This is an optimization exercise on Yosys and OpenROAD, whose aim is small area, not a production implementation. In this exercise RTL edits were held to simulation tests only and were not proved equivalent to the original. The series may have gaps, and a smaller design here may also do less where the tests do not look.

$ cat flow/config.mk
export PLATFORM = sky130hd
export DESIGN_NAME = pe_unit
export DESIGN_NICKNAME = pe_unit
export VERILOG_FILES = /design/flow/design.v
export SDC_FILE = /design/flow/constraint.sdc
export NUM_CORES = 4
export LEC_CHECK = 0
export CAP_MARGIN = 20
export CORE_MARGIN = 2
export CORE_UTILIZATION = 25
export PLACE_DENSITY = 0.38
export SLEW_MARGIN = 20
$ cat flow/constraint.sdc
create_clock -name core_clock -period 9.5 [get_ports {clk}]
set_input_delay 1.9000 -clock core_clock [delete_from_list [all_inputs] [get_ports {clk}]]
set_output_delay 1.9000 -clock core_clock [all_outputs]
set_load 0.01 [all_outputs]
$ cat flow/design.v
package poly_arith_pkg;
    parameter int DWIDTH        = 256;           
    parameter int KEEP_WIDTH    = DWIDTH / 8;    
    parameter int BYTE_SIZE     = 8;
    parameter int Q             = 3329;          
    parameter int N             = 256;           
    parameter int LOG_N         = 8;             
    parameter int COEFF_WIDTH   = 12;            
    parameter int STORE_WIDTH   = 16;            
    parameter int COEFFS_PER_BEAT = DWIDTH / STORE_WIDTH;
    parameter int BEATS_PER_POLY  = N / COEFFS_PER_BEAT;
    typedef logic [11:0] coeff_t;  
    parameter logic [11:0] OMEGA_4_NTT  = 12'd1729;    
    parameter logic [11:0] OMEGA_4_INTT = 12'd1600;    
    parameter logic [11:0] INV_2_MOD_Q  = 12'd1665;    
    typedef enum logic [3:0] {
        PE_MODE_CWM    = 4'b1000,  
        PE_MODE_NTT    = 4'b1010,  
        PE_MODE_INTT   = 4'b1111,  
        PE_MODE_ADDSUB = 4'b0011,  
        PE_MODE_COMP   = 4'b1100,  
        PE_MODE_DECOMP = 4'b0100   
    } pe_mode_e;
endpackage : poly_arith_pkg
module mod_add(
    input   poly_arith_pkg::coeff_t op1_i,
    input   poly_arith_pkg::coeff_t op2_i,
    output  poly_arith_pkg::coeff_t result_o
);
    logic [12:0] sum;
    logic [12:0] sum_minus_q;
    always_comb begin
        sum = op1_i + op2_i;
        sum_minus_q = sum - 13'(poly_arith_pkg::Q);
        if (sum >= 13'(poly_arith_pkg::Q)) begin
            result_o = sum_minus_q[11:0];
        end else begin
            result_o = sum[11:0];
        end
    end
endmodule
module mod_sub(
    input   poly_arith_pkg::coeff_t op1_i,
    input   poly_arith_pkg::coeff_t op2_i,
    output  poly_arith_pkg::coeff_t result_o
);
    logic [12:0] diff;
    logic [12:0] diff_plus_q;
    always_comb begin
        diff = op1_i - op2_i;
        diff_plus_q = diff + 13'(poly_arith_pkg::Q);
        if (diff[12]) begin
            result_o = diff_plus_q[11:0];
        end else begin
            result_o = diff[11:0];
        end
    end
endmodule
module mod_uni_add_sub(
    input   poly_arith_pkg::coeff_t op1_i,
    input   poly_arith_pkg::coeff_t op2_i,
    input   logic   is_sub_i,  
    output  poly_arith_pkg::coeff_t result_o
);
    poly_arith_pkg::coeff_t         op2_final;
    logic [12:0]    sum_raw;
    logic [12:0]    sum_reduced;
    always_comb begin
        if (is_sub_i) begin
            op2_final = 13'(poly_arith_pkg::Q) - op2_i;
        end else begin
            op2_final = op2_i;
        end
        sum_raw = op1_i + op2_final;
        sum_reduced = sum_raw - 13'(poly_arith_pkg::Q);
        if (sum_raw >= 13'(poly_arith_pkg::Q)) begin
            result_o = sum_reduced[11:0];
        end else begin
            result_o = sum_raw[11:0];
        end
    end
endmodule
module mod_div_by_2 (
    input   poly_arith_pkg::coeff_t op_i,
    output  poly_arith_pkg::coeff_t op_o
);
    logic [12:0] intermediate;  
    always_comb begin
        if (op_i[0]) begin
            intermediate = op_i + 12'(poly_arith_pkg::Q);
        end else begin
            intermediate = {1'b0, op_i};
        end
        op_o = intermediate[12:1];
    end
endmodule
module mod_mul (
    input   logic   clk,
    input   logic   rst,
    input   poly_arith_pkg::coeff_t op1_i,
    input   poly_arith_pkg::coeff_t op2_i,
    input   logic   valid_i,
    output  poly_arith_pkg::coeff_t result_o,
    output  logic   valid_o
);
    poly_arith_pkg::coeff_t op1_reg, op2_reg;
    logic   valid_reg1;
    always_ff @(posedge clk) begin
        if (rst) begin
            op1_reg    <= '0;
            op2_reg    <= '0;
            valid_reg1 <= 1'b0;
        end else begin
            op1_reg    <= op1_i;
            op2_reg    <= op2_i;
            valid_reg1 <= valid_i;
        end
    end
    logic [23:0] mul_result;
    assign mul_result = op1_reg * op2_reg;
    logic [3:0]  chunk_23_20, chunk_19_16, chunk_15_12;
    logic [11:0] chunk_11_00;
    assign chunk_23_20 = mul_result[23:20];
    assign chunk_19_16 = mul_result[19:16];
    assign chunk_15_12 = mul_result[15:12];
    assign chunk_11_00 = mul_result[11:0];
    logic [11:0] lut_val_15_12, lut_val_19_16, lut_val_23_20;
    always_comb begin
        case(chunk_15_12)
            4'd0:    lut_val_15_12 = 12'd0;    4'd1:    lut_val_15_12 = 12'd767;
            4'd2:    lut_val_15_12 = 12'd1534; 4'd3:    lut_val_15_12 = 12'd2301;
            4'd4:    lut_val_15_12 = 12'd3068; 4'd5:    lut_val_15_12 = 12'd506;
            4'd6:    lut_val_15_12 = 12'd1273; 4'd7:    lut_val_15_12 = 12'd2040;
            4'd8:    lut_val_15_12 = 12'd2807; 4'd9:    lut_val_15_12 = 12'd245;
            4'd10:   lut_val_15_12 = 12'd1012; 4'd11:   lut_val_15_12 = 12'd1779;
            4'd12:   lut_val_15_12 = 12'd2546; 4'd13:   lut_val_15_12 = 12'd3313;
            4'd14:   lut_val_15_12 = 12'd751;  4'd15:   lut_val_15_12 = 12'd1518;
            default: lut_val_15_12 = '0;
        endcase
        case(chunk_19_16)
            4'd0:    lut_val_19_16 = 12'd0;    4'd1:    lut_val_19_16 = 12'd2285;
            4'd2:    lut_val_19_16 = 12'd1241; 4'd3:    lut_val_19_16 = 12'd197;
            4'd4:    lut_val_19_16 = 12'd2482; 4'd5:    lut_val_19_16 = 12'd1438;
            4'd6:    lut_val_19_16 = 12'd394;  4'd7:    lut_val_19_16 = 12'd2679;
            4'd8:    lut_val_19_16 = 12'd1635; 4'd9:    lut_val_19_16 = 12'd591;
            4'd10:   lut_val_19_16 = 12'd2876; 4'd11:   lut_val_19_16 = 12'd1832;
            4'd12:   lut_val_19_16 = 12'd788;  4'd13:   lut_val_19_16 = 12'd3073;
            4'd14:   lut_val_19_16 = 12'd2029; 4'd15:   lut_val_19_16 = 12'd985;
            default: lut_val_19_16 = '0;
        endcase
        case(chunk_23_20)
            4'd0:    lut_val_23_20 = 12'd0;    4'd1:    lut_val_23_20 = 12'd3270;
            4'd2:    lut_val_23_20 = 12'd3211; 4'd3:    lut_val_23_20 = 12'd3152;
            4'd4:    lut_val_23_20 = 12'd3093; 4'd5:    lut_val_23_20 = 12'd3034;
            4'd6:    lut_val_23_20 = 12'd2975; 4'd7:    lut_val_23_20 = 12'd2916;
            4'd8:    lut_val_23_20 = 12'd2857; 4'd9:    lut_val_23_20 = 12'd2798;
            4'd10:   lut_val_23_20 = 12'd2739; 4'd11:   lut_val_23_20 = 12'd2680;
            4'd12:   lut_val_23_20 = 12'd2621; 4'd13:   lut_val_23_20 = 12'd2562;
            4'd14:   lut_val_23_20 = 12'd2503; 4'd15:   lut_val_23_20 = 12'd2444;
            default: lut_val_23_20 = '0;
        endcase
    end
    logic [13:0] stage1_sum;
    assign stage1_sum = lut_val_23_20 + lut_val_19_16 + lut_val_15_12 + chunk_11_00;
    logic [13:0] stage2_sum;
    logic valid_reg2;
    always_ff @(posedge clk) begin
        if (rst) begin
            stage2_sum <= '0;
            valid_reg2 <= 1'b0;
        end else begin
            stage2_sum <= stage1_sum;
            valid_reg2 <= valid_reg1;
        end
    end
    logic [1:0] stage2_sum_13_12;
    assign stage2_sum_13_12 = stage2_sum[13:12];
    logic [11:0] stage2_sum_11_0;
    assign stage2_sum_11_0 = stage2_sum[11:0];
    logic [11:0] lut_val_13_12;
    always_comb begin
        case (stage2_sum_13_12)
            2'd0:    lut_val_13_12 = 12'd0;
            2'd1:    lut_val_13_12 = 12'd767;
            2'd2:    lut_val_13_12 = 12'd1534;
            2'd3:    lut_val_13_12 = 12'd2301;
            default: lut_val_13_12 = 12'd0;
        endcase
    end
    logic [12:0] final_sum;
    assign final_sum = stage2_sum_11_0 + lut_val_13_12;
    logic [12:0] final_sub;
    assign final_sub = final_sum - 13'(poly_arith_pkg::Q);
    logic [11:0] final_result_wire;
    assign final_result_wire = (final_sub[12]) ? final_sum[11:0] : final_sub[11:0];
    always_ff @(posedge clk) begin
        if (rst) begin
            result_o <= '0;
            valid_o  <= 1'b0;
        end else begin
            result_o <= final_result_wire;
            valid_o  <= valid_reg2;
        end
    end
endmodule
module delay_n #(
    parameter int DWIDTH = 12,
    parameter int DEPTH = 3
) (
    input  logic                clk,
    input  logic                rst,
    input  logic [DWIDTH-1:0]   data_i,
    output logic [DWIDTH-1:0]   data_o
);
    logic [DEPTH-1:0][DWIDTH-1:0] shift_reg;
    always_ff @(posedge clk) begin
        if (rst) begin
            shift_reg <= '0;
        end else begin
            shift_reg[0] <= data_i;
            for (int i = 1; i < DEPTH; i++) begin
                shift_reg[i] <= shift_reg[i-1];
            end
        end
    end
    assign data_o = shift_reg[DEPTH-1];
endmodule
module pe0 (
    input   logic           clk,
    input   logic           rst,
    input   poly_arith_pkg::coeff_t         a0_i,
    input   poly_arith_pkg::coeff_t         b0_i,
    input   poly_arith_pkg::coeff_t         w0_i,
    input   poly_arith_pkg::pe_mode_e       ctrl_i,
    input   logic           valid_i,
    output  poly_arith_pkg::coeff_t         u0_o,
    output  poly_arith_pkg::coeff_t         v0_o,
    output  logic           valid_o
);
    logic   delay_4_valid_data_i;
    logic   delay_4_valid_data_o;
    logic   delay_3_valid_data_i;
    logic   delay_3_valid_data_o;
    logic   delay_1_valid_data_i;
    logic   delay_1_valid_data_o;
    poly_arith_pkg::coeff_t delay_1_w0_data_i;
    poly_arith_pkg::coeff_t delay_1_w0_data_o;
    poly_arith_pkg::coeff_t delay_3_data_i;
    poly_arith_pkg::coeff_t delay_3_data_o;
    poly_arith_pkg::coeff_t delay_1_add_data_i;
    poly_arith_pkg::coeff_t delay_1_add_data_o;
    poly_arith_pkg::coeff_t delay_1_sub_data_i;
    poly_arith_pkg::coeff_t delay_1_sub_data_o;
    poly_arith_pkg::coeff_t mod_add_op1_i;
    poly_arith_pkg::coeff_t mod_add_op2_i;
    poly_arith_pkg::coeff_t mod_add_result_o;
    poly_arith_pkg::coeff_t mod_sub_op1_i;
    poly_arith_pkg::coeff_t mod_sub_op2_i;
    poly_arith_pkg::coeff_t mod_sub_result_o;
    poly_arith_pkg::coeff_t mod_mul_op1_i;
    poly_arith_pkg::coeff_t mod_mul_op2_i;
    poly_arith_pkg::coeff_t mod_mul_result_o;
    poly_arith_pkg::coeff_t mod_div_by_2_op_i;
    poly_arith_pkg::coeff_t mod_div_by_2_op_o;
    delay_n #(
        .DWIDTH (1),
        .DEPTH  (4)
    ) u_delay_4_valid (
        .clk(clk),
        .rst(rst),
        .data_i(delay_4_valid_data_i),
        .data_o(delay_4_valid_data_o)
    );
    assign delay_4_valid_data_i = ( ctrl_i == poly_arith_pkg::PE_MODE_NTT ||
                                    ctrl_i == poly_arith_pkg::PE_MODE_INTT ||
                                    ctrl_i == poly_arith_pkg::PE_MODE_CWM) ? valid_i : 1'b0;
    delay_n #(
        .DWIDTH (1),
        .DEPTH  (3)
    ) u_delay_3_valid (
        .clk(clk),
        .rst(rst),
        .data_i(delay_3_valid_data_i),
        .data_o(delay_3_valid_data_o)
    );
    assign delay_3_valid_data_i = ( ctrl_i == poly_arith_pkg::PE_MODE_COMP ||
                                    ctrl_i == poly_arith_pkg::PE_MODE_DECOMP) ? valid_i : 1'b0;
    delay_n #(
        .DWIDTH (1),
        .DEPTH  (1)
    ) u_delay_1_valid (
        .clk(clk),
        .rst(rst),
        .data_i(delay_1_valid_data_i),
        .data_o(delay_1_valid_data_o)
    );
    assign delay_1_valid_data_i = (ctrl_i == poly_arith_pkg::PE_MODE_ADDSUB) ? valid_i : 1'b0;
    delay_n #(
        .DWIDTH (poly_arith_pkg::COEFF_WIDTH),  
        .DEPTH  (1)
    ) u_delay_1_w0 (
        .clk(clk),
        .rst(rst),
        .data_i(delay_1_w0_data_i),
        .data_o(delay_1_w0_data_o)
    );
    assign delay_1_w0_data_i    = w0_i;
    delay_n #(
        .DWIDTH (poly_arith_pkg::COEFF_WIDTH),  
        .DEPTH  (3)
    ) u_delay_3 (
        .clk(clk),
        .rst(rst),
        .data_i(delay_3_data_i),
        .data_o(delay_3_data_o)
    );
    assign delay_3_data_i = ctrl_i[0] ? mod_div_by_2_op_o : a0_i;
    delay_n #(
        .DWIDTH (poly_arith_pkg::COEFF_WIDTH),  
        .DEPTH  (1)
    ) u_delay_1_add (
        .clk(clk),
        .rst(rst),
        .data_i(delay_1_add_data_i),
        .data_o(delay_1_add_data_o)
    );
    assign delay_1_add_data_i = mod_add_result_o;
    delay_n #(
        .DWIDTH (poly_arith_pkg::COEFF_WIDTH),  
        .DEPTH  (1)
    ) u_delay_1_sub (
        .clk(clk),
        .rst(rst),
        .data_i(delay_1_sub_data_i),
        .data_o(delay_1_sub_data_o)
    );
    assign delay_1_sub_data_i = mod_sub_result_o;
    mod_add u_mod_add (
        .op1_i      (mod_add_op1_i),
        .op2_i      (mod_add_op2_i),
        .result_o   (mod_add_result_o)
    );
    assign mod_add_op1_i    = ctrl_i[0] ? a0_i : delay_3_data_o;
    assign mod_add_op2_i    = ctrl_i[0] ? b0_i : mod_mul_result_o;
    mod_sub u_mod_sub (
        .op1_i      (mod_sub_op1_i),
        .op2_i      (mod_sub_op2_i),
        .result_o   (mod_sub_result_o)
    );
    always_comb begin
        case(ctrl_i)
            poly_arith_pkg::PE_MODE_CWM : begin
                mod_sub_op1_i = mod_mul_result_o;
                mod_sub_op2_i = delay_3_data_o;
            end
            default : begin
                mod_sub_op1_i = ctrl_i[0] ? a0_i : delay_3_data_o;
                mod_sub_op2_i = ctrl_i[0] ? b0_i : mod_mul_result_o;
            end
        endcase
    end
    mod_mul u_mod_mul (
        .clk        (clk),
        .rst        (rst),
        .valid_i    (),
        .op1_i      (mod_mul_op1_i),
        .op2_i      (mod_mul_op2_i),
        .result_o   (mod_mul_result_o),
        .valid_o     ()
    );
    assign mod_mul_op1_i    = ctrl_i[0] ? delay_1_w0_data_o : w0_i;
    assign mod_mul_op2_i    = ctrl_i[0] ? delay_1_sub_data_o : b0_i;
    mod_div_by_2 u_mod_div_by_2 (
        .op_i       (mod_div_by_2_op_i),
        .op_o       (mod_div_by_2_op_o)
    );
    assign mod_div_by_2_op_i = delay_1_add_data_o;
    assign u0_o     = ctrl_i[2] ? delay_3_data_o : delay_1_add_data_o;
    assign v0_o     = ctrl_i[2] ? mod_mul_result_o : delay_1_sub_data_o;
    always_comb begin
        if (ctrl_i == poly_arith_pkg::PE_MODE_ADDSUB) begin
            valid_o = delay_1_valid_data_o;
        end else if (ctrl_i == poly_arith_pkg::PE_MODE_COMP || ctrl_i == poly_arith_pkg::PE_MODE_DECOMP) begin
            valid_o = delay_3_valid_data_o;
        end else begin
            valid_o = delay_4_valid_data_o;
        end
    end
endmodule
module pe1 (
    input   logic           clk,
    input   logic           rst,
    input   poly_arith_pkg::coeff_t         a1_i,
    input   poly_arith_pkg::coeff_t         b1_i,
    input   poly_arith_pkg::coeff_t         c0_i,
    input   poly_arith_pkg::coeff_t         c1_i,
    input   poly_arith_pkg::pe_mode_e       ctrl_i,
    input   logic           valid_i,
    output  poly_arith_pkg::coeff_t         u1_o,
    output  poly_arith_pkg::coeff_t         v1_o,
    output  logic           valid_o
);
    logic delay_4_valid_data_i, delay_4_valid_data_o;
    logic delay_1_valid_data_i, delay_1_valid_data_o;
    poly_arith_pkg::coeff_t delay_1_add_data_i, delay_1_add_data_o;
    poly_arith_pkg::coeff_t delay_1_uni_add_sub_data_i, delay_1_uni_add_sub_data_o;
    poly_arith_pkg::coeff_t delay_3_u1_data_i, delay_3_u1_data_o;
    poly_arith_pkg::coeff_t delay_3_v1_data_i, delay_3_v1_data_o;
    poly_arith_pkg::coeff_t mod_add_op1_i, mod_add_op2_i, mod_add_result_o;
    poly_arith_pkg::coeff_t mod_div_by_2_op_i, mod_div_by_2_op_o;
    poly_arith_pkg::coeff_t mod_uni_add_sub_op1_i, mod_uni_add_sub_op2_i, mod_uni_add_sub_result_o;
    logic   mod_uni_add_sub_is_sub_i;
    delay_n #(
        .DWIDTH(1),
        .DEPTH(4)
    ) u_delay_4_valid (
        .clk(clk),
        .rst(rst),
        .data_i(delay_4_valid_data_i),
        .data_o(delay_4_valid_data_o)
    );
    assign delay_4_valid_data_i = (ctrl_i[3] == 1'b1) ? valid_i : 1'b0;
    delay_n #(
        .DWIDTH(1),
        .DEPTH(1)
    ) u_delay_1_valid (
        .clk(clk),
        .rst(rst),
        .data_i(delay_1_valid_data_i),
        .data_o(delay_1_valid_data_o)
    );
    assign delay_1_valid_data_i = (ctrl_i[3] == 1'b0) ? valid_i : 1'b0;
    delay_n #(
        .DWIDTH(poly_arith_pkg::COEFF_WIDTH),
        .DEPTH(1)
    ) u_delay_1_add (
        .clk(clk),
        .rst(rst),
        .data_i(delay_1_add_data_i),
        .data_o(delay_1_add_data_o)
    );
    assign delay_1_add_data_i = mod_add_result_o;
    delay_n #(
        .DWIDTH(poly_arith_pkg::COEFF_WIDTH),
        .DEPTH(1)
    ) u_delay_1_uni_add_sub (
        .clk(clk),
        .rst(rst),
        .data_i(delay_1_uni_add_sub_data_i),
        .data_o(delay_1_uni_add_sub_data_o)
    );
    assign delay_1_uni_add_sub_data_i = mod_uni_add_sub_result_o;
    delay_n #(
        .DWIDTH(poly_arith_pkg::COEFF_WIDTH),
        .DEPTH(3)
    ) u_delay_3_u1 (
        .clk(clk),
        .rst(rst),
        .data_i(delay_3_u1_data_i),
        .data_o(delay_3_u1_data_o)
    );
    assign delay_3_u1_data_i = ctrl_i[2] ? mod_div_by_2_op_o : delay_1_add_data_o;
    delay_n #(
        .DWIDTH(poly_arith_pkg::COEFF_WIDTH),
        .DEPTH(3)
    ) u_delay_3_v1 (
        .clk(clk),
        .rst(rst),
        .data_i(delay_3_v1_data_i),
        .data_o(delay_3_v1_data_o)
    );
    assign delay_3_v1_data_i = delay_1_uni_add_sub_data_o;
    mod_add u_mod_add (
        .op1_i      (mod_add_op1_i),
        .op2_i      (mod_add_op2_i),
        .result_o   (mod_add_result_o)
    );
    assign mod_add_op1_i    = a1_i;
    assign mod_add_op2_i    = ctrl_i[1] ? b1_i : c1_i;
    mod_div_by_2 u_mod_div_by_2 (
        .op_i       (mod_div_by_2_op_i),
        .op_o       (mod_div_by_2_op_o)
    );
    assign mod_div_by_2_op_i = delay_1_add_data_o;
    mod_uni_add_sub u_uni_add_sub(
        .op1_i      (mod_uni_add_sub_op1_i),
        .op2_i      (mod_uni_add_sub_op2_i),
        .is_sub_i   (mod_uni_add_sub_is_sub_i),
        .result_o   (mod_uni_add_sub_result_o)
    );
    assign mod_uni_add_sub_op1_i = ctrl_i[1] ? a1_i : c0_i;
    assign mod_uni_add_sub_op2_i = b1_i;
    assign mod_uni_add_sub_is_sub_i = ctrl_i[1];
    assign u1_o = ctrl_i[3] ? delay_3_u1_data_o : delay_1_add_data_o;
    assign v1_o = ctrl_i[3] ? delay_3_v1_data_o : delay_1_uni_add_sub_data_o;
    always_comb begin
        if (ctrl_i[3] == 1'b1) begin
            valid_o = delay_4_valid_data_o;
        end else begin
            valid_o = delay_1_valid_data_o;
        end
    end
endmodule
module pe2 (
    input   logic           clk,
    input   logic           rst,
    input   poly_arith_pkg::coeff_t         a2_i,
    input   poly_arith_pkg::coeff_t         b2_i,
    input   poly_arith_pkg::coeff_t         w1_i,
    input   poly_arith_pkg::coeff_t         w2_i,
    input   poly_arith_pkg::pe_mode_e       ctrl_i,
    input   logic           valid_i,
    output  poly_arith_pkg::coeff_t         u2_o,
    output  poly_arith_pkg::coeff_t         v2_o,
    output  logic           valid_o,
    output  poly_arith_pkg::coeff_t         m_o,
    output  logic           valid_m_o
);
    logic delay_4_valid_data_i;
    logic delay_4_valid_data_o;
    logic delay_3_valid_data_i;
    logic delay_3_valid_data_o;
    logic delay_1_valid_data_i;
    logic delay_1_valid_data_o;
    poly_arith_pkg::coeff_t delay_1_w1_data_i;
    poly_arith_pkg::coeff_t delay_1_w1_data_o;
    poly_arith_pkg::coeff_t delay_1_w2_data_i;
    poly_arith_pkg::coeff_t delay_1_w2_data_o;
    poly_arith_pkg::coeff_t delay_1_add_data_i;
    poly_arith_pkg::coeff_t delay_1_add_data_o;
    poly_arith_pkg::coeff_t delay_1_sub_data_i;
    poly_arith_pkg::coeff_t delay_1_sub_data_o;
    poly_arith_pkg::coeff_t mod_mul_1_op1_i;
    poly_arith_pkg::coeff_t mod_mul_1_op2_i;
    poly_arith_pkg::coeff_t mod_mul_1_result_o;
    poly_arith_pkg::coeff_t mod_mul_2_op1_i;
    poly_arith_pkg::coeff_t mod_mul_2_op2_i;
    poly_arith_pkg::coeff_t mod_mul_2_result_o;
    poly_arith_pkg::coeff_t mod_add_op1_i;
    poly_arith_pkg::coeff_t mod_add_op2_i;
    poly_arith_pkg::coeff_t mod_add_result_o;
    poly_arith_pkg::coeff_t mod_sub_op1_i;
    poly_arith_pkg::coeff_t mod_sub_op2_i;
    poly_arith_pkg::coeff_t mod_sub_result_o;
    poly_arith_pkg::coeff_t u2_mux_i;
    poly_arith_pkg::coeff_t v2_mux_i;
    delay_n #(
        .DWIDTH(1),
        .DEPTH(4)
    ) u_delay_4_valid (
        .clk(clk),
        .rst(rst),
        .data_i(delay_4_valid_data_i),
        .data_o(delay_4_valid_data_o)
    );
    assign delay_4_valid_data_i = ( ctrl_i == poly_arith_pkg::PE_MODE_NTT  ||
                                    ctrl_i == poly_arith_pkg::PE_MODE_INTT ||
                                    ctrl_i == poly_arith_pkg::PE_MODE_CWM) ? valid_i : 1'b0;
    delay_n #(
        .DWIDTH(1),
        .DEPTH(3)
    ) u_delay_3_valid (
        .clk(clk),
        .rst(rst),
        .data_i(delay_3_valid_data_i),
        .data_o(delay_3_valid_data_o)
    );
    assign delay_3_valid_data_i = ( ctrl_i == poly_arith_pkg::PE_MODE_CWM  ||
                                    ctrl_i == poly_arith_pkg::PE_MODE_COMP ||
                                    ctrl_i == poly_arith_pkg::PE_MODE_DECOMP) ? valid_i : 1'b0;
    delay_n #(
        .DWIDTH(1),
        .DEPTH(1)
    ) u_delay_1_valid (
        .clk(clk),
        .rst(rst),
        .data_i(delay_1_valid_data_i),
        .data_o(delay_1_valid_data_o)
    );
    assign delay_1_valid_data_i = (ctrl_i == poly_arith_pkg::PE_MODE_ADDSUB) ? valid_i : 1'b0;
    delay_n #(
        .DWIDTH (poly_arith_pkg::COEFF_WIDTH),  
        .DEPTH  (1)
    ) u_delay_1_w1 (
        .clk(clk),
        .rst(rst),
        .data_i(delay_1_w1_data_i),
        .data_o(delay_1_w1_data_o)
    );
    assign delay_1_w1_data_i = w1_i;
    delay_n #(
        .DWIDTH (poly_arith_pkg::COEFF_WIDTH),  
        .DEPTH  (1)
    ) u_delay_1_w2 (
        .clk(clk),
        .rst(rst),
        .data_i(delay_1_w2_data_i),
        .data_o(delay_1_w2_data_o)
    );
    assign delay_1_w2_data_i = w2_i;
    delay_n #(
        .DWIDTH (poly_arith_pkg::COEFF_WIDTH),  
        .DEPTH  (1)
    ) u_delay_1_add (
        .clk(clk),
        .rst(rst),
        .data_i(delay_1_add_data_i),
        .data_o(delay_1_add_data_o)
    );
    assign delay_1_add_data_i = mod_add_result_o;
    delay_n #(
        .DWIDTH (poly_arith_pkg::COEFF_WIDTH),  
        .DEPTH  (1)
    ) u_delay_1_sub (
        .clk(clk),
        .rst(rst),
        .data_i(delay_1_sub_data_i),
        .data_o(delay_1_sub_data_o)
    );
    assign delay_1_sub_data_i = mod_sub_result_o;
    mod_mul u_mod_mul_1 (
        .clk           (clk),
        .rst           (rst),
        .valid_i       (),
        .op1_i         (mod_mul_1_op1_i),
        .op2_i         (mod_mul_1_op2_i),
        .result_o      (mod_mul_1_result_o),
        .valid_o       ()
    );
    assign mod_mul_1_op1_i = ctrl_i[0] ? delay_1_add_data_o : a2_i;
    assign mod_mul_1_op2_i = ctrl_i[0] ? delay_1_w1_data_o : w1_i;
    mod_mul u_mod_mul_2 (
        .clk           (clk),
        .rst           (rst),
        .valid_i       (),
        .op1_i         (mod_mul_2_op1_i),
        .op2_i         (mod_mul_2_op2_i),
        .result_o      (mod_mul_2_result_o),
        .valid_o       ()
    );
    assign mod_mul_2_op1_i = ctrl_i[0] ? delay_1_w2_data_o : w2_i;
    assign mod_mul_2_op2_i = ctrl_i[0] ? delay_1_sub_data_o : b2_i;
    mod_add u_mod_add (
        .op1_i      (mod_add_op1_i),
        .op2_i      (mod_add_op2_i),
        .result_o   (mod_add_result_o)
    );
    assign mod_add_op1_i    = ctrl_i[0] ? a2_i : mod_mul_1_result_o;
    assign mod_add_op2_i    = ctrl_i[0] ? b2_i : mod_mul_2_result_o;
    mod_sub u_mod_sub (
        .op1_i      (mod_sub_op1_i),
        .op2_i      (mod_sub_op2_i),
        .result_o   (mod_sub_result_o)
    );
    assign mod_sub_op1_i    = ctrl_i[0] ? a2_i : mod_mul_1_result_o;
    assign mod_sub_op2_i    = ctrl_i[0] ? b2_i : mod_mul_2_result_o;
    assign u2_mux_i = ctrl_i[2] ? mod_mul_1_result_o : delay_1_add_data_o;
    assign v2_mux_i = ctrl_i[2] ? mod_mul_2_result_o : delay_1_sub_data_o;
    assign u2_o = ctrl_i[1] ? u2_mux_i : mod_mul_1_result_o;
    assign v2_o = ctrl_i[1] ? v2_mux_i : mod_mul_2_result_o;
    assign m_o = delay_1_add_data_o;
    always_comb begin
        if (ctrl_i == poly_arith_pkg::PE_MODE_ADDSUB) begin
            valid_o = delay_1_valid_data_o;
        end else if (   ctrl_i == poly_arith_pkg::PE_MODE_CWM ||
                        ctrl_i == poly_arith_pkg::PE_MODE_COMP ||
                        ctrl_i == poly_arith_pkg::PE_MODE_DECOMP) begin
            valid_o = delay_3_valid_data_o;
        end else begin
            valid_o = delay_4_valid_data_o;
        end
    end
    assign valid_m_o = (ctrl_i == poly_arith_pkg::PE_MODE_CWM) ? delay_4_valid_data_o : 1'b0;
endmodule
module pe3 (
    input   logic           clk,
    input   logic           rst,
    input   poly_arith_pkg::coeff_t         a3_i,
    input   poly_arith_pkg::coeff_t         b3_i,
    input   poly_arith_pkg::coeff_t         w3_i,
    input   poly_arith_pkg::coeff_t         tf_omega_4_i,
    input   poly_arith_pkg::pe_mode_e       ctrl_i,
    input   logic           valid_i,
    output  poly_arith_pkg::coeff_t         u3_o,
    output  poly_arith_pkg::coeff_t         v3_o,
    output  logic           valid_o
);
    logic   delay_4_valid_data_i;
    logic   delay_4_valid_data_o;
    logic   delay_3_valid_data_i;
    logic   delay_3_valid_data_o;
    logic   delay_1_valid_data_i;
    logic   delay_1_valid_data_o;
    poly_arith_pkg::coeff_t delay_1_w_data_i;
    poly_arith_pkg::coeff_t delay_1_w_data_o;
    poly_arith_pkg::coeff_t delay_3_data_i;
    poly_arith_pkg::coeff_t delay_3_data_o;
    poly_arith_pkg::coeff_t delay_1_add_data_i;
    poly_arith_pkg::coeff_t delay_1_add_data_o;
    poly_arith_pkg::coeff_t delay_1_sub_data_i;
    poly_arith_pkg::coeff_t delay_1_sub_data_o;
    poly_arith_pkg::coeff_t mod_add_op1_i;
    poly_arith_pkg::coeff_t mod_add_op2_i;
    poly_arith_pkg::coeff_t mod_add_result_o;
    poly_arith_pkg::coeff_t mod_sub_op1_i;
    poly_arith_pkg::coeff_t mod_sub_op2_i;
    poly_arith_pkg::coeff_t mod_sub_result_o;
    poly_arith_pkg::coeff_t mod_mul_op1_i;
    poly_arith_pkg::coeff_t mod_mul_op2_i;
    poly_arith_pkg::coeff_t mod_mul_result_o;
    poly_arith_pkg::coeff_t mod_div_by_2_op_i;
    poly_arith_pkg::coeff_t mod_div_by_2_op_o;
    delay_n #(
        .DWIDTH (1),
        .DEPTH  (4)
    ) u_delay_4_valid (
        .clk(clk),
        .rst(rst),
        .data_i(delay_4_valid_data_i),
        .data_o(delay_4_valid_data_o)
    );
    assign delay_4_valid_data_i = ( ctrl_i == poly_arith_pkg::PE_MODE_NTT ||
                                    ctrl_i == poly_arith_pkg::PE_MODE_INTT ||
                                    ctrl_i == poly_arith_pkg::PE_MODE_CWM) ? valid_i : 1'b0;
    delay_n #(
        .DWIDTH (1),
        .DEPTH  (3)
    ) u_delay_3_valid (
        .clk(clk),
        .rst(rst),
        .data_i(delay_3_valid_data_i),
        .data_o(delay_3_valid_data_o)
    );
    assign delay_3_valid_data_i = ( ctrl_i == poly_arith_pkg::PE_MODE_COMP ||
                                    ctrl_i == poly_arith_pkg::PE_MODE_DECOMP) ? valid_i : 1'b0;
    delay_n #(
        .DWIDTH (1),
        .DEPTH  (1)
    ) u_delay_1_valid (
        .clk(clk),
        .rst(rst),
        .data_i(delay_1_valid_data_i),
        .data_o(delay_1_valid_data_o)
    );
    assign delay_1_valid_data_i = (ctrl_i == poly_arith_pkg::PE_MODE_ADDSUB) ? valid_i : 1'b0;
    delay_n #(
        .DWIDTH (poly_arith_pkg::COEFF_WIDTH),  
        .DEPTH  (1)
    ) u_delay_1_w (
        .clk(clk),
        .rst(rst),
        .data_i(delay_1_w_data_i),
        .data_o(delay_1_w_data_o)
    );
    assign delay_1_w_data_i = ctrl_i[1] ? tf_omega_4_i : w3_i;
    delay_n #(
        .DWIDTH (poly_arith_pkg::COEFF_WIDTH),  
        .DEPTH  (3)
    ) u_delay_3 (
        .clk(clk),
        .rst(rst),
        .data_i(delay_3_data_i),
        .data_o(delay_3_data_o)
    );
    assign delay_3_data_i = ctrl_i[0] ? mod_div_by_2_op_o : a3_i;
    delay_n #(
        .DWIDTH (poly_arith_pkg::COEFF_WIDTH),  
        .DEPTH  (1)
    ) u_delay_1_add (
        .clk(clk),
        .rst(rst),
        .data_i(delay_1_add_data_i),
        .data_o(delay_1_add_data_o)
    );
    assign delay_1_add_data_i = mod_add_result_o;
    delay_n #(
        .DWIDTH (poly_arith_pkg::COEFF_WIDTH),  
        .DEPTH  (1)
    ) u_delay_1_sub (
        .clk(clk),
        .rst(rst),
        .data_i(delay_1_sub_data_i),
        .data_o(delay_1_sub_data_o)
    );
    assign delay_1_sub_data_i = mod_sub_result_o;
    mod_add u_mod_add (
        .op1_i      (mod_add_op1_i),
        .op2_i      (mod_add_op2_i),
        .result_o   (mod_add_result_o)
    );
    assign mod_add_op1_i    = ctrl_i[0] ? a3_i : delay_3_data_o;
    assign mod_add_op2_i    = ctrl_i[0] ? b3_i : mod_mul_result_o;
    mod_sub u_mod_sub (
        .op1_i      (mod_sub_op1_i),
        .op2_i      (mod_sub_op2_i),
        .result_o   (mod_sub_result_o)
    );
    assign mod_sub_op1_i    = ctrl_i[0] ? a3_i : delay_3_data_o;
    assign mod_sub_op2_i    = ctrl_i[0] ? b3_i : mod_mul_result_o;
    mod_mul u_mod_mul (
        .clk        (clk),
        .rst        (rst),
        .valid_i    (),
        .op1_i      (mod_mul_op1_i),
        .op2_i      (mod_mul_op2_i),
        .result_o   (mod_mul_result_o),
        .valid_o     ()
    );
    assign mod_mul_op1_i    =   ctrl_i[0] ?
                                delay_1_w_data_o :
                                delay_1_w_data_i;
    assign mod_mul_op2_i    = ctrl_i[0] ? delay_1_sub_data_o : b3_i;
    mod_div_by_2 u_mod_div_by_2 (
        .op_i       (mod_div_by_2_op_i),
        .op_o       (mod_div_by_2_op_o)
    );
    assign mod_div_by_2_op_i = delay_1_add_data_o;
    assign u3_o     = ctrl_i[2] ? delay_3_data_o : delay_1_add_data_o;
    assign v3_o     = ctrl_i[2] ? mod_mul_result_o : delay_1_sub_data_o;
    always_comb begin
        if (ctrl_i == poly_arith_pkg::PE_MODE_ADDSUB) begin
            valid_o = delay_1_valid_data_o;
        end else if (ctrl_i == poly_arith_pkg::PE_MODE_COMP || ctrl_i == poly_arith_pkg::PE_MODE_DECOMP) begin
            valid_o = delay_3_valid_data_o;
        end else begin
            valid_o = delay_4_valid_data_o;
        end
    end
endmodule
module pe_unit (
    input   logic           clk,
    input   logic           rst,
    input   logic           valid_i,
    input   logic [3:0]                     ctrl_i,    
    input   logic           mode_i,
    input   poly_arith_pkg::coeff_t         op_a0_i,
    input   poly_arith_pkg::coeff_t         op_a1_i,
    input   poly_arith_pkg::coeff_t         op_a2_i,
    input   poly_arith_pkg::coeff_t         op_a3_i,
    input   poly_arith_pkg::coeff_t         op_b0_i,
    input   poly_arith_pkg::coeff_t         op_b1_i,
    input   poly_arith_pkg::coeff_t         op_b2_i,
    input   poly_arith_pkg::coeff_t         op_b3_i,
    output  poly_arith_pkg::coeff_t         z0_o,
    output  poly_arith_pkg::coeff_t         z1_o,
    output  poly_arith_pkg::coeff_t         z2_o,
    output  poly_arith_pkg::coeff_t         z3_o,
    output  logic           valid_o
);
    poly_arith_pkg::coeff_t     pe0_a0_i, pe0_b0_i, pe0_w0_i;
    poly_arith_pkg::coeff_t     pe0_u0_o, pe0_v0_o;
    poly_arith_pkg::pe_mode_e   pe0_ctrl_i;
    logic       pe0_valid_i, pe0_valid_o;
    poly_arith_pkg::coeff_t     pe1_a1_i, pe1_b1_i, pe1_c0_i, pe1_c1_i;
    poly_arith_pkg::coeff_t     pe1_u1_o, pe1_v1_o;
    poly_arith_pkg::pe_mode_e   pe1_ctrl_i;
    logic       pe1_valid_i, pe1_valid_o;
    poly_arith_pkg::coeff_t     pe2_a2_i, pe2_b2_i, pe2_w1_i, pe2_w2_i;
    poly_arith_pkg::coeff_t     pe2_u2_o, pe2_v2_o, pe2_m_o;
    poly_arith_pkg::pe_mode_e   pe2_ctrl_i;
    logic       pe2_valid_i, pe2_valid_o, pe2_valid_m_o;
    poly_arith_pkg::coeff_t     pe3_a3_i, pe3_b3_i, pe3_w3_i, pe3_tf_omega_4_i;
    poly_arith_pkg::coeff_t     pe3_u3_o, pe3_v3_o;
    poly_arith_pkg::pe_mode_e   pe3_ctrl_i;
    logic       pe3_valid_i, pe3_valid_o;
    poly_arith_pkg::coeff_t op_b0_d3, op_b0_d4;
    poly_arith_pkg::coeff_t op_b1_d4;
    poly_arith_pkg::coeff_t op_b2_d4;
    poly_arith_pkg::coeff_t op_b3_d4;
    delay_n #(.DWIDTH(12), .DEPTH(3)) u_delay_b0_3 (
        .clk(clk), .rst(rst), .data_i(op_b0_i), .data_o(op_b0_d3)
    );
    delay_n #(.DWIDTH(12), .DEPTH(1)) u_delay_b0_4 (
        .clk(clk), .rst(rst), .data_i(op_b0_d3), .data_o(op_b0_d4)  
    );
    delay_n #(.DWIDTH(12), .DEPTH(4)) u_delay_b1_4 (
        .clk(clk), .rst(rst), .data_i(op_b1_i), .data_o(op_b1_d4)
    );
    delay_n #(.DWIDTH(12), .DEPTH(4)) u_delay_b2_4 (
        .clk(clk), .rst(rst), .data_i(op_b2_i), .data_o(op_b2_d4)
    );
    delay_n #(.DWIDTH(12), .DEPTH(4)) u_delay_b3_4 (
        .clk(clk), .rst(rst), .data_i(op_b3_i), .data_o(op_b3_d4)
    );
    poly_arith_pkg::coeff_t pe3_u3_o_d1;
    logic   pe3_valid_o_d1;
    delay_n #(.DWIDTH(12), .DEPTH(1)) u_delay_pe3_u3_out (
        .clk(clk), .rst(rst), .data_i(pe3_u3_o), .data_o(pe3_u3_o_d1)
    );
    delay_n #(.DWIDTH(1), .DEPTH(1)) u_delay_pe3_valid_out (
        .clk(clk), .rst(rst), .data_i(pe3_valid_o), .data_o(pe3_valid_o_d1)
    );
    pe0 u_pe0 (
        .clk        (clk),
        .rst        (rst),
        .a0_i       (pe0_a0_i),
        .b0_i       (pe0_b0_i),
        .w0_i       (pe0_w0_i),
        .ctrl_i     (pe0_ctrl_i),
        .valid_i    (pe0_valid_i),
        .u0_o       (pe0_u0_o),
        .v0_o       (pe0_v0_o),
        .valid_o    (pe0_valid_o)
    );
    pe1 u_pe1 (
        .clk        (clk),
        .rst        (rst),
        .a1_i       (pe1_a1_i),
        .b1_i       (pe1_b1_i),
        .c0_i       (pe1_c0_i),
        .c1_i       (pe1_c1_i),
        .ctrl_i     (pe1_ctrl_i),
        .valid_i    (pe1_valid_i),
        .u1_o       (pe1_u1_o),
        .v1_o       (pe1_v1_o),
        .valid_o    (pe1_valid_o)
    );
    pe2 u_pe2 (
        .clk        (clk),
        .rst        (rst),
        .a2_i       (pe2_a2_i),
        .b2_i       (pe2_b2_i),
        .w1_i       (pe2_w1_i),
        .w2_i       (pe2_w2_i),
        .ctrl_i     (pe2_ctrl_i),
        .valid_i    (pe2_valid_i),
        .u2_o       (pe2_u2_o),
        .v2_o       (pe2_v2_o),
        .valid_o    (pe2_valid_o),
        .m_o        (pe2_m_o),
        .valid_m_o  (pe2_valid_m_o)
    );
    pe3 u_pe3 (
        .clk            (clk),
        .rst            (rst),
        .a3_i           (pe3_a3_i),
        .b3_i           (pe3_b3_i),
        .w3_i           (pe3_w3_i),
        .tf_omega_4_i   (pe3_tf_omega_4_i),
        .ctrl_i         (pe3_ctrl_i),
        .valid_i        (pe3_valid_i),
        .u3_o           (pe3_u3_o),
        .v3_o           (pe3_v3_o),
        .valid_o        (pe3_valid_o)
    );
    always_comb begin
        pe0_a0_i = '0; pe0_b0_i = '0; pe0_w0_i = '0;
        pe1_a1_i = '0; pe1_b1_i = '0; pe1_c0_i = '0; pe1_c1_i = '0;
        pe2_a2_i = '0; pe2_b2_i = '0; pe2_w1_i = '0; pe2_w2_i = '0;
        pe3_a3_i = '0; pe3_b3_i = '0; pe3_w3_i = '0; pe3_tf_omega_4_i = '0;
        z0_o = '0; z1_o = '0; z2_o = '0; z3_o = '0;
        pe0_ctrl_i = poly_arith_pkg::pe_mode_e'(ctrl_i); pe1_ctrl_i = poly_arith_pkg::pe_mode_e'(ctrl_i);
        pe2_ctrl_i = poly_arith_pkg::pe_mode_e'(ctrl_i); pe3_ctrl_i = poly_arith_pkg::pe_mode_e'(ctrl_i);
        pe0_valid_i = 1'b0; pe1_valid_i = 1'b0;
        pe2_valid_i = 1'b0; pe3_valid_i = 1'b0;
        valid_o = 1'b0;
        case(ctrl_i)
            poly_arith_pkg::PE_MODE_CWM : begin
                pe1_valid_i = valid_i;
                pe2_valid_i = valid_i;
                pe0_valid_i = pe1_valid_o & pe2_valid_m_o;  
                pe3_valid_i = pe2_valid_o;                  
                pe0_a0_i = pe2_m_o;    
                pe0_b0_i = pe1_u1_o;   
                pe0_w0_i = pe1_v1_o;   
                pe1_a1_i = op_a2_i;    
                pe1_b1_i = op_a1_i;    
                pe1_c0_i = op_a0_i;    
                pe1_c1_i = op_a3_i;    
                pe2_a2_i = op_a0_i;    
                pe2_b2_i = op_a3_i;    
                pe2_w1_i = op_a2_i;    
                pe2_w2_i = op_a1_i;    
                pe3_a3_i = pe2_u2_o;   
                pe3_b3_i = pe2_v2_o;   
                pe3_w3_i = op_b0_d3;   
                z1_o = pe3_u3_o_d1;    
                z2_o = pe0_v0_o;       
                valid_o = pe0_valid_o & pe3_valid_o_d1;  
            end
            poly_arith_pkg::PE_MODE_NTT : begin
                if (mode_i == 1'b0) begin
                    pe0_valid_i = valid_i;
                    pe2_valid_i = valid_i;
                    pe1_valid_i = pe0_valid_o & pe2_valid_o;
                    pe3_valid_i = pe0_valid_o & pe2_valid_o;
                    pe0_a0_i = op_a0_i;    
                    pe0_b0_i = op_a2_i;    
                    pe0_w0_i = op_b0_i;    
                    pe1_a1_i = pe0_u0_o;   
                    pe1_b1_i = pe2_u2_o;   
                    pe2_a2_i = op_a1_i;    
                    pe2_b2_i = op_a3_i;    
                    pe2_w1_i = op_b1_i;    
                    pe2_w2_i = op_b2_i;    
                    pe3_a3_i = pe0_v0_o;   
                    pe3_b3_i = pe2_v2_o;   
                    pe3_tf_omega_4_i = op_b3_d4;  
                    z0_o = pe1_u1_o;       
                    z1_o = pe1_v1_o;       
                    z2_o = pe3_u3_o;       
                    z3_o = pe3_v3_o;       
                    valid_o = pe1_valid_o & pe3_valid_o;
                end else begin
                    pe0_valid_i = valid_i;
                    pe2_valid_i = valid_i;
                    pe0_a0_i = op_a0_i;
                    pe0_b0_i = op_a2_i;
                    pe0_w0_i = op_b0_i;
                    pe2_a2_i = op_a1_i;
                    pe2_b2_i = op_a3_i;
                    pe2_w1_i = op_b1_i;  
                    pe2_w2_i = op_b2_i;
                    z0_o = pe0_u0_o;
                    z1_o = pe0_v0_o;
                    z2_o = pe2_u2_o;
                    z3_o = pe2_v2_o;
                    valid_o = pe0_valid_o & pe2_valid_o;
                end
            end
            poly_arith_pkg::PE_MODE_INTT : begin
                if (mode_i == 1'b0) begin
                    pe1_valid_i = valid_i;
                    pe3_valid_i = valid_i;
                    pe0_valid_i = pe1_valid_o & pe3_valid_o;
                    pe2_valid_i = pe1_valid_o & pe3_valid_o;
                    pe0_a0_i = pe3_u3_o;   
                    pe0_b0_i = pe1_u1_o;   
                    pe0_w0_i = op_b0_d4;   
                    pe1_a1_i = op_a2_i;    
                    pe1_b1_i = op_a3_i;    
                    pe2_a2_i = pe3_v3_o;   
                    pe2_b2_i = pe1_v1_o;   
                    pe2_w1_i = op_b1_d4;   
                    pe2_w2_i = op_b2_d4;   
                    pe3_a3_i = op_a0_i;    
                    pe3_b3_i = op_a1_i;    
                    pe3_tf_omega_4_i = op_b3_i;  
                    z0_o = pe0_u0_o;       
                    z1_o = pe2_u2_o;       
                    z2_o = pe0_v0_o;       
                    z3_o = pe2_v2_o;       
                    valid_o = pe0_valid_o & pe2_valid_o;
                end else begin
                    pe0_valid_i = valid_i;
                    pe2_valid_i = valid_i;
                    pe0_a0_i = op_a0_i;    
                    pe0_b0_i = op_a1_i;    
                    pe0_w0_i = op_b0_i;
                    pe2_a2_i = op_a2_i;    
                    pe2_b2_i = op_a3_i;    
                    pe2_w1_i = op_b1_i;    
                    pe2_w2_i = op_b2_i;
                    z0_o = pe0_u0_o;
                    z1_o = pe0_v0_o;
                    z2_o = pe2_u2_o;
                    z3_o = pe2_v2_o;
                    valid_o = pe0_valid_o & pe2_valid_o;
                end
            end
            poly_arith_pkg::PE_MODE_ADDSUB : begin
                pe0_valid_i = valid_i;
                pe1_valid_i = valid_i;
                pe2_valid_i = valid_i;
                pe3_valid_i = valid_i;
                pe0_a0_i = op_a0_i;
                pe0_b0_i = op_b0_i;
                pe1_a1_i = op_a1_i;
                pe1_b1_i = op_b1_i;
                pe2_a2_i = op_a2_i;
                pe2_b2_i = op_b2_i;
                pe3_a3_i = op_a3_i;
                pe3_b3_i = op_b3_i;
                if (mode_i == 1'b0) begin
                    z0_o = pe0_u0_o;
                    z1_o = pe1_u1_o;
                    z2_o = pe2_u2_o;
                    z3_o = pe3_u3_o;
                end else begin
                    z0_o = pe0_v0_o;
                    z1_o = pe1_v1_o;
                    z2_o = pe2_v2_o;
                    z3_o = pe3_v3_o;
                end
                valid_o = pe0_valid_o & pe1_valid_o & pe2_valid_o & pe3_valid_o;
            end
            poly_arith_pkg::PE_MODE_COMP, poly_arith_pkg::PE_MODE_DECOMP : begin
                pe0_valid_i = valid_i;
                pe2_valid_i = valid_i;
                pe3_valid_i = valid_i;
                pe0_b0_i = op_a0_i;    
                pe0_w0_i = op_b0_i;    
                pe2_a2_i = op_a1_i;    
                pe2_b2_i = op_a2_i;    
                pe2_w1_i = op_b1_i;    
                pe2_w2_i = op_b2_i;    
                pe3_b3_i = op_a3_i;    
                pe3_w3_i = op_b3_i;    
                z0_o = pe0_v0_o;       
                z1_o = pe2_u2_o;       
                z2_o = pe2_v2_o;       
                z3_o = pe3_v3_o;       
                valid_o = pe0_valid_o & pe2_valid_o & pe3_valid_o;
            end
            default : begin
            end
        endcase
    end
endmodule
$ cat flow/run.sh
#!/bin/bash
# synth_recipe.tcl (not shown) runs the flow's synth.tcl, then flattens the netlist and writes it again
# the make line also repeats each setting of config.mk as NAME=value (left out here)
make -C /OpenROAD-flow-scripts/flow DESIGN_CONFIG=/design/flow/config.mk WORK_HOME=/design/flow/orfs CLKGATE_MAP_FILE= SYNTH_SCRIPT=/design/flow/synth_recipe.tcl finish
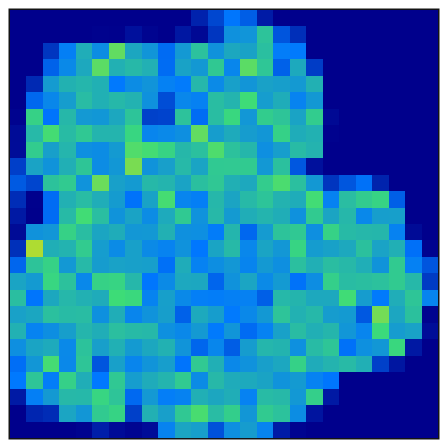
**Above:** run 1 (local utilization).
26 x 26 tiles, from dark blue (low) to red (high), 0 to 100% covered.
emptiest ninth of the die	upper right
fullest tile	65%
nearly empty tiles	23%
mean over tiles	26%

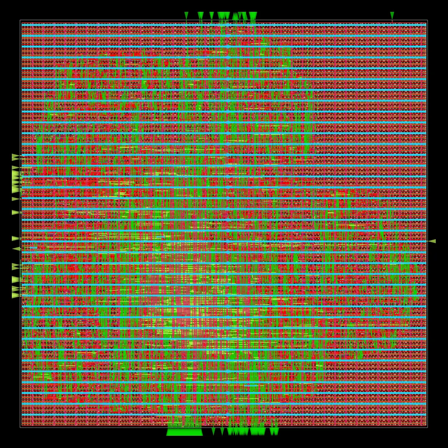
**Above:** run 1 (top view of the die).
Die X: 512 um
die height: 512 um

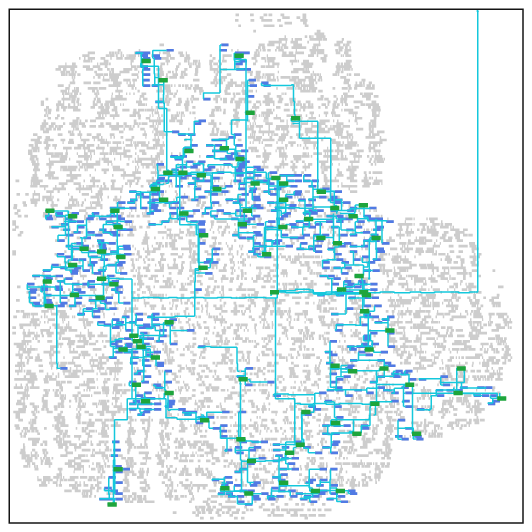
**Above:** run 1 (clock distribution).
Drawn at 1 px/um.
[flip-flops] blue | count: 722
[clock wires] cyan | length: 11400 um
[cells driving clock nets] green | count: 89
routed clock nets	90

==> flow_metrics.py, run 1 <==
metrics = {
    "status": {
        "status": "no timing/DRC/antenna violations",
    },
    "drt": {
        "drtIter0Drc": 4694,
        "post_drt_wl_per_cell_um": 23.1,
        "routed_wl_mm": 259,
        "vias": 55300,
        "drc": 0,
        "dr.pass1.iters": 11,
        "ant_nets": 0,
        "avgViaCountPerCell": 4.93,
    },
    "sta": {
        "setup_viol": 0,
        "skew_ns": 0.0508,
        "maxSlewViolCount": 0,
        "relSlewSlack_pct": 7.48,
        "clock.fmax_mhz": 112,
        "min_period_over_period_pct": 94.0,
        "hold_viol": 0,
        "fin_crit_ns": 8.93,
        "tns_ns": 0,
        "rsz0062_at_grt": "false",
        "worstMarginPinSlew_ns": 1.35,
    },
    "cts": {
        "cts_setup_buffers": 0,
        "cts-htree-levels": 3,
        "ctsHoldBuffers": 0,
        "cts_resized": 0,
        "clkSlewWorstSetupHoldPaths_ns": 0.06,
        "clock_path_buffers": 3,
        "clkLatencyLatePin_ns": 0.74,
        "cts.sinks": 722,
        "cts_tree": "yes",
        "cts_buffers": 89,
        "root_buffer": "clkbuf_16",
    },
    "setup_path": {
        "timing.rr.end": "u_pe2.u_mod_mul_2.stage2_sum[11]",
        "crit_fanout": 7,
        "worst-r2r-cell-count": 35,
        "rrSetupSlack_ns": 0.57,
        "path_delay_family": "adder cells",
        "crit_arrival_ns": 9.55,
        "startpoint_type": "flip-flop",
        "end_kind": "flip-flop",
        "path_depth": 35,
        "cp-endpoint": "u_pe2.u_mod_mul_2.stage2_sum[11]",
        "crit_type": "reg2reg",
        "rr_startpoint": "u_pe2.u_mod_mul_2.op2_reg[5]",
        "worstPathRequired_ns": 10.12,
        "path_buf_inv": 7,
        "cpPeakStageDelay_ns": 0.55,
        "crit_slowest_cell": "fa_1",
        "crit_path_start": "u_pe2.u_mod_mul_2.op2_reg[5]",
        "crit_top_cell": "fa_1",
    },
    "synthesis": {
        "synth_fa_ha_area_share_pct": 26.8,
        "yosys.area.top_type": "dfxtp_1",
        "synth_top_family_by_area": "adder cells",
        "synth-xor-area-share_pct": 4.02,
        "synth_edf_count": 0,
        "synthFlopType": "dfxtp_1",
        "syn-cell-area_um2": 64600,
        "synth_nets": 8933,
        "postSynthCellCount": 7752,
        "ys_seq_area_share_pct": 22.4,
        "synth_warnings": 16,
        "ys_types": 93,
        "synth.ff_latch_count": 722,
        "netlist_top_cells_area": "dfxtp_1 22%, fa_1 16%, ha_1 11%, inv_1 5.1%, nor2_1 4.6%",
        "yosysTopAreaCellShare_pct": 22.4,
        "synth_compound_area_share_pct": 17.1,
        "synth_most_common_cell": "inv_1",
        "muxShareOfSynthArea_pct": 3.33,
        "ys_async_sr_fraction_pct": 0,
        "synthTopCellsByCount": "878 x inv_1, 789 x nor2_1, 722 x dfxtp_1, 658 x nand2_1, 569 x ha_1",
        "syn_area_per_cell_um2": 8.33,
        "synth_simple_gate_area_share_pct": 18.9,
    },
    "global_route": {
        "grt_overflow": 0,
        "grt_start_max_net_pins": 106,
        "grt_pass1_wl_mm": 380,
        "antenna_found_initial": 19,
        "grt_pass1_vias": 55700,
        "grt_use_total_pct": 19.4,
    },
    "min_path": {
        "hold_depth": 1,
        "hp-start": "u_pe1.u_delay_3_u1.shift_reg[6]",
        "hold_path.class": "reg2reg",
        "holdPathEnd": "u_pe1.u_delay_3_u1.shift_reg[18]",
    },
    "floorplanning": {
        "start_util_pct": 25.1,
        "num_io_pins": 153,
        "coreArea_um2": 257000,
        "rows": 186,
        "die_area_um2": 262000,
    },
    "layout": {
        "drive_gt1_share_pct": 6.84,
        "fillers": 27700,
        "fin_nets": 8938,
        "areaGrowthSynthToFinish_pct": 13.5,
    },
    "placement": {
        "portBuffers": 152,
        "dpl.hpwl_mm": 205,
        "gp_congestion": 0.934,
    },
    "run": {
        "max_cap_violations": 0,
    },
}
==> run 1: layer usage <==
metal / GRT usage [%] / wire, um / vias up / share of wire, %
met2: 31.7 / 118000 / 1665 / 46
met1: 24.9 / 113000 / 27100 / 43
met4: 9.86 / 15200 / 6 / 5.9
met5: 0 / 29 / - / 0.011
met3: 2.71 / 12800 / 469 / 4.9
li1: - / - / 26100 / -
==> run 1: layout by cell type (no fill, tap or decap), types with 26 or more instances in the layout <==
cell type,instances
o31ai_1,33
a221oi_1,52
nand3_1,105
a21oi_1,456
fa_1,508
o211ai_1,47
nand2_1,656
nor2_1,789
o21a_1,58
a21o_1,101
a222oi_1,99
mux2_2,48
xor2_1,87
a211oi_1,70
xnor2_1,193
o21ai_0,262
mux2i_1,121
a31oi_1,58
and2_1,269
nor2b_1,368
dfxtp_2,29
or2_2,26
o22ai_1,41
and3_1,43
buf_4,165
a22oi_1,45
dfxtp_1,693
nand4_1,40
clkbuf_16,89
nor3_1,100
inv_1,874
o221ai_1,26
nand2b_1,38
or3_1,30
clkdlybuf4s50_1,147
ha_1,569
o21bai_1,33
==> run 1: metrics by stage <==
step	std cells	worst slack (ns)	utilization [%]	cell area, um^2	hold WS (ns)
floorplan	7752	0.728	-	64600	0.414
global placement	11000	0.221	27.3	70100	0.415
detailed placement	11000	0.147	27.3	70100	0.421
CTS	11200	0.162	28.4	73000	0.410
global route	11200	0.00186	28.5	73300	0.431
finish	11200	0.570	28.5	73300	0.413
==> run 1: area by class of cell <==
| type | instances | area [um^2] | share of cell area (%) |
|---|---|---|---|
| diodes | 9 | 22.5 | 0.0307 |
| clock buffers | 124 | 2550 | 3.48 |
| clock inverters | 36 | 362 | 0.493 |
| inverters | 884 | 3320 | 4.53 |
| multi-input cells | 5741 | 45500 | 62.1 |
| flip-flops and latches | 722 | 14500 | 19.8 |
| well taps | 3384 | 4230 | 5.78 |
| repair buffers | 319 | 2820 | 3.84 |
==> run 2: a larger rewrite; changed files in full <==
==> flow/design.v <==
package poly_arith_pkg;
    parameter int DWIDTH        = 256;           
    parameter int KEEP_WIDTH    = DWIDTH / 8;    
    parameter int BYTE_SIZE     = 8;
    parameter int Q             = 3329;          
    parameter int N             = 256;           
    parameter int LOG_N         = 8;             
    parameter int COEFF_WIDTH   = 12;            
    parameter int STORE_WIDTH   = 16;            
    parameter int COEFFS_PER_BEAT = DWIDTH / STORE_WIDTH;
    parameter int BEATS_PER_POLY  = N / COEFFS_PER_BEAT;
    typedef logic [11:0] coeff_t;  
    parameter logic [11:0] OMEGA_4_NTT  = 12'd1729;    
    parameter logic [11:0] OMEGA_4_INTT = 12'd1600;    
    parameter logic [11:0] INV_2_MOD_Q  = 12'd1665;    
    typedef enum logic [3:0] {
        PE_MODE_CWM    = 4'b1000,  
        PE_MODE_NTT    = 4'b1010,  
        PE_MODE_INTT   = 4'b1111,  
        PE_MODE_ADDSUB = 4'b0011,  
        PE_MODE_COMP   = 4'b1100,  
        PE_MODE_DECOMP = 4'b0100   
    } pe_mode_e;
endpackage : poly_arith_pkg
module mod_uni_add_sub (
    input  logic [11:0] op1_i,
    input  logic [11:0] op2_i,
    input  logic        is_sub_i,
    output logic [11:0] result_o
);
    logic [12:0] op2, sum, red;
    assign op2 = is_sub_i ? (13'd3329 - 13'(op2_i)) : 13'(op2_i);
    assign sum = 13'(op1_i) + op2;
    assign red = sum - 13'd3329;
    assign result_o = red[12] ? sum[11:0] : red[11:0];
endmodule
module mod_div_by_2 (
    input  logic [11:0] op_i,
    output logic [11:0] op_o
);
    assign op_o = {1'b0, op_i[11:1]} + (op_i[0] ? 12'd1665 : 12'd0);
endmodule
module mm_stage1 (
    input  logic [11:0] a_i,
    input  logic [11:0] b_i,
    output logic [13:0] s_o
);
    logic [23:0] p;
    mul12 u_mul (.a(a_i), .b(b_i), .p(p));
    wire [3:0] l1_s = p[15:12];
    wire [11:0] l1;
    assign l1[0] = (l1_s == 4'd1) | (l1_s == 4'd3) | (l1_s == 4'd6) | (l1_s == 4'd8) | (l1_s == 4'd9) | (l1_s == 4'd11) | (l1_s == 4'd13) | (l1_s == 4'd14);
    assign l1[1] = (l1_s == 4'd1) | (l1_s == 4'd2) | (l1_s == 4'd5) | (l1_s == 4'd8) | (l1_s == 4'd11) | (l1_s == 4'd12) | (l1_s == 4'd14) | (l1_s == 4'd15);
    assign l1[2] = (l1_s == 4'd1) | (l1_s == 4'd2) | (l1_s == 4'd3) | (l1_s == 4'd4) | (l1_s == 4'd8) | (l1_s == 4'd9) | (l1_s == 4'd10) | (l1_s == 4'd14) | (l1_s == 4'd15);
    assign l1[3] = (l1_s == 4'd1) | (l1_s == 4'd2) | (l1_s == 4'd3) | (l1_s == 4'd4) | (l1_s == 4'd5) | (l1_s == 4'd6) | (l1_s == 4'd7) | (l1_s == 4'd14) | (l1_s == 4'd15);
    assign l1[4] = (l1_s == 4'd1) | (l1_s == 4'd2) | (l1_s == 4'd3) | (l1_s == 4'd4) | (l1_s == 4'd5) | (l1_s == 4'd6) | (l1_s == 4'd7) | (l1_s == 4'd8) | (l1_s == 4'd9) | (l1_s == 4'd10) | (l1_s == 4'd11) | (l1_s == 4'd12) | (l1_s == 4'd13);
    assign l1[5] = (l1_s == 4'd1) | (l1_s == 4'd2) | (l1_s == 4'd3) | (l1_s == 4'd4) | (l1_s == 4'd5) | (l1_s == 4'd6) | (l1_s == 4'd7) | (l1_s == 4'd8) | (l1_s == 4'd9) | (l1_s == 4'd10) | (l1_s == 4'd11) | (l1_s == 4'd12) | (l1_s == 4'd13) | (l1_s == 4'd14) | (l1_s == 4'd15);
    assign l1[6] = (l1_s == 4'd1) | (l1_s == 4'd2) | (l1_s == 4'd3) | (l1_s == 4'd4) | (l1_s == 4'd5) | (l1_s == 4'd6) | (l1_s == 4'd7) | (l1_s == 4'd8) | (l1_s == 4'd9) | (l1_s == 4'd10) | (l1_s == 4'd11) | (l1_s == 4'd12) | (l1_s == 4'd13) | (l1_s == 4'd14) | (l1_s == 4'd15);
    assign l1[7] = (l1_s == 4'd1) | (l1_s == 4'd2) | (l1_s == 4'd3) | (l1_s == 4'd4) | (l1_s == 4'd5) | (l1_s == 4'd6) | (l1_s == 4'd7) | (l1_s == 4'd8) | (l1_s == 4'd9) | (l1_s == 4'd10) | (l1_s == 4'd11) | (l1_s == 4'd12) | (l1_s == 4'd13) | (l1_s == 4'd14) | (l1_s == 4'd15);
    assign l1[8] = (l1_s == 4'd2) | (l1_s == 4'd4) | (l1_s == 4'd5) | (l1_s == 4'd7) | (l1_s == 4'd10) | (l1_s == 4'd12) | (l1_s == 4'd15);
    assign l1[9] = (l1_s == 4'd1) | (l1_s == 4'd4) | (l1_s == 4'd7) | (l1_s == 4'd8) | (l1_s == 4'd10) | (l1_s == 4'd11) | (l1_s == 4'd14);
    assign l1[10] = (l1_s == 4'd2) | (l1_s == 4'd6) | (l1_s == 4'd7) | (l1_s == 4'd11) | (l1_s == 4'd13) | (l1_s == 4'd15);
    assign l1[11] = (l1_s == 4'd3) | (l1_s == 4'd4) | (l1_s == 4'd8) | (l1_s == 4'd12) | (l1_s == 4'd13);
    wire [3:0] l2_s = p[19:16];
    wire [11:0] l2;
    assign l2[0] = (l2_s == 4'd1) | (l2_s == 4'd2) | (l2_s == 4'd3) | (l2_s == 4'd7) | (l2_s == 4'd8) | (l2_s == 4'd9) | (l2_s == 4'd13) | (l2_s == 4'd14) | (l2_s == 4'd15);
    assign l2[1] = (l2_s == 4'd4) | (l2_s == 4'd5) | (l2_s == 4'd6) | (l2_s == 4'd7) | (l2_s == 4'd8) | (l2_s == 4'd9);
    assign l2[2] = (l2_s == 4'd1) | (l2_s == 4'd3) | (l2_s == 4'd5) | (l2_s == 4'd7) | (l2_s == 4'd9) | (l2_s == 4'd10) | (l2_s == 4'd12) | (l2_s == 4'd14);
    assign l2[3] = (l2_s == 4'd1) | (l2_s == 4'd2) | (l2_s == 4'd5) | (l2_s == 4'd6) | (l2_s == 4'd9) | (l2_s == 4'd10) | (l2_s == 4'd11) | (l2_s == 4'd14) | (l2_s == 4'd15);
    assign l2[4] = (l2_s == 4'd2) | (l2_s == 4'd4) | (l2_s == 4'd5) | (l2_s == 4'd7) | (l2_s == 4'd10) | (l2_s == 4'd12) | (l2_s == 4'd15);
    assign l2[5] = (l2_s == 4'd1) | (l2_s == 4'd4) | (l2_s == 4'd7) | (l2_s == 4'd8) | (l2_s == 4'd10) | (l2_s == 4'd11) | (l2_s == 4'd14);
    assign l2[6] = (l2_s == 4'd1) | (l2_s == 4'd2) | (l2_s == 4'd3) | (l2_s == 4'd7) | (l2_s == 4'd8) | (l2_s == 4'd9) | (l2_s == 4'd14) | (l2_s == 4'd15);
    assign l2[7] = (l2_s == 4'd1) | (l2_s == 4'd2) | (l2_s == 4'd3) | (l2_s == 4'd4) | (l2_s == 4'd5) | (l2_s == 4'd6) | (l2_s == 4'd14) | (l2_s == 4'd15);
    assign l2[8] = (l2_s == 4'd4) | (l2_s == 4'd5) | (l2_s == 4'd6) | (l2_s == 4'd10) | (l2_s == 4'd11) | (l2_s == 4'd12) | (l2_s == 4'd14) | (l2_s == 4'd15);
    assign l2[9] = (l2_s == 4'd7) | (l2_s == 4'd8) | (l2_s == 4'd9) | (l2_s == 4'd10) | (l2_s == 4'd11) | (l2_s == 4'd12) | (l2_s == 4'd14) | (l2_s == 4'd15);
    assign l2[10] = (l2_s == 4'd2) | (l2_s == 4'd5) | (l2_s == 4'd8) | (l2_s == 4'd11) | (l2_s == 4'd13) | (l2_s == 4'd14);
    assign l2[11] = (l2_s == 4'd1) | (l2_s == 4'd4) | (l2_s == 4'd7) | (l2_s == 4'd10) | (l2_s == 4'd13);
    wire [3:0] l3_s = p[23:20];
    wire [11:0] l3;
    assign l3[0] = (l3_s == 4'd2) | (l3_s == 4'd4) | (l3_s == 4'd6) | (l3_s == 4'd8) | (l3_s == 4'd10);
    assign l3[1] = (l3_s == 4'd1) | (l3_s == 4'd2) | (l3_s == 4'd5) | (l3_s == 4'd6) | (l3_s == 4'd9) | (l3_s == 4'd10);
    assign l3[2] = (l3_s == 4'd1) | (l3_s == 4'd4) | (l3_s == 4'd6) | (l3_s == 4'd7) | (l3_s == 4'd9);
    assign l3[3] = (l3_s == 4'd2) | (l3_s == 4'd5) | (l3_s == 4'd6) | (l3_s == 4'd8) | (l3_s == 4'd9);
    assign l3[4] = (l3_s == 4'd3) | (l3_s == 4'd4) | (l3_s == 4'd5) | (l3_s == 4'd6) | (l3_s == 4'd10);
    assign l3[5] = (l3_s == 4'd7) | (l3_s == 4'd8) | (l3_s == 4'd9) | (l3_s == 4'd10);
    assign l3[6] = (l3_s == 4'd1) | (l3_s == 4'd3) | (l3_s == 4'd5) | (l3_s == 4'd7) | (l3_s == 4'd9);
    assign l3[7] = (l3_s == 4'd1) | (l3_s == 4'd2) | (l3_s == 4'd5) | (l3_s == 4'd6) | (l3_s == 4'd9) | (l3_s == 4'd10);
    assign l3[8] = (l3_s == 4'd5) | (l3_s == 4'd6) | (l3_s == 4'd7) | (l3_s == 4'd8);
    assign l3[9] = (l3_s == 4'd5) | (l3_s == 4'd6) | (l3_s == 4'd7) | (l3_s == 4'd8) | (l3_s == 4'd9) | (l3_s == 4'd10);
    assign l3[10] = (l3_s == 4'd1) | (l3_s == 4'd2) | (l3_s == 4'd3) | (l3_s == 4'd4);
    assign l3[11] = (l3_s == 4'd1) | (l3_s == 4'd2) | (l3_s == 4'd3) | (l3_s == 4'd4) | (l3_s == 4'd5) | (l3_s == 4'd6) | (l3_s == 4'd7) | (l3_s == 4'd8) | (l3_s == 4'd9) | (l3_s == 4'd10);
    assign s_o = 14'(l1) + 14'(l2) + 14'(l3) + 14'(p[11:0]);
endmodule
module mm_stage2 (
    input  logic [13:0] s_i,
    output logic [11:0] r_o
);
    logic [11:0] l4;
    logic [12:0] f, g;
    always_comb begin
        case (s_i[13:12])
            2'd0: l4 = 12'd0;
            2'd1: l4 = 12'd767;
            2'd2: l4 = 12'd1534;
            default: l4 = 12'd2301;
        endcase
    end
    assign f = 13'(s_i[11:0]) + 13'(l4);
    assign g = f - 13'd3329;
    assign r_o = g[12] ? f[11:0] : g[11:0];
endmodule
module mul12(input [11:0] a, input [11:0] b, output [23:0] p);
  wire [143:0] pp;
  assign pp[0] = (a[0] & b[0]);
  assign pp[1] = (a[0] & b[1]);
  assign pp[2] = (a[0] & b[2]);
  assign pp[3] = (a[0] & b[3]);
  assign pp[4] = (a[0] & b[4]);
  assign pp[5] = (a[0] & b[5]);
  assign pp[6] = (a[0] & b[6]);
  assign pp[7] = (a[0] & b[7]);
  assign pp[8] = (a[0] & b[8]);
  assign pp[9] = (a[0] & b[9]);
  assign pp[10] = (a[0] & b[10]);
  assign pp[11] = (a[0] & b[11]);
  assign pp[12] = (a[1] & b[0]);
  assign pp[13] = (a[1] & b[1]);
  assign pp[14] = (a[1] & b[2]);
  assign pp[15] = (a[1] & b[3]);
  assign pp[16] = (a[1] & b[4]);
  assign pp[17] = (a[1] & b[5]);
  assign pp[18] = (a[1] & b[6]);
  assign pp[19] = (a[1] & b[7]);
  assign pp[20] = (a[1] & b[8]);
  assign pp[21] = (a[1] & b[9]);
  assign pp[22] = (a[1] & b[10]);
  assign pp[23] = (a[1] & b[11]);
  assign pp[24] = (a[2] & b[0]);
  assign pp[25] = (a[2] & b[1]);
  assign pp[26] = (a[2] & b[2]);
  assign pp[27] = (a[2] & b[3]);
  assign pp[28] = (a[2] & b[4]);
  assign pp[29] = (a[2] & b[5]);
  assign pp[30] = (a[2] & b[6]);
  assign pp[31] = (a[2] & b[7]);
  assign pp[32] = (a[2] & b[8]);
  assign pp[33] = (a[2] & b[9]);
  assign pp[34] = (a[2] & b[10]);
  assign pp[35] = (a[2] & b[11]);
  assign pp[36] = (a[3] & b[0]);
  assign pp[37] = (a[3] & b[1]);
  assign pp[38] = (a[3] & b[2]);
  assign pp[39] = (a[3] & b[3]);
  assign pp[40] = (a[3] & b[4]);
  assign pp[41] = (a[3] & b[5]);
  assign pp[42] = (a[3] & b[6]);
  assign pp[43] = (a[3] & b[7]);
  assign pp[44] = (a[3] & b[8]);
  assign pp[45] = (a[3] & b[9]);
  assign pp[46] = (a[3] & b[10]);
  assign pp[47] = (a[3] & b[11]);
  assign pp[48] = (a[4] & b[0]);
  assign pp[49] = (a[4] & b[1]);
  assign pp[50] = (a[4] & b[2]);
  assign pp[51] = (a[4] & b[3]);
  assign pp[52] = (a[4] & b[4]);
  assign pp[53] = (a[4] & b[5]);
  assign pp[54] = (a[4] & b[6]);
  assign pp[55] = (a[4] & b[7]);
  assign pp[56] = (a[4] & b[8]);
  assign pp[57] = (a[4] & b[9]);
  assign pp[58] = (a[4] & b[10]);
  assign pp[59] = (a[4] & b[11]);
  assign pp[60] = (a[5] & b[0]);
  assign pp[61] = (a[5] & b[1]);
  assign pp[62] = (a[5] & b[2]);
  assign pp[63] = (a[5] & b[3]);
  assign pp[64] = (a[5] & b[4]);
  assign pp[65] = (a[5] & b[5]);
  assign pp[66] = (a[5] & b[6]);
  assign pp[67] = (a[5] & b[7]);
  assign pp[68] = (a[5] & b[8]);
  assign pp[69] = (a[5] & b[9]);
  assign pp[70] = (a[5] & b[10]);
  assign pp[71] = (a[5] & b[11]);
  assign pp[72] = (a[6] & b[0]);
  assign pp[73] = (a[6] & b[1]);
  assign pp[74] = (a[6] & b[2]);
  assign pp[75] = (a[6] & b[3]);
  assign pp[76] = (a[6] & b[4]);
  assign pp[77] = (a[6] & b[5]);
  assign pp[78] = (a[6] & b[6]);
  assign pp[79] = (a[6] & b[7]);
  assign pp[80] = (a[6] & b[8]);
  assign pp[81] = (a[6] & b[9]);
  assign pp[82] = (a[6] & b[10]);
  assign pp[83] = (a[6] & b[11]);
  assign pp[84] = (a[7] & b[0]);
  assign pp[85] = (a[7] & b[1]);
  assign pp[86] = (a[7] & b[2]);
  assign pp[87] = (a[7] & b[3]);
  assign pp[88] = (a[7] & b[4]);
  assign pp[89] = (a[7] & b[5]);
  assign pp[90] = (a[7] & b[6]);
  assign pp[91] = (a[7] & b[7]);
  assign pp[92] = (a[7] & b[8]);
  assign pp[93] = (a[7] & b[9]);
  assign pp[94] = (a[7] & b[10]);
  assign pp[95] = (a[7] & b[11]);
  assign pp[96] = (a[8] & b[0]);
  assign pp[97] = (a[8] & b[1]);
  assign pp[98] = (a[8] & b[2]);
  assign pp[99] = (a[8] & b[3]);
  assign pp[100] = (a[8] & b[4]);
  assign pp[101] = (a[8] & b[5]);
  assign pp[102] = (a[8] & b[6]);
  assign pp[103] = (a[8] & b[7]);
  assign pp[104] = (a[8] & b[8]);
  assign pp[105] = (a[8] & b[9]);
  assign pp[106] = (a[8] & b[10]);
  assign pp[107] = (a[8] & b[11]);
  assign pp[108] = (a[9] & b[0]);
  assign pp[109] = (a[9] & b[1]);
  assign pp[110] = (a[9] & b[2]);
  assign pp[111] = (a[9] & b[3]);
  assign pp[112] = (a[9] & b[4]);
  assign pp[113] = (a[9] & b[5]);
  assign pp[114] = (a[9] & b[6]);
  assign pp[115] = (a[9] & b[7]);
  assign pp[116] = (a[9] & b[8]);
  assign pp[117] = (a[9] & b[9]);
  assign pp[118] = (a[9] & b[10]);
  assign pp[119] = (a[9] & b[11]);
  assign pp[120] = (a[10] & b[0]);
  assign pp[121] = (a[10] & b[1]);
  assign pp[122] = (a[10] & b[2]);
  assign pp[123] = (a[10] & b[3]);
  assign pp[124] = (a[10] & b[4]);
  assign pp[125] = (a[10] & b[5]);
  assign pp[126] = (a[10] & b[6]);
  assign pp[127] = (a[10] & b[7]);
  assign pp[128] = (a[10] & b[8]);
  assign pp[129] = (a[10] & b[9]);
  assign pp[130] = (a[10] & b[10]);
  assign pp[131] = (a[10] & b[11]);
  assign pp[132] = (a[11] & b[0]);
  assign pp[133] = (a[11] & b[1]);
  assign pp[134] = (a[11] & b[2]);
  assign pp[135] = (a[11] & b[3]);
  assign pp[136] = (a[11] & b[4]);
  assign pp[137] = (a[11] & b[5]);
  assign pp[138] = (a[11] & b[6]);
  assign pp[139] = (a[11] & b[7]);
  assign pp[140] = (a[11] & b[8]);
  assign pp[141] = (a[11] & b[9]);
  assign pp[142] = (a[11] & b[10]);
  assign pp[143] = (a[11] & b[11]);
  wire mul12_t1 = pp[9] ^ pp[20];
  wire mul12_t2 = pp[9] & pp[20];
  wire mul12_t3 = pp[10] ^ pp[21] ^ pp[32];
  wire mul12_t4 = (pp[10] & pp[21]) | (pp[10] & pp[32]) | (pp[21] & pp[32]);
  wire mul12_t5 = pp[43] ^ pp[54];
  wire mul12_t6 = pp[43] & pp[54];
  wire mul12_t7 = pp[11] ^ pp[22] ^ pp[33];
  wire mul12_t8 = (pp[11] & pp[22]) | (pp[11] & pp[33]) | (pp[22] & pp[33]);
  wire mul12_t9 = pp[44] ^ pp[55] ^ pp[66];
  wire mul12_t10 = (pp[44] & pp[55]) | (pp[44] & pp[66]) | (pp[55] & pp[66]);
  wire mul12_t11 = pp[77] ^ pp[88];
  wire mul12_t12 = pp[77] & pp[88];
  wire mul12_t13 = pp[23] ^ pp[34] ^ pp[45];
  wire mul12_t14 = (pp[23] & pp[34]) | (pp[23] & pp[45]) | (pp[34] & pp[45]);
  wire mul12_t15 = pp[56] ^ pp[67] ^ pp[78];
  wire mul12_t16 = (pp[56] & pp[67]) | (pp[56] & pp[78]) | (pp[67] & pp[78]);
  wire mul12_t17 = pp[89] ^ pp[100];
  wire mul12_t18 = pp[89] & pp[100];
  wire mul12_t19 = pp[35] ^ pp[46] ^ pp[57];
  wire mul12_t20 = (pp[35] & pp[46]) | (pp[35] & pp[57]) | (pp[46] & pp[57]);
  wire mul12_t21 = pp[68] ^ pp[79] ^ pp[90];
  wire mul12_t22 = (pp[68] & pp[79]) | (pp[68] & pp[90]) | (pp[79] & pp[90]);
  wire mul12_t23 = pp[47] ^ pp[58] ^ pp[69];
  wire mul12_t24 = (pp[47] & pp[58]) | (pp[47] & pp[69]) | (pp[58] & pp[69]);
  wire mul12_t25 = pp[6] ^ pp[17];
  wire mul12_t26 = pp[6] & pp[17];
  wire mul12_t27 = pp[7] ^ pp[18] ^ pp[29];
  wire mul12_t28 = (pp[7] & pp[18]) | (pp[7] & pp[29]) | (pp[18] & pp[29]);
  wire mul12_t29 = pp[40] ^ pp[51];
  wire mul12_t30 = pp[40] & pp[51];
  wire mul12_t31 = pp[8] ^ pp[19] ^ pp[30];
  wire mul12_t32 = (pp[8] & pp[19]) | (pp[8] & pp[30]) | (pp[19] & pp[30]);
  wire mul12_t33 = pp[41] ^ pp[52] ^ pp[63];
  wire mul12_t34 = (pp[41] & pp[52]) | (pp[41] & pp[63]) | (pp[52] & pp[63]);
  wire mul12_t35 = pp[74] ^ pp[85];
  wire mul12_t36 = pp[74] & pp[85];
  wire mul12_t37 = mul12_t1 ^ pp[31] ^ pp[42];
  wire mul12_t38 = (mul12_t1 & pp[31]) | (mul12_t1 & pp[42]) | (pp[31] & pp[42]);
  wire mul12_t39 = pp[53] ^ pp[64] ^ pp[75];
  wire mul12_t40 = (pp[53] & pp[64]) | (pp[53] & pp[75]) | (pp[64] & pp[75]);
  wire mul12_t41 = pp[86] ^ pp[97] ^ pp[108];
  wire mul12_t42 = (pp[86] & pp[97]) | (pp[86] & pp[108]) | (pp[97] & pp[108]);
  wire mul12_t43 = mul12_t2 ^ mul12_t3 ^ mul12_t5;
  wire mul12_t44 = (mul12_t2 & mul12_t3) | (mul12_t2 & mul12_t5) | (mul12_t3 & mul12_t5);
  wire mul12_t45 = pp[65] ^ pp[76] ^ pp[87];
  wire mul12_t46 = (pp[65] & pp[76]) | (pp[65] & pp[87]) | (pp[76] & pp[87]);
  wire mul12_t47 = pp[98] ^ pp[109] ^ pp[120];
  wire mul12_t48 = (pp[98] & pp[109]) | (pp[98] & pp[120]) | (pp[109] & pp[120]);
  wire mul12_t49 = mul12_t4 ^ mul12_t6 ^ mul12_t7;
  wire mul12_t50 = (mul12_t4 & mul12_t6) | (mul12_t4 & mul12_t7) | (mul12_t6 & mul12_t7);
  wire mul12_t51 = mul12_t9 ^ mul12_t11 ^ pp[99];
  wire mul12_t52 = (mul12_t9 & mul12_t11) | (mul12_t9 & pp[99]) | (mul12_t11 & pp[99]);
  wire mul12_t53 = pp[110] ^ pp[121] ^ pp[132];
  wire mul12_t54 = (pp[110] & pp[121]) | (pp[110] & pp[132]) | (pp[121] & pp[132]);
  wire mul12_t55 = mul12_t8 ^ mul12_t10 ^ mul12_t12;
  wire mul12_t56 = (mul12_t8 & mul12_t10) | (mul12_t8 & mul12_t12) | (mul12_t10 & mul12_t12);
  wire mul12_t57 = mul12_t13 ^ mul12_t15 ^ mul12_t17;
  wire mul12_t58 = (mul12_t13 & mul12_t15) | (mul12_t13 & mul12_t17) | (mul12_t15 & mul12_t17);
  wire mul12_t59 = pp[111] ^ pp[122] ^ pp[133];
  wire mul12_t60 = (pp[111] & pp[122]) | (pp[111] & pp[133]) | (pp[122] & pp[133]);
  wire mul12_t61 = mul12_t14 ^ mul12_t16 ^ mul12_t18;
  wire mul12_t62 = (mul12_t14 & mul12_t16) | (mul12_t14 & mul12_t18) | (mul12_t16 & mul12_t18);
  wire mul12_t63 = mul12_t19 ^ mul12_t21 ^ pp[101];
  wire mul12_t64 = (mul12_t19 & mul12_t21) | (mul12_t19 & pp[101]) | (mul12_t21 & pp[101]);
  wire mul12_t65 = pp[112] ^ pp[123] ^ pp[134];
  wire mul12_t66 = (pp[112] & pp[123]) | (pp[112] & pp[134]) | (pp[123] & pp[134]);
  wire mul12_t67 = mul12_t20 ^ mul12_t22 ^ mul12_t23;
  wire mul12_t68 = (mul12_t20 & mul12_t22) | (mul12_t20 & mul12_t23) | (mul12_t22 & mul12_t23);
  wire mul12_t69 = pp[80] ^ pp[91] ^ pp[102];
  wire mul12_t70 = (pp[80] & pp[91]) | (pp[80] & pp[102]) | (pp[91] & pp[102]);
  wire mul12_t71 = pp[113] ^ pp[124] ^ pp[135];
  wire mul12_t72 = (pp[113] & pp[124]) | (pp[113] & pp[135]) | (pp[124] & pp[135]);
  wire mul12_t73 = mul12_t24 ^ pp[59] ^ pp[70];
  wire mul12_t74 = (mul12_t24 & pp[59]) | (mul12_t24 & pp[70]) | (pp[59] & pp[70]);
  wire mul12_t75 = pp[81] ^ pp[92] ^ pp[103];
  wire mul12_t76 = (pp[81] & pp[92]) | (pp[81] & pp[103]) | (pp[92] & pp[103]);
  wire mul12_t77 = pp[114] ^ pp[125] ^ pp[136];
  wire mul12_t78 = (pp[114] & pp[125]) | (pp[114] & pp[136]) | (pp[125] & pp[136]);
  wire mul12_t79 = pp[71] ^ pp[82] ^ pp[93];
  wire mul12_t80 = (pp[71] & pp[82]) | (pp[71] & pp[93]) | (pp[82] & pp[93]);
  wire mul12_t81 = pp[104] ^ pp[115] ^ pp[126];
  wire mul12_t82 = (pp[104] & pp[115]) | (pp[104] & pp[126]) | (pp[115] & pp[126]);
  wire mul12_t83 = pp[83] ^ pp[94] ^ pp[105];
  wire mul12_t84 = (pp[83] & pp[94]) | (pp[83] & pp[105]) | (pp[94] & pp[105]);
  wire mul12_t85 = pp[4] ^ pp[15];
  wire mul12_t86 = pp[4] & pp[15];
  wire mul12_t87 = pp[5] ^ pp[16] ^ pp[27];
  wire mul12_t88 = (pp[5] & pp[16]) | (pp[5] & pp[27]) | (pp[16] & pp[27]);
  wire mul12_t89 = pp[38] ^ pp[49];
  wire mul12_t90 = pp[38] & pp[49];
  wire mul12_t91 = mul12_t25 ^ pp[28] ^ pp[39];
  wire mul12_t92 = (mul12_t25 & pp[28]) | (mul12_t25 & pp[39]) | (pp[28] & pp[39]);
  wire mul12_t93 = pp[50] ^ pp[61] ^ pp[72];
  wire mul12_t94 = (pp[50] & pp[61]) | (pp[50] & pp[72]) | (pp[61] & pp[72]);
  wire mul12_t95 = mul12_t26 ^ mul12_t27 ^ mul12_t29;
  wire mul12_t96 = (mul12_t26 & mul12_t27) | (mul12_t26 & mul12_t29) | (mul12_t27 & mul12_t29);
  wire mul12_t97 = pp[62] ^ pp[73] ^ pp[84];
  wire mul12_t98 = (pp[62] & pp[73]) | (pp[62] & pp[84]) | (pp[73] & pp[84]);
  wire mul12_t99 = mul12_t28 ^ mul12_t30 ^ mul12_t31;
  wire mul12_t100 = (mul12_t28 & mul12_t30) | (mul12_t28 & mul12_t31) | (mul12_t30 & mul12_t31);
  wire mul12_t101 = mul12_t33 ^ mul12_t35 ^ pp[96];
  wire mul12_t102 = (mul12_t33 & mul12_t35) | (mul12_t33 & pp[96]) | (mul12_t35 & pp[96]);
  wire mul12_t103 = mul12_t32 ^ mul12_t34 ^ mul12_t36;
  wire mul12_t104 = (mul12_t32 & mul12_t34) | (mul12_t32 & mul12_t36) | (mul12_t34 & mul12_t36);
  wire mul12_t105 = mul12_t37 ^ mul12_t39 ^ mul12_t41;
  wire mul12_t106 = (mul12_t37 & mul12_t39) | (mul12_t37 & mul12_t41) | (mul12_t39 & mul12_t41);
  wire mul12_t107 = mul12_t38 ^ mul12_t40 ^ mul12_t42;
  wire mul12_t108 = (mul12_t38 & mul12_t40) | (mul12_t38 & mul12_t42) | (mul12_t40 & mul12_t42);
  wire mul12_t109 = mul12_t43 ^ mul12_t45 ^ mul12_t47;
  wire mul12_t110 = (mul12_t43 & mul12_t45) | (mul12_t43 & mul12_t47) | (mul12_t45 & mul12_t47);
  wire mul12_t111 = mul12_t44 ^ mul12_t46 ^ mul12_t48;
  wire mul12_t112 = (mul12_t44 & mul12_t46) | (mul12_t44 & mul12_t48) | (mul12_t46 & mul12_t48);
  wire mul12_t113 = mul12_t49 ^ mul12_t51 ^ mul12_t53;
  wire mul12_t114 = (mul12_t49 & mul12_t51) | (mul12_t49 & mul12_t53) | (mul12_t51 & mul12_t53);
  wire mul12_t115 = mul12_t50 ^ mul12_t52 ^ mul12_t54;
  wire mul12_t116 = (mul12_t50 & mul12_t52) | (mul12_t50 & mul12_t54) | (mul12_t52 & mul12_t54);
  wire mul12_t117 = mul12_t55 ^ mul12_t57 ^ mul12_t59;
  wire mul12_t118 = (mul12_t55 & mul12_t57) | (mul12_t55 & mul12_t59) | (mul12_t57 & mul12_t59);
  wire mul12_t119 = mul12_t56 ^ mul12_t58 ^ mul12_t60;
  wire mul12_t120 = (mul12_t56 & mul12_t58) | (mul12_t56 & mul12_t60) | (mul12_t58 & mul12_t60);
  wire mul12_t121 = mul12_t61 ^ mul12_t63 ^ mul12_t65;
  wire mul12_t122 = (mul12_t61 & mul12_t63) | (mul12_t61 & mul12_t65) | (mul12_t63 & mul12_t65);
  wire mul12_t123 = mul12_t62 ^ mul12_t64 ^ mul12_t66;
  wire mul12_t124 = (mul12_t62 & mul12_t64) | (mul12_t62 & mul12_t66) | (mul12_t64 & mul12_t66);
  wire mul12_t125 = mul12_t67 ^ mul12_t69 ^ mul12_t71;
  wire mul12_t126 = (mul12_t67 & mul12_t69) | (mul12_t67 & mul12_t71) | (mul12_t69 & mul12_t71);
  wire mul12_t127 = mul12_t68 ^ mul12_t70 ^ mul12_t72;
  wire mul12_t128 = (mul12_t68 & mul12_t70) | (mul12_t68 & mul12_t72) | (mul12_t70 & mul12_t72);
  wire mul12_t129 = mul12_t73 ^ mul12_t75 ^ mul12_t77;
  wire mul12_t130 = (mul12_t73 & mul12_t75) | (mul12_t73 & mul12_t77) | (mul12_t75 & mul12_t77);
  wire mul12_t131 = mul12_t74 ^ mul12_t76 ^ mul12_t78;
  wire mul12_t132 = (mul12_t74 & mul12_t76) | (mul12_t74 & mul12_t78) | (mul12_t76 & mul12_t78);
  wire mul12_t133 = mul12_t79 ^ mul12_t81 ^ pp[137];
  wire mul12_t134 = (mul12_t79 & mul12_t81) | (mul12_t79 & pp[137]) | (mul12_t81 & pp[137]);
  wire mul12_t135 = mul12_t80 ^ mul12_t82 ^ mul12_t83;
  wire mul12_t136 = (mul12_t80 & mul12_t82) | (mul12_t80 & mul12_t83) | (mul12_t82 & mul12_t83);
  wire mul12_t137 = pp[116] ^ pp[127] ^ pp[138];
  wire mul12_t138 = (pp[116] & pp[127]) | (pp[116] & pp[138]) | (pp[127] & pp[138]);
  wire mul12_t139 = mul12_t84 ^ pp[95] ^ pp[106];
  wire mul12_t140 = (mul12_t84 & pp[95]) | (mul12_t84 & pp[106]) | (pp[95] & pp[106]);
  wire mul12_t141 = pp[117] ^ pp[128] ^ pp[139];
  wire mul12_t142 = (pp[117] & pp[128]) | (pp[117] & pp[139]) | (pp[128] & pp[139]);
  wire mul12_t143 = pp[107] ^ pp[118] ^ pp[129];
  wire mul12_t144 = (pp[107] & pp[118]) | (pp[107] & pp[129]) | (pp[118] & pp[129]);
  wire mul12_t145 = pp[3] ^ pp[14];
  wire mul12_t146 = pp[3] & pp[14];
  wire mul12_t147 = mul12_t85 ^ pp[26] ^ pp[37];
  wire mul12_t148 = (mul12_t85 & pp[26]) | (mul12_t85 & pp[37]) | (pp[26] & pp[37]);
  wire mul12_t149 = mul12_t86 ^ mul12_t87 ^ mul12_t89;
  wire mul12_t150 = (mul12_t86 & mul12_t87) | (mul12_t86 & mul12_t89) | (mul12_t87 & mul12_t89);
  wire mul12_t151 = mul12_t88 ^ mul12_t90 ^ mul12_t91;
  wire mul12_t152 = (mul12_t88 & mul12_t90) | (mul12_t88 & mul12_t91) | (mul12_t90 & mul12_t91);
  wire mul12_t153 = mul12_t92 ^ mul12_t94 ^ mul12_t95;
  wire mul12_t154 = (mul12_t92 & mul12_t94) | (mul12_t92 & mul12_t95) | (mul12_t94 & mul12_t95);
  wire mul12_t155 = mul12_t96 ^ mul12_t98 ^ mul12_t99;
  wire mul12_t156 = (mul12_t96 & mul12_t98) | (mul12_t96 & mul12_t99) | (mul12_t98 & mul12_t99);
  wire mul12_t157 = mul12_t100 ^ mul12_t102 ^ mul12_t103;
  wire mul12_t158 = (mul12_t100 & mul12_t102) | (mul12_t100 & mul12_t103) | (mul12_t102 & mul12_t103);
  wire mul12_t159 = mul12_t104 ^ mul12_t106 ^ mul12_t107;
  wire mul12_t160 = (mul12_t104 & mul12_t106) | (mul12_t104 & mul12_t107) | (mul12_t106 & mul12_t107);
  wire mul12_t161 = mul12_t108 ^ mul12_t110 ^ mul12_t111;
  wire mul12_t162 = (mul12_t108 & mul12_t110) | (mul12_t108 & mul12_t111) | (mul12_t110 & mul12_t111);
  wire mul12_t163 = mul12_t112 ^ mul12_t114 ^ mul12_t115;
  wire mul12_t164 = (mul12_t112 & mul12_t114) | (mul12_t112 & mul12_t115) | (mul12_t114 & mul12_t115);
  wire mul12_t165 = mul12_t116 ^ mul12_t118 ^ mul12_t119;
  wire mul12_t166 = (mul12_t116 & mul12_t118) | (mul12_t116 & mul12_t119) | (mul12_t118 & mul12_t119);
  wire mul12_t167 = mul12_t120 ^ mul12_t122 ^ mul12_t123;
  wire mul12_t168 = (mul12_t120 & mul12_t122) | (mul12_t120 & mul12_t123) | (mul12_t122 & mul12_t123);
  wire mul12_t169 = mul12_t124 ^ mul12_t126 ^ mul12_t127;
  wire mul12_t170 = (mul12_t124 & mul12_t126) | (mul12_t124 & mul12_t127) | (mul12_t126 & mul12_t127);
  wire mul12_t171 = mul12_t128 ^ mul12_t130 ^ mul12_t131;
  wire mul12_t172 = (mul12_t128 & mul12_t130) | (mul12_t128 & mul12_t131) | (mul12_t130 & mul12_t131);
  wire mul12_t173 = mul12_t132 ^ mul12_t134 ^ mul12_t135;
  wire mul12_t174 = (mul12_t132 & mul12_t134) | (mul12_t132 & mul12_t135) | (mul12_t134 & mul12_t135);
  wire mul12_t175 = mul12_t136 ^ mul12_t138 ^ mul12_t139;
  wire mul12_t176 = (mul12_t136 & mul12_t138) | (mul12_t136 & mul12_t139) | (mul12_t138 & mul12_t139);
  wire mul12_t177 = mul12_t140 ^ mul12_t142 ^ mul12_t143;
  wire mul12_t178 = (mul12_t140 & mul12_t142) | (mul12_t140 & mul12_t143) | (mul12_t142 & mul12_t143);
  wire mul12_t179 = mul12_t144 ^ pp[119] ^ pp[130];
  wire mul12_t180 = (mul12_t144 & pp[119]) | (mul12_t144 & pp[130]) | (pp[119] & pp[130]);
  wire mul12_t181 = pp[2] ^ pp[13];
  wire mul12_t182 = pp[2] & pp[13];
  wire mul12_t183 = mul12_t145 ^ pp[25] ^ pp[36];
  wire mul12_t184 = (mul12_t145 & pp[25]) | (mul12_t145 & pp[36]) | (pp[25] & pp[36]);
  wire mul12_t185 = mul12_t146 ^ mul12_t147 ^ pp[48];
  wire mul12_t186 = (mul12_t146 & mul12_t147) | (mul12_t146 & pp[48]) | (mul12_t147 & pp[48]);
  wire mul12_t187 = mul12_t148 ^ mul12_t149 ^ pp[60];
  wire mul12_t188 = (mul12_t148 & mul12_t149) | (mul12_t148 & pp[60]) | (mul12_t149 & pp[60]);
  wire mul12_t189 = mul12_t150 ^ mul12_t151 ^ mul12_t93;
  wire mul12_t190 = (mul12_t150 & mul12_t151) | (mul12_t150 & mul12_t93) | (mul12_t151 & mul12_t93);
  wire mul12_t191 = mul12_t152 ^ mul12_t153 ^ mul12_t97;
  wire mul12_t192 = (mul12_t152 & mul12_t153) | (mul12_t152 & mul12_t97) | (mul12_t153 & mul12_t97);
  wire mul12_t193 = mul12_t154 ^ mul12_t155 ^ mul12_t101;
  wire mul12_t194 = (mul12_t154 & mul12_t155) | (mul12_t154 & mul12_t101) | (mul12_t155 & mul12_t101);
  wire mul12_t195 = mul12_t156 ^ mul12_t157 ^ mul12_t105;
  wire mul12_t196 = (mul12_t156 & mul12_t157) | (mul12_t156 & mul12_t105) | (mul12_t157 & mul12_t105);
  wire mul12_t197 = mul12_t158 ^ mul12_t159 ^ mul12_t109;
  wire mul12_t198 = (mul12_t158 & mul12_t159) | (mul12_t158 & mul12_t109) | (mul12_t159 & mul12_t109);
  wire mul12_t199 = mul12_t160 ^ mul12_t161 ^ mul12_t113;
  wire mul12_t200 = (mul12_t160 & mul12_t161) | (mul12_t160 & mul12_t113) | (mul12_t161 & mul12_t113);
  wire mul12_t201 = mul12_t162 ^ mul12_t163 ^ mul12_t117;
  wire mul12_t202 = (mul12_t162 & mul12_t163) | (mul12_t162 & mul12_t117) | (mul12_t163 & mul12_t117);
  wire mul12_t203 = mul12_t164 ^ mul12_t165 ^ mul12_t121;
  wire mul12_t204 = (mul12_t164 & mul12_t165) | (mul12_t164 & mul12_t121) | (mul12_t165 & mul12_t121);
  wire mul12_t205 = mul12_t166 ^ mul12_t167 ^ mul12_t125;
  wire mul12_t206 = (mul12_t166 & mul12_t167) | (mul12_t166 & mul12_t125) | (mul12_t167 & mul12_t125);
  wire mul12_t207 = mul12_t168 ^ mul12_t169 ^ mul12_t129;
  wire mul12_t208 = (mul12_t168 & mul12_t169) | (mul12_t168 & mul12_t129) | (mul12_t169 & mul12_t129);
  wire mul12_t209 = mul12_t170 ^ mul12_t171 ^ mul12_t133;
  wire mul12_t210 = (mul12_t170 & mul12_t171) | (mul12_t170 & mul12_t133) | (mul12_t171 & mul12_t133);
  wire mul12_t211 = mul12_t172 ^ mul12_t173 ^ mul12_t137;
  wire mul12_t212 = (mul12_t172 & mul12_t173) | (mul12_t172 & mul12_t137) | (mul12_t173 & mul12_t137);
  wire mul12_t213 = mul12_t174 ^ mul12_t175 ^ mul12_t141;
  wire mul12_t214 = (mul12_t174 & mul12_t175) | (mul12_t174 & mul12_t141) | (mul12_t175 & mul12_t141);
  wire mul12_t215 = mul12_t176 ^ mul12_t177 ^ pp[140];
  wire mul12_t216 = (mul12_t176 & mul12_t177) | (mul12_t176 & pp[140]) | (mul12_t177 & pp[140]);
  wire mul12_t217 = mul12_t178 ^ mul12_t179 ^ pp[141];
  wire mul12_t218 = (mul12_t178 & mul12_t179) | (mul12_t178 & pp[141]) | (mul12_t179 & pp[141]);
  wire mul12_t219 = mul12_t180 ^ pp[131] ^ pp[142];
  wire mul12_t220 = (mul12_t180 & pp[131]) | (mul12_t180 & pp[142]) | (pp[131] & pp[142]);
  wire [23:0] ra = {1'b0, mul12_t220, mul12_t218, mul12_t216, mul12_t214, mul12_t212, mul12_t210, mul12_t208, mul12_t206, mul12_t204, mul12_t202, mul12_t200, mul12_t198, mul12_t196, mul12_t194, mul12_t192, mul12_t190, mul12_t188, mul12_t186, mul12_t184, mul12_t182, mul12_t181, pp[1], pp[0]};
  wire [23:0] rb = {1'b0, pp[143], mul12_t219, mul12_t217, mul12_t215, mul12_t213, mul12_t211, mul12_t209, mul12_t207, mul12_t205, mul12_t203, mul12_t201, mul12_t199, mul12_t197, mul12_t195, mul12_t193, mul12_t191, mul12_t189, mul12_t187, mul12_t185, mul12_t183, pp[24], pp[12], 1'b0};
  assign p = ra + rb;
endmodule
module pe_unit (
    input   logic           clk,
    input   logic           rst,
    input   logic           valid_i,
    input   logic [3:0]     ctrl_i,
    input   logic           mode_i,
    input   poly_arith_pkg::coeff_t         op_a0_i,
    input   poly_arith_pkg::coeff_t         op_a1_i,
    input   poly_arith_pkg::coeff_t         op_a2_i,
    input   poly_arith_pkg::coeff_t         op_a3_i,
    input   poly_arith_pkg::coeff_t         op_b0_i,
    input   poly_arith_pkg::coeff_t         op_b1_i,
    input   poly_arith_pkg::coeff_t         op_b2_i,
    input   poly_arith_pkg::coeff_t         op_b3_i,
    output  poly_arith_pkg::coeff_t         z0_o,
    output  poly_arith_pkg::coeff_t         z1_o,
    output  poly_arith_pkg::coeff_t         z2_o,
    output  poly_arith_pkg::coeff_t         z3_o,
    output  logic           valid_o
);
    logic m_as, m_comp, m_intt, m_ntt, m_cwm;
    assign m_as   = ~ctrl_i[3] & ~ctrl_i[2];                
    assign m_comp =  ctrl_i[2] & ~ctrl_i[1];                
    assign m_intt =  ctrl_i[2] &  ctrl_i[1];                
    assign m_ntt  =  ctrl_i[3] & ~ctrl_i[2] &  ctrl_i[1];   
    assign m_cwm  =  ctrl_i[3] & ~ctrl_i[2] & ~ctrl_i[1];   
    logic r_as, r_comp, r_intt, r_ntt, r_cwm, r_intt4, r_lat4, r_mode;
    always_ff @(posedge clk) begin
        r_as    <= m_as;
        r_comp  <= m_comp;
        r_intt  <= m_intt;
        r_ntt   <= m_ntt;
        r_cwm   <= m_cwm;
        r_intt4 <= m_intt & ~mode_i;                 
        r_lat4  <= (m_ntt | m_intt) & mode_i;        
        r_mode  <= mode_i;
    end
    logic [8:1] v;
    always_ff @(posedge clk) begin
        if (rst) begin
            v <= '0;
        end else begin
            v[1] <= valid_i;
            v[2] <= v[1] & ~r_as;
            v[3] <= v[2];
            v[4] <= v[3] & ~r_comp;
            v[5] <= v[4] & ~r_lat4;
            v[6] <= v[5];
            v[7] <= v[6];
            v[8] <= v[7];
        end
    end
    assign valid_o = r_as ? v[1] : r_comp ? v[3] : r_lat4 ? v[4] : v[8];
    logic [7:0][11:0] b1;
    logic [13:0] s0, s1, s2, s3;
    logic [5:0][11:0] c2;
    logic [5:0][11:0] c3;
    logic [2:0][11:0] c4;
    logic [3:0][11:0] c5;
    logic [3:0][11:0] c6;
    logic [3:0][11:0] c7;
    logic [3:0][11:0] z;
    logic [11:0] ma0_a, ma0_b, ma1_a, ma1_b, ma2_a, ma2_b, ma3_a, ma3_b;
    logic [13:0] ma0_s, ma1_s, ma2_s, ma3_s;
    logic [11:0] rb0, rb1, rb2, rb3;
    assign ma0_a = r_intt4 ? c2[1] : b1[2];
    assign ma0_b = r_intt4 ? c2[3] : b1[4];
    assign ma1_a = r_intt4 ? c3[1] : b1[1];
    assign ma1_b = r_intt4 ? c3[5] : b1[5];
    assign ma2_a = r_intt4 ? c3[2] : b1[3];
    assign ma2_b = r_intt4 ? c3[4] : b1[6];
    assign ma3_a = (r_ntt | r_cwm) ? c3[3] : r_comp ? b1[0] : b1[2];
    assign ma3_b = (r_ntt | r_cwm) ? c3[4] : b1[7];
    mm_stage1 u_ma0 (.a_i(ma0_a), .b_i(ma0_b), .s_o(ma0_s));
    mm_stage1 u_ma1 (.a_i(ma1_a), .b_i(ma1_b), .s_o(ma1_s));
    mm_stage1 u_ma2 (.a_i(ma2_a), .b_i(ma2_b), .s_o(ma2_s));
    mm_stage1 u_ma3 (.a_i(ma3_a), .b_i(ma3_b), .s_o(ma3_s));
    mm_stage2 u_rb0 (.s_i(s0), .r_o(rb0));
    mm_stage2 u_rb1 (.s_i(s1), .r_o(rb1));
    mm_stage2 u_rb2 (.s_i(s2), .r_o(rb2));
    mm_stage2 u_rb3 (.s_i(s3), .r_o(rb3));
    logic [7:0][11:0] as_a;
    logic [7:0][11:0] as_b;
    logic [7:0]  as_sub;
    logic [7:0][11:0] as_r;
    assign as_a[0] = m_ntt ? c2[0] : op_a0_i;
    assign as_b[0] = m_ntt ? rb0 : m_as ? op_b0_i : op_a1_i;
    assign as_sub[0] = m_as & mode_i;
    assign as_a[1] = m_ntt ? c2[0] : m_as ? op_a1_i : op_a0_i;
    assign as_b[1] = m_ntt ? rb0 : m_as ? op_b1_i : op_a1_i;
    assign as_sub[1] = ~m_as | mode_i;
    assign as_a[2] = m_ntt ? rb1 : op_a2_i;
    assign as_b[2] = m_ntt ? rb2 : m_as ? op_b2_i : op_a3_i;
    assign as_sub[2] = m_as & mode_i;
    assign as_a[3] = (m_ntt | m_cwm) ? rb1 : m_as ? op_a3_i : op_a2_i;
    assign as_b[3] = (m_ntt | m_cwm) ? rb2 : m_as ? op_b3_i : op_a3_i;
    assign as_sub[3] = m_as ? mode_i : ~m_cwm;      
    assign as_a[4] = r_intt ? b1[0] : c4[0];
    assign as_b[4] = r_intt ? b1[1] : c4[2];
    assign as_sub[4] = 1'b0;
    assign as_a[5] = r_intt ? b1[0] : c4[0];
    assign as_b[5] = r_intt ? b1[1] : r_cwm ? rb3 : c4[2];
    assign as_sub[5] = ~r_cwm;
    assign as_a[6] = r_intt ? c2[2] : c4[1];
    assign as_b[6] = rb3;
    assign as_sub[6] = 1'b0;
    assign as_a[7] = r_cwm ? c3[1] : r_intt ? rb3 : c4[1];
    assign as_b[7] = r_cwm ? c3[5] : r_intt ? c2[2] : rb3;
    assign as_sub[7] = 1'b1;
    for (genvar k = 0; k < 8; k++) begin : g_as
        mod_uni_add_sub u_as (.op1_i(as_a[k]), .op2_i(as_b[k]), .is_sub_i(as_sub[k]), .result_o(as_r[k]));
    end
    logic [11:0] d_q, d_h, d_f;
    mod_div_by_2 u_div_q (.op_i(as_r[4]), .op_o(d_q));
    mod_div_by_2 u_div_h (.op_i(r_intt4 ? d_q : b1[0]), .op_o(d_h));
    mod_div_by_2 u_div_f (.op_i(as_r[5]), .op_o(d_f));
    always_ff @(posedge clk) begin
        b1[0] <= m_intt ? as_r[0] : op_a0_i;
        b1[1] <= m_intt ? as_r[2] : m_cwm ? op_a0_i : op_a1_i;
        b1[2] <= m_intt ? as_r[1] : m_cwm ? as_r[0] : op_a2_i;
        b1[3] <= m_intt ? as_r[3] : m_cwm ? op_a1_i : op_a3_i;
        b1[4] <= m_comp ? op_b2_i : m_cwm ? as_r[2] : op_b0_i;
        b1[5] <= m_cwm ? op_a2_i : op_b1_i;
        b1[6] <= m_cwm ? op_a3_i : m_comp ? op_b3_i : op_b2_i;
        b1[7] <= (m_comp | m_cwm) ? op_b0_i : op_b3_i;
        s0 <= ma0_s;
        s1 <= ma1_s;
        s2 <= ma2_s;
        s3 <= ma3_s;
        c2[0] <= r_intt ? d_h : b1[0];
        c2[1] <= r_intt ? d_f : b1[7];
        c2[2] <= b1[3];
        c2[3] <= r_cwm ? b1[7] : b1[4];
        c2[4] <= b1[5];
        c2[5] <= b1[6];
        c3[0] <= r_ntt ? as_r[0] : r_cwm ? rb1 : c2[0];
        c3[1] <= r_ntt ? as_r[1] : r_intt4 ? as_r[6] : rb0;
        c3[2] <= r_ntt ? as_r[2] : r_intt4 ? as_r[7] : rb1;
        c3[3] <= r_ntt ? as_r[3] : rb2;
        c3[4] <= r_ntt ? c2[1] : r_cwm ? c2[3] : c2[5];
        c3[5] <= r_cwm ? as_r[3] : c2[4];
        c4[0] <= c3[0];
        c4[1] <= r_ntt ? c3[1] : r_intt ? rb0 : as_r[7];
        c4[2] <= c3[2];
        c5[0] <= r_ntt ? as_r[4] : c4[0];
        c5[1] <= r_intt ? rb1 : as_r[5];
        c5[2] <= r_ntt ? as_r[6] : c4[1];
        c5[3] <= r_ntt ? as_r[7] : rb2;
        c6 <= c5;
        c7 <= c6;
        if (m_as) begin
            z[0] <= as_r[0]; z[1] <= as_r[1]; z[2] <= as_r[2]; z[3] <= as_r[3];
        end else if (r_comp) begin
            z[0] <= rb3; z[1] <= rb1; z[2] <= rb0; z[3] <= rb2;
        end else if (r_lat4) begin
            z[0] <= c3[0]; z[1] <= c3[1]; z[2] <= c3[2]; z[3] <= c3[3];
        end else begin
            z <= c7;
        end
    end
    assign z0_o = z[0];
    assign z1_o = z[1];
    assign z2_o = z[2];
    assign z3_o = z[3];
endmodule
==> run 2 against run 1 <==
  * Critical path depth is 7 higher
  * Register-to-register slack worse by 0.22 ns
  * Clock skew is 0.0064 ns lower
  * Utilization is 3.9 points higher
  * Global-route usage is 2.0 points higher
  * Non-clock buffer count is 791 higher
  * Wire length is 1.6% lower
  * Highest routed layer unchanged
==> flow_metrics.py, run 2 <==
metrics = {
    "status": {
        "status": "no timing/DRC/antenna violations",
    },
    "global_route": {
        "antenna_found_initial": 23,
        "grt_pass1_wl_mm": 366,
        "grt_pass1_vias": 52700,
        "grt_start_max_net_pins": 73,
        "grt_overflow": 0,
    },
    "placement": {
        "portBuffers": 151,
        "gp_congestion": 0.992,
        "postPlaceCellArea_um2": 68700,
        "dpl.hpwl_mm": 213,
        "dp_cells": 10900,
    },
    "sta": {
        "relSlewSlack_pct": 20.9,
        "hold_viol": 0,
        "clock.fmax_mhz": 109,
        "setup_viol": 0,
        "tns_ns": 0,
        "min_period_over_period_pct": 96.3,
        "skew_ns": 0.0444,
        "fin_crit_ns": 9.15,
        "worstMarginPinSlew_ns": 1.18,
    },
    "drt": {
        "post_drt_wl_per_cell_um": 23.0,
        "routed_wl_mm": 255,
        "avgViaCountPerCell": 4.79,
        "drtIter0Drc": 3463,
        "dr.pass1.iters": 6,
        "ant_nets": 0,
        "vias": 53200,
        "drc": 0,
    },
    "setup_path": {
        "crit_slowest_cell": "fa_1",
        "crit_type": "reg2reg",
        "crit_fanout": 6,
        "worstPathRequired_ns": 10.07,
        "crit_top_cell": "a21oi_2",
        "startpoint_type": "flip-flop",
        "crit_arrival_ns": 9.72,
        "cpPeakStageDelay_ns": 0.56,
        "end_kind": "flip-flop",
    },
    "cts": {
        "cts.sinks": 539,
        "clkLatencyLatePin_ns": 0.70,
        "root_buffer": "clkbuf_16",
        "clock_path_buffers": 3,
        "clkSlewWorstSetupHoldPaths_ns": 0.06,
        "cts_tree": "yes",
        "cts_buffers": 74,
        "cts-htree-levels": 3,
        "ctsHoldBuffers": 0,
        "cts_setup_buffers": 3,
    },
    "synthesis": {
        "ys_async_sr_fraction_pct": 0,
        "yosys.area.top_type": "dfxtp_1",
        "ys_types": 110,
        "synth.ff_latch_count": 539,
        "synth_edf_count": 0,
        "postSynthCellCount": 7100,
        "synthTopCellsByCount": "863 x inv_1, 813 x nor2_1, 617 x nand2_1, 539 x dfxtp_1, 498 x a21oi_1",
        "synth_most_common_cell": "inv_1",
        "netlist_top_cells_area": "dfxtp_1 19%, fa_1 16%, ha_1 9.4%, inv_1 5.7%, nor2_1 5.3%",
        "yosysTopAreaCellShare_pct": 18.8,
        "syn-cell-area_um2": 57300,
        "ys_seq_area_share_pct": 18.8,
        "synth_warnings": 2,
        "synth_nets": 8103,
    },
    "layout": {
        "layout_common_cells": "901 x buf_4, 830 x inv_1, 806 x nor2_1, 604 x nand2_1, 532 x dfxtp_1",
        "final_common_cell": "buf_4",
        "final_cell_count_no_fill": 11100,
        "drive_gt1_share_pct": 21.0,
        "stdcell_area_um2": 73900,
        "areaGrowthSynthToFinish_pct": 28.9,
    },
    "min_path": {
        "hold_path.class": "reg2reg",
    },
    "floorplanning": {
        "die_width_um": 483,
        "rows": 175,
    },
    "run": {
        "max_cap_violations": 0,
    },
}
[run 2: cell types whose count changed after synthesis, sizes merged, moves of 98 or more]
| cell | change |
|---|---|
| xnor2 | +121 |
| o21ai | +151 |
| and2 | -243 |
| clkbuf | -120 |
| nor2b | -310 |
| ha | -138 |
| dfxtp | -183 |
| mux2i | +116 |
| a222oi | -98 |
[run 2: layout make-up]
type | instances | area (um^2)
inverter | 864 | 3250
tap | 3009 | 3760
multi-input combinational | 5423 | 44200
clock inverter | 43 | 571
fill | 24200 | 154000
timing repair buffer | 1110 | 9260
sequential | 539 | 10800
antenna | 15 | 37.5
clock buffer | 91 | 1990
[run 2: cells by family (layout without fill, tap and decap cells)]
kind of cell,count (synthesis),after routing,share of synthesized area (%)
xor gates and xnor gates,489,489,7.49
adders and majority gates,899,899,25.7
DFF,539,539,18.8
buffers and inverters,1138,2108,7.49
muxes,366,366,6.66
AOI/OAI and AO/OA,1601,1601,17.6
and+or+nand+nor,2068,2068,16.2
other,0,15,0
[run 2: worst max-delay path, delay by kind of cell (launching register included)]
family	cells	cell delay, ns
simple gates	3	0.45
flops	1	0.43
mux	1	0.37
buf+inv	9	0.91
compound gates	18	3.03
fa+ha+maj	9	3.49
xor+xnor	2	0.34
[run 2: per-layer routing]
layer	vias up	share of wire [%]	global-route usage, %
met5	-	0.010	0
met4	4	6.6	12.8
met3	417	3.7	1.89
met2	1208	46	34.8
met1	26000	43	27.7
li1	25600	-	-
[run 2: path summary, 6_finish.rpt]
path	from	endpoint	slack (ns)	cells past startpoint
min	c5[44]	c6[44]	0.29	0
min reg2reg	c5[44]	c6[44]	0.29	0
max reg2reg	r_comp	s3[13]	0.35	42
max	r_comp	s3[13]	0.35	42
[run 2: metrics by stage]
| step | hold slack [ns] | worst slack (ns) | utilization, % |
|---|---|---|---|
| after detailed placement | 0.312 | -0.391 | 30.2 |
| after floorplan | 0.310 | -0.0247 | - |
| after CTS | 0.287 | 0.00442 | 31.4 |
| after global routing | 0.288 | -0.133 | 32.4 |
| after global placement | 0.310 | -0.430 | 30.2 |
| final | 0.292 | 0.349 | 32.4 |
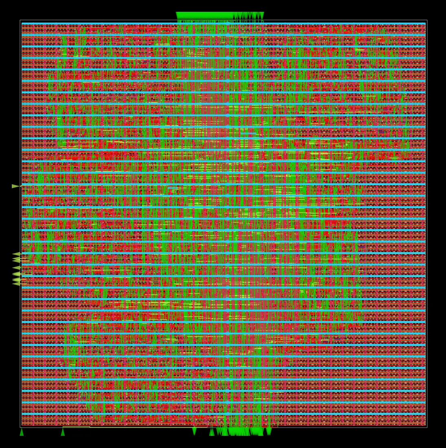
**Above:** run 2 (top view of the die).
die footprint: 233000 um^2
Final Core Density: 32.4%
I/O pin cnt: 153
die height: 483 um

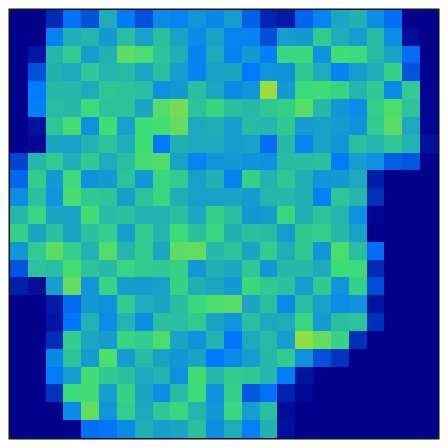
**Above:** run 2 (local utilization).
24 x 24 tiles, from dark blue (low) to red (high), 0 to 100% covered.
emptiest ninth of the die	lower right
fullest tile	62%
mean over tiles	30%
nearly empty tiles	19%
CORE AREA: 228000 um^2
initial core utilization: 25.2%

## Run 3: what changed since run 2
--- a/flow/design.v
+++ b/flow/design.v
@@ -22,6 +22,35 @@
         PE_MODE_DECOMP = 4'b0100   
     } pe_mode_e;
 endpackage : poly_arith_pkg
+module mod_add_sub_rc (
+    input  logic [11:0] op1_i,
+    input  logic [11:0] op2_i,
+    input  logic        is_sub_i,
+    output logic [11:0] result_o
+);
+    logic [12:0] t, u, k;
+    logic [13:0] c;
+    logic [12:0] cu;
+    logic [11:0] bx;
+    assign bx = op2_i ^ {12{is_sub_i}};
+    assign c[0] = is_sub_i;
+    for (genvar i = 0; i < 12; i++) begin : g_t
+        assign t[i] = op1_i[i] ^ bx[i] ^ c[i];
+        assign c[i+1] = (op1_i[i] & bx[i]) | (c[i] & (op1_i[i] ^ bx[i]));
+    end
+    assign t[12] = c[12] ^ is_sub_i;
+    assign k = is_sub_i ? 13'd3329 : 13'd4863;
+    assign cu[0] = 1'b0;
+    for (genvar i = 0; i < 13; i++) begin : g_u
+        assign u[i] = t[i] ^ k[i] ^ cu[i];
+        if (i < 12) begin : g_c
+            assign cu[i+1] = (t[i] & k[i]) | (cu[i] & (t[i] ^ k[i]));
+        end
+    end
+    logic sel;
+    assign sel = is_sub_i ? t[12] : ~u[12];
+    assign result_o = sel ? u[11:0] : t[11:0];
+endmodule
 module mod_uni_add_sub (
     input  logic [11:0] op1_i,
     input  logic [11:0] op2_i,
@@ -40,15 +69,20 @@
 );
     assign op_o = {1'b0, op_i[11:1]} + (op_i[0] ? 12'd1665 : 12'd0);
 endmodule
-module mm_stage1 (
+module mm_mul (
     input  logic [11:0] a_i,
     input  logic [11:0] b_i,
-    output logic [13:0] s_o
+    output logic [23:0] p_o
 );
-    logic [23:0] p;
-    mul12 u_mul (.a(a_i), .b(b_i), .p(p));
-    wire [3:0] l1_s = p[15:12];
-    wire [11:0] l1;
+    mul12 u_mul (.a(a_i), .b(b_i), .p(p_o));
+endmodule
+module mm_red (
+    input  logic [23:0] p_i,
+    output logic [11:0] r_o
+);
+    logic [3:0] l1_s;
+    logic [11:0] l1;
+    assign l1_s = p_i[15:12];
     assign l1[0] = (l1_s == 4'd1) | (l1_s == 4'd3) | (l1_s == 4'd6) | (l1_s == 4'd8) | (l1_s == 4'd9) | (l1_s == 4'd11) | (l1_s == 4'd13) | (l1_s == 4'd14);
     assign l1[1] = (l1_s == 4'd1) | (l1_s == 4'd2) | (l1_s == 4'd5) | (l1_s == 4'd8) | (l1_s == 4'd11) | (l1_s == 4'd12) | (l1_s == 4'd14) | (l1_s == 4'd15);
     assign l1[2] = (l1_s == 4'd1) | (l1_s == 4'd2) | (l1_s == 4'd3) | (l1_s == 4'd4) | (l1_s == 4'd8) | (l1_s == 4'd9) | (l1_s == 4'd10) | (l1_s == 4'd14) | (l1_s == 4'd15);
@@ -61,8 +95,9 @@
     assign l1[9] = (l1_s == 4'd1) | (l1_s == 4'd4) | (l1_s == 4'd7) | (l1_s == 4'd8) | (l1_s == 4'd10) | (l1_s == 4'd11) | (l1_s == 4'd14);
     assign l1[10] = (l1_s == 4'd2) | (l1_s == 4'd6) | (l1_s == 4'd7) | (l1_s == 4'd11) | (l1_s == 4'd13) | (l1_s == 4'd15);
     assign l1[11] = (l1_s == 4'd3) | (l1_s == 4'd4) | (l1_s == 4'd8) | (l1_s == 4'd12) | (l1_s == 4'd13);
-    wire [3:0] l2_s = p[19:16];
-    wire [11:0] l2;
+    logic [3:0] l2_s;
+    logic [11:0] l2;
+    assign l2_s = p_i[19:16];
     assign l2[0] = (l2_s == 4'd1) | (l2_s == 4'd2) | (l2_s == 4'd3) | (l2_s == 4'd7) | (l2_s == 4'd8) | (l2_s == 4'd9) | (l2_s == 4'd13) | (l2_s == 4'd14) | (l2_s == 4'd15);
     assign l2[1] = (l2_s == 4'd4) | (l2_s == 4'd5) | (l2_s == 4'd6) | (l2_s == 4'd7) | (l2_s == 4'd8) | (l2_s == 4'd9);
     assign l2[2] = (l2_s == 4'd1) | (l2_s == 4'd3) | (l2_s == 4'd5) | (l2_s == 4'd7) | (l2_s == 4'd9) | (l2_s == 4'd10) | (l2_s == 4'd12) | (l2_s == 4'd14);
@@ -75,8 +110,9 @@
     assign l2[9] = (l2_s == 4'd7) | (l2_s == 4'd8) | (l2_s == 4'd9) | (l2_s == 4'd10) | (l2_s == 4'd11) | (l2_s == 4'd12) | (l2_s == 4'd14) | (l2_s == 4'd15);
     assign l2[10] = (l2_s == 4'd2) | (l2_s == 4'd5) | (l2_s == 4'd8) | (l2_s == 4'd11) | (l2_s == 4'd13) | (l2_s == 4'd14);
     assign l2[11] = (l2_s == 4'd1) | (l2_s == 4'd4) | (l2_s == 4'd7) | (l2_s == 4'd10) | (l2_s == 4'd13);
-    wire [3:0] l3_s = p[23:20];
-    wire [11:0] l3;
+    logic [3:0] l3_s;
+    logic [11:0] l3;
+    assign l3_s = p_i[23:20];
     assign l3[0] = (l3_s == 4'd2) | (l3_s == 4'd4) | (l3_s == 4'd6) | (l3_s == 4'd8) | (l3_s == 4'd10);
     assign l3[1] = (l3_s == 4'd1) | (l3_s == 4'd2) | (l3_s == 4'd5) | (l3_s == 4'd6) | (l3_s == 4'd9) | (l3_s == 4'd10);
     assign l3[2] = (l3_s == 4'd1) | (l3_s == 4'd4) | (l3_s == 4'd6) | (l3_s == 4'd7) | (l3_s == 4'd9);
@@ -89,25 +125,20 @@
     assign l3[9] = (l3_s == 4'd5) | (l3_s == 4'd6) | (l3_s == 4'd7) | (l3_s == 4'd8) | (l3_s == 4'd9) | (l3_s == 4'd10);
     assign l3[10] = (l3_s == 4'd1) | (l3_s == 4'd2) | (l3_s == 4'd3) | (l3_s == 4'd4);
     assign l3[11] = (l3_s == 4'd1) | (l3_s == 4'd2) | (l3_s == 4'd3) | (l3_s == 4'd4) | (l3_s == 4'd5) | (l3_s == 4'd6) | (l3_s == 4'd7) | (l3_s == 4'd8) | (l3_s == 4'd9) | (l3_s == 4'd10);
-    assign s_o = 14'(l1) + 14'(l2) + 14'(l3) + 14'(p[11:0]);
-endmodule
-module mm_stage2 (
-    input  logic [13:0] s_i,
-    output logic [11:0] r_o
-);
-    logic [11:0] l4;
-    logic [12:0] f, g;
+    logic [13:0] s;
+    assign s = 14'(l1) + 14'(l2) + 14'(l3) + 14'(p_i[11:0]);
+    logic [12:0] k0, k1, f0, f1;
     always_comb begin
-        case (s_i[13:12])
-            2'd0: l4 = 12'd0;
-            2'd1: l4 = 12'd767;
-            2'd2: l4 = 12'd1534;
-            default: l4 = 12'd2301;
+        case (s[13:12])
+            2'd0: begin k0 = 13'd0; k1 = 13'd4863; end
+            2'd1: begin k0 = 13'd767; k1 = 13'd5630; end
+            2'd2: begin k0 = 13'd1534; k1 = 13'd6397; end
+            default: begin k0 = 13'd2301; k1 = 13'd7164; end
         endcase
     end
-    assign f = 13'(s_i[11:0]) + 13'(l4);
-    assign g = f - 13'd3329;
-    assign r_o = g[12] ? f[11:0] : g[11:0];
+    assign f0 = 13'(s[11:0]) + k0;    
+    assign f1 = 13'(s[11:0]) + k1;    
+    assign r_o = f1[12] ? f0[11:0] : f1[11:0];
 endmodule
 module mul12(input [11:0] a, input [11:0] b, output [23:0] p);
   wire [143:0] pp;
@@ -505,7 +536,7 @@
     assign m_intt =  ctrl_i[2] &  ctrl_i[1];                
     assign m_ntt  =  ctrl_i[3] & ~ctrl_i[2] &  ctrl_i[1];   
     assign m_cwm  =  ctrl_i[3] & ~ctrl_i[2] & ~ctrl_i[1];   
-    logic r_as, r_comp, r_intt, r_ntt, r_cwm, r_intt4, r_lat4, r_mode;
+    logic r_as, r_comp, r_intt, r_ntt, r_cwm, r_intt4, r_lat4;
     always_ff @(posedge clk) begin
         r_as    <= m_as;
         r_comp  <= m_comp;
@@ -514,7 +545,6 @@
         r_cwm   <= m_cwm;
         r_intt4 <= m_intt & ~mode_i;                 
         r_lat4  <= (m_ntt | m_intt) & mode_i;        
-        r_mode  <= mode_i;
     end
     logic [8:1] v;
     always_ff @(posedge clk) begin
@@ -533,110 +563,113 @@
     end
     assign valid_o = r_as ? v[1] : r_comp ? v[3] : r_lat4 ? v[4] : v[8];
     logic [7:0][11:0] b1;
-    logic [13:0] s0, s1, s2, s3;
-    logic [5:0][11:0] c2;
-    logic [5:0][11:0] c3;
-    logic [2:0][11:0] c4;
-    logic [3:0][11:0] c5;
-    logic [3:0][11:0] c6;
-    logic [3:0][11:0] c7;
+    logic [5:0][11:0] d2;
+    logic [3:0][11:0] d3;
+    logic [4:0][11:0] d4;
+    logic [2:0][11:0] d5;
+    logic [2:0][11:0] d6;
+    logic [3:0][11:0] d7;
     logic [3:0][11:0] z;
-    logic [11:0] ma0_a, ma0_b, ma1_a, ma1_b, ma2_a, ma2_b, ma3_a, ma3_b;
-    logic [13:0] ma0_s, ma1_s, ma2_s, ma3_s;
-    logic [11:0] rb0, rb1, rb2, rb3;
-    assign ma0_a = r_intt4 ? c2[1] : b1[2];
-    assign ma0_b = r_intt4 ? c2[3] : b1[4];
-    assign ma1_a = r_intt4 ? c3[1] : b1[1];
-    assign ma1_b = r_intt4 ? c3[5] : b1[5];
-    assign ma2_a = r_intt4 ? c3[2] : b1[3];
-    assign ma2_b = r_intt4 ? c3[4] : b1[6];
-    assign ma3_a = (r_ntt | r_cwm) ? c3[3] : r_comp ? b1[0] : b1[2];
-    assign ma3_b = (r_ntt | r_cwm) ? c3[4] : b1[7];
-    mm_stage1 u_ma0 (.a_i(ma0_a), .b_i(ma0_b), .s_o(ma0_s));
-    mm_stage1 u_ma1 (.a_i(ma1_a), .b_i(ma1_b), .s_o(ma1_s));
-    mm_stage1 u_ma2 (.a_i(ma2_a), .b_i(ma2_b), .s_o(ma2_s));
-    mm_stage1 u_ma3 (.a_i(ma3_a), .b_i(ma3_b), .s_o(ma3_s));
-    mm_stage2 u_rb0 (.s_i(s0), .r_o(rb0));
-    mm_stage2 u_rb1 (.s_i(s1), .r_o(rb1));
-    mm_stage2 u_rb2 (.s_i(s2), .r_o(rb2));
-    mm_stage2 u_rb3 (.s_i(s3), .r_o(rb3));
-    logic [7:0][11:0] as_a;
-    logic [7:0][11:0] as_b;
-    logic [7:0]  as_sub;
-    logic [7:0][11:0] as_r;
-    assign as_a[0] = m_ntt ? c2[0] : op_a0_i;
-    assign as_b[0] = m_ntt ? rb0 : m_as ? op_b0_i : op_a1_i;
+    logic [3:0][23:0] p;      
+    logic [3:0][11:0] r;      
+    logic [3:0][11:0] ma, mb;
+    logic [3:0][23:0] mp;
+    logic [3:0][11:0] mr;
+    assign ma[0] = r_intt4 ? d2[1] : b1[2];
+    assign mb[0] = r_intt4 ? d2[3] : b1[4];
+    assign ma[1] = r_intt4 ? d4[1] : b1[1];
+    assign mb[1] = r_intt4 ? d4[3] : b1[5];
+    assign ma[2] = r_intt4 ? d4[2] : b1[3];
+    assign mb[2] = r_intt4 ? d4[4] : b1[6];
+    assign ma[3] = (r_ntt | r_cwm) ? d4[3] : r_comp ? b1[0] : b1[2];
+    assign mb[3] = (r_ntt | r_cwm) ? d4[4] : b1[7];
+    for (genvar k = 0; k < 4; k++) begin : g_mm
+        mm_mul u_mul (.a_i(ma[k]), .b_i(mb[k]), .p_o(mp[k]));
+        mm_red u_red (.p_i(p[k]), .r_o(mr[k]));
+    end
+    logic [7:0][11:0] as_a, as_b, as_r;
+    logic [7:0]       as_sub;
+    assign as_a[0]   = m_ntt ? d3[0] : op_a0_i;
+    assign as_b[0]   = m_ntt ? r[0] : m_as ? op_b0_i : op_a1_i;
     assign as_sub[0] = m_as & mode_i;
-    assign as_a[1] = m_ntt ? c2[0] : m_as ? op_a1_i : op_a0_i;
-    assign as_b[1] = m_ntt ? rb0 : m_as ? op_b1_i : op_a1_i;
-    assign as_sub[1] = ~m_as | mode_i;
-    assign as_a[2] = m_ntt ? rb1 : op_a2_i;
-    assign as_b[2] = m_ntt ? rb2 : m_as ? op_b2_i : op_a3_i;
+    assign as_a[1]   = m_ntt ? d3[0] : m_as ? op_a1_i : op_a0_i;
+    assign as_b[1]   = m_ntt ? r[0] : m_as ? op_b1_i : op_a1_i;
+    assign as_sub[1] = m_as ? mode_i : ~m_cwm;
+    assign as_a[2]   = (m_ntt | m_cwm) ? r[1] : op_a2_i;
+    assign as_b[2]   = (m_ntt | m_cwm) ? r[2] : m_as ? op_b2_i : op_a3_i;
     assign as_sub[2] = m_as & mode_i;
-    assign as_a[3] = (m_ntt | m_cwm) ? rb1 : m_as ? op_a3_i : op_a2_i;
-    assign as_b[3] = (m_ntt | m_cwm) ? rb2 : m_as ? op_b3_i : op_a3_i;
-    assign as_sub[3] = m_as ? mode_i : ~m_cwm;      
-    assign as_a[4] = r_intt ? b1[0] : c4[0];
-    assign as_b[4] = r_intt ? b1[1] : c4[2];
+    assign as_a[3]   = m_ntt ? r[1] : m_as ? op_a3_i : op_a2_i;
+    assign as_b[3]   = m_ntt ? r[2] : m_as ? op_b3_i : op_a3_i;
+    assign as_sub[3] = m_as ? mode_i : ~m_cwm;
+    assign as_a[4]   = r_intt ? b1[0] : d4[0];
+    assign as_b[4]   = r_intt ? b1[1] : d4[2];
     assign as_sub[4] = 1'b0;
-    assign as_a[5] = r_intt ? b1[0] : c4[0];
-    assign as_b[5] = r_intt ? b1[1] : r_cwm ? rb3 : c4[2];
-    assign as_sub[5] = ~r_cwm;
-    assign as_a[6] = r_intt ? c2[2] : c4[1];
-    assign as_b[6] = rb3;
+    assign as_a[5]   = as_a[4];
+    assign as_b[5]   = as_b[4];
+    assign as_sub[5] = 1'b1;
+    assign as_a[6]   = r_intt ? d3[1] : d6[2];
+    assign as_b[6]   = r[3];
     assign as_sub[6] = 1'b0;
-    assign as_a[7] = r_cwm ? c3[1] : r_intt ? rb3 : c4[1];
-    assign as_b[7] = r_cwm ? c3[5] : r_intt ? c2[2] : rb3;
+    assign as_a[7]   = r_intt ? r[3] : d6[2];
+    assign as_b[7]   = r_intt ? d3[1] : r[3];
     assign as_sub[7] = 1'b1;
-    for (genvar k = 0; k < 8; k++) begin : g_as
+    for (genvar k = 0; k < 4; k++) begin : g_as_fast
         mod_uni_add_sub u_as (.op1_i(as_a[k]), .op2_i(as_b[k]), .is_sub_i(as_sub[k]), .result_o(as_r[k]));
     end
-    logic [11:0] d_q, d_h, d_f;
-    mod_div_by_2 u_div_q (.op_i(as_r[4]), .op_o(d_q));
-    mod_div_by_2 u_div_h (.op_i(r_intt4 ? d_q : b1[0]), .op_o(d_h));
-    mod_div_by_2 u_div_f (.op_i(as_r[5]), .op_o(d_f));
+    for (genvar k = 4; k < 8; k++) begin : g_as_rc
+        mod_add_sub_rc u_as (.op1_i(as_a[k]), .op2_i(as_b[k]), .is_sub_i(as_sub[k]), .result_o(as_r[k]));
+    end
+    logic [11:0] h_in, h_q, h_z0, h_z2;
+    mod_div_by_2 u_div_q  (.op_i(d2[0]), .op_o(h_q));
+    assign h_in = r_intt4 ? h_q : d2[0];
+    mod_div_by_2 u_div_z0 (.op_i(h_in), .op_o(h_z0));
+    mod_div_by_2 u_div_z2 (.op_i(r[0]), .op_o(h_z2));
     always_ff @(posedge clk) begin
         b1[0] <= m_intt ? as_r[0] : op_a0_i;
         b1[1] <= m_intt ? as_r[2] : m_cwm ? op_a0_i : op_a1_i;
-        b1[2] <= m_intt ? as_r[1] : m_cwm ? as_r[0] : op_a2_i;
+        b1[2] <= (m_intt | m_cwm) ? as_r[1] : op_a2_i;
         b1[3] <= m_intt ? as_r[3] : m_cwm ? op_a1_i : op_a3_i;
-        b1[4] <= m_comp ? op_b2_i : m_cwm ? as_r[2] : op_b0_i;
+        b1[4] <= m_cwm ? as_r[3] : m_comp ? op_b2_i : op_b0_i;
         b1[5] <= m_cwm ? op_a2_i : op_b1_i;
         b1[6] <= m_cwm ? op_a3_i : m_comp ? op_b3_i : op_b2_i;
         b1[7] <= (m_comp | m_cwm) ? op_b0_i : op_b3_i;
-        s0 <= ma0_s;
-        s1 <= ma1_s;
-        s2 <= ma2_s;
-        s3 <= ma3_s;
-        c2[0] <= r_intt ? d_h : b1[0];
-        c2[1] <= r_intt ? d_f : b1[7];
-        c2[2] <= b1[3];
-        c2[3] <= r_cwm ? b1[7] : b1[4];
-        c2[4] <= b1[5];
-        c2[5] <= b1[6];
-        c3[0] <= r_ntt ? as_r[0] : r_cwm ? rb1 : c2[0];
-        c3[1] <= r_ntt ? as_r[1] : r_intt4 ? as_r[6] : rb0;
-        c3[2] <= r_ntt ? as_r[2] : r_intt4 ? as_r[7] : rb1;
-        c3[3] <= r_ntt ? as_r[3] : rb2;
-        c3[4] <= r_ntt ? c2[1] : r_cwm ? c2[3] : c2[5];
-        c3[5] <= r_cwm ? as_r[3] : c2[4];
-        c4[0] <= c3[0];
-        c4[1] <= r_ntt ? c3[1] : r_intt ? rb0 : as_r[7];
-        c4[2] <= c3[2];
-        c5[0] <= r_ntt ? as_r[4] : c4[0];
-        c5[1] <= r_intt ? rb1 : as_r[5];
-        c5[2] <= r_ntt ? as_r[6] : c4[1];
-        c5[3] <= r_ntt ? as_r[7] : rb2;
-        c6 <= c5;
-        c7 <= c6;
+        p <= mp;
+        r <= mr;
+        d2[0] <= r_intt4 ? as_r[4] : b1[0];
+        d2[1] <= r_intt4 ? as_r[5] : b1[7];
+        d2[2] <= b1[3];
+        d2[3] <= b1[4];
+        d2[4] <= b1[5];
+        d2[5] <= b1[6];
+        d3[0] <= r_intt ? h_z0 : d2[0];
+        d3[1] <= r_intt4 ? d2[2] : d2[1];
+        d3[2] <= d2[4];
+        d3[3] <= d2[5];
+        d4[0] <= r_ntt ? as_r[0] : r_cwm ? r[0] : d3[0];
+        d4[1] <= r_ntt ? as_r[1] : r_cwm ? r[1] : as_r[6];
+        d4[2] <= r_intt ? as_r[7] : as_r[2];
+        d4[3] <= r_ntt ? as_r[3] : r_cwm ? r[2] : d3[2];
+        d4[4] <= r_intt ? d3[3] : d3[1];
+        d5[0] <= r_intt ? d4[0] : as_r[4];
+        d5[1] <= r_intt ? h_z2 : as_r[5];
+        d5[2] <= d4[1];
+        d6 <= d5;
+        d7[0] <= d6[0];
+        d7[1] <= r_intt ? r[1] : r_cwm ? as_r[6] : d6[1];
+        d7[2] <= r_ntt ? as_r[6] : d6[1];
+        d7[3] <= r_intt ? r[2] : as_r[7];
         if (m_as) begin
-            z[0] <= as_r[0]; z[1] <= as_r[1]; z[2] <= as_r[2]; z[3] <= as_r[3];
+            z <= as_r[3:0];
         end else if (r_comp) begin
-            z[0] <= rb3; z[1] <= rb1; z[2] <= rb0; z[3] <= rb2;
+            z[0] <= mr[3]; z[1] <= mr[1]; z[2] <= mr[0]; z[3] <= mr[2];
         end else if (r_lat4) begin
-            z[0] <= c3[0]; z[1] <= c3[1]; z[2] <= c3[2]; z[3] <= c3[3];
+            if (r_ntt) begin
+                z <= as_r[3:0];
+            end else begin
+                z[0] <= d3[0]; z[1] <= r[0]; z[2] <= r[1]; z[3] <= r[2];
+            end
         end else begin
-            z <= c7;
+            z <= d7;
         end
     end
     assign z0_o = z[0];
==> run 3 against run 2 <==
  * Still clean
  * Sequential cell count grew 64
  * Register-to-register slack gained 0.39 ns
  * Wire length shrank 10%
  * Final cell count shrank 9.7%
  * Critical path depth shrank 3
  * First-iteration DRC count shrank 7.2%
  * Synthesized cell count shrank 3.6%
  * Fmax grew 4.5%
  * Global-route usage shrank 2.2 points
  * Critical path type unchanged
==> flow_metrics.py, run 3 <==
metrics = {
    "sta": {
        "hold_viol": 0,
        "tns_ns": 0,
        "setup_viol": 0,
        "relSlewSlack_pct": 17.9,
        "rsz0062_at_grt": "false",
        "clock.fmax_mhz": 114,
        "fin_crit_ns": 8.76,
        "worstMarginPinSlew_ns": 1.22,
        "worst_slack_ns": 0.740,
        "maxSlewViolCount": 0,
    },
    "setup_path": {
        "crit_path_start": "p[19]",
        "startpoint_type": "flip-flop",
        "path_buf_inv": 3,
        "crit_slowest_cell": "a21oi_1",
        "crit_fanout": 10,
        "crit_arrival_ns": 9.29,
        "path_delay_family": "compound AO/OA/AOI/OAI gates",
        "worstPathRequired_ns": 10.03,
        "end_kind": "flip-flop",
        "crit_type": "reg2reg",
        "rr_startpoint": "p[19]",
    },
    "floorplanning": {
        "rows": 176,
        "fp.dieH_um": 484,
        "die_width_um": 484,
        "die_area_um2": 234000,
        "num_io_pins": 153,
    },
    "synthesis": {
        "synthTopCellsByCount": "986 x inv_1, 819 x nor2_1, 603 x dfxtp_1, 512 x fa_1, 427 x ha_1",
        "synth_edf_count": 0,
        "synth_compound_area_share_pct": 15.3,
        "yosys.area.top_type": "dfxtp_1",
        "synthFlopType": "dfxtp_1",
        "netlist_top_cells_area": "dfxtp_1 21%, fa_1 18%, ha_1 9.3%, inv_1 6.4%, nor2_1 5.3%",
        "synth.ff_latch_count": 603,
        "ys_seq_area_share_pct": 21.0,
        "postSynthCellCount": 6845,
        "muxShareOfSynthArea_pct": 7.96,
        "synth_warnings": 2,
        "ys_types": 92,
        "synth-xor-area-share_pct": 5.78,
        "syn-cell-area_um2": 57600,
        "syn_area_per_cell_um2": 8.41,
        "synth_most_common_cell": "inv_1",
    },
    "placement": {
        "dpl.hpwl_mm": 185,
        "postPlaceCellArea_um2": 63100,
        "dp_slack_ns": 0.289,
        "portBuffers": 151,
    },
    "drt": {
        "drc": 0,
        "dr.pass1.iters": 7,
        "vias": 47800,
        "ant_nets": 0,
        "routed_wl_mm": 229,
    },
    "layout": {
        "drive_gt1_share_pct": 9.40,
        "layout_common_cells": "986 x inv_1, 816 x nor2_1, 595 x dfxtp_1, 512 x fa_1, 427 x ha_1",
    },
    "min_path": {
        "hold_path.class": "reg2reg",
        "hp-start": "d2[48]",
    },
    "global_route": {
        "grt_overflow": 0,
        "antenna_found_initial": 15,
        "grt_pass1_wl_mm": 332,
        "grt_start_max_net_pins": 104,
        "grt_pass1_vias": 47700,
    },
    "cts": {
        "cts-htree-levels": 3,
        "clkLatencyLatePin_ns": 0.70,
        "cts_buffers": 75,
        "clkSlewWorstSetupHoldPaths_ns": 0.06,
    },
    "run": {
        "max_cap_violations": 0,
    },
    "status": {
        "status": "no timing/DRC/antenna violations",
    },
}
-- run 3: area by class of cell --
type                    count  area (um^2)  share of cell area (%)
diodes                      5         12.5                  0.0190
clock inverters            36          609                   0.926
clock buffers             100         2090                    3.18
multi-input cells        4927        40600                    61.7
inverters                 990         3720                    5.65
flip-flops and latches    603        12100                    18.4
repair buffers            330         2880                    4.38
well taps                3026         3790                    5.75
-- run 3: cells by family (layout without fill, tap and decap cells) --
| kind of cell | Yosys count | count (layout) |
|---|---|---|
| buffers and inverters | 1315 | 1456 |
| other | 0 | 5 |
| AOI/OAI and AO/OA | 1384 | 1384 |
| DFF | 603 | 603 |
| and+or+nand+nor | 1803 | 1803 |
| xor gates and xnor gates | 365 | 365 |
| muxes | 436 | 436 |
| adders and majority gates | 939 | 939 |
-- run 3: repair_timing --
action / 4_1_cts / 5_1_grt
hold endpoints to repair: 0 / 0
endpoints found under the setup margin: 0 / 18
setup buffers: 0 / 0
hold buffers: 0 / 0
gates resized for setup: 0 / 12
-- run 3: routing by layer --
metal	up-vias	track usage (%)	part of all wire, %
li1	22800	-	-
met3	251	2.36	4.9
met2	1278	30.5	45
met1	23500	27.2	48
met4	4	5.35	3.0
met5	-	0	0.011
-- run 3: path summary, 6_finish.rpt --
| path | to | slack (ns) | depth (start not counted) |
|---|---|---|---|
| min reg2reg | d3[24] | 0.32 | 0 |
| min | d3[24] | 0.32 | 0 |
| max reg2reg | z[34] | 0.74 | 39 |
| max | z[34] | 0.74 | 39 |
-- run 3: metrics by stage --
step                hold slack [ns]  instances
finish                        0.322      10000
floorplan                     0.310       6845
CTS                           0.326      10000
global placement              0.310       9876
global route                  0.323      10000
detailed placement            0.312       9876
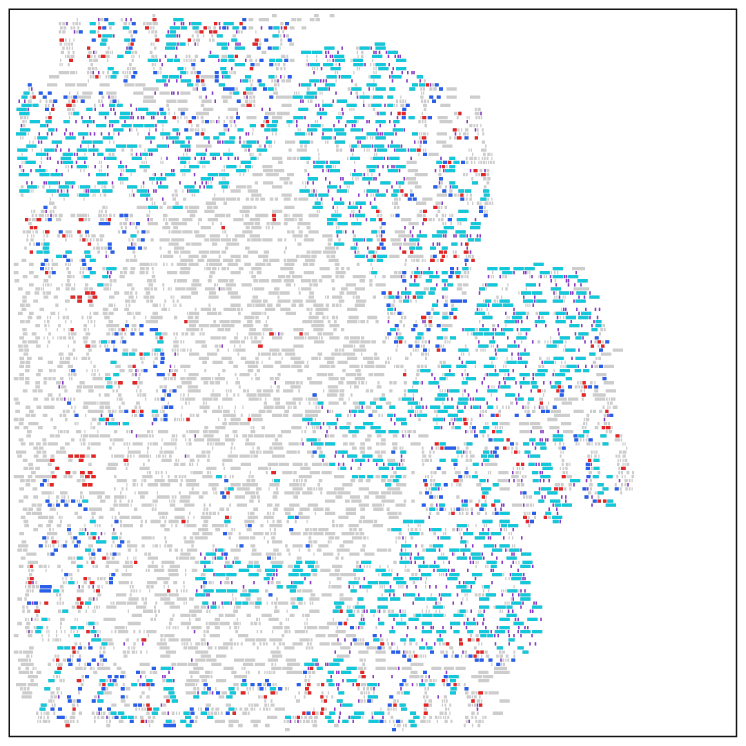
**Above:** run 3 (gate-type map).
Drawn at 1.5 px/um.
family	colour	cells
inverters	purple	990
adder and majority cells	cyan	939
XOR/XNOR gates	blue	365
AND-OR and OR-AND gates	red	258
most common cell after layout, fill and taps aside: inv_1
fin cells: 10.0k
fraction of area in multi-input gates: 61.7%

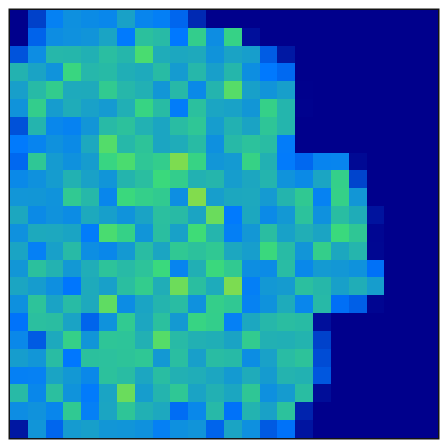
**Above:** run 3 (local utilization).
24 x 24 tiles, from dark blue (low) to red (high), 0 to 100% covered.
mean over tiles	27%
fullest tile	59%
emptiest ninth of the die	upper right
densest ninth of the die	centre
Final Core Density: 28.7%
initial core utilization: 25.1%
CORE AREA: 229000 um^2

## Run 4: what changed since run 3
--- a/flow/design.v
+++ b/flow/design.v
@@ -125,8 +125,16 @@
     assign l3[9] = (l3_s == 4'd5) | (l3_s == 4'd6) | (l3_s == 4'd7) | (l3_s == 4'd8) | (l3_s == 4'd9) | (l3_s == 4'd10);
     assign l3[10] = (l3_s == 4'd1) | (l3_s == 4'd2) | (l3_s == 4'd3) | (l3_s == 4'd4);
     assign l3[11] = (l3_s == 4'd1) | (l3_s == 4'd2) | (l3_s == 4'd3) | (l3_s == 4'd4) | (l3_s == 4'd5) | (l3_s == 4'd6) | (l3_s == 4'd7) | (l3_s == 4'd8) | (l3_s == 4'd9) | (l3_s == 4'd10);
+    logic [11:0] x1, y1;
+    assign x1 = l1 ^ l2 ^ l3;
+    assign y1 = (l1 & l2) | (l1 & l3) | (l2 & l3);
+    logic [12:0] x2, y2, e1, e2;
+    assign e1 = {y1, 1'b0};
+    assign e2 = {1'b0, p_i[11:0]};
+    assign x2 = {1'b0, x1} ^ e1 ^ e2;
+    assign y2 = ({1'b0, x1} & e1) | ({1'b0, x1} & e2) | (e1 & e2);
     logic [13:0] s;
-    assign s = 14'(l1) + 14'(l2) + 14'(l3) + 14'(p_i[11:0]);
+    assign s = 14'(x2) + {y2, 1'b0};
     logic [12:0] k0, k1, f0, f1;
     always_comb begin
         case (s[13:12])
@@ -136,8 +144,17 @@
             default: begin k0 = 13'd2301; k1 = 13'd7164; end
         endcase
     end
-    assign f0 = 13'(s[11:0]) + k0;    
-    assign f1 = 13'(s[11:0]) + k1;    
+    logic [13:0] c0, c1;
+    logic [12:0] sl;
+    assign sl = {1'b0, s[11:0]};
+    assign c0[0] = 1'b0;
+    assign c1[0] = 1'b0;
+    for (genvar i = 0; i < 13; i++) begin : g_f
+        assign f0[i] = sl[i] ^ k0[i] ^ c0[i];
+        assign c0[i+1] = (sl[i] & k0[i]) | (c0[i] & (sl[i] ^ k0[i]));
+        assign f1[i] = sl[i] ^ k1[i] ^ c1[i];
+        assign c1[i+1] = (sl[i] & k1[i]) | (c1[i] & (sl[i] ^ k1[i]));
+    end
     assign r_o = f1[12] ? f0[11:0] : f1[11:0];
 endmodule
 module mul12(input [11:0] a, input [11:0] b, output [23:0] p);
@@ -508,7 +525,22 @@
   wire mul12_t220 = (mul12_t180 & pp[131]) | (mul12_t180 & pp[142]) | (pp[131] & pp[142]);
   wire [23:0] ra = {1'b0, mul12_t220, mul12_t218, mul12_t216, mul12_t214, mul12_t212, mul12_t210, mul12_t208, mul12_t206, mul12_t204, mul12_t202, mul12_t200, mul12_t198, mul12_t196, mul12_t194, mul12_t192, mul12_t190, mul12_t188, mul12_t186, mul12_t184, mul12_t182, mul12_t181, pp[1], pp[0]};
   wire [23:0] rb = {1'b0, pp[143], mul12_t219, mul12_t217, mul12_t215, mul12_t213, mul12_t211, mul12_t209, mul12_t207, mul12_t205, mul12_t203, mul12_t201, mul12_t199, mul12_t197, mul12_t195, mul12_t193, mul12_t191, mul12_t189, mul12_t187, mul12_t185, mul12_t183, pp[24], pp[12], 1'b0};
-  assign p = ra + rb;
+  wire [6:0] lc; assign lc[0] = 1'b0;
+  wire [5:0] lo;
+  assign lo[0] = ra[0] ^ rb[0] ^ lc[0];
+  assign lc[1] = (ra[0] & rb[0]) | (lc[0] & (ra[0] ^ rb[0]));
+  assign lo[1] = ra[1] ^ rb[1] ^ lc[1];
+  assign lc[2] = (ra[1] & rb[1]) | (lc[1] & (ra[1] ^ rb[1]));
+  assign lo[2] = ra[2] ^ rb[2] ^ lc[2];
+  assign lc[3] = (ra[2] & rb[2]) | (lc[2] & (ra[2] ^ rb[2]));
+  assign lo[3] = ra[3] ^ rb[3] ^ lc[3];
+  assign lc[4] = (ra[3] & rb[3]) | (lc[3] & (ra[3] ^ rb[3]));
+  assign lo[4] = ra[4] ^ rb[4] ^ lc[4];
+  assign lc[5] = (ra[4] & rb[4]) | (lc[4] & (ra[4] ^ rb[4]));
+  assign lo[5] = ra[5] ^ rb[5] ^ lc[5];
+  assign lc[6] = (ra[5] & rb[5]) | (lc[5] & (ra[5] ^ rb[5]));
+  wire [17:0] hi = ra[23:6] + rb[23:6] + lc[6];
+  assign p = {hi, lo};
 endmodule
 module pe_unit (
     input   logic           clk,
==> run 4 against run 3 <==
  * Fmax is 2.9% lower
  * Global-route usage is 0.46 points higher
  * Synthesized cell count is 9.9% lower
  * Critical path depth is 1 lower
  * Area after synthesis is 5.2% lower
  * First-iteration DRC count is 3.4% higher
  * Largest cell class unchanged
==> flow_metrics.py, run 4 <==
metrics = {
    "floorplanning": {
        "start_util_pct": 25.1,
        "num_io_pins": 153,
        "die_area_um2": 222000,
        "rows": 171,
        "fp.dieH_um": 471,
        "die_width_um": 471,
        "coreArea_um2": 217000,
    },
    "layout": {
        "areaGrowthSynthToFinish_pct": 16.8,
        "final_common_cell": "nor2_1",
        "fin_util_pct": 29.4,
        "fin_nets": 7460,
        "layout_common_cells": "796 x nor2_1, 772 x inv_1, 600 x fa_1, 591 x dfxtp_1, 341 x nand2_1",
        "drive_gt1_share_pct": 12.8,
    },
    "global_route": {
        "grt_overflow": 0,
        "grt_pass1_wl_mm": 319,
        "grt_use_total_pct": 19.7,
        "antenna_found_initial": 16,
        "grt_start_max_net_pins": 62,
        "grt_pass1_vias": 44800,
    },
    "synthesis": {
        "synth_most_common_cell": "nor2_1",
        "yosysTopAreaCellShare_pct": 22.9,
        "synth_warnings": 2,
        "synthFlopType": "dfxtp_1",
        "yosys.area.top_type": "fa_1",
        "postSynthCellCount": 6167,
        "netlist_top_cells_area": "fa_1 23%, dfxtp_1 22%, ha_1 7.4%, nor2_1 5.5%, inv_1 5.3%",
        "syn_area_per_cell_um2": 8.85,
        "synth_edf_count": 0,
        "ys_async_sr_fraction_pct": 0,
        "synthTopCellsByCount": "803 x nor2_1, 772 x inv_1, 624 x fa_1, 603 x dfxtp_1, 341 x nand2_1",
        "ys_types": 104,
        "syn-cell-area_um2": 54600,
        "synth_nets": 7218,
        "ys_seq_area_share_pct": 22.1,
        "synth.ff_latch_count": 603,
    },
    "sta": {
        "worst_slack_ns": 0.480,
        "maxSlewViolCount": 0,
        "relSlewSlack_pct": 23.6,
        "skew_ns": 0.0629,
        "worstMarginPinSlew_ns": 1.11,
        "clock.fmax_mhz": 111,
        "hold_viol": 0,
        "fin_crit_ns": 9.02,
        "min_period_over_period_pct": 94.9,
        "setup_viol": 0,
    },
    "cts": {
        "clkSlewWorstSetupHoldPaths_ns": 0.06,
        "cts_buffers": 79,
        "clock_path_buffers": 3,
        "cts.sinks": 603,
        "root_buffer": "clkbuf_16",
        "ctsHoldBuffers": 0,
        "clkLatencyLatePin_ns": 0.73,
        "cts-htree-levels": 3,
        "cts_tree": "yes",
    },
    "setup_path": {
        "worstPathRequired_ns": 10.15,
        "end_kind": "flip-flop",
        "crit_arrival_ns": 9.67,
        "crit_slowest_cell": "fa_1",
        "cpPeakStageDelay_ns": 0.53,
        "crit_fanout": 7,
        "crit_top_cell": "fa_1",
        "startpoint_type": "flip-flop",
        "rrSetupSlack_ns": 0.48,
        "crit_type": "reg2reg",
    },
    "status": {
        "status": "no timing/DRC/antenna violations",
    },
    "drt": {
        "routed_wl_mm": 222,
        "wl_met3_mm": 12.4,
        "drc": 0,
        "top_layer": "met5",
        "drtIter0Drc": 3323,
        "dr.pass1.iters": 6,
        "vias": 44600,
        "avgViaCountPerCell": 4.78,
        "wl_met2_mm": 98.4,
        "ant_nets": 0,
        "wl_met1_mm": 104,
        "post_drt_wl_per_cell_um": 23.8,
    },
    "placement": {
        "dpl.hpwl_mm": 182,
        "gp_congestion": 0.920,
        "dp_cells": 9181,
        "dp_slack_ns": -0.169,
        "portBuffers": 151,
    },
    "run": {
        "max_cap_violations": 0,
    },
    "min_path": {
        "hold_path.class": "reg2reg",
    },
}
run 4: worst paths after layout:
path | start | to | depth (start not counted)
min | d6[10] | d7[10] | 0
max reg2reg | p[36] | z[23] | 38
min reg2reg | d6[10] | d7[10] | 0
max | p[36] | z[23] | 38
run 4: metal layers:
metal / track usage [%] / vias to the layer above
met5: 0 / -
met4: 6.03 / 10
met3: 2.95 / 238
met2: 30.7 / 1178
met1: 27.8 / 22400
li1: - / 20800
run 4: logic make-up after synthesis:
kind of cell             count (synthesis)  synth area share, %
AND/OR/NAND/NOR                       1685                 14.0
AO/OA/AOI/OAI                         1172                 13.6
buffers and inverters                 1087                 7.68
adder cells (fa/ha/maj)                947                 30.3
flip-flops                             603                 22.1
multiplexers                           413                 7.93
XOR/XNOR                               260                 4.37
run 4: critical path, delay by kind of cell (launching register included):
family / cells / cell delay, ns
buf+inv: 8 / 1.03
simple gates: 3 / 0.28
fa+ha+maj: 14 / 5.24
flops: 1 / 0.35
compound gates: 10 / 1.59
xor+xnor: 3 / 0.46
run 4: stage by stage:
step	setup TNS [ns]	cell area, um^2	hold slack, ns
floorplan	0	54600	0.310
global placement	-0.343	60900	0.311
detailed placement	-0.406	60900	0.312
CTS	0	63500	0.308
global route	-0.0450	63700	0.323
finish	0	63700	0.313
run 4: cell type report:
class | count | area, um^2
clock buffer | 102 | 2160
inverter | 779 | 2930
sequential | 603 | 12100
tap | 2854 | 3570
fill | 23000 | 153000
clock inverter | 42 | 477
multi-input combinational | 4477 | 38600
timing repair buffer | 469 | 3890
antenna | 4 | 10.0
run 4: repair_timing:
action                                  in CTS  in global routing
pin swaps                                    0                  7
resized for setup                           11                 56
endpoints found under the setup margin       9                 42
buffers inserted                             0                  1
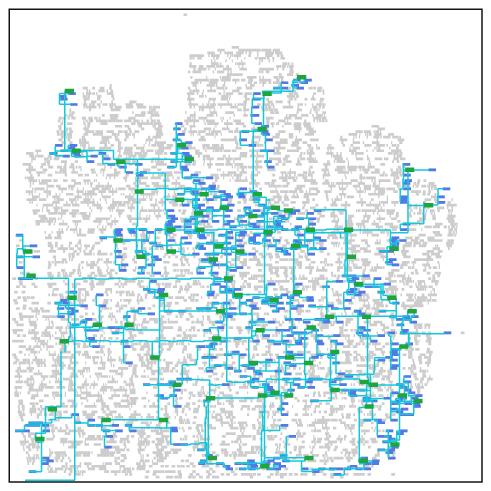
**Above:** run 4 (clock distribution).
Drawn at 1 px/um.
[cells driving clock nets] green | count: 79
[clock wires] cyan | length: 10400 um
[flip-flops] blue | count: 603
routed clock nets	80

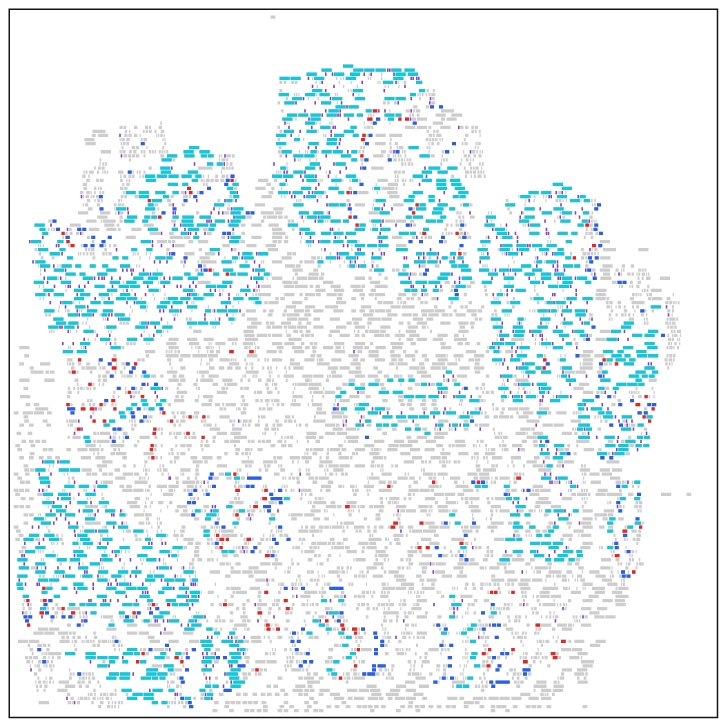
**Above:** run 4 (gate-type map).
Drawn at 1.5 px/um.
family	colour	cells	where
adder and majority cells	cyan	947	spread over the die
inverters	purple	779	spread over the die
AND-OR and OR-AND gates	red	137	spread over the die
XOR/XNOR gates	blue	260	spread over the die
fraction of area in multi-input gates: 60.6%
fin cells: 9330

## Run 5: what changed since run 4
--- a/flow/config.mk
+++ b/flow/config.mk
@@ -7,6 +7,6 @@
 export LEC_CHECK = 0
 export CAP_MARGIN = 20
 export CORE_MARGIN = 2
-export CORE_UTILIZATION = 25
-export PLACE_DENSITY = 0.38
+export CORE_UTILIZATION = 45
+export PLACE_DENSITY = 0.65
 export SLEW_MARGIN = 20
==> run 5 against run 4 <==
  * Still clean on timing, DRC and antenna
  * Synthesized cell count unchanged
  * Global-route usage increased by 11 points
  * Critical path depth is 1 lower
  * Sequential cell count unchanged
  * Via count up 3.3%
  * Fmax shrank 1.0%
==> flow_metrics.py, run 5 <==
metrics = {
    "sta": {
        "hold_viol": 0,
        "fin_crit_ns": 9.11,
        "tns_ns": 0,
        "relSlewSlack_pct": 18.2,
        "skew_ns": 0.0272,
        "maxSlewViolCount": 0,
    },
    "synthesis": {
        "synth_most_common_cell": "nor2_1",
        "ys_async_sr_fraction_pct": 0,
        "synth_top_family_by_area": "adder cells",
        "postSynthCellCount": 6167,
        "synthTopCellsByCount": "803 x nor2_1, 772 x inv_1, 624 x fa_1, 603 x dfxtp_1, 341 x nand2_1",
        "synthFlopType": "dfxtp_1",
        "yosysTopAreaCellShare_pct": 22.9,
        "synth_nets": 7218,
        "synth-xor-area-share_pct": 4.37,
        "netlist_top_cells_area": "fa_1 23%, dfxtp_1 22%, ha_1 7.4%, nor2_1 5.5%, inv_1 5.3%",
        "synth_simple_gate_area_share_pct": 14.0,
        "ys_seq_area_share_pct": 22.1,
        "yosys.area.top_type": "fa_1",
        "syn_area_per_cell_um2": 8.85,
        "ys_types": 104,
        "synth_compound_area_share_pct": 13.6,
    },
    "floorplanning": {
        "coreArea_um2": 120000,
        "start_util_pct": 45.4,
        "num_io_pins": 153,
    },
    "drt": {
        "top_layer": "met5",
        "ant_nets": 0,
        "drc": 0,
        "wl_met1_mm": 78.6,
        "wl_met3_mm": 19.1,
        "avgViaCountPerCell": 5.72,
        "post_drt_wl_per_cell_um": 24.2,
    },
    "layout": {
        "areaGrowthSynthToFinish_pct": 13.3,
        "final_common_cell": "nor2_1",
        "fillers": 11300,
        "fin_nets": 7431,
        "drive_gt1_share_pct": 12.4,
    },
    "global_route": {
        "grt_start_max_net_pins": 107,
        "grt_overflow": 0,
        "grt_pass1_vias": 45200,
    },
    "placement": {
        "gp_congestion": 1.02,
        "portBuffers": 151,
        "dpl.hpwl_mm": 157,
    },
    "setup_path": {
        "path_delay_family": "adder cells",
        "cpPeakStageDelay_ns": 0.48,
        "crit_type": "reg2reg",
        "startpoint_type": "flip-flop",
        "crit_top_cell": "fa_1",
    },
    "cts": {
        "cts-htree-levels": 3,
        "ctsHoldBuffers": 0,
        "clkLatencyLatePin_ns": 0.69,
        "clock_path_buffers": 3,
        "cts_tree": "yes",
        "cts.sinks": 603,
        "root_buffer": "clkbuf_16",
    },
    "status": {
        "status": "no timing/DRC/antenna violations",
    },
    "min_path": {
        "hold_path.class": "reg2reg",
    },
    "run": {
        "max_cap_violations": 0,
    },
}
run 5: cell types whose count changed in the layout (fill, tap and decap cells not counted), moves of 5 or more:
| cell | delta |
|---|---|
| buf_4 | -24 |
| inv_6 | +5 |
| clkbuf_16 | -7 |
| fa_2 | -10 |
| clkbuf_8 | -5 |
| fa_1 | +10 |
run 5: final timing paths:
path	start	to	slack, ns	cells past startpoint
min	d5[10]	d6[10]	0.32	0
min reg2reg	d5[10]	d6[10]	0.32	0
max	p[91]	z[9]	0.39	37
max reg2reg	p[91]	z[9]	0.39	37
run 5: through the flow:
step | hold WS (ns) | setup WS, ns | cell area (um^2)
6_report | 0.320 | 0.386 | 61800
2_1_floorplan | 0.310 | 0.358 | 54600
5_1_grt | 0.327 | -0.0307 | 61800
4_1_cts | 0.319 | 0.0110 | 61600
3_3_place_gp | 0.310 | -0.134 | 59100
3_5_place_dp | 0.312 | -0.158 | 59100
run 5: logic make-up after synthesis:
kind of cell / Yosys count
and+or+nand+nor: 1685
AOI/OAI and AO/OA: 1172
buffers and inverters: 1087
adders and majority gates: 947
DFF: 603
muxes: 413
xor gates and xnor gates: 260
run 5: per-layer routing:
metal / vias to the layer above / global-route usage (%)
li1: 20700 / -
met1: 22700 / 40.5
met2: 2072 / 47.4
met3: 485 / 7.61
met4: 18 / 17.2
met5: - / 0
run 5: layout make-up:
| class | instances | area [um^2] | area share (%) |
|---|---|---|---|
| diodes | 5 | 12.5 | 0.0202 |
| repair buffers | 447 | 3750 | 6.07 |
| clock buffers | 89 | 1920 | 3.10 |
| well taps | 1612 | 2020 | 3.26 |
| multi-input cells | 4477 | 38600 | 62.4 |
| inverters | 779 | 2930 | 4.73 |
| clock inverters | 43 | 510 | 0.825 |
| flip-flops and latches | 603 | 12100 | 19.6 |
run 5: what timing repair did:
item	in CTS	in global routing
pin swaps	3	14
endpoints found under the setup margin	5	34
resized for setup	8	66
buffers inserted	0	6
hold endpoints to repair	0	0
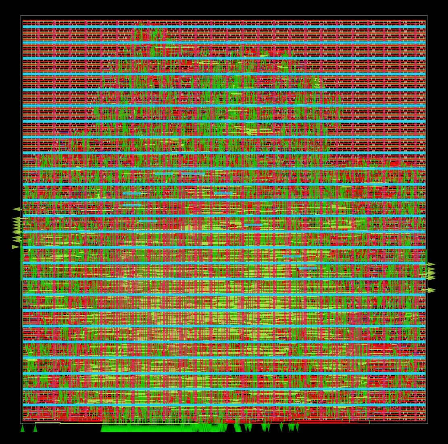
**Above:** run 5 (top view of the die).
Cell Rows: 127
Die X: 352 um
fin cells: 8055
die footprint: 124000 um^2
Final Core Density: 51.5%

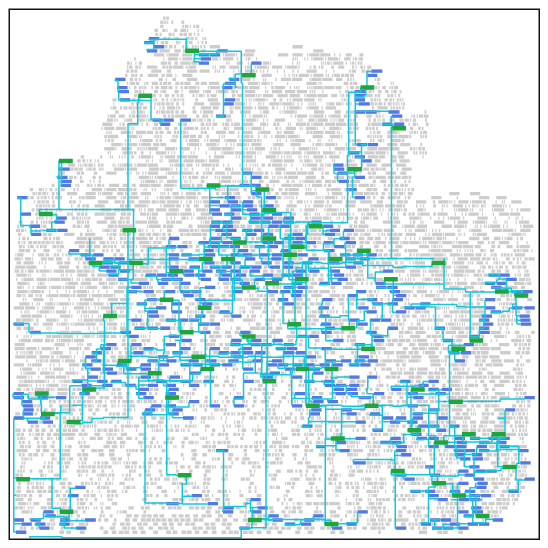
**Above:** run 5 (clock distribution).
Drawn at 1.5 px/um.
[flip-flops] blue | count: 603
[cells driving clock nets] green | count: 72
[clock wires] cyan | length: 8950 um
routed clock nets	73

## Run 6: what changed since run 5
--- a/flow/config.mk
+++ b/flow/config.mk
@@ -8,5 +8,6 @@
 export CAP_MARGIN = 20
 export CORE_MARGIN = 2
 export CORE_UTILIZATION = 45
+export GPL_TIMING_DRIVEN = 0
 export PLACE_DENSITY = 0.65
 export SLEW_MARGIN = 20
==> run 6 against run 5 <==
  * Count of clock-buffer cells in the layout increased by 1
  * Die area unchanged
  * Via count increased by 2.5%
  * Critical endpoint is now b1[59]
==> flow_metrics.py, run 6 <==
metrics = {
    "floorplanning": {
        "die_area_um2": 124000,
        "die_width_um": 352,
        "rows": 127,
        "coreArea_um2": 120000,
        "fp.dieH_um": 352,
        "start_util_pct": 45.4,
        "num_io_pins": 153,
    },
    "setup_path": {
        "startpoint_type": "input pin",
        "cpPeakStageDelay_ns": 1.04,
        "path_buf_inv": 7,
        "worstPathRequired_ns": 9.89,
        "crit_slowest_cell": "o22ai_1",
        "crit_arrival_ns": 9.66,
        "crit_type": "in2reg",
        "end_kind": "flip-flop",
        "worst-r2r-cell-count": 37,
        "path_depth": 22,
        "crit_path_cell_trace": "clkdlybuf4s50_1 -> or2_1 -> buf_4 -> inv_4 -> buf_4 -> clkbuf_1 -> buf_1 -> nand2_1 -> a31oi_1 -> ha_1 -> inv_1 -> fa_1 -> nor2b_1 -> o21a_1 -> o21a_1 -> nor2_1 -> nor3_1 -> nand4b_1 -> a21oi_1 -> mux2_2 -> o22ai_1 -> a21oi_1",
        "crit_fanout": 10,
        "path_delay_family": "buffers and inverters",
    },
    "drt": {
        "ant_nets": 0,
        "avgViaCountPerCell": 5.84,
        "drc": 0,
        "routed_wl_mm": 222,
        "drtIter0Drc": 5081,
        "vias": 47200,
        "post_drt_wl_per_cell_um": 27.4,
        "dr.pass1.iters": 14,
    },
    "layout": {
        "stdcell_area_um2": 61700,
        "final_common_cell": "nor2_1",
        "areaGrowthSynthToFinish_pct": 13.1,
        "fin_nets": 7453,
        "drive_gt1_share_pct": 10.5,
        "layout_common_cells": "795 x nor2_1, 768 x inv_1, 591 x fa_1, 579 x dfxtp_1, 340 x nand2_1",
        "fillers": 11300,
    },
    "cts": {
        "cts_buffers": 73,
        "clkSlewWorstSetupHoldPaths_ns": 0.07,
        "root_buffer": "clkbuf_16",
        "cts-htree-levels": 3,
        "clock_path_buffers": 3,
        "clkLatencyLatePin_ns": 0.68,
        "cts_tree": "yes",
        "ctsHoldBuffers": 0,
        "cts.sinks": 603,
    },
    "sta": {
        "maxSlewViolCount": 0,
        "min_period_over_period_pct": 97.5,
        "skew_ns": 0.0408,
        "fin_crit_ns": 9.26,
        "hold_viol": 0,
        "clock.fmax_mhz": 108,
        "worstMarginPinSlew_ns": 1.36,
        "setup_viol": 0,
        "relSlewSlack_pct": 6.59,
        "tns_ns": 0,
    },
    "synthesis": {
        "syn-cell-area_um2": 54600,
        "yosys.area.top_type": "fa_1",
        "ys_async_sr_fraction_pct": 0,
        "ys_seq_area_share_pct": 22.1,
        "synth_most_common_cell": "nor2_1",
        "ys_types": 104,
        "synth_edf_count": 0,
        "synth_nets": 7218,
        "yosysTopAreaCellShare_pct": 22.9,
        "synthFlopType": "dfxtp_1",
        "postSynthCellCount": 6167,
        "syn_area_per_cell_um2": 8.85,
        "synth_warnings": 2,
        "netlist_top_cells_area": "fa_1 23%, dfxtp_1 22%, ha_1 7.4%, nor2_1 5.5%, inv_1 5.3%",
        "synth.ff_latch_count": 603,
        "synthTopCellsByCount": "803 x nor2_1, 772 x inv_1, 624 x fa_1, 603 x dfxtp_1, 341 x nand2_1",
    },
    "status": {
        "status": "no timing/DRC/antenna violations",
    },
    "min_path": {
        "hold_path.class": "reg2reg",
        "hold_depth": 0,
    },
    "placement": {
        "postPlaceCellArea_um2": 58100,
        "gp_congestion": 1.10,
        "portBuffers": 149,
        "dpl.hpwl_mm": 183,
    },
    "global_route": {
        "grt_use_total_pct": 35.0,
        "grt_overflow": 0,
        "grt_pass1_vias": 46400,
        "grt_start_max_net_pins": 15,
        "grt_pass1_wl_mm": 316,
        "antenna_found_initial": 27,
    },
    "run": {
        "max_cap_violations": 0,
    },
}
## run 6: cell counts after synthesis
Identical to the previous run, type by type.
## run 6: logic make-up after synthesis
group,share of synthesized area (%)
AO/OA/AOI/OAI,13.6
XOR/XNOR,4.37
AND/OR/NAND/NOR,14.0
multiplexers,7.93
flip-flops,22.1
buffers and inverters,7.68
adder cells (fa/ha/maj),30.3
## run 6: area by class of cell
cell class                 instances  area (um^2)  share of cell area, %
antenna                           19         47.5                 0.0770
buffer                           294         1310                   2.12
clock buffer                      90         1990                   3.23
clock inverter                    38          458                  0.742
inverter                         779         2930                   4.74
multi-input combinational       4477        39200                   63.4
sequential                       603        12100                   19.6
tap                             1612         2020                   3.27
timing repair buffer             174         1720                   2.78
## run 6: repair_timing
| item | CTS | global route |
|---|---|---|
| pin swaps | 17 | 35 |
| gates resized for setup | 151 | 127 |
| setup endpoints to repair | 86 | 62 |
| buffers inserted | 9 | 14 |
| cloned | 0 | 0 |
## run 6: worst reg2reg max path, delay by kind of cell, from the launching register on
| family | cells | cell delay (ns) |
|---|---|---|
| flops | 1 | 0.35 |
| buf+inv | 6 | 0.50 |
| compound gates | 9 | 1.78 |
| fa+ha+maj | 15 | 5.50 |
| simple gates | 6 | 0.80 |
| mux | 1 | 0.18 |
## run 6: layer usage
metal	share of wire (%)	wire (um)	up-vias	GRT usage [%]
li1	-	-	20800	-
met1	39	85600	23100	43.5
met2	42	93700	2513	52.3
met3	11	24600	777	11.3
met4	7.8	17400	16	22.3
met5	0.12	271	-	1.23
## run 6: per-stage QoR
step	cells	utilization (%)	worst slack, ns	hold WS (ns)
final	8086	51.4	0.236	0.307
after global routing	8079	51.4	-0.133	0.312
after CTS	8054	50.9	-0.00511	0.301
after detailed placement	7929	48.4	-1.40	0.312
after global placement	7928	48.4	-1.65	0.310
after floorplan	6167	-	0.358	0.310
## run 6: final timing paths
kind             start      to  slack (ns)
max          ctrl_i[2]  b1[59]        0.24
min             d5[13]  d6[13]        0.31
max reg2reg      p[68]   z[46]        0.24
min reg2reg     d5[13]  d6[13]        0.31
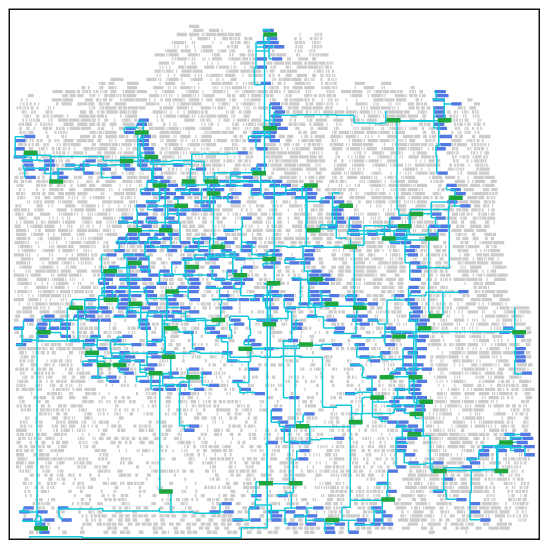
**Above:** run 6 (clock distribution).
Drawn at 1.5 px/um.
[cells driving clock nets] green | count: 73
[clock wires] cyan | length: 8660 um
[flip-flops] blue | count: 603
routed clock nets	74

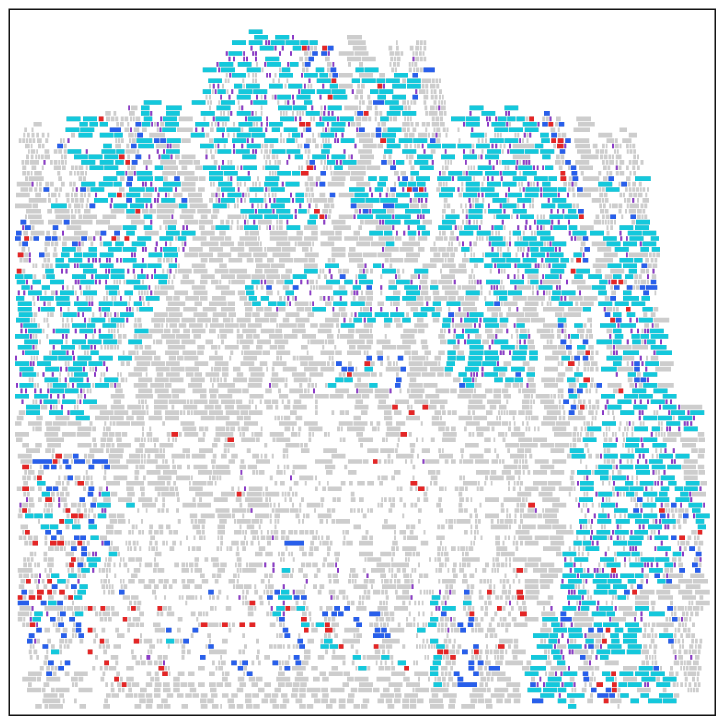
**Above:** run 6 (gate-type map).
Drawn at 2 px/um.
family	colour	cells	where
XOR/XNOR gates	blue	260	spread over the die
inverters	purple	779	spread over the die
adder and majority cells	cyan	947	spread over the die
AND-OR and OR-AND gates	red	137	spread over the die

## Run 7: what changed since run 6
==> flow/flow/run.sh (new file) <==
#!/bin/bash
# Standard layout, with one netlist clean-up between synthesis and floorplan:
# flow/fixinv.py removes the inverters that synthesis leaves between full-adder
# cells (a full adder is self-dual, so a cell can take complemented inputs and
# give complemented outputs). Registers, ports and all other cells are kept.
set -euo pipefail
R=orfs/results/${FLOW_PLATFORM}/pe_unit/base
bash standard.sh synth > synth.log 2>&1
cp "$R/1_2_yosys.v" "$R/1_2_yosys.orig.v"
python3 flow/fixinv.py "$R/1_2_yosys.orig.v" "$R/1_2_yosys.v" > fixinv.log 2>&1
rm -f "$R/1_synth.odb" "$R/1_synth.sdc"
bash standard.sh finish > finish.log 2>&1
==> flow/flow/fixinv.py (new file) <==
#!/usr/bin/env python3
"""Remove inverters around full adders in a mapped sky130 netlist.

A full adder is self-dual: FA(~a, ~b, ~c) = (~sum, ~cout). Each FA cell may
therefore be "flipped" (fed complemented inputs, giving complemented outputs)
without changing what the design computes. This script collapses every
inverter, chooses by local search which FA cells to flip so that as few
signals as possible are needed in both polarities, and then puts back one
inverter for each signal that some load needs complemented. Flip-flops, ports
and every other cell keep their connections and polarity.

usage: fixinv.py IN.v OUT.v
"""
import re
import sys

INV = re.compile(r"^sky130_fd_sc_hd__(inv|clkinv)_\d+$")
FA = re.compile(r"^sky130_fd_sc_hd__fa_\d+$")
OUTPINS = {"X", "Y", "Q", "Q_N", "SUM", "COUT", "HI", "LO"}
FA_IN = ("A", "B", "CIN")


def main(src, dst):
    text = open(src).read()
    m = re.search(r"\bmodule\s+(\w+)\s*\((.*?)\);", text, re.S)
    body_start = m.end()
    end = text.rindex("endmodule")
    header, body = text[:body_start], text[body_start:end]
    ports = set()
    for d in re.finditer(r"^\s*(input|output|inout)\s+(\[[^\]]*\]\s*)?([^;]+);", body, re.M):
        for nm in d.group(3).split(","):
            ports.add(nm.strip())
    cell_re = re.compile(r"^\s*(sky130_fd_sc_hd__\w+)\s+(\S+)\s*\((.*?)\);\s*$", re.S | re.M)
    cells, order, decl_parts = {}, [], []
    pos = 0
    for cm in cell_re.finditer(body):
        decl_parts.append(body[pos:cm.start()])
        pos = cm.end()
        conns = {}
        for pm in re.finditer(r"\.(\w+)\(\s*(.*?)\s*\)\s*(,|$)", cm.group(3), re.S):
            conns[pm.group(1)] = pm.group(2)
        cells[cm.group(2)] = [cm.group(1), conns]
        order.append(cm.group(2))
    tail = body[pos:]
    decls = "".join(decl_parts)

    def is_port(net):
        return net.split("[")[0].strip() in ports

    drv = {}
    for n, (t, c) in cells.items():
        for p, net in c.items():
            if p in OUTPINS:
                drv[net] = (n, p)

    def is_inv(n):
        return INV.match(cells[n][0]) is not None

    # resolve a net through inverter chains to (source net, inverted)
    def resolve(net):
        inv = False
        seen = 0
        while True:
            d = drv.get(net)
            if d is None or not is_inv(d[0]) or seen > 50:
                return net, inv
            net = cells[d[0]][1]["A"]
            inv = not inv
            seen += 1

    # inverters whose output is a port must stay as they are (their input keeps
    # its polarity); keep them as ordinary cells
    keep_inv = set()
    for n in order:
        if is_inv(n) and is_port(cells[n][1]["Y"]):
            keep_inv.add(n)

    # loads in resolved form: list of (cell, pin, source, inverted)
    loads = []
    for n in order:
        t, c = cells[n]
        if is_inv(n) and n not in keep_inv:
            continue
        for p, net in c.items():
            if p in OUTPINS:
                continue
            if n in keep_inv:
                src_, inv = net, False   # keep exactly
            else:
                src_, inv = resolve(net)
            loads.append((n, p, src_, inv))
    # port outputs driven through inverters: the port net itself is a load
    # of its resolved source
    port_loads = []
    for net, (dn, dp) in drv.items():
        if is_port(net) and is_inv(dn) and dn not in keep_inv:
            pass  # (covered by keep_inv)

    fas = [n for n in order if FA.match(cells[n][0])
           and not is_port(cells[n][1]["SUM"]) and not is_port(cells[n][1]["COUT"])]
    x = {f: False for f in fas}

    # signal polarity: a signal driven by a flipped FA carries its complement
    def drv_flip(s):
        d = drv.get(s)
        return d is not None and d[0] in x and x[d[0]]

    by_src = {}
    for ld in loads:
        by_src.setdefault(ld[2], []).append(ld)

    def need_comp(s):
        # does any load of s need the complement of what the net carries?
        df = drv_flip(s)
        for (c, p, _, inv) in by_src.get(s, []):
            want = inv ^ (x[c] if c in x and p in FA_IN else False)
            if want ^ df:
                return True
        return False

    def touched(f):
        ss = set()
        c = cells[f][1]
        for p in FA_IN:
            ss.add(resolve(c[p])[0])
        for p in ("SUM", "COUT"):
            ss.add(c[p])
        return ss

    def cost(ss):
        return sum(1 for s in ss if need_comp(s))

    improved = True
    rounds = 0
    while improved and rounds < 20:
        improved = False
        rounds += 1
        for f in fas:
            ss = touched(f)
            before = cost(ss)
            x[f] = not x[f]
            after = cost(ss)
            if after < before:
                improved = True
            else:
                x[f] = not x[f]

    # rebuild the netlist
    newcells = {}
    neworder = []
    comp = {}
    newwires = []
    cnt = [0]

    def comp_net(s):
        if s not in comp:
            cnt[0] += 1
            nn = f"fixinv_n{cnt[0]}"
            newwires.append(nn)
            comp[s] = nn
            newcells[f"fixinv_i{cnt[0]}"] = ["sky130_fd_sc_hd__inv_1", {"A": R(s), "Y": nn}]
            neworder.append(f"fixinv_i{cnt[0]}")
        return comp[s]

    # outputs of flipped FAs carry the complement of the old net: new names
    ren = {}
    for f in fas:
        if x[f]:
            for p in ("SUM", "COUT"):
                cnt[0] += 1
                ren[cells[f][1][p]] = f"fixinv_c{cnt[0]}"
                newwires.append(f"fixinv_c{cnt[0]}")

    def R(net):
        return ren.get(net, net)

    n_inv_before = sum(1 for n in order if is_inv(n))
    for n in order:
        if is_inv(n) and n not in keep_inv:
            continue
        t, c = cells[n]
        nc = dict(c)
        if n not in keep_inv:
            for p, net in c.items():
                if p in OUTPINS:
                    continue
                s, inv = resolve(net)
                want = inv ^ (x[n] if n in x and p in FA_IN else False)
                nc[p] = comp_net(s) if (want ^ drv_flip(s)) else R(s)
        else:
            for p, net in c.items():
                if p not in OUTPINS:
                    nc[p] = R(net)
        for p, net in c.items():
            if p in OUTPINS:
                nc[p] = R(net)
        newcells[n] = [t, nc]
        neworder.insert(len(neworder), n)
    # a net that was driven by a removed inverter and read by nobody now needs no driver;
    # nets of flipped FA outputs keep their names (they now carry the complement)
    n_inv_after = sum(1 for n in neworder if INV.match(newcells[n][0]))
    out = [header, decls.rstrip("\n") + "\n"]
    for nn in newwires:
        out.append(f"  wire {nn};\n")
    for n in neworder:
        t, c = newcells[n]
        pins = ",\n".join(f"    .{p}({v} )" if v.startswith("\\") else f"    .{p}({v})"
                          for p, v in c.items())
        out.append(f"  {t} {n} (\n{pins}\n  );\n")
    out.append(tail)
    out.append(text[end:])
    open(dst, "w").write("".join(out))
    print(f"fixinv: {sum(x.values())} of {len(fas)} full adders flipped; "
          f"inverters {n_inv_before} -> {n_inv_after}", file=sys.stderr)


if __name__ == "__main__":
    main(sys.argv[1], sys.argv[2])
==> flow/standard.sh (new file) <==
#!/bin/bash
# synth_recipe.tcl (not shown) runs the flow's synth.tcl, then flattens the netlist and writes it again
# the make line also repeats each setting of config.mk as NAME=value (left out here)
make -C /OpenROAD-flow-scripts/flow DESIGN_CONFIG=/design/flow/config.mk WORK_HOME=/design/flow/orfs CLKGATE_MAP_FILE= SYNTH_SCRIPT=/design/flow/synth_recipe.tcl "${@:-finish}"
--- a/flow/config.mk
+++ b/flow/config.mk
@@ -8,6 +8,5 @@
 export CAP_MARGIN = 20
 export CORE_MARGIN = 2
 export CORE_UTILIZATION = 45
-export GPL_TIMING_DRIVEN = 0
 export PLACE_DENSITY = 0.65
 export SLEW_MARGIN = 20
removed: flow/run.sh
==> run 7 against run 6 <==
  * Still clean on timing, DRC and antenna
  * Non-clock buffer count shrank 36
  * Worst setup slack improved by 0.20 ns
  * Count of clock-buffer cells in the layout increased by 1
  * Area after synthesis fell by 3.0%
  * Sequential cell count unchanged
  * Highest routed layer unchanged
==> flow_metrics.py, run 7 <==
metrics = {
    "layout": {
        "layout_common_cells": "799 x nor2_1, 600 x fa_1, 589 x dfxtp_1, 341 x nand2_1, 335 x inv_1",
        "final_common_cell": "nor2_1",
        "drive_gt1_share_pct": 13.0,
        "fin_nets": 6976,
        "fillers": 10800,
        "multi_input_area_um2": 38600,
        "ff_latch_area_um2": 12100,
        "areaGrowthSynthToFinish_pct": 13.4,
    },
    "global_route": {
        "grt_use_total_pct": 31.6,
        "grt_pass1_wl_mm": 282,
        "grt_pass1_vias": 43400,
        "grt_overflow": 0,
        "grt_start_max_net_pins": 108,
        "antenna_found_initial": 9,
    },
    "floorplanning": {
        "num_io_pins": 153,
        "fp.dieH_um": 347,
        "rows": 125,
        "die_area_um2": 120000,
        "die_width_um": 347,
    },
    "cts": {
        "clkLatencyLatePin_ns": 0.67,
        "cts_tree": "yes",
        "cts_buffers": 71,
        "clock_path_buffers": 3,
        "root_buffer": "clkbuf_16",
        "cts-htree-levels": 3,
        "clkSlewWorstSetupHoldPaths_ns": 0.06,
        "ctsHoldBuffers": 0,
        "cts.sinks": 603,
    },
    "placement": {
        "portBuffers": 151,
        "gp_congestion": 1.05,
        "dpl.hpwl_mm": 155,
        "dp_slack_ns": -0.365,
    },
    "drt": {
        "routed_wl_mm": 192,
        "ant_nets": 0,
        "drtIter0Drc": 4742,
        "vias": 44100,
        "dr.pass1.iters": 6,
        "post_drt_wl_per_cell_um": 25.5,
        "drc": 0,
        "avgViaCountPerCell": 5.87,
    },
    "setup_path": {
        "crit_arrival_ns": 9.65,
        "end_kind": "flip-flop",
        "crit_top_cell": "fa_1",
        "crit_type": "reg2reg",
        "crit_fanout": 5,
        "startpoint_type": "flip-flop",
        "worstPathRequired_ns": 10.09,
        "crit_slowest_cell": "fa_1",
        "cpPeakStageDelay_ns": 0.46,
    },
    "synthesis": {
        "syn_area_per_cell_um2": 9.24,
        "synth_warnings": 2,
        "syn-cell-area_um2": 52900,
        "postSynthCellCount": 5728,
        "synth_nets": 6779,
    },
    "sta": {
        "skew_ns": 0.0539,
        "relSlewSlack_pct": 21.9,
        "min_period_over_period_pct": 95.4,
        "worst_slack_ns": 0.440,
        "hold_viol": 0,
        "fin_crit_ns": 9.06,
        "rsz0062_at_grt": "true",
        "maxSlewViolCount": 0,
        "worstMarginPinSlew_ns": 1.14,
        "setup_viol": 0,
        "clock.fmax_mhz": 110,
    },
    "min_path": {
        "hold_path.class": "reg2reg",
    },
    "status": {
        "status": "no timing/DRC/antenna violations",
    },
    "run": {
        "max_cap_violations": 0,
    },
}
## run 7: cell types whose count changed in the layout (fill, tap and decap cells not counted), sizes merged
| cell | change |
|---|---|
| clkinv | -6 |
| clkinvlp | +5 |
| buf | +201 |
| clkbuf | -237 |
| clkdlybuf4s50 | +1 |
| inv | -437 |
| diode | -16 |
## run 7: layer usage
metal  vias to the layer above  GRT usage (%)  share of wire, %
met4                         2           16.7               6.3
met5                         -              0            0.0068
met2                      2049           47.6                43
met1                     21700           42.5                41
li1                      19800              -                 -
met3                       472           6.70               9.4
## run 7: critical path, delay by kind of cell, from the launching register on
kind | cells | cell delay, ns
compound gates | 13 | 2.09
fa+ha+maj | 14 | 5.54
simple gates | 3 | 0.39
flops | 1 | 0.40
mux | 1 | 0.26
buf+inv | 3 | 0.31
## run 7: path summary, 6_finish.rpt
check	startpoint	endpoint	slack, ns	cells past startpoint
max	p[91]	z[9]	0.44	34
min	d2[51]	d3[27]	0.31	0
max reg2reg	p[91]	z[9]	0.44	34
min reg2reg	d2[51]	d3[27]	0.31	0
## run 7: area by class of cell
cell class | instances | area share [%]
timing repair buffer | 432 | 6.09
multi-input combinational | 4477 | 64.3
antenna | 3 | 0.0125
clock buffer | 91 | 3.24
clock inverter | 39 | 0.874
inverter | 340 | 2.13
sequential | 603 | 20.2
tap | 1524 | 3.18
## run 7: repair_timing
item                       4_1_cts  5_1_grt
pin swaps                        2       19
setup endpoints to repair        7       39
resized for setup               15       61
buffers inserted                 0        5
## run 7: metrics by stage
stage / area, um^2 / setup TNS, ns / instances / hold WS, ns
after CTS: 59800 / 0 / 7501 / 0.296
after global routing: 60000 / -0.0426 / 7507 / 0.319
after floorplan: 52900 / 0 / 5728 / 0.310
after detailed placement: 57200 / -0.795 / 7371 / 0.312
final: 60000 / 0 / 7509 / 0.308
after global placement: 57200 / -0.686 / 7370 / 0.310
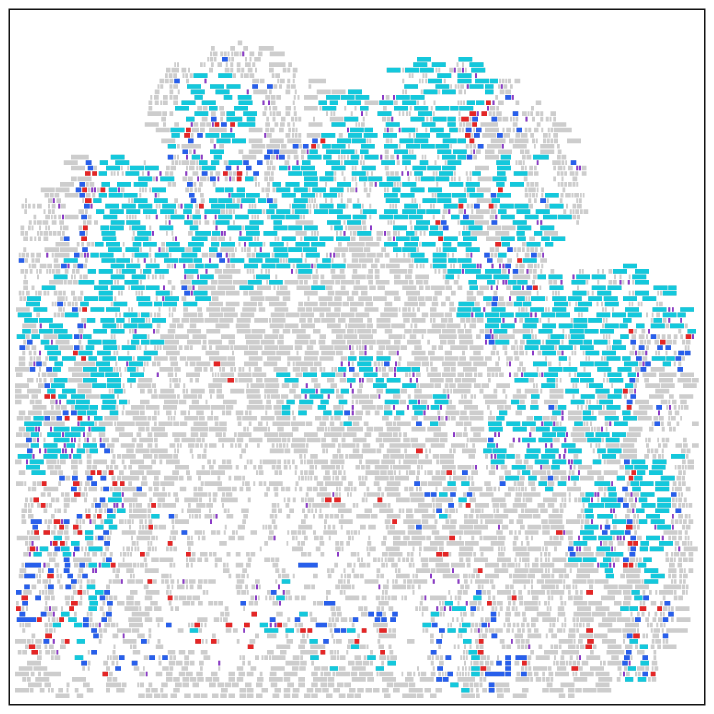
**Above:** run 7 (gate-type map).
Drawn at 2 px/um.
family	colour	cells
inverters	purple	340
AND-OR and OR-AND gates	red	137
XOR/XNOR gates	blue	260
adder and majority cells	cyan	947

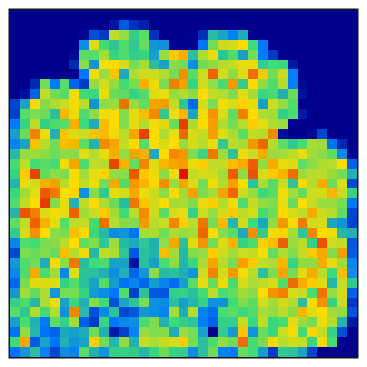
**Above:** run 7 (local utilization).
Drawn at 1 px/um. 35 x 35 tiles, from dark blue (low) to red (high), 0 to 100% covered.
nearly empty tiles	16%
emptiest ninth of the die	upper right
fullest tile	98%
tiles over 75% full	14%
mean over tiles	48%
Final Core Density: 51.6%
CORE AREA: 116000 um^2
initial core utilization: 45.5%

## Run 8: what changed since run 7
--- a/flow/config.mk
+++ b/flow/config.mk
@@ -8,5 +8,6 @@
 export CAP_MARGIN = 20
 export CORE_MARGIN = 2
 export CORE_UTILIZATION = 45
+export CTS_BUF_LIST = sky130_fd_sc_hd__clkbuf_8
 export PLACE_DENSITY = 0.65
 export SLEW_MARGIN = 20
==> run 8 against run 7 <==
  * Critical path depth up 3
  * Via count down 0.20%
  * Register-to-register slack worse by 0.04 ns
  * Area after synthesis unchanged
  * Final cell count up 0.79%
  * Wire length up 0.15%
  * Global-route usage about the same
  * Sequential share of layout area up 0.061 points
  * Die area unchanged
  * Synthesized cell count unchanged
  * Critical path type unchanged
  * Largest cell class unchanged
==> flow_metrics.py, run 8 <==
metrics = {
    "setup_path": {
        "cpPeakStageDelay_ns": 0.56,
        "crit_fanout": 5,
        "crit_arrival_ns": 9.77,
        "crit_type": "reg2reg",
        "end_kind": "flip-flop",
        "rr_startpoint": "p[60]",
        "crit_slowest_cell": "fa_1",
        "rrSetupSlack_ns": 0.40,
        "worstPathRequired_ns": 10.17,
        "startpoint_type": "flip-flop",
        "timing.rr.end": "z[47]",
        "path_delay_family": "adder cells",
        "crit_top_cell": "fa_2",
        "path_buf_inv": 4,
        "worst-r2r-cell-count": 37,
    },
    "drt": {
        "drc": 0,
        "post_drt_wl_per_cell_um": 25.4,
        "vias": 44000,
        "drtIter0Drc": 4599,
        "dr.pass1.iters": 8,
        "ant_nets": 0,
        "avgViaCountPerCell": 5.82,
    },
    "cts": {
        "clock_path_buffers": 3,
        "clkSlewWorstSetupHoldPaths_ns": 0.06,
        "root_buffer": "clkbuf_8",
        "cts_tree": "yes",
        "cts-htree-levels": 3,
        "cts_buffers": 105,
        "clkLatencyLatePin_ns": 0.81,
        "cts.sinks": 603,
    },
    "placement": {
        "dp_cells": 7371,
        "gp_congestion": 1.05,
        "dpl.hpwl_mm": 155,
        "dp_slack_ns": -0.365,
        "portBuffers": 151,
    },
    "sta": {
        "fin_crit_ns": 9.10,
        "min_period_over_period_pct": 95.8,
        "skew_ns": 0.0584,
        "maxSlewViolCount": 0,
        "worstMarginPinSlew_ns": 1.22,
        "clock.fmax_mhz": 110,
        "worst_slack_ns": 0.397,
        "relSlewSlack_pct": 18.9,
        "setup_viol": 0,
        "hold_viol": 0,
    },
    "floorplanning": {
        "die_area_um2": 120000,
        "start_util_pct": 45.5,
        "coreArea_um2": 116000,
        "num_io_pins": 153,
    },
    "layout": {
        "ff_latch_area_um2": 12100,
        "drive_gt1_share_pct": 13.6,
        "final_common_cell": "nor2_1",
        "fin_nets": 7008,
        "fillers": 10800,
        "multi_input_area_um2": 38600,
        "layout_common_cells": "798 x nor2_1, 600 x fa_1, 589 x dfxtp_1, 362 x inv_1, 341 x nand2_1",
    },
    "status": {
        "status": "no timing/DRC/antenna violations",
    },
    "synthesis": {
        "syn-cell-area_um2": 52900,
        "synth_nets": 6779,
        "syn_area_per_cell_um2": 9.24,
        "synth_warnings": 2,
        "postSynthCellCount": 5728,
    },
    "global_route": {
        "antenna_found_initial": 7,
        "grt_start_max_net_pins": 108,
        "grt_overflow": 0,
        "grt_pass1_wl_mm": 283,
        "grt_use_total_pct": 31.6,
        "grt_pass1_vias": 43600,
    },
    "min_path": {
        "hold_path.class": "reg2reg",
        "holdPathEnd": "d3[44]",
        "hp-start": "d2[68]",
        "hold_depth": 0,
    },
    "run": {
        "max_cap_violations": 0,
    },
}
## run 8: final cells by class
cell class / count / share of cell area [%]
Clock buffer: 130 / 2.99
Timing Repair Buffer: 430 / 6.08
Inverter: 340 / 2.13
Antenna cell: 2 / 0.00836
Clock inverter: 62 / 0.886
Multi-Input combinational cell: 4477 / 64.5
Tap cell: 1524 / 3.19
Sequential cell: 603 / 20.2
## run 8: layer usage
layer | GRT usage, % | part of all wire, % | vias to the layer above
li1 | - | - | 19900
met1 | 42.3 | 41 | 21600
met2 | 47.5 | 43 | 2020
met3 | 7.13 | 9.7 | 484
met4 | 17.1 | 6.4 | 6
met5 | 0 | 0.020 | -
## run 8: worst max path at each step
stage	start	to	cells after the start
2_1_floorplan	p[63]	z[47]	36
3_3_place_gp	p[60]	z[47]	37
3_5_place_dp	p[60]	z[47]	37
4_1_cts	p[60]	z[47]	37
5_1_grt	p[60]	z[47]	37
6_report	p[60]	z[47]	37
## run 8: what timing repair did
action | 4_1_cts | 5_1_grt
setup buffers | 0 | 2
gates resized for setup | 14 | 63
hold buffers | 0 | 0
pin swaps | 2 | 19
setup endpoints to repair | 6 | 38
## run 8: worst register-to-register path: cells and delay by family, from the launching register on
kind	cells	cell delay (ns)
multiplexers	2	0.51
AO/OA/AOI/OAI	9	1.44
buffers and inverters	4	0.27
adder cells (fa/ha/maj)	15	5.52
XOR/XNOR	3	0.45
flip-flops	1	0.36
AND/OR/NAND/NOR	4	0.43
## run 8: per-stage QoR
step | setup TNS, ns | instance area [um^2] | hold slack [ns]
3_5_place_dp | -0.795 | 57200 | 0.312
4_1_cts | 0 | 59600 | 0.292
2_1_floorplan | 0 | 52900 | 0.310
5_1_grt | -0.0283 | 59800 | 0.306
3_3_place_gp | -0.686 | 57200 | 0.310
6_report | 0 | 59800 | 0.283
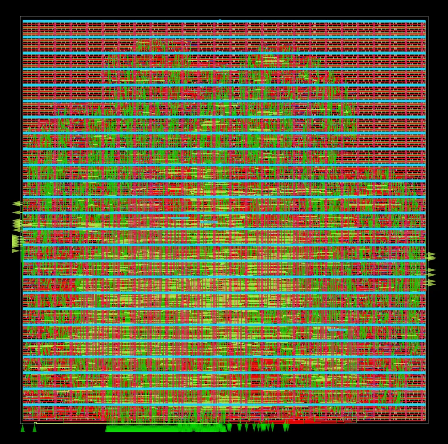
**Above:** run 8 (top view of the die).
Cell Rows: 125
Final Core Density: 51.4%
Die X: 347 um
fin cells: 7568
DRT Wirelength: 192 mm

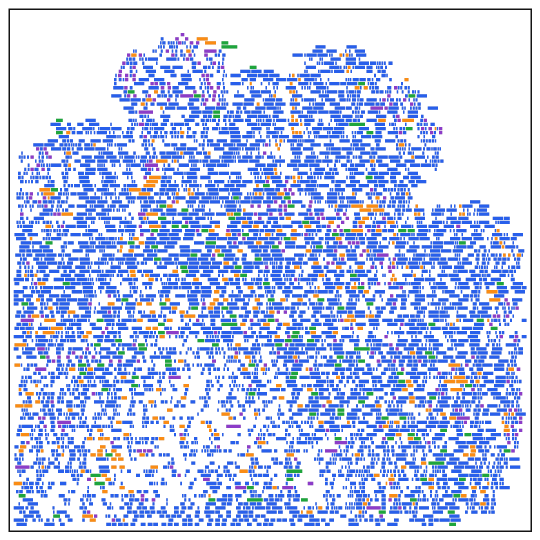
**Above:** run 8 (drive-strength map).
Drawn at 1.5 px/um.
size	colour	cells	share	most used
drive 3 to 4	purple	311	5.1%	buf_4
drive 6 and up	green	146	2.4%	clkbuf_8
drive 2	orange	367	6.1%	mux2_2
drive 1 or less	blue	5218	86%	nor2_1
final instance area: 59800 um^2
synthesis-to-finish area growth: 13.1%

## Run 9: what changed since run 8
==> flow/flow/run.sh (replaced) <==
#!/bin/bash
# Standard layout, with one netlist clean-up between synthesis and floorplan:
# flow/fixinv.py removes the inverters that synthesis leaves between full-adder
# cells (a full adder is self-dual, so a cell can take complemented inputs and
# give complemented outputs). Registers, ports and all other cells are kept.
# The port buffers that placement inserts are buf_1 cells (the standard flow
# picks a larger cell for them); each port still gets its own buffer.
set -euo pipefail
R=orfs/results/${FLOW_PLATFORM}/pe_unit/base
bash standard.sh synth > synth.log 2>&1
cp "$R/1_2_yosys.v" "$R/1_2_yosys.orig.v"
python3 flow/fixinv.py "$R/1_2_yosys.orig.v" "$R/1_2_yosys.v" > fixinv.log 2>&1
rm -f "$R/1_synth.odb" "$R/1_synth.sdc"
bash standard.sh finish "BUFFER_PORTS_ARGS=-buffer_cell sky130_fd_sc_hd__buf_1" > finish.log 2>&1
--- a/flow/config.mk
+++ b/flow/config.mk
@@ -8,6 +8,6 @@
 export CAP_MARGIN = 20
 export CORE_MARGIN = 2
 export CORE_UTILIZATION = 45
-export CTS_BUF_LIST = sky130_fd_sc_hd__clkbuf_8
+export CTS_BUF_LIST = sky130_fd_sc_hd__clkbuf_4 sky130_fd_sc_hd__clkbuf_8
 export PLACE_DENSITY = 0.65
 export SLEW_MARGIN = 20
==> run 9 against run 8 <==
  * Register-to-register slack worse by 0.05 ns
  * Sequential share of layout area grew 0.21 points
  * Global-route usage shrank 0.37 points
  * First-iteration DRC count rose by 6.0%
  * Still clean on timing, DRC and antenna
  * Final cell count is 0.15% higher
  * Clock skew increased by 0.011 ns
==> flow_metrics.py, run 9 <==
metrics = {
    "layout": {
        "final_common_cell": "nor2_1",
        "areaGrowthSynthToFinish_pct": 11.9,
        "drive_gt1_share_pct": 14.4,
        "ff_latch_area_um2": 12100,
        "multi_input_area_um2": 38600,
        "layout_common_cells": "797 x nor2_1, 598 x fa_1, 585 x dfxtp_1, 340 x nand2_1, 336 x inv_1",
        "fin_nets": 7019,
        "fillers": 10800,
    },
    "sta": {
        "maxSlewViolCount": 0,
        "min_period_over_period_pct": 96.3,
        "worst_slack_ns": 0.348,
        "setup_viol": 0,
        "clock.fmax_mhz": 109,
        "tns_ns": 0,
        "hold_viol": 0,
        "fin_crit_ns": 9.15,
        "relSlewSlack_pct": 24.0,
        "worstMarginPinSlew_ns": 1.12,
        "skew_ns": 0.0696,
    },
    "floorplanning": {
        "coreArea_um2": 116000,
        "fp.dieH_um": 347,
        "start_util_pct": 45.5,
        "rows": 125,
        "die_area_um2": 120000,
        "num_io_pins": 153,
        "die_width_um": 347,
    },
    "cts": {
        "root_buffer": "clkbuf_8",
        "cts_buffers": 104,
        "clock_path_buffers": 3,
        "cts-htree-levels": 3,
        "clkLatencyLatePin_ns": 0.82,
        "cts_tree": "yes",
        "cts.sinks": 603,
        "clkSlewWorstSetupHoldPaths_ns": 0.07,
    },
    "drt": {
        "top_layer": "met5",
        "ant_nets": 0,
        "drc": 0,
        "drtIter0Drc": 4875,
        "vias": 44300,
        "post_drt_wl_per_cell_um": 25.0,
        "wl_met3_mm": 18.7,
        "wl_met1_mm": 77.0,
        "dr.pass1.iters": 6,
        "wl_met2_mm": 81.5,
        "avgViaCountPerCell": 5.85,
    },
    "min_path": {
        "hp-start": "d5[16]",
        "hold_path.class": "reg2reg",
        "hold_depth": 0,
        "holdPathEnd": "d6[16]",
    },
    "setup_path": {
        "cpPeakStageDelay_ns": 0.56,
        "end_kind": "flip-flop",
        "path_delay_family": "adder cells",
        "crit_fanout": 12,
        "worst-r2r-cell-count": 41,
        "timing.rr.end": "z[13]",
        "rrSetupSlack_ns": 0.35,
        "path_buf_inv": 8,
        "crit_type": "reg2reg",
        "crit_top_cell": "fa_1",
        "rr_startpoint": "p[36]",
        "startpoint_type": "flip-flop",
        "worstPathRequired_ns": 10.15,
        "crit_slowest_cell": "fa_1",
        "crit_arrival_ns": 9.80,
    },
    "placement": {
        "dp_slack_ns": -0.391,
        "gp_congestion": 1.03,
        "dpl.hpwl_mm": 152,
        "portBuffers": 151,
    },
    "synthesis": {
        "synth_nets": 6779,
        "syn-cell-area_um2": 52900,
        "postSynthCellCount": 5728,
        "synth_warnings": 2,
        "syn_area_per_cell_um2": 9.24,
    },
    "global_route": {
        "grt_use_total_pct": 31.2,
        "grt_pass1_wl_mm": 281,
        "antenna_found_initial": 16,
        "grt_pass1_vias": 43400,
        "grt_start_max_net_pins": 74,
        "grt_overflow": 0,
    },
    "status": {
        "status": "no timing/DRC/antenna violations",
    },
    "run": {
        "max_cap_violations": 0,
    },
}
## run 9: worst max-delay path by stage
stage	from	to	slack [ns]	cells after the start
final	p[36]	z[13]	0.35	41
after global placement	p[60]	z[47]	-0.38	37
after global routing	p[90]	z[9]	-0.01	34
after CTS	p[36]	z[21]	0.006	37
after detailed placement	p[60]	z[47]	-0.39	37
after floorplan	p[63]	z[47]	0.004	36
## run 9: per-layer routing
metal,GRT usage (%),vias to the layer above
met5,0,-
met4,17.0,8
met3,7.34,533
met2,46.9,2134
met1,41.5,21700
li1,-,19900
## run 9: final cells by class
type,count,share of cell area (%)
clock buffers,153,3.30
clock inverters,35,1.02
well taps,1524,3.22
flip-flops and latches,603,20.4
inverters,340,2.15
repair buffers,442,4.71
multi-input cells,4477,65.1
diodes,5,0.0211
## run 9: repair_timing
action,4_1_cts,5_1_grt
gates resized for setup,14,68
setup endpoints to repair,11,45
pin swaps,2,15
buffers inserted,0,5
hold buffers,0,0
## run 9: per-stage QoR
step | area (um^2) | instances | util, % | hold slack [ns]
floorplan | 52900 | 5728 | - | 0.310
global placement | 56300 | 7380 | 48.4 | 0.310
detailed placement | 56300 | 7380 | 48.4 | 0.312
CTS | 58900 | 7568 | 50.7 | 0.317
global route | 59200 | 7576 | 50.9 | 0.327
finish | 59200 | 7579 | 50.9 | 0.324
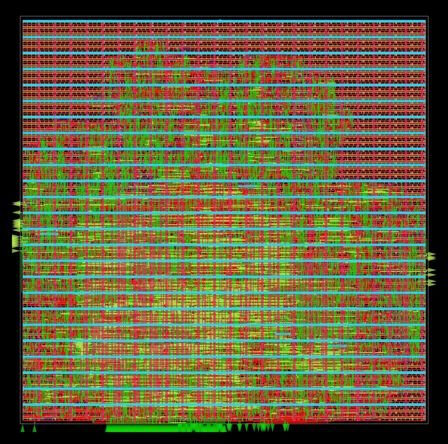
**Above:** run 9 (top view of the die).
DRT Wirelength: 189 mm
final instance area: 59200 um^2
fin cells: 7579
Final Core Density: 50.9%

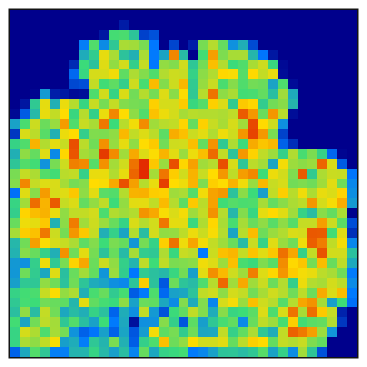
**Above:** run 9 (local utilization).
Drawn at 1 px/um. 35 x 35 tiles, from dark blue (low) to red (high), 0 to 100% covered.
nearly empty tiles	19%
tiles over 75% full	13%
emptiest ninth of the die	upper right

## Run 10: what changed since run 9
--- a/flow/config.mk
+++ b/flow/config.mk
@@ -5,9 +5,9 @@
 export SDC_FILE = /design/flow/constraint.sdc
 export NUM_CORES = 4
 export LEC_CHECK = 0
-export CAP_MARGIN = 20
+export CAP_MARGIN = 5
 export CORE_MARGIN = 2
 export CORE_UTILIZATION = 45
 export CTS_BUF_LIST = sky130_fd_sc_hd__clkbuf_4 sky130_fd_sc_hd__clkbuf_8
 export PLACE_DENSITY = 0.65
-export SLEW_MARGIN = 20
+export SLEW_MARGIN = 5
==> run 10 against run 9 <==
  * Hold slack better by 0.0014 ns
  * Design area about the same
  * Register-to-register slack got worse by 0.07 ns
  * Non-clock buffer count down 1
  * Sequential cell count unchanged
  * Die area unchanged
  * Clock skew about the same
  * Global-route usage did not move
  * Synthesized cell count stayed put
  * Critical endpoint is now z[15]
==> flow_metrics.py, run 10 <==
metrics = {
    "status": {
        "status": "no timing/DRC/antenna violations",
    },
    "floorplanning": {
        "die_width_um": 347,
        "rows": 125,
        "coreArea_um2": 116000,
        "fp.dieH_um": 347,
        "num_io_pins": 153,
        "start_util_pct": 45.5,
        "die_area_um2": 120000,
    },
    "sta": {
        "maxSlewViolCount": 0,
        "holdWs_ns": 0.325,
        "skew_ns": 0.0700,
        "setup_viol": 0,
        "worstMarginPinSlew_ns": 1.21,
        "relSlewSlack_pct": 18.7,
        "clock.fmax_mhz": 108,
        "tns_ns": 0,
        "hold_viol": 0,
        "min_period_over_period_pct": 97.0,
        "fin_crit_ns": 9.22,
    },
    "drt": {
        "vias": 44300,
        "wl_met1_mm": 76.8,
        "ant_nets": 0,
        "dr.pass1.iters": 7,
        "routed_wl_mm": 190,
        "post_drt_wl_per_cell_um": 25.1,
        "wl_met3_mm": 19.1,
        "drc": 0,
        "wl_met2_mm": 81.8,
        "avgViaCountPerCell": 5.85,
        "drtIter0Drc": 4748,
        "top_layer": "met5",
    },
    "layout": {
        "multi_input_area_um2": 38600,
        "drive_gt1_share_pct": 14.3,
        "fillers": 10800,
        "ff_latch_area_um2": 12100,
        "final_common_cell": "nor2_1",
        "layout_common_cells": "797 x nor2_1, 598 x fa_1, 585 x dfxtp_1, 340 x nand2_1, 336 x inv_1",
        "fin_nets": 7018,
        "final_cell_count_no_fill": 7578,
    },
    "setup_path": {
        "startpoint_type": "flip-flop",
        "path_delay_family": "adder cells",
        "cpPeakStageDelay_ns": 0.57,
        "end_kind": "flip-flop",
        "crit_type": "reg2reg",
        "worstPathRequired_ns": 10.11,
        "crit_top_cell": "fa_1",
        "crit_slowest_cell": "fa_1",
        "crit_fanout": 12,
        "path_buf_inv": 8,
        "crit_arrival_ns": 9.83,
    },
    "synthesis": {
        "synth_warnings": 2,
        "synth_nets": 6779,
        "postSynthCellCount": 5728,
        "syn-cell-area_um2": 52900,
        "syn_area_per_cell_um2": 9.24,
    },
    "cts": {
        "cts_buffers": 104,
        "clkLatencyLatePin_ns": 0.81,
        "cts_tree": "yes",
        "clkSlewWorstSetupHoldPaths_ns": 0.07,
        "cts.sinks": 603,
        "root_buffer": "clkbuf_8",
        "clock_path_buffers": 3,
        "ctsHoldBuffers": 0,
        "cts-htree-levels": 3,
    },
    "min_path": {
        "hold_path.class": "reg2reg",
    },
    "global_route": {
        "grt_use_total_pct": 31.2,
        "grt_pass1_wl_mm": 281,
        "antenna_found_initial": 16,
        "grt_overflow": 0,
        "grt_pass1_vias": 43400,
        "grt_start_max_net_pins": 74,
    },
    "placement": {
        "portBuffers": 151,
        "dpl.hpwl_mm": 152,
        "dp_cells": 7380,
        "gp_congestion": 1.03,
    },
    "run": {
        "max_cap_violations": 0,
    },
}
[run 10: cell types whose count changed in the layout (fill, tap and decap cells not counted), sizes merged]
| cell | delta |
|---|---|
| buf | -1 |
[run 10: worst register-to-register path: cells and delay by family (launching register included)]
kind,cells,cell delay [ns]
mux,1,0.16
flops,1,0.37
xor+xnor,1,0.17
buf+inv,8,0.88
fa+ha+maj,16,4.61
simple gates,6,0.60
compound gates,10,2.25
[run 10: what timing repair did]
item / CTS / global route
resized for setup: 14 / 68
endpoints found under the setup margin: 11 / 45
setup buffers: 0 / 5
pin swaps: 2 / 15
[run 10: worst paths after layout]
kind | start | endpoint | slack, ns | cells after the start
setup / recovery | p[36] | z[15] | 0.28 | 42
hold / removal | d6[10] | d7[10] | 0.33 | 0
setup reg to reg | p[36] | z[15] | 0.28 | 42
hold reg to reg | d6[10] | d7[10] | 0.33 | 0
[run 10: stage by stage]
stage	setup slack, ns	instance area, um^2	util, %
floorplan	0.00362	52900	-
global placement	-0.381	56300	48.4
detailed placement	-0.391	56300	48.4
CTS	0.00647	58900	50.7
global route	-0.0103	59200	50.9
finish	0.281	59200	50.9
[run 10: final cells by class]
type	instances	area share, %
diodes	5	0.0211
flip-flops and latches	603	20.5
well taps	1524	3.22
clock inverters	35	1.02
repair buffers	441	4.67
inverters	340	2.16
clock buffers	153	3.30
multi-input cells	4477	65.2
[run 10: layer usage]
layer	global-route usage, %	vias to the layer above
li1	-	19900
met2	46.9	2164
met3	7.34	542
met5	0	-
met1	41.5	21700
met4	17.0	6
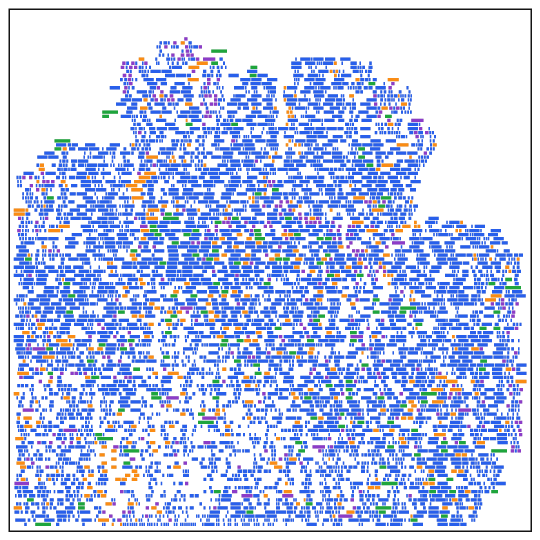
**Above:** run 10 (drive-strength map).
Drawn at 1.5 px/um.
size	colour	cells	share	most used
drive 2	orange	376	6.2%	mux2_2
drive 3 to 4	purple	340	5.6%	buf_4
drive 1 or less	blue	5182	86%	nor2_1
drive 6 and up	green	151	2.5%	clkbuf_8
final instance area: 59200 um^2
synthesis-to-finish area growth: 11.9%
Non-CTS buffers: 441
PnR worst setup slack: 0.281 ns

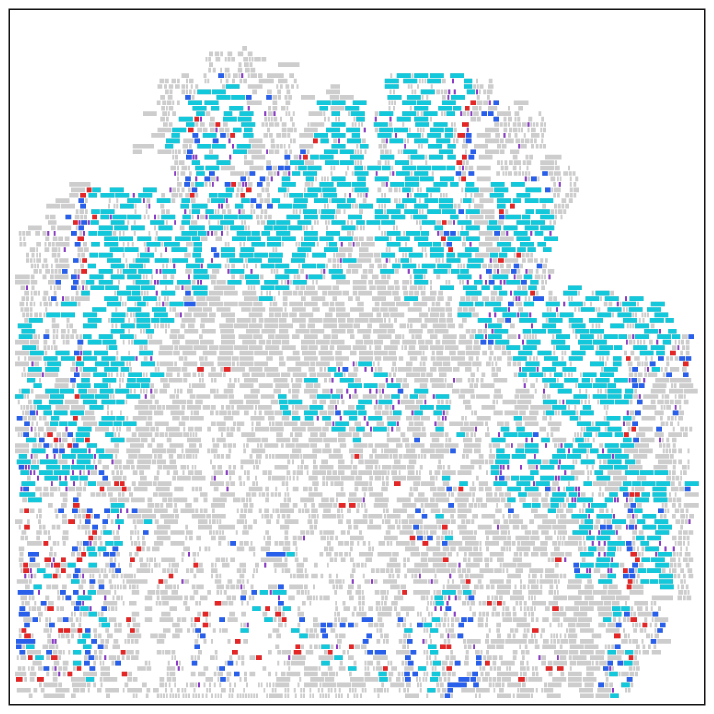
**Above:** run 10 (gate-type map).
Drawn at 2 px/um.
family	colour	cells
adder and majority cells	cyan	947
inverters	purple	340
AND-OR and OR-AND gates	red	137
XOR/XNOR gates	blue	260

## Run 11: what changed since run 10
==> flow/config.mk (replaced) <==
export PLATFORM = sky130hd
export DESIGN_NAME = pe_unit
export DESIGN_NICKNAME = pe_unit
export VERILOG_FILES = /design/flow/design.v
export SDC_FILE = /design/flow/constraint.sdc
export NUM_CORES = 4
export LEC_CHECK = 0
export CAP_MARGIN = 20
export CORE_MARGIN = 2
export CORE_UTILIZATION = 60
export CTS_BUF_LIST = sky130_fd_sc_hd__clkbuf_4 sky130_fd_sc_hd__clkbuf_8
export PLACE_DENSITY = 0.75
export SLEW_MARGIN = 20
==> run 11 against run 10 <==
  * Still clean on timing, DRC and antenna
  * Die area is 25% lower
  * First-iteration DRC count is 10% higher
  * Final cell count is 5.5% lower
  * Critical endpoint is now z[26]
==> flow_metrics.py, run 11 <==
metrics = {
    "sta": {
        "min_period_over_period_pct": 96.2,
        "skew_ns": 0.108,
        "worst_slack_ns": 0.357,
        "worstMarginPinSlew_ns": 1.25,
        "fin_crit_ns": 9.14,
        "relSlewSlack_pct": 16.6,
        "setup_viol": 0,
        "rsz0062_at_grt": "true",
        "tns_ns": 0,
        "maxSlewViolCount": 0,
        "hold_viol": 0,
        "clock.fmax_mhz": 109,
    },
    "drt": {
        "post_drt_wl_per_cell_um": 25.4,
        "dr.pass1.iters": 9,
        "vias": 44900,
        "drc": 0,
        "drtIter0Drc": 5237,
        "ant_nets": 0,
        "avgViaCountPerCell": 6.26,
        "routed_wl_mm": 182,
    },
    "setup_path": {
        "startpoint_type": "flip-flop",
        "worstPathRequired_ns": 10.12,
        "end_kind": "flip-flop",
        "rrSetupSlack_ns": 0.36,
        "cpPeakStageDelay_ns": 0.64,
        "crit_arrival_ns": 9.76,
        "crit_slowest_cell": "mux2i_1",
        "crit_type": "reg2reg",
        "crit_fanout": 10,
    },
    "run": {
        "max_cap_violations": 0,
    },
    "layout": {
        "final_common_cell": "nor2_1",
        "areaGrowthSynthToFinish_pct": 10.2,
        "fin_nets": 6978,
        "fillers": 7042,
        "layout_common_cells": "794 x nor2_1, 601 x fa_1, 582 x dfxtp_1, 341 x nand2_1, 335 x inv_1",
        "drive_gt1_share_pct": 14.0,
    },
    "placement": {
        "dpl.hpwl_mm": 145,
        "gp_congestion": 1.07,
        "portBuffers": 151,
        "dp_slack_ns": -0.394,
    },
    "global_route": {
        "grt_overflow": 0,
        "grt_start_max_net_pins": 82,
        "antenna_found_initial": 18,
        "grt_use_total_pct": 40.2,
        "grt_pass1_wl_mm": 270,
        "grt_pass1_vias": 43900,
    },
    "synthesis": {
        "syn-cell-area_um2": 52900,
        "synth_nets": 6779,
        "postSynthCellCount": 5728,
        "syn_area_per_cell_um2": 9.24,
        "synth_warnings": 2,
    },
    "cts": {
        "clkLatencyLatePin_ns": 0.84,
        "cts_buffers": 101,
        "clkSlewWorstSetupHoldPaths_ns": 0.06,
        "root_buffer": "clkbuf_8",
        "ctsHoldBuffers": 0,
        "clock_path_buffers": 3,
        "cts.sinks": 603,
        "cts_tree": "yes",
        "cts-htree-levels": 3,
    },
    "floorplanning": {
        "num_io_pins": 153,
        "die_area_um2": 90600,
    },
    "min_path": {
        "hold_path.class": "reg2reg",
    },
    "status": {
        "status": "no timing/DRC/antenna violations",
    },
}
==> run 11: stage by stage <==
stage / utilization [%] / std cells / instance area (um^2) / hold slack (ns)
after global placement: 63.9 / 6968 / 55600 / 0.310
after global routing: 67.0 / 7156 / 58300 / 0.303
after detailed placement: 63.9 / 6969 / 55600 / 0.312
after floorplan: - / 5728 / 52900 / 0.310
after CTS: 66.7 / 7147 / 58000 / 0.304
final: 67.0 / 7164 / 58300 / 0.321
==> run 11: critical path, delay by kind of cell, from the launching register on <==
kind            cells  cell delay [ns]
compound gates     11             1.84
xor+xnor            1             0.19
flops               1             0.35
simple gates        4             0.37
mux                 2             0.87
fa+ha+maj          16             5.00
buf+inv             5             0.35
==> run 11: area by class of cell <==
type | instances | area [um^2] | share of cell area (%)
Timing Repair Buffer | 404 | 2490 | 4.27
Clock inverter | 36 | 526 | 0.901
Sequential cell | 603 | 12100 | 20.8
Inverter | 340 | 1280 | 2.19
Clock buffer | 140 | 1790 | 3.07
Tap cell | 1155 | 1450 | 2.48
Multi-Input combinational cell | 4477 | 38700 | 66.3
Antenna cell | 9 | 22.5 | 0.0386
==> run 11: final timing paths <==
path	startpoint	cells past startpoint	endpoint
min reg2reg	d2[64]	0	d3[40]
min	d2[64]	0	d3[40]
max	p[13]	39	z[26]
max reg2reg	p[13]	39	z[26]
==> run 11: repair_timing <==
| action | in CTS | in global routing |
|---|---|---|
| gates resized for setup | 22 | 76 |
| pin swaps | 6 | 19 |
| setup endpoints to repair | 8 | 49 |
| cloned | 0 | 0 |
| setup buffers | 2 | 7 |
==> run 11: metal layers <==
| layer | wire length [um] | GRT usage [%] |
|---|---|---|
| met5 | 189 | 0 |
| met1 | 69200 | 52.1 |
| met2 | 77300 | 59.6 |
| met3 | 23300 | 13.0 |
| met4 | 12200 | 22.3 |
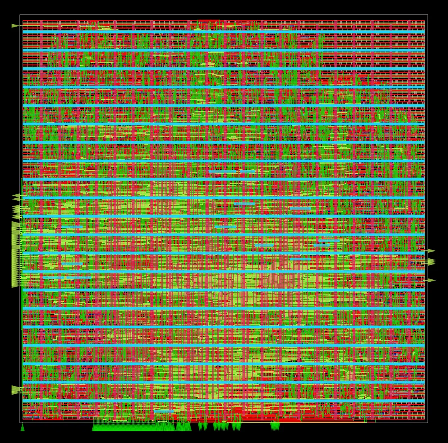
**Above:** run 11 (top view of the die).
Final Core Density: 67.0%
Die X: 301 um
Cell Rows: 108

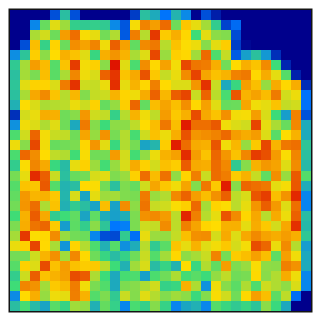
**Above:** run 11 (local utilization).
Drawn at 1 px/um. 30 x 30 tiles, from dark blue (low) to red (high), 0 to 100% covered.
tiles over 75% full	39%
nearly empty tiles	6.0%
mean over tiles	63%
emptiest ninth of the die	upper right
CORE AREA: 87000 um^2
initial core utilization: 60.8%

## Run 12: what changed since run 11
--- a/flow/design.v
+++ b/flow/design.v
@@ -67,18 +67,31 @@
     input  logic [11:0] op_i,
     output logic [11:0] op_o
 );
-    assign op_o = {1'b0, op_i[11:1]} + (op_i[0] ? 12'd1665 : 12'd0);
+    localparam logic [11:0] H = 12'd1665;
+    logic [11:0] x, k;
+    logic [12:0] c;
+    assign x = {1'b0, op_i[11:1]};
+    assign k = H & {12{op_i[0]}};
+    assign c[0] = 1'b0;
+    for (genvar i = 0; i < 12; i++) begin : g_r
+        assign op_o[i] = x[i] ^ k[i] ^ c[i];
+        assign c[i+1] = (x[i] & k[i]) | (c[i] & (x[i] ^ k[i]));
+    end
 endmodule
 module mm_mul (
     input  logic [11:0] a_i,
     input  logic [11:0] b_i,
-    output logic [23:0] p_o
+    output logic [12:0] x_o,
+    output logic [12:0] y_o
 );
-    mul12 u_mul (.a(a_i), .b(b_i), .p(p_o));
+    logic [23:0] p;
+    mul12 u_mul (.a(a_i), .b(b_i), .p(p));
+    mm_red_a u_red_a (.p_i(p), .x_o(x_o), .y_o(y_o));
 endmodule
-module mm_red (
+module mm_red_a (
     input  logic [23:0] p_i,
-    output logic [11:0] r_o
+    output logic [12:0] x_o,
+    output logic [12:0] y_o
 );
     logic [3:0] l1_s;
     logic [11:0] l1;
@@ -128,13 +141,20 @@
     logic [11:0] x1, y1;
     assign x1 = l1 ^ l2 ^ l3;
     assign y1 = (l1 & l2) | (l1 & l3) | (l2 & l3);
-    logic [12:0] x2, y2, e1, e2;
+    logic [12:0] e0, e1, e2;
+    assign e0 = {1'b0, x1};
     assign e1 = {y1, 1'b0};
     assign e2 = {1'b0, p_i[11:0]};
-    assign x2 = {1'b0, x1} ^ e1 ^ e2;
-    assign y2 = ({1'b0, x1} & e1) | ({1'b0, x1} & e2) | (e1 & e2);
+    assign x_o = e0 ^ e1 ^ e2;
+    assign y_o = (e0 & e1) | (e0 & e2) | (e1 & e2);
+endmodule
+module mm_red_b (
+    input  logic [12:0] x_i,
+    input  logic [12:0] y_i,
+    output logic [11:0] r_o
+);
     logic [13:0] s;
-    assign s = 14'(x2) + {y2, 1'b0};
+    assign s = 14'(x_i) + {y_i, 1'b0};
     logic [12:0] k0, k1, f0, f1;
     always_comb begin
         case (s[13:12])
@@ -602,10 +622,10 @@
     logic [2:0][11:0] d6;
     logic [3:0][11:0] d7;
     logic [3:0][11:0] z;
-    logic [3:0][23:0] p;      
+    logic [3:0][12:0] px, py;  
     logic [3:0][11:0] r;      
     logic [3:0][11:0] ma, mb;
-    logic [3:0][23:0] mp;
+    logic [3:0][12:0] mx, my;
     logic [3:0][11:0] mr;
     assign ma[0] = r_intt4 ? d2[1] : b1[2];
     assign mb[0] = r_intt4 ? d2[3] : b1[4];
@@ -613,25 +633,25 @@
     assign mb[1] = r_intt4 ? d4[3] : b1[5];
     assign ma[2] = r_intt4 ? d4[2] : b1[3];
     assign mb[2] = r_intt4 ? d4[4] : b1[6];
-    assign ma[3] = (r_ntt | r_cwm) ? d4[3] : r_comp ? b1[0] : b1[2];
+    assign ma[3] = ({12{r_ntt | r_cwm}} & d4[3]) | ({12{r_comp}} & b1[0]) | ({12{r_intt}} & b1[2]);
     assign mb[3] = (r_ntt | r_cwm) ? d4[4] : b1[7];
     for (genvar k = 0; k < 4; k++) begin : g_mm
-        mm_mul u_mul (.a_i(ma[k]), .b_i(mb[k]), .p_o(mp[k]));
-        mm_red u_red (.p_i(p[k]), .r_o(mr[k]));
+        mm_mul  u_mul (.a_i(ma[k]), .b_i(mb[k]), .x_o(mx[k]), .y_o(my[k]));
+        mm_red_b u_red (.x_i(px[k]), .y_i(py[k]), .r_o(mr[k]));
     end
     logic [7:0][11:0] as_a, as_b, as_r;
     logic [7:0]       as_sub;
     assign as_a[0]   = m_ntt ? d3[0] : op_a0_i;
-    assign as_b[0]   = m_ntt ? r[0] : m_as ? op_b0_i : op_a1_i;
+    assign as_b[0]   = ({12{m_ntt}} & r[0]) | ({12{m_as}} & op_b0_i) | ({12{m_intt | m_cwm}} & op_a1_i);
     assign as_sub[0] = m_as & mode_i;
-    assign as_a[1]   = m_ntt ? d3[0] : m_as ? op_a1_i : op_a0_i;
-    assign as_b[1]   = m_ntt ? r[0] : m_as ? op_b1_i : op_a1_i;
+    assign as_a[1]   = ({12{m_ntt}} & d3[0]) | ({12{m_as}} & op_a1_i) | ({12{m_intt | m_cwm}} & op_a0_i);
+    assign as_b[1]   = ({12{m_ntt}} & r[0]) | ({12{m_as}} & op_b1_i) | ({12{m_intt | m_cwm}} & op_a1_i);
     assign as_sub[1] = m_as ? mode_i : ~m_cwm;
     assign as_a[2]   = (m_ntt | m_cwm) ? r[1] : op_a2_i;
-    assign as_b[2]   = (m_ntt | m_cwm) ? r[2] : m_as ? op_b2_i : op_a3_i;
+    assign as_b[2]   = ({12{m_ntt | m_cwm}} & r[2]) | ({12{m_as}} & op_b2_i) | ({12{m_intt}} & op_a3_i);
     assign as_sub[2] = m_as & mode_i;
-    assign as_a[3]   = m_ntt ? r[1] : m_as ? op_a3_i : op_a2_i;
-    assign as_b[3]   = m_ntt ? r[2] : m_as ? op_b3_i : op_a3_i;
+    assign as_a[3]   = ({12{m_ntt}} & r[1]) | ({12{m_as}} & op_a3_i) | ({12{m_intt | m_cwm}} & op_a2_i);
+    assign as_b[3]   = ({12{m_ntt}} & r[2]) | ({12{m_as}} & op_b3_i) | ({12{m_intt | m_cwm}} & op_a3_i);
     assign as_sub[3] = m_as ? mode_i : ~m_cwm;
     assign as_a[4]   = r_intt ? b1[0] : d4[0];
     assign as_b[4]   = r_intt ? b1[1] : d4[2];
@@ -658,14 +678,15 @@
     mod_div_by_2 u_div_z2 (.op_i(r[0]), .op_o(h_z2));
     always_ff @(posedge clk) begin
         b1[0] <= m_intt ? as_r[0] : op_a0_i;
-        b1[1] <= m_intt ? as_r[2] : m_cwm ? op_a0_i : op_a1_i;
+        b1[1] <= ({12{m_intt}} & as_r[2]) | ({12{m_cwm}} & op_a0_i) | ({12{m_ntt | m_comp}} & op_a1_i);
         b1[2] <= (m_intt | m_cwm) ? as_r[1] : op_a2_i;
-        b1[3] <= m_intt ? as_r[3] : m_cwm ? op_a1_i : op_a3_i;
-        b1[4] <= m_cwm ? as_r[3] : m_comp ? op_b2_i : op_b0_i;
+        b1[3] <= ({12{m_intt}} & as_r[3]) | ({12{m_cwm}} & op_a1_i) | ({12{m_ntt | m_comp}} & op_a3_i);
+        b1[4] <= ({12{m_cwm}} & as_r[3]) | ({12{m_comp}} & op_b2_i) | ({12{m_ntt | m_intt}} & op_b0_i);
         b1[5] <= m_cwm ? op_a2_i : op_b1_i;
-        b1[6] <= m_cwm ? op_a3_i : m_comp ? op_b3_i : op_b2_i;
+        b1[6] <= ({12{m_cwm}} & op_a3_i) | ({12{m_comp}} & op_b3_i) | ({12{m_ntt | m_intt}} & op_b2_i);
         b1[7] <= (m_comp | m_cwm) ? op_b0_i : op_b3_i;
-        p <= mp;
+        px <= mx;
+        py <= my;
         r <= mr;
         d2[0] <= r_intt4 ? as_r[4] : b1[0];
         d2[1] <= r_intt4 ? as_r[5] : b1[7];
@@ -677,31 +698,26 @@
         d3[1] <= r_intt4 ? d2[2] : d2[1];
         d3[2] <= d2[4];
         d3[3] <= d2[5];
-        d4[0] <= r_ntt ? as_r[0] : r_cwm ? r[0] : d3[0];
-        d4[1] <= r_ntt ? as_r[1] : r_cwm ? r[1] : as_r[6];
+        d4[0] <= ({12{r_ntt}} & as_r[0]) | ({12{r_cwm}} & r[0]) | ({12{r_intt}} & d3[0]);
+        d4[1] <= ({12{r_ntt}} & as_r[1]) | ({12{r_cwm}} & r[1]) | ({12{r_intt}} & as_r[6]);
         d4[2] <= r_intt ? as_r[7] : as_r[2];
-        d4[3] <= r_ntt ? as_r[3] : r_cwm ? r[2] : d3[2];
+        d4[3] <= ({12{r_ntt}} & as_r[3]) | ({12{r_cwm}} & r[2]) | ({12{r_intt}} & d3[2]);
         d4[4] <= r_intt ? d3[3] : d3[1];
         d5[0] <= r_intt ? d4[0] : as_r[4];
         d5[1] <= r_intt ? h_z2 : as_r[5];
         d5[2] <= d4[1];
         d6 <= d5;
         d7[0] <= d6[0];
-        d7[1] <= r_intt ? r[1] : r_cwm ? as_r[6] : d6[1];
+        d7[1] <= ({12{r_intt}} & r[1]) | ({12{r_cwm}} & as_r[6]) | ({12{r_ntt}} & d6[1]);
         d7[2] <= r_ntt ? as_r[6] : d6[1];
         d7[3] <= r_intt ? r[2] : as_r[7];
-        if (m_as) begin
+        if (m_as | (r_ntt & r_lat4)) begin
             z <= as_r[3:0];
-        end else if (r_comp) begin
-            z[0] <= mr[3]; z[1] <= mr[1]; z[2] <= mr[0]; z[3] <= mr[2];
-        end else if (r_lat4) begin
-            if (r_ntt) begin
-                z <= as_r[3:0];
-            end else begin
-                z[0] <= d3[0]; z[1] <= r[0]; z[2] <= r[1]; z[3] <= r[2];
-            end
         end else begin
-            z <= d7;
+            z[0] <= ({12{r_comp}} & mr[3]) | ({12{r_intt & r_lat4}} & d3[0]) | ({12{~r_comp & ~r_lat4}} & d7[0]);
+            z[1] <= ({12{r_comp}} & mr[1]) | ({12{r_intt & r_lat4}} & r[0]) | ({12{~r_comp & ~r_lat4}} & d7[1]);
+            z[2] <= ({12{r_comp}} & mr[0]) | ({12{r_intt & r_lat4}} & r[1]) | ({12{~r_comp & ~r_lat4}} & d7[2]);
+            z[3] <= ({12{r_comp}} & mr[2]) | ({12{r_intt & r_lat4}} & r[2]) | ({12{~r_comp & ~r_lat4}} & d7[3]);
         end
     end
     assign z0_o = z[0];
==> flow/flow/run.sh (replaced) <==
#!/bin/bash
# Standard layout, with one netlist clean-up between synthesis and floorplan:
# flow/fixinv.py removes the inverters that synthesis leaves between full-adder
# cells (a full adder is self-dual, so a cell can take complemented inputs and
# give complemented outputs). Registers, ports and all other cells are kept.
set -euo pipefail
R=orfs/results/${FLOW_PLATFORM}/pe_unit/base
bash standard.sh synth > synth.log 2>&1
cp "$R/1_2_yosys.v" "$R/1_2_yosys.orig.v"
python3 flow/fixinv.py "$R/1_2_yosys.orig.v" "$R/1_2_yosys.v" > fixinv.log 2>&1
rm -f "$R/1_synth.odb" "$R/1_synth.sdc"
bash standard.sh finish > finish.log 2>&1
--- a/flow/config.mk
+++ b/flow/config.mk
@@ -7,7 +7,6 @@
 export LEC_CHECK = 0
 export CAP_MARGIN = 20
 export CORE_MARGIN = 2
-export CORE_UTILIZATION = 60
-export CTS_BUF_LIST = sky130_fd_sc_hd__clkbuf_4 sky130_fd_sc_hd__clkbuf_8
-export PLACE_DENSITY = 0.75
+export CORE_UTILIZATION = 45
+export PLACE_DENSITY = 0.65
 export SLEW_MARGIN = 20
==> run 12 against run 11 <==
  * Synthesized cell count up 1.1%
  * Critical path depth is 19 lower
  * Register-to-register slack better by 0.28 ns
  * Sequential cell count up 4
  * Clock skew fell by 0.069 ns
  * Non-clock buffer count decreased by 98
  * First-iteration DRC count grew 3.6%
  * Utilization decreased by 17 points
  * Design area increased by 2.9%
  * Final cell count increased by 5.6%
  * Die area is 35% higher
  * Highest routed layer unchanged
==> flow_metrics.py, run 12 <==
metrics = {
    "synthesis": {
        "postSynthCellCount": 5789,
        "syn_area_per_cell_um2": 9.32,
        "synth_warnings": 2,
        "synth_nets": 6862,
        "syn-cell-area_um2": 54000,
    },
    "sta": {
        "fin_crit_ns": 8.86,
        "clock.fmax_mhz": 113,
        "setup_viol": 0,
        "hold_viol": 0,
        "tns_ns": 0,
        "relSlewSlack_pct": 29.2,
        "maxSlewViolCount": 0,
        "worstMarginPinSlew_ns": 1.04,
        "skew_ns": 0.0390,
        "min_period_over_period_pct": 93.3,
        "holdWs_ns": 0.318,
        "rsz0062_at_grt": "false",
    },
    "cts": {
        "cts_tree": "yes",
        "ctsHoldBuffers": 0,
        "clkLatencyLatePin_ns": 0.67,
        "root_buffer": "clkbuf_16",
        "cts-htree-levels": 3,
        "clkSlewWorstSetupHoldPaths_ns": 0.07,
        "cts_resized": 0,
        "cts_buffers": 69,
        "clock_path_buffers": 3,
        "cts.sinks": 607,
        "cts_setup_buffers": 0,
    },
    "global_route": {
        "grt_pass1_wl_mm": 277,
        "grt_pass1_vias": 43800,
        "grt_start_max_net_pins": 77,
        "grt_use_total_pct": 30.4,
        "grt_overflow": 0,
        "antenna_found_initial": 13,
    },
    "layout": {
        "layout_common_cells": "664 x nor2_1, 633 x fa_1, 602 x dfxtp_1, 468 x inv_1, 415 x nand2_1",
        "stdcell_area_um2": 60000,
        "final_common_cell": "nor2_1",
        "top_register": "b1",
        "fin_util_pct": 50.2,
        "fin_nets": 6965,
        "drive_gt1_share_pct": 10.7,
        "largest_register_ffs": 96,
        "areaGrowthSynthToFinish_pct": 11.2,
    },
    "drt": {
        "ant_nets": 0,
        "drc": 0,
        "post_drt_wl_per_cell_um": 24.7,
        "dr.pass1.iters": 8,
        "drtIter0Drc": 5425,
        "avgViaCountPerCell": 5.91,
        "vias": 44700,
    },
    "floorplanning": {
        "die_width_um": 350,
        "coreArea_um2": 119000,
        "start_util_pct": 45.2,
        "die_area_um2": 123000,
        "num_io_pins": 153,
    },
    "setup_path": {
        "end_kind": "flip-flop",
        "crit_fanout": 35,
        "crit_arrival_ns": 9.39,
        "worstPathRequired_ns": 10.03,
        "worst-r2r-cell-count": 20,
        "startpoint_type": "flip-flop",
        "crit_type": "reg2reg",
    },
    "run": {
        "max_cap_violations": 0,
    },
    "min_path": {
        "hold_path.class": "reg2reg",
        "hold_depth": 0,
    },
    "status": {
        "status": "no timing/DRC/antenna violations",
    },
    "placement": {
        "postPlaceCellArea_um2": 57600,
        "dp_cells": 7433,
        "portBuffers": 151,
        "gp_congestion": 1.06,
        "dpl.hpwl_mm": 149,
    },
}
run 12: path summary, 6_finish.rpt:
kind	start	slack, ns	end
worst max-delay path	r_intt4	0.64	px[7]
worst min-delay path	d5[26]	0.32	d6[26]
worst max register to register	r_intt4	0.64	px[7]
worst min register to register	d5[26]	0.32	d6[26]
run 12: final cells by class:
class                      instances  area, um^2
antenna                           10        25.0
timing repair buffer             306        2690
inverter                         468        1760
clock inverter                    38         493
tap                             1612        2020
clock buffer                      84        1880
sequential                       607       12200
multi-input combinational       4440       39000
fill                           11100       59500
run 12: worst max-delay path: stages (launching register included):
cell,delay (ns)
dfxtp_4,0.79
mux2i_1,0.76
nor2_1,0.17
fa_1,0.60
fa_1,0.44
fa_1,0.43
fa_1,0.46
fa_1,0.48
fa_1,0.42
inv_1,0.09
nor2b_1,0.06
o2111ai_1,0.23
nand3_1,0.20
a2111oi_0,0.95
nor2_1,0.16
xnor2_1,0.65
nor2_1,0.23
or3b_2,0.54
fa_1,0.49
inv_1,0.05
fa_1,0.46
run 12: metal layers:
metal	vias to the layer above	GRT usage, %	share of wire (%)
met5	-	0.392	0.061
met4	10	15.9	6.3
met3	545	9.09	11
met2	2382	45.3	43
met1	21900	39.6	40
li1	19900	-	-
run 12: per-stage QoR:
step,setup WS (ns)
global route,0.149
floorplan,1.37
detailed placement,0.862
finish,0.638
CTS,0.827
global placement,0.959
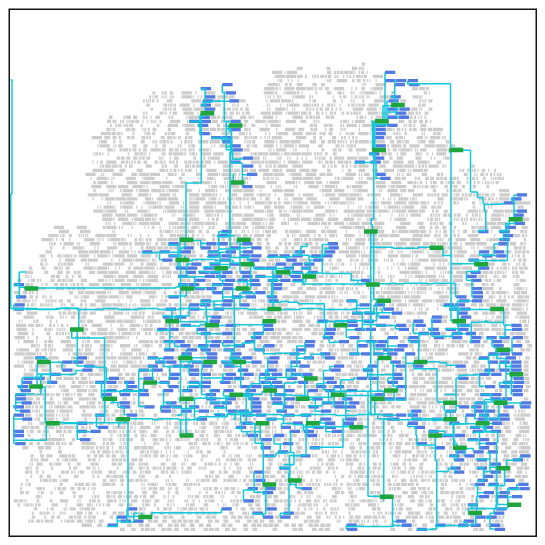
**Above:** run 12 (clock distribution).
Drawn at 1.5 px/um.
[cells driving clock nets] green | count: 69
[flip-flops] blue | count: 607
[clock wires] cyan | length: 8600 um
routed clock nets	70

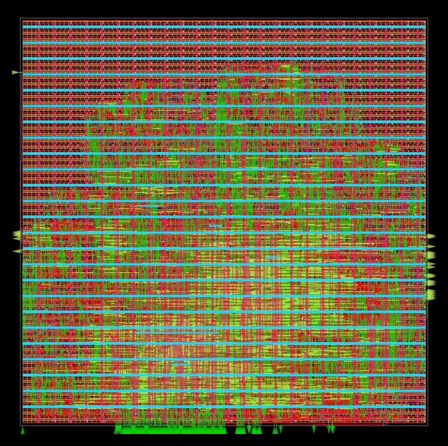
**Above:** run 12 (top view of the die).
fin cells: 7565
Cell Rows: 127
die height: 350 um
DRT Wirelength: 187 mm

## Run 13: what changed since run 12
==> flow/flow/run.sh (replaced) <==
#!/bin/bash
# Standard layout, with one netlist clean-up between synthesis and floorplan:
# flow/fixinv.py removes the inverters that synthesis leaves between full-adder
# cells (a full adder is self-dual, so a cell can take complemented inputs and
# give complemented outputs). Registers, ports and all other cells are kept.
# The port buffers that placement inserts are buf_1 cells (the standard flow
# picks a larger cell for them); each port still gets its own buffer.
set -euo pipefail
R=orfs/results/${FLOW_PLATFORM}/pe_unit/base
bash standard.sh synth > synth.log 2>&1
cp "$R/1_2_yosys.v" "$R/1_2_yosys.orig.v"
python3 flow/fixinv.py "$R/1_2_yosys.orig.v" "$R/1_2_yosys.v" > fixinv.log 2>&1
rm -f "$R/1_synth.odb" "$R/1_synth.sdc"
bash standard.sh finish "BUFFER_PORTS_ARGS=-buffer_cell sky130_fd_sc_hd__buf_1" > finish.log 2>&1
--- a/flow/config.mk
+++ b/flow/config.mk
@@ -8,5 +8,6 @@
 export CAP_MARGIN = 20
 export CORE_MARGIN = 2
 export CORE_UTILIZATION = 45
+export CTS_BUF_LIST = sky130_fd_sc_hd__clkbuf_4 sky130_fd_sc_hd__clkbuf_8
 export PLACE_DENSITY = 0.65
 export SLEW_MARGIN = 20
==> run 13 against run 12 <==
  * Global-route usage increased by 0.65 points
  * First-iteration DRC count decreased by 2.3%
  * Largest cell class unchanged
  * Count of clock-buffer cells in the layout increased by 63
  * Design area decreased by 1.4%
  * Area after synthesis unchanged
  * Sequential share of layout area increased by 0.28 points
  * Fmax increased by 2.0%
  * Critical path type unchanged
  * Utilization decreased by 0.68 points
  * Hold slack got worse by 0.040 ns
  * Still clean
  * Wire length increased by 2.0%
==> flow_metrics.py, run 13 <==
metrics = {
    "status": {
        "status": "no timing/DRC/antenna violations",
    },
    "floorplanning": {
        "fp.dieH_um": 350,
        "rows": 127,
        "die_width_um": 350,
        "num_io_pins": 153,
        "die_area_um2": 123000,
        "start_util_pct": 45.2,
    },
    "global_route": {
        "grt_start_max_net_pins": 70,
        "antenna_found_initial": 20,
        "grt_pass1_vias": 43700,
        "grt_overflow": 0,
        "grt_use_total_pct": 31.0,
    },
    "drt": {
        "drc": 0,
        "post_drt_wl_per_cell_um": 25.0,
        "avgViaCountPerCell": 5.85,
        "drtIter0Drc": 5302,
        "ant_nets": 0,
        "routed_wl_mm": 191,
        "dr.pass1.iters": 10,
    },
    "setup_path": {
        "startpoint_type": "flip-flop",
        "rrSetupSlack_ns": 0.81,
        "end_kind": "flip-flop",
        "crit_arrival_ns": 9.31,
        "crit_type": "reg2reg",
        "worst-r2r-cell-count": 22,
        "rr_startpoint": "r_intt4",
    },
    "layout": {
        "fin_nets": 7010,
        "stdcell_area_um2": 59200,
        "top_register": "b1",
        "areaGrowthSynthToFinish_pct": 9.66,
        "drive_gt1_share_pct": 11.8,
        "largest_register_ffs": 96,
    },
    "synthesis": {
        "postSynthCellCount": 5789,
        "synth_warnings": 2,
        "syn_area_per_cell_um2": 9.32,
    },
    "sta": {
        "clock.fmax_mhz": 115,
        "tns_ns": 0,
        "setup_viol": 0,
        "worstMarginPinSlew_ns": 1.12,
        "min_period_over_period_pct": 91.5,
        "fin_crit_ns": 8.69,
        "hold_viol": 0,
        "skew_ns": 0.0844,
        "rsz0062_at_grt": "false",
        "relSlewSlack_pct": 23.2,
        "maxSlewViolCount": 0,
    },
    "cts": {
        "ctsHoldBuffers": 0,
        "clock_path_buffers": 3,
        "cts_tree": "yes",
        "cts_buffers": 99,
        "cts-htree-levels": 3,
        "root_buffer": "clkbuf_8",
        "cts_resized": 0,
    },
    "min_path": {
        "hp-start": "d6[1]",
        "holdPathEnd": "d7[1]",
        "hold_path.class": "reg2reg",
    },
    "run": {
        "max_cap_violations": 0,
    },
    "placement": {
        "postPlaceCellArea_um2": 56800,
        "dpl.hpwl_mm": 153,
        "gp_congestion": 1.03,
    },
}
run 13: worst max-delay path, cell delays in order, from the launching register on:
cell,delay (ns)
dfxtp_4,0.64
buf_12,0.25
mux2i_1,0.37
buf_4,0.28
nor2_1,0.09
fa_1,0.57
fa_1,0.47
fa_1,0.51
fa_1,0.43
fa_1,0.49
fa_1,0.42
inv_1,0.09
nor2b_1,0.06
o2111ai_1,0.24
nand3_1,0.21
a2111oi_0,0.86
nor2_1,0.14
xnor2_1,0.59
nor2_1,0.22
or3b_2,0.53
fa_1,0.50
inv_1,0.06
fa_1,0.46
run 13: cell type report:
cell class	instances	area, um^2
fillers	11300	60300
well taps	1612	2020
repair buffers	321	1870
inverters	468	1760
clock buffers	147	1850
flip-flops and latches	607	12200
multi-input cells	4440	39000
clock inverters	36	509
diodes	12	30.0
run 13: worst max path at each step:
stage	slack [ns]	startpoint	endpoint	cells past startpoint
2_1_floorplan	1.37	r_intt4	px[21]	26
3_3_place_gp	0.95	py[0]	z[34]	25
3_5_place_dp	0.85	py[0]	z[34]	25
4_1_cts	0.85	py[13]	z[22]	24
5_1_grt	0.39	r_intt4	px[4]	24
6_report	0.81	r_intt4	px[7]	22
run 13: metrics by stage:
step                      worst slack (ns)  instances  hold slack (ns)
after floorplan                       1.37       5789            0.310
final                                0.812       7643            0.278
after CTS                            0.850       7631            0.276
after global routing                 0.390       7634            0.292
after detailed placement             0.852       7448            0.312
after global placement               0.949       7448            0.310
run 13: layer usage:
metal / share of wire (%) / global-route usage (%) / wire length (um) / up-vias
met5: 0.068 / 0 / 129 / -
met4: 5.5 / 14.6 / 10500 / 18
met3: 11 / 7.75 / 20100 / 479
met2: 43 / 46.9 / 82300 / 2253
met1: 41 / 41.6 / 77800 / 22000
li1: - / - / - / 20000
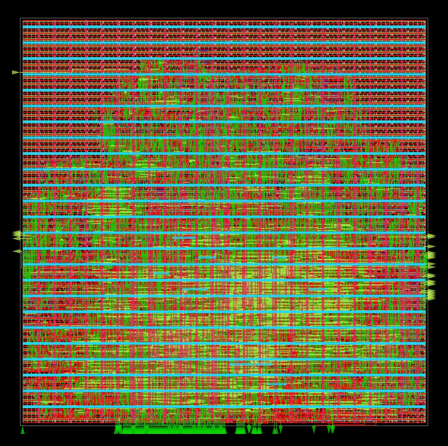
**Above:** run 13 (top view of the die).
Final Core Density: 49.5%
fin cells: 7643

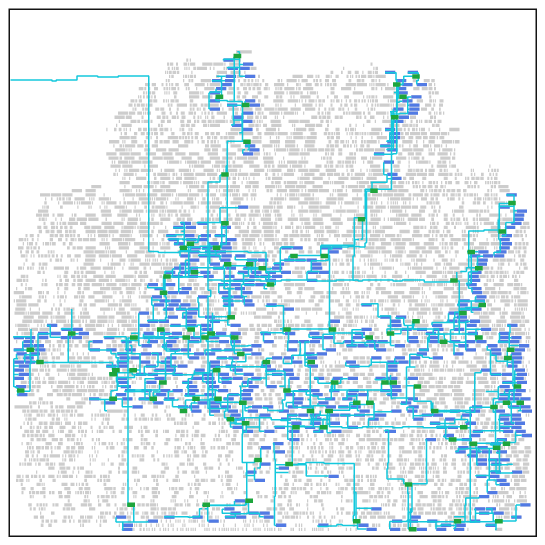
**Above:** run 13 (clock distribution).
Drawn at 1.5 px/um.
[clock wires] cyan | length: 8430 um
[cells driving clock nets] green | count: 99
[flip-flops] blue | count: 607
routed clock nets	100

## Run 14: what changed since run 13
--- a/flow/config.mk
+++ b/flow/config.mk
@@ -7,7 +7,7 @@
 export LEC_CHECK = 0
 export CAP_MARGIN = 20
 export CORE_MARGIN = 2
-export CORE_UTILIZATION = 45
+export CORE_UTILIZATION = 60
 export CTS_BUF_LIST = sky130_fd_sc_hd__clkbuf_4 sky130_fd_sc_hd__clkbuf_8
-export PLACE_DENSITY = 0.65
+export PLACE_DENSITY = 0.75
 export SLEW_MARGIN = 20
==> run 14 against run 13 <==
  * Sequential share of layout area is 0.28 points higher
  * Synthesized cell count stayed put
  * Wire length is 3.6% lower
  * Count of clock-buffer cells in the layout is 7 lower
  * Global-route usage is 8.4 points higher
  * Sequential cell count stayed put
  * Critical path depth is 1 lower
==> flow_metrics.py, run 14 <==
metrics = {
    "status": {
        "status": "no timing/DRC/antenna violations",
    },
    "synthesis": {
        "synth_nets": 6862,
        "syn_area_per_cell_um2": 9.32,
        "synth_warnings": 2,
        "syn-cell-area_um2": 54000,
        "postSynthCellCount": 5789,
    },
    "sta": {
        "rsz0062_at_grt": "false",
        "clock.fmax_mhz": 113,
        "relSlewSlack_pct": 18.6,
        "skew_ns": 0.0812,
        "tns_ns": 0,
        "setup_viol": 0,
        "maxSlewViolCount": 0,
        "worstMarginPinSlew_ns": 1.22,
        "min_period_over_period_pct": 92.8,
        "fin_crit_ns": 8.82,
        "hold_viol": 0,
        "worst_slack_ns": 0.682,
    },
    "cts": {
        "cts-htree-levels": 3,
        "cts_resized": 0,
        "cts_setup_buffers": 0,
        "ctsHoldBuffers": 0,
        "clock_path_buffers": 3,
        "clkSlewWorstSetupHoldPaths_ns": 0.07,
        "cts_buffers": 96,
        "cts_tree": "yes",
        "root_buffer": "clkbuf_8",
        "clkLatencyLatePin_ns": 0.80,
        "cts.sinks": 607,
    },
    "floorplanning": {
        "num_io_pins": 153,
        "die_width_um": 304,
        "fp.dieH_um": 304,
        "start_util_pct": 60.8,
        "die_area_um2": 92400,
        "rows": 109,
        "coreArea_um2": 88800,
    },
    "drt": {
        "post_drt_wl_per_cell_um": 25.6,
        "drc": 0,
        "routed_wl_mm": 184,
        "drtIter0Drc": 5492,
        "ant_nets": 0,
        "vias": 45100,
        "avgViaCountPerCell": 6.28,
        "dr.pass1.iters": 13,
    },
    "global_route": {
        "grt_pass1_wl_mm": 273,
        "antenna_found_initial": 8,
        "grt_overflow": 0,
        "grt_pass1_vias": 44000,
        "grt_start_max_net_pins": 67,
        "grt_use_total_pct": 39.4,
    },
    "placement": {
        "dp_slack_ns": 0.774,
        "gp_congestion": 1.07,
        "dpl.hpwl_mm": 148,
        "dp_cells": 6990,
        "portBuffers": 151,
    },
    "run": {
        "max_cap_violations": 0,
    },
    "setup_path": {
        "crit_arrival_ns": 9.42,
        "worstPathRequired_ns": 10.10,
        "startpoint_type": "flip-flop",
        "crit_type": "reg2reg",
        "crit_fanout": 13,
        "end_kind": "flip-flop",
    },
    "layout": {
        "final_cell_count_no_fill": 7177,
        "areaGrowthSynthToFinish_pct": 8.18,
        "final_common_cell": "nor2_1",
        "layout_common_cells": "664 x nor2_1, 633 x fa_1, 602 x dfxtp_1, 468 x inv_1, 415 x nand2_1",
        "drive_gt1_share_pct": 11.5,
        "top_register": "b1",
        "largest_register_ffs": 96,
        "fin_util_pct": 65.8,
        "fillers": 7311,
        "fin_nets": 6996,
    },
    "min_path": {
        "hold_path.class": "reg2reg",
    },
}
## run 14: cell types whose count changed in the layout (fill, tap and decap cells not counted), sizes merged
cell / change
clkinv: +2
inv: -2
bufinv: -1
buf: -11
clkbuf: -7
## run 14: cell type report
cell class              instances  area, um^2  area share, %
diodes                         12        30.0         0.0514
clock buffers                 140        1800           3.09
clock inverters                35         442          0.756
inverters                     468        1760           3.01
multi-input cells            4440       39000           66.7
flip-flops and latches        607       12200           20.8
well taps                    1165        1460           2.50
repair buffers                310        1780           3.04
## run 14: path summary, 6_finish.rpt
path / from / slack (ns) / end / cells past startpoint
hold / removal: d5[16] / 0.29 / d6[16] / 0
hold reg to reg: d5[16] / 0.29 / d6[16] / 0
setup / recovery: r_intt4 / 0.68 / px[7] / 21
setup reg to reg: r_intt4 / 0.68 / px[7] / 21
## run 14: critical path, stage by stage, from the launching register on
cell,delay (ns)
dfxtp_4,0.51
mux2i_1,0.85
nor2_1,0.09
ha_1,0.34
fa_1,0.48
fa_1,0.51
fa_1,0.45
fa_1,0.46
fa_1,0.49
fa_1,0.44
inv_1,0.09
nor2b_1,0.06
o2111ai_1,0.26
nand3_1,0.21
a2111oi_0,0.83
nor2_1,0.14
xnor2_1,0.59
nor2_1,0.24
or3b_2,0.54
fa_1,0.50
inv_1,0.06
fa_1,0.46
## run 14: per-stage QoR
stage | instance area (um^2) | hold WS, ns
2_1_floorplan | 54000 | 0.310
3_3_place_gp | 56100 | 0.310
3_5_place_dp | 56100 | 0.312
4_1_cts | 58400 | 0.274
5_1_grt | 58400 | 0.285
6_report | 58400 | 0.289
## run 14: metal layers
layer / track usage (%) / up-vias / part of all wire (%)
met3: 9.55 / 604 / 11
met1: 51.4 / 22000 / 38
li1: - / 20000 / -
met5: 0 / - / 0.030
met2: 58.8 / 2561 / 43
met4: 24.9 / 8 / 7.8
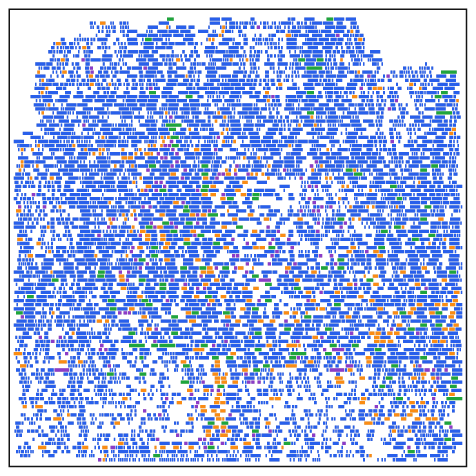
**Above:** run 14 (drive-strength map).
Drawn at 1.5 px/um.
size	colour	cells	share	most used
drive 2	orange	365	6.1%	mux2_2
drive 6 and up	green	136	2.3%	clkbuf_8
drive 3 to 4	purple	191	3.2%	buf_4
drive 1 or less	blue	5308	88%	nor2_1

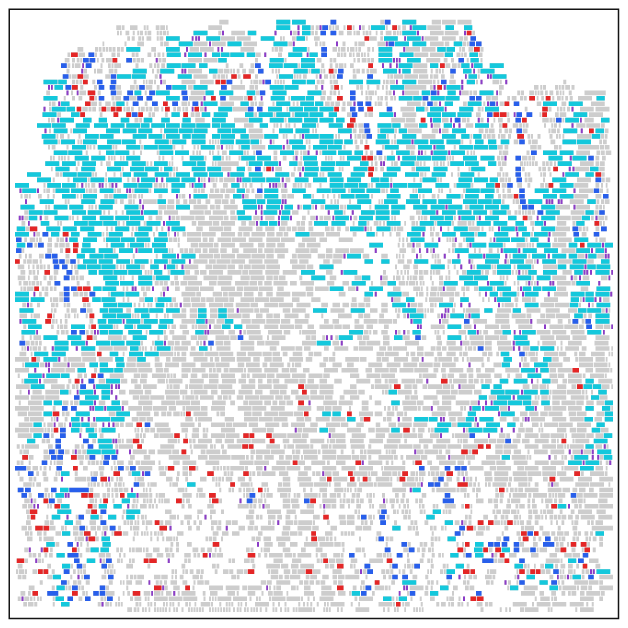
**Above:** run 14 (gate-type map).
Drawn at 2 px/um.
family	colour	cells
AND-OR and OR-AND gates	red	217
XOR/XNOR gates	blue	257
inverters	purple	468
adder and majority cells	cyan	970

## Run 15: what changed since run 14
--- a/flow/config.mk
+++ b/flow/config.mk
@@ -7,7 +7,7 @@
 export LEC_CHECK = 0
 export CAP_MARGIN = 20
 export CORE_MARGIN = 2
-export CORE_UTILIZATION = 60
+export CORE_UTILIZATION = 70
 export CTS_BUF_LIST = sky130_fd_sc_hd__clkbuf_4 sky130_fd_sc_hd__clkbuf_8
-export PLACE_DENSITY = 0.75
+export PLACE_DENSITY = 0.85
 export SLEW_MARGIN = 20
==> run 15 against run 14 <==
  * Clock skew shrank 0.0023 ns
  * Worst setup slack lost 0.076 ns
  * Sequential cell count is the same
  * Still clean
  * Hold slack gained 0.020 ns
  * Critical endpoint is now z[35]
  * Die area shrank 14%
  * Highest routed layer unchanged
  * Critical path type unchanged
  * Design area shrank 0.30%
  * First-iteration DRC count grew 25%
  * Fmax shrank 0.86%
  * Largest cell class unchanged
==> flow_metrics.py, run 15 <==
metrics = {
    "status": {
        "status": "no timing/DRC/antenna violations",
    },
    "cts": {
        "cts_tree": "yes",
        "cts-htree-levels": 3,
        "cts_resized": 0,
        "clock_path_buffers": 3,
        "clkSlewWorstSetupHoldPaths_ns": 0.07,
        "cts_buffers": 99,
        "cts.sinks": 607,
        "root_buffer": "clkbuf_8",
        "cts_setup_buffers": 0,
        "ctsHoldBuffers": 0,
    },
    "layout": {
        "top_register": "b1",
        "layout_common_cells": "664 x nor2_1, 633 x fa_1, 602 x dfxtp_1, 468 x inv_1, 415 x nand2_1",
        "areaGrowthSynthToFinish_pct": 7.86,
        "largest_register_ffs": 96,
        "drive_gt1_share_pct": 11.4,
        "fin_nets": 6986,
    },
    "sta": {
        "clock.fmax_mhz": 112,
        "relSlewSlack_pct": 11.8,
        "maxSlewViolCount": 0,
        "tns_ns": 0,
        "min_period_over_period_pct": 93.6,
        "setup_viol": 0,
        "rsz0062_at_grt": "false",
        "worstMarginPinSlew_ns": 1.31,
        "hold_viol": 0,
        "fin_crit_ns": 8.89,
    },
    "synthesis": {
        "synth_nets": 6862,
        "syn_area_per_cell_um2": 9.32,
        "postSynthCellCount": 5789,
        "synth_warnings": 2,
        "syn-cell-area_um2": 54000,
    },
    "setup_path": {
        "crit_slowest_cell": "o21a_1",
        "crit_top_cell": "fa_1",
        "path_buf_inv": 0,
        "rr_startpoint": "py[0]",
        "rrSetupSlack_ns": 0.61,
        "worstPathRequired_ns": 10.11,
        "cp-endpoint": "z[35]",
        "path_delay_family": "adder cells",
        "startpoint_type": "flip-flop",
        "crit_path_start": "py[0]",
        "timing.rr.end": "z[35]",
        "end_kind": "flip-flop",
        "path_depth": 25,
        "crit_fanout": 3,
        "crit_arrival_ns": 9.51,
        "worst-r2r-cell-count": 25,
        "cpPeakStageDelay_ns": 0.53,
        "crit_type": "reg2reg",
    },
    "min_path": {
        "hold_path.class": "reg2reg",
        "hold_depth": 0,
    },
    "global_route": {
        "grt_pass1_wl_mm": 279,
        "grt_overflow": 0,
        "grt_start_max_net_pins": 67,
        "grt_use_total_pct": 47.8,
        "antenna_found_initial": 14,
        "grt_pass1_vias": 45500,
    },
    "floorplanning": {
        "die_width_um": 282,
        "num_io_pins": 153,
        "start_util_pct": 70.9,
        "die_area_um2": 79300,
        "rows": 101,
        "coreArea_um2": 76100,
        "fp.dieH_um": 282,
    },
    "placement": {
        "portBuffers": 151,
        "dpl.hpwl_mm": 147,
        "gp_congestion": 1.08,
        "dp_cells": 6841,
    },
    "drt": {
        "vias": 46300,
        "ant_nets": 0,
        "dr.pass1.iters": 9,
        "avgViaCountPerCell": 6.59,
        "drtIter0Drc": 6870,
        "drc": 0,
        "routed_wl_mm": 188,
        "post_drt_wl_per_cell_um": 26.7,
    },
    "run": {
        "max_cap_violations": 0,
    },
}
==> run 15: layout make-up <==
class / instances / area [um^2]
multi-input combinational: 4440 / 39000
fill: 5329 / 17900
sequential: 607 / 12200
clock buffer: 139 / 1810
inverter: 468 / 1760
timing repair buffer: 297 / 1680
tap: 1030 / 1290
clock inverter: 41 / 539
antenna: 9 / 22.5
==> run 15: stage by stage <==
| step | instance area (um^2) | worst slack, ns | hold WS (ns) | util [%] |
|---|---|---|---|---|
| 2_1_floorplan | 54000 | 1.37 | 0.310 | - |
| 3_3_place_gp | 55800 | 0.844 | 0.310 | 73.4 |
| 3_5_place_dp | 55800 | 0.730 | 0.312 | 73.4 |
| 4_1_cts | 58200 | 0.658 | 0.319 | 76.5 |
| 5_1_grt | 58200 | 0.191 | 0.312 | 76.5 |
| 6_report | 58200 | 0.606 | 0.310 | 76.5 |
==> run 15: worst reg2reg max path, stage by stage, from the launching register on <==
cell	delay, ns
dfxtp_1	0.30
ha_1	0.24
fa_1	0.45
a21o_1	0.19
a21oi_1	0.21
o21bai_1	0.11
a2111o_1	0.44
a31o_2	0.25
a21o_1	0.19
a21o_1	0.18
a21o_1	0.21
ha_1	0.34
fa_1	0.41
fa_1	0.46
fa_1	0.46
fa_1	0.47
fa_1	0.47
fa_1	0.46
fa_1	0.47
fa_1	0.47
fa_1	0.46
fa_1	0.44
xor2_1	0.21
xnor2_1	0.15
o21a_1	0.53
o221ai_1	0.23
==> run 15: how the worst min path moves through the flow <==
stage | start | to | slack [ns]
finish | d5[13] | d6[13] | 0.31
global route | d5[13] | d6[13] | 0.31
CTS | d5[13] | d6[13] | 0.32
detailed placement | d5[7] | d6[7] | 0.31
global placement | d6[6] | d7[6] | 0.31
floorplan | d2[48] | d3[24] | 0.31
==> run 15: per-layer routing <==
layer  routed length (um)  track usage [%]  part of all wire [%]
met3                24000             14.3                    13
met4                17900             36.4                   9.6
met5                  110                0                 0.059
met2                78200             69.6                    42
met1                67500             59.9                    36
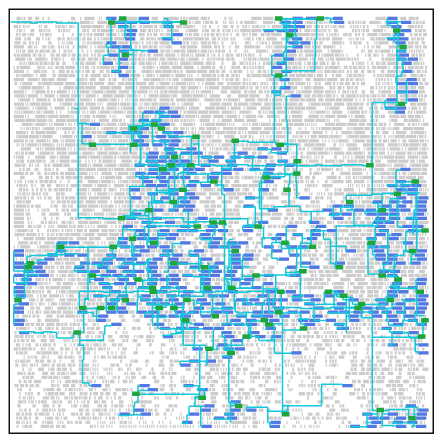
**Above:** run 15 (clock distribution).
Drawn at 1.5 px/um.
[clock wires] cyan | length: 8030 um
[cells driving clock nets] green | count: 99
[flip-flops] blue | count: 607
routed clock nets	100
final clock skew: 0.0789 ns
Worst-Skew Late Latency: 0.79 ns

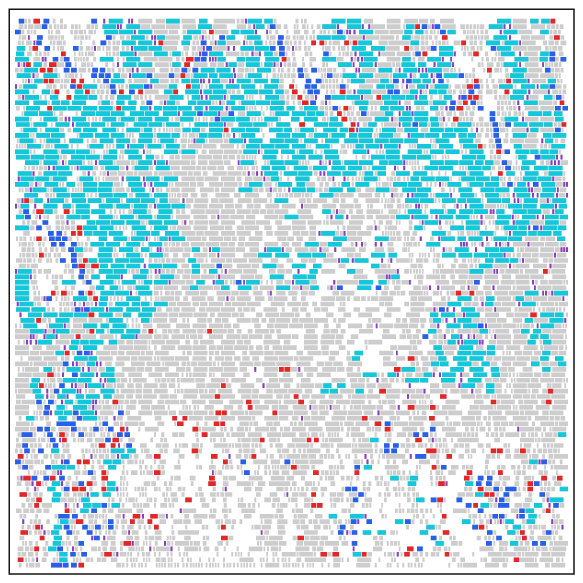
**Above:** run 15 (gate-type map).
Drawn at 2 px/um.
family	colour	cells
inverters	purple	468
XOR/XNOR gates	blue	257
adder and majority cells	cyan	970
AND-OR and OR-AND gates	red	217
most common cell after layout, fill and taps aside: nor2_1
fraction of area in multi-input gates: 66.9%
fin cells: 7031

## Run 16: what changed since run 15
==> flow/flow/run.sh (replaced) <==
#!/bin/bash
set -euo pipefail
R=orfs/results/${FLOW_PLATFORM}/pe_unit/base
bash standard.sh synth > synth.log 2>&1
cp "$R/1_2_yosys.v" "$R/1_2_yosys.orig.v"
python3 flow/fixinv.py "$R/1_2_yosys.orig.v" "$R/1_2_yosys.v" > fixinv.log 2>&1
rm -f "$R/1_synth.odb" "$R/1_synth.sdc"
bash standard.sh finish "BUFFER_PORTS_ARGS=-buffer_cell sky130_fd_sc_hd__buf_1" \
  "CTS_ARGS=-sink_clustering_enable -repair_clock_nets -buf_list {sky130_fd_sc_hd__clkbuf_4} -dont_use_dummy_load" \
  > finish.log 2>&1
--- a/flow/config.mk
+++ b/flow/config.mk
@@ -7,7 +7,7 @@
 export LEC_CHECK = 0
 export CAP_MARGIN = 20
 export CORE_MARGIN = 2
-export CORE_UTILIZATION = 70
-export CTS_BUF_LIST = sky130_fd_sc_hd__clkbuf_4 sky130_fd_sc_hd__clkbuf_8
-export PLACE_DENSITY = 0.85
+export CORE_UTILIZATION = 60
+export CTS_BUF_LIST = sky130_fd_sc_hd__clkbuf_4
+export PLACE_DENSITY = 0.75
 export SLEW_MARGIN = 20
==> run 16 against run 15 <==
  * Still clean on timing, DRC and antenna
  * First-iteration DRC count down 18%
  * Final cell count rose by 1.8%
  * Worst setup slack worse by 0.037 ns
  * Die area is 16% higher
  * Largest cell class unchanged
==> flow_metrics.py, run 16 <==
metrics = {
    "setup_path": {
        "crit_arrival_ns": 9.75,
        "startpoint_type": "flip-flop",
        "worstPathRequired_ns": 10.32,
        "crit_fanout": 11,
        "cpPeakStageDelay_ns": 0.87,
        "crit_path_cell_trace": "nor2_1 -> buf_4 -> mux2i_1 -> buf_4 -> or2_2 -> fa_1 -> inv_1 -> fa_1 -> fa_1 -> fa_1 -> fa_1 -> ha_1 -> o21ai_0 -> nor2b_1 -> o31ai_1 -> a21oi_1 -> a21boi_0 -> o31ai_1 -> xnor2_1 -> nand2_1 -> mux2i_1 -> fa_1 -> fa_1 -> inv_1",
        "end_kind": "flip-flop",
        "crit_slowest_cell": "nor2_1",
        "crit_type": "reg2reg",
        "crit_top_cell": "fa_1",
    },
    "sta": {
        "maxSlewViolCount": 0,
        "min_period_over_period_pct": 94.0,
        "worstMarginPinSlew_ns": 1.21,
        "clock.fmax_mhz": 112,
        "hold_viol": 0,
        "setup_viol": 0,
        "relSlewSlack_pct": 19.6,
        "holdWs_ns": 0.278,
        "fin_crit_ns": 8.93,
        "skew_ns": 0.154,
        "tns_ns": 0,
        "rsz0062_at_grt": "false",
    },
    "global_route": {
        "grt_pass1_vias": 44200,
        "grtUsageMet2_pct": 59.1,
        "grt_overflow": 0,
        "grt_start_max_net_pins": 67,
        "antenna_found_initial": 14,
        "grt_use_met1_pct": 51.5,
        "grt_pass1_wl_mm": 273,
        "grt_use_total_pct": 39.5,
        "use_met3_pct": 9.92,
        "busiest_layer": "met2",
    },
    "placement": {
        "dpl.hpwl_mm": 148,
        "portBuffers": 151,
        "postPlaceCellArea_um2": 56100,
        "gp_congestion": 1.07,
        "dp_cells": 6990,
    },
    "drt": {
        "avgViaCountPerCell": 6.34,
        "routed_wl_mm": 184,
        "drtIter0Drc": 5657,
        "dr.pass1.iters": 14,
        "drc": 0,
        "post_drt_wl_per_cell_um": 25.7,
        "ant_nets": 0,
        "vias": 45300,
    },
    "synthesis": {
        "syn_area_per_cell_um2": 9.32,
        "synth_warnings": 2,
        "synth_nets": 6862,
        "postSynthCellCount": 5789,
        "syn-cell-area_um2": 54000,
    },
    "cts": {
        "clock_path_buffers": 3,
        "cts_setup_buffers": 0,
        "ctsHoldBuffers": 0,
        "cts-htree-levels": 4,
        "root_buffer": "clkbuf_4",
        "cts_tree": "yes",
        "clkSlewWorstSetupHoldPaths_ns": 0.08,
        "clkLatencyLatePin_ns": 1.06,
        "cts_buffers": 154,
        "cts.sinks": 607,
        "cts_resized": 0,
    },
    "layout": {
        "stdcell_area_um2": 57300,
        "fillers": 7494,
        "largest_register_ffs": 96,
        "multi_input_area_um2": 39000,
        "final_common_cell": "nor2_1",
        "fin_nets": 7054,
        "areaGrowthSynthToFinish_pct": 6.16,
        "final_cell_count_no_fill": 7155,
        "layout_common_cells": "664 x nor2_1, 633 x fa_1, 602 x dfxtp_1, 468 x inv_1, 415 x nand2_1",
        "top_register": "b1",
        "ff_latch_area_um2": 12200,
        "drive_gt1_share_pct": 11.2,
    },
    "floorplanning": {
        "coreArea_um2": 88800,
        "rows": 109,
        "die_width_um": 304,
        "num_io_pins": 153,
        "die_area_um2": 92400,
        "start_util_pct": 60.8,
        "fp.dieH_um": 304,
    },
    "run": {
        "max_cap_violations": 0,
    },
    "status": {
        "status": "no timing/DRC/antenna violations",
    },
    "min_path": {
        "hold_path.class": "reg2reg",
    },
}
==> run 16: final timing paths <==
path,startpoint,to,slack [ns],depth (start not counted)
worst max-delay path,r_cwm,px[44],0.57,24
worst min-delay path,d6[0],d7[0],0.28,0
worst max register to register,r_cwm,px[44],0.57,24
worst min register to register,d6[0],d7[0],0.28,0
==> run 16: routing by layer <==
metal	wire length [um]	share of wire (%)
met5	41	0.022
met4	13600	7.4
met3	20800	11
met2	78700	43
met1	70700	38
==> run 16: layout make-up <==
cell class	instances	area share, %
multi-input cells	4440	68.0
flip-flops and latches	607	21.2
repair buffers	310	3.10
inverters	468	3.07
well taps	1165	2.54
clock buffers	154	2.02
diodes	11	0.0480
==> run 16: worst max-delay path: cells and delay by family, from the launching register on <==
| kind | cells | cell delay (ns) |
|---|---|---|
| and+or+nand+nor | 4 | 1.70 |
| DFF | 1 | 0.33 |
| xor gates and xnor gates | 1 | 0.44 |
| AOI/OAI and AO/OA | 5 | 1.43 |
| buffers and inverters | 4 | 0.62 |
| adders and majority gates | 8 | 3.78 |
| muxes | 2 | 0.40 |
==> run 16: stage by stage <==
step,utilization [%],setup WS [ns]
finish,64.5,0.568
global route,64.5,0.0500
CTS,64.5,0.730
detailed placement,63.2,0.774
global placement,63.2,0.921
floorplan,-,1.37
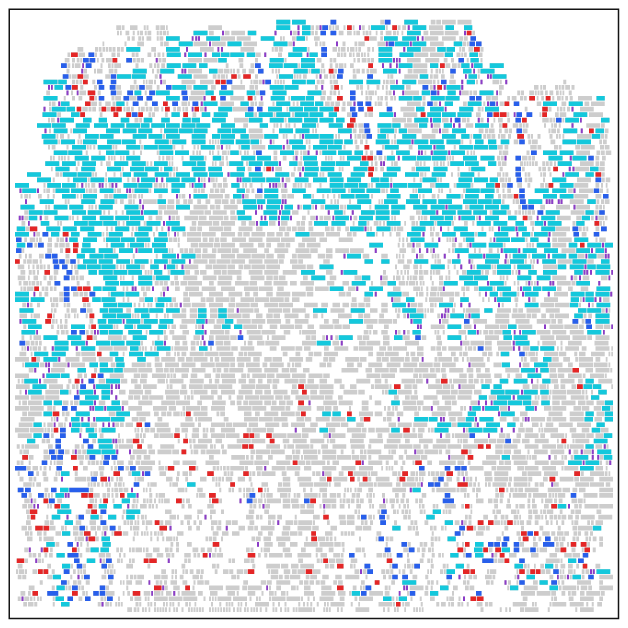
**Above:** run 16 (gate-type map).
Drawn at 2 px/um.
family	colour	cells
AND-OR and OR-AND gates	red	217
inverters	purple	468
XOR/XNOR gates	blue	257
adder and majority cells	cyan	970

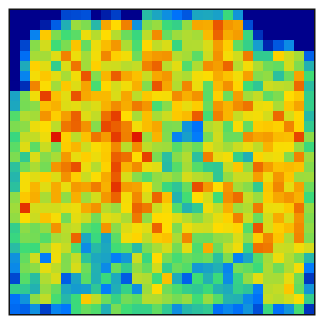
**Above:** run 16 (local utilization).
Drawn at 1 px/um. 30 x 30 tiles, from dark blue (low) to red (high), 0 to 100% covered.
nearly empty tiles	4.2%
tiles over 75% full	27%
mean over tiles	60%

## static timing again, ports no longer ideal
In the flow no input, the clock included, has a driving cell. The finished layouts below were timed again as built, in two steps. Step 1 (the two cells are an assumption about what drives the block):
set clk [get_ports {clk}]
set_driving_cell -lib_cell sky130_fd_sc_hd__clkbuf_16 $clk
set_driving_cell -lib_cell sky130_fd_sc_hd__buf_2 [delete_from_list [all_inputs] $clk]
Step 2 adds t to the input delays and takes it off the output delays; t is the mean of the earliest and latest rising clock arrival at the registers after step 1. Input paths then give back, and output paths get back, about the clock's delay inside the block. Three values: no drivers, after step 1, after step 2; two values: the first two.
| run | shift t [ns] | slack for setup (ns) | worst setup path after step 2 | slew at the worst register clock pin (ns) |
|---|---|---|---|---|
| run 1 | 0.804 | 0.570 / 0.570 / 0.570 | register to register | 0.07 / 0.07 |
| run 2 | 0.759 | 0.349 / 0.349 / 0.349 | register to register | 0.08 / 0.08 |
| run 3 | 0.771 | 0.740 / 0.740 / 0.586 | input to register | 0.07 / 0.07 |
| run 4 | 0.786 | 0.480 / 0.480 / 0.480 | register to register | 0.07 / 0.07 |
| run 5 | 0.750 | 0.386 / 0.386 / 0.386 | register to register | 0.07 / 0.07 |
| run 6 | 0.735 | 0.236 / 0.243 / -0.446 | input to register | 0.07 / 0.07 |
| run 7 | 0.717 | 0.440 / 0.440 / 0.440 | register to register | 0.07 / 0.07 |
| run 8 | 0.852 | 0.397 / 0.397 / 0.397 | register to register | 0.07 / 0.07 |
| run 9 | 0.865 | 0.348 / 0.348 / 0.348 | register to register | 0.08 / 0.08 |
| run 10 | 0.861 | 0.281 / 0.281 / 0.281 | register to register | 0.08 / 0.08 |
| run 11 | 0.855 | 0.357 / 0.357 / 0.357 | register to register | 0.08 / 0.08 |
| run 12 | 0.720 | 0.638 / 0.638 / 0.638 | register to register | 0.07 / 0.07 |
| run 13 | 0.856 | 0.812 / 0.812 / 0.812 | register to register | 0.09 / 0.09 |
| run 14 | 0.826 | 0.682 / 0.682 / 0.682 | register to register | 0.08 / 0.08 |
| run 15 | 0.826 | 0.606 / 0.606 / 0.606 | register to register | 0.08 / 0.08 |
| run 16 | 1.054 | 0.568 / 0.568 / 0.568 | register to register | 0.08 / 0.08 |
With both steps, setup timing fails in run 6, where it was met with ideal ports. For run 6, which loses most, drivers alone change the setup slack by +0.007 ns; drivers and shift together by -0.682 ns.
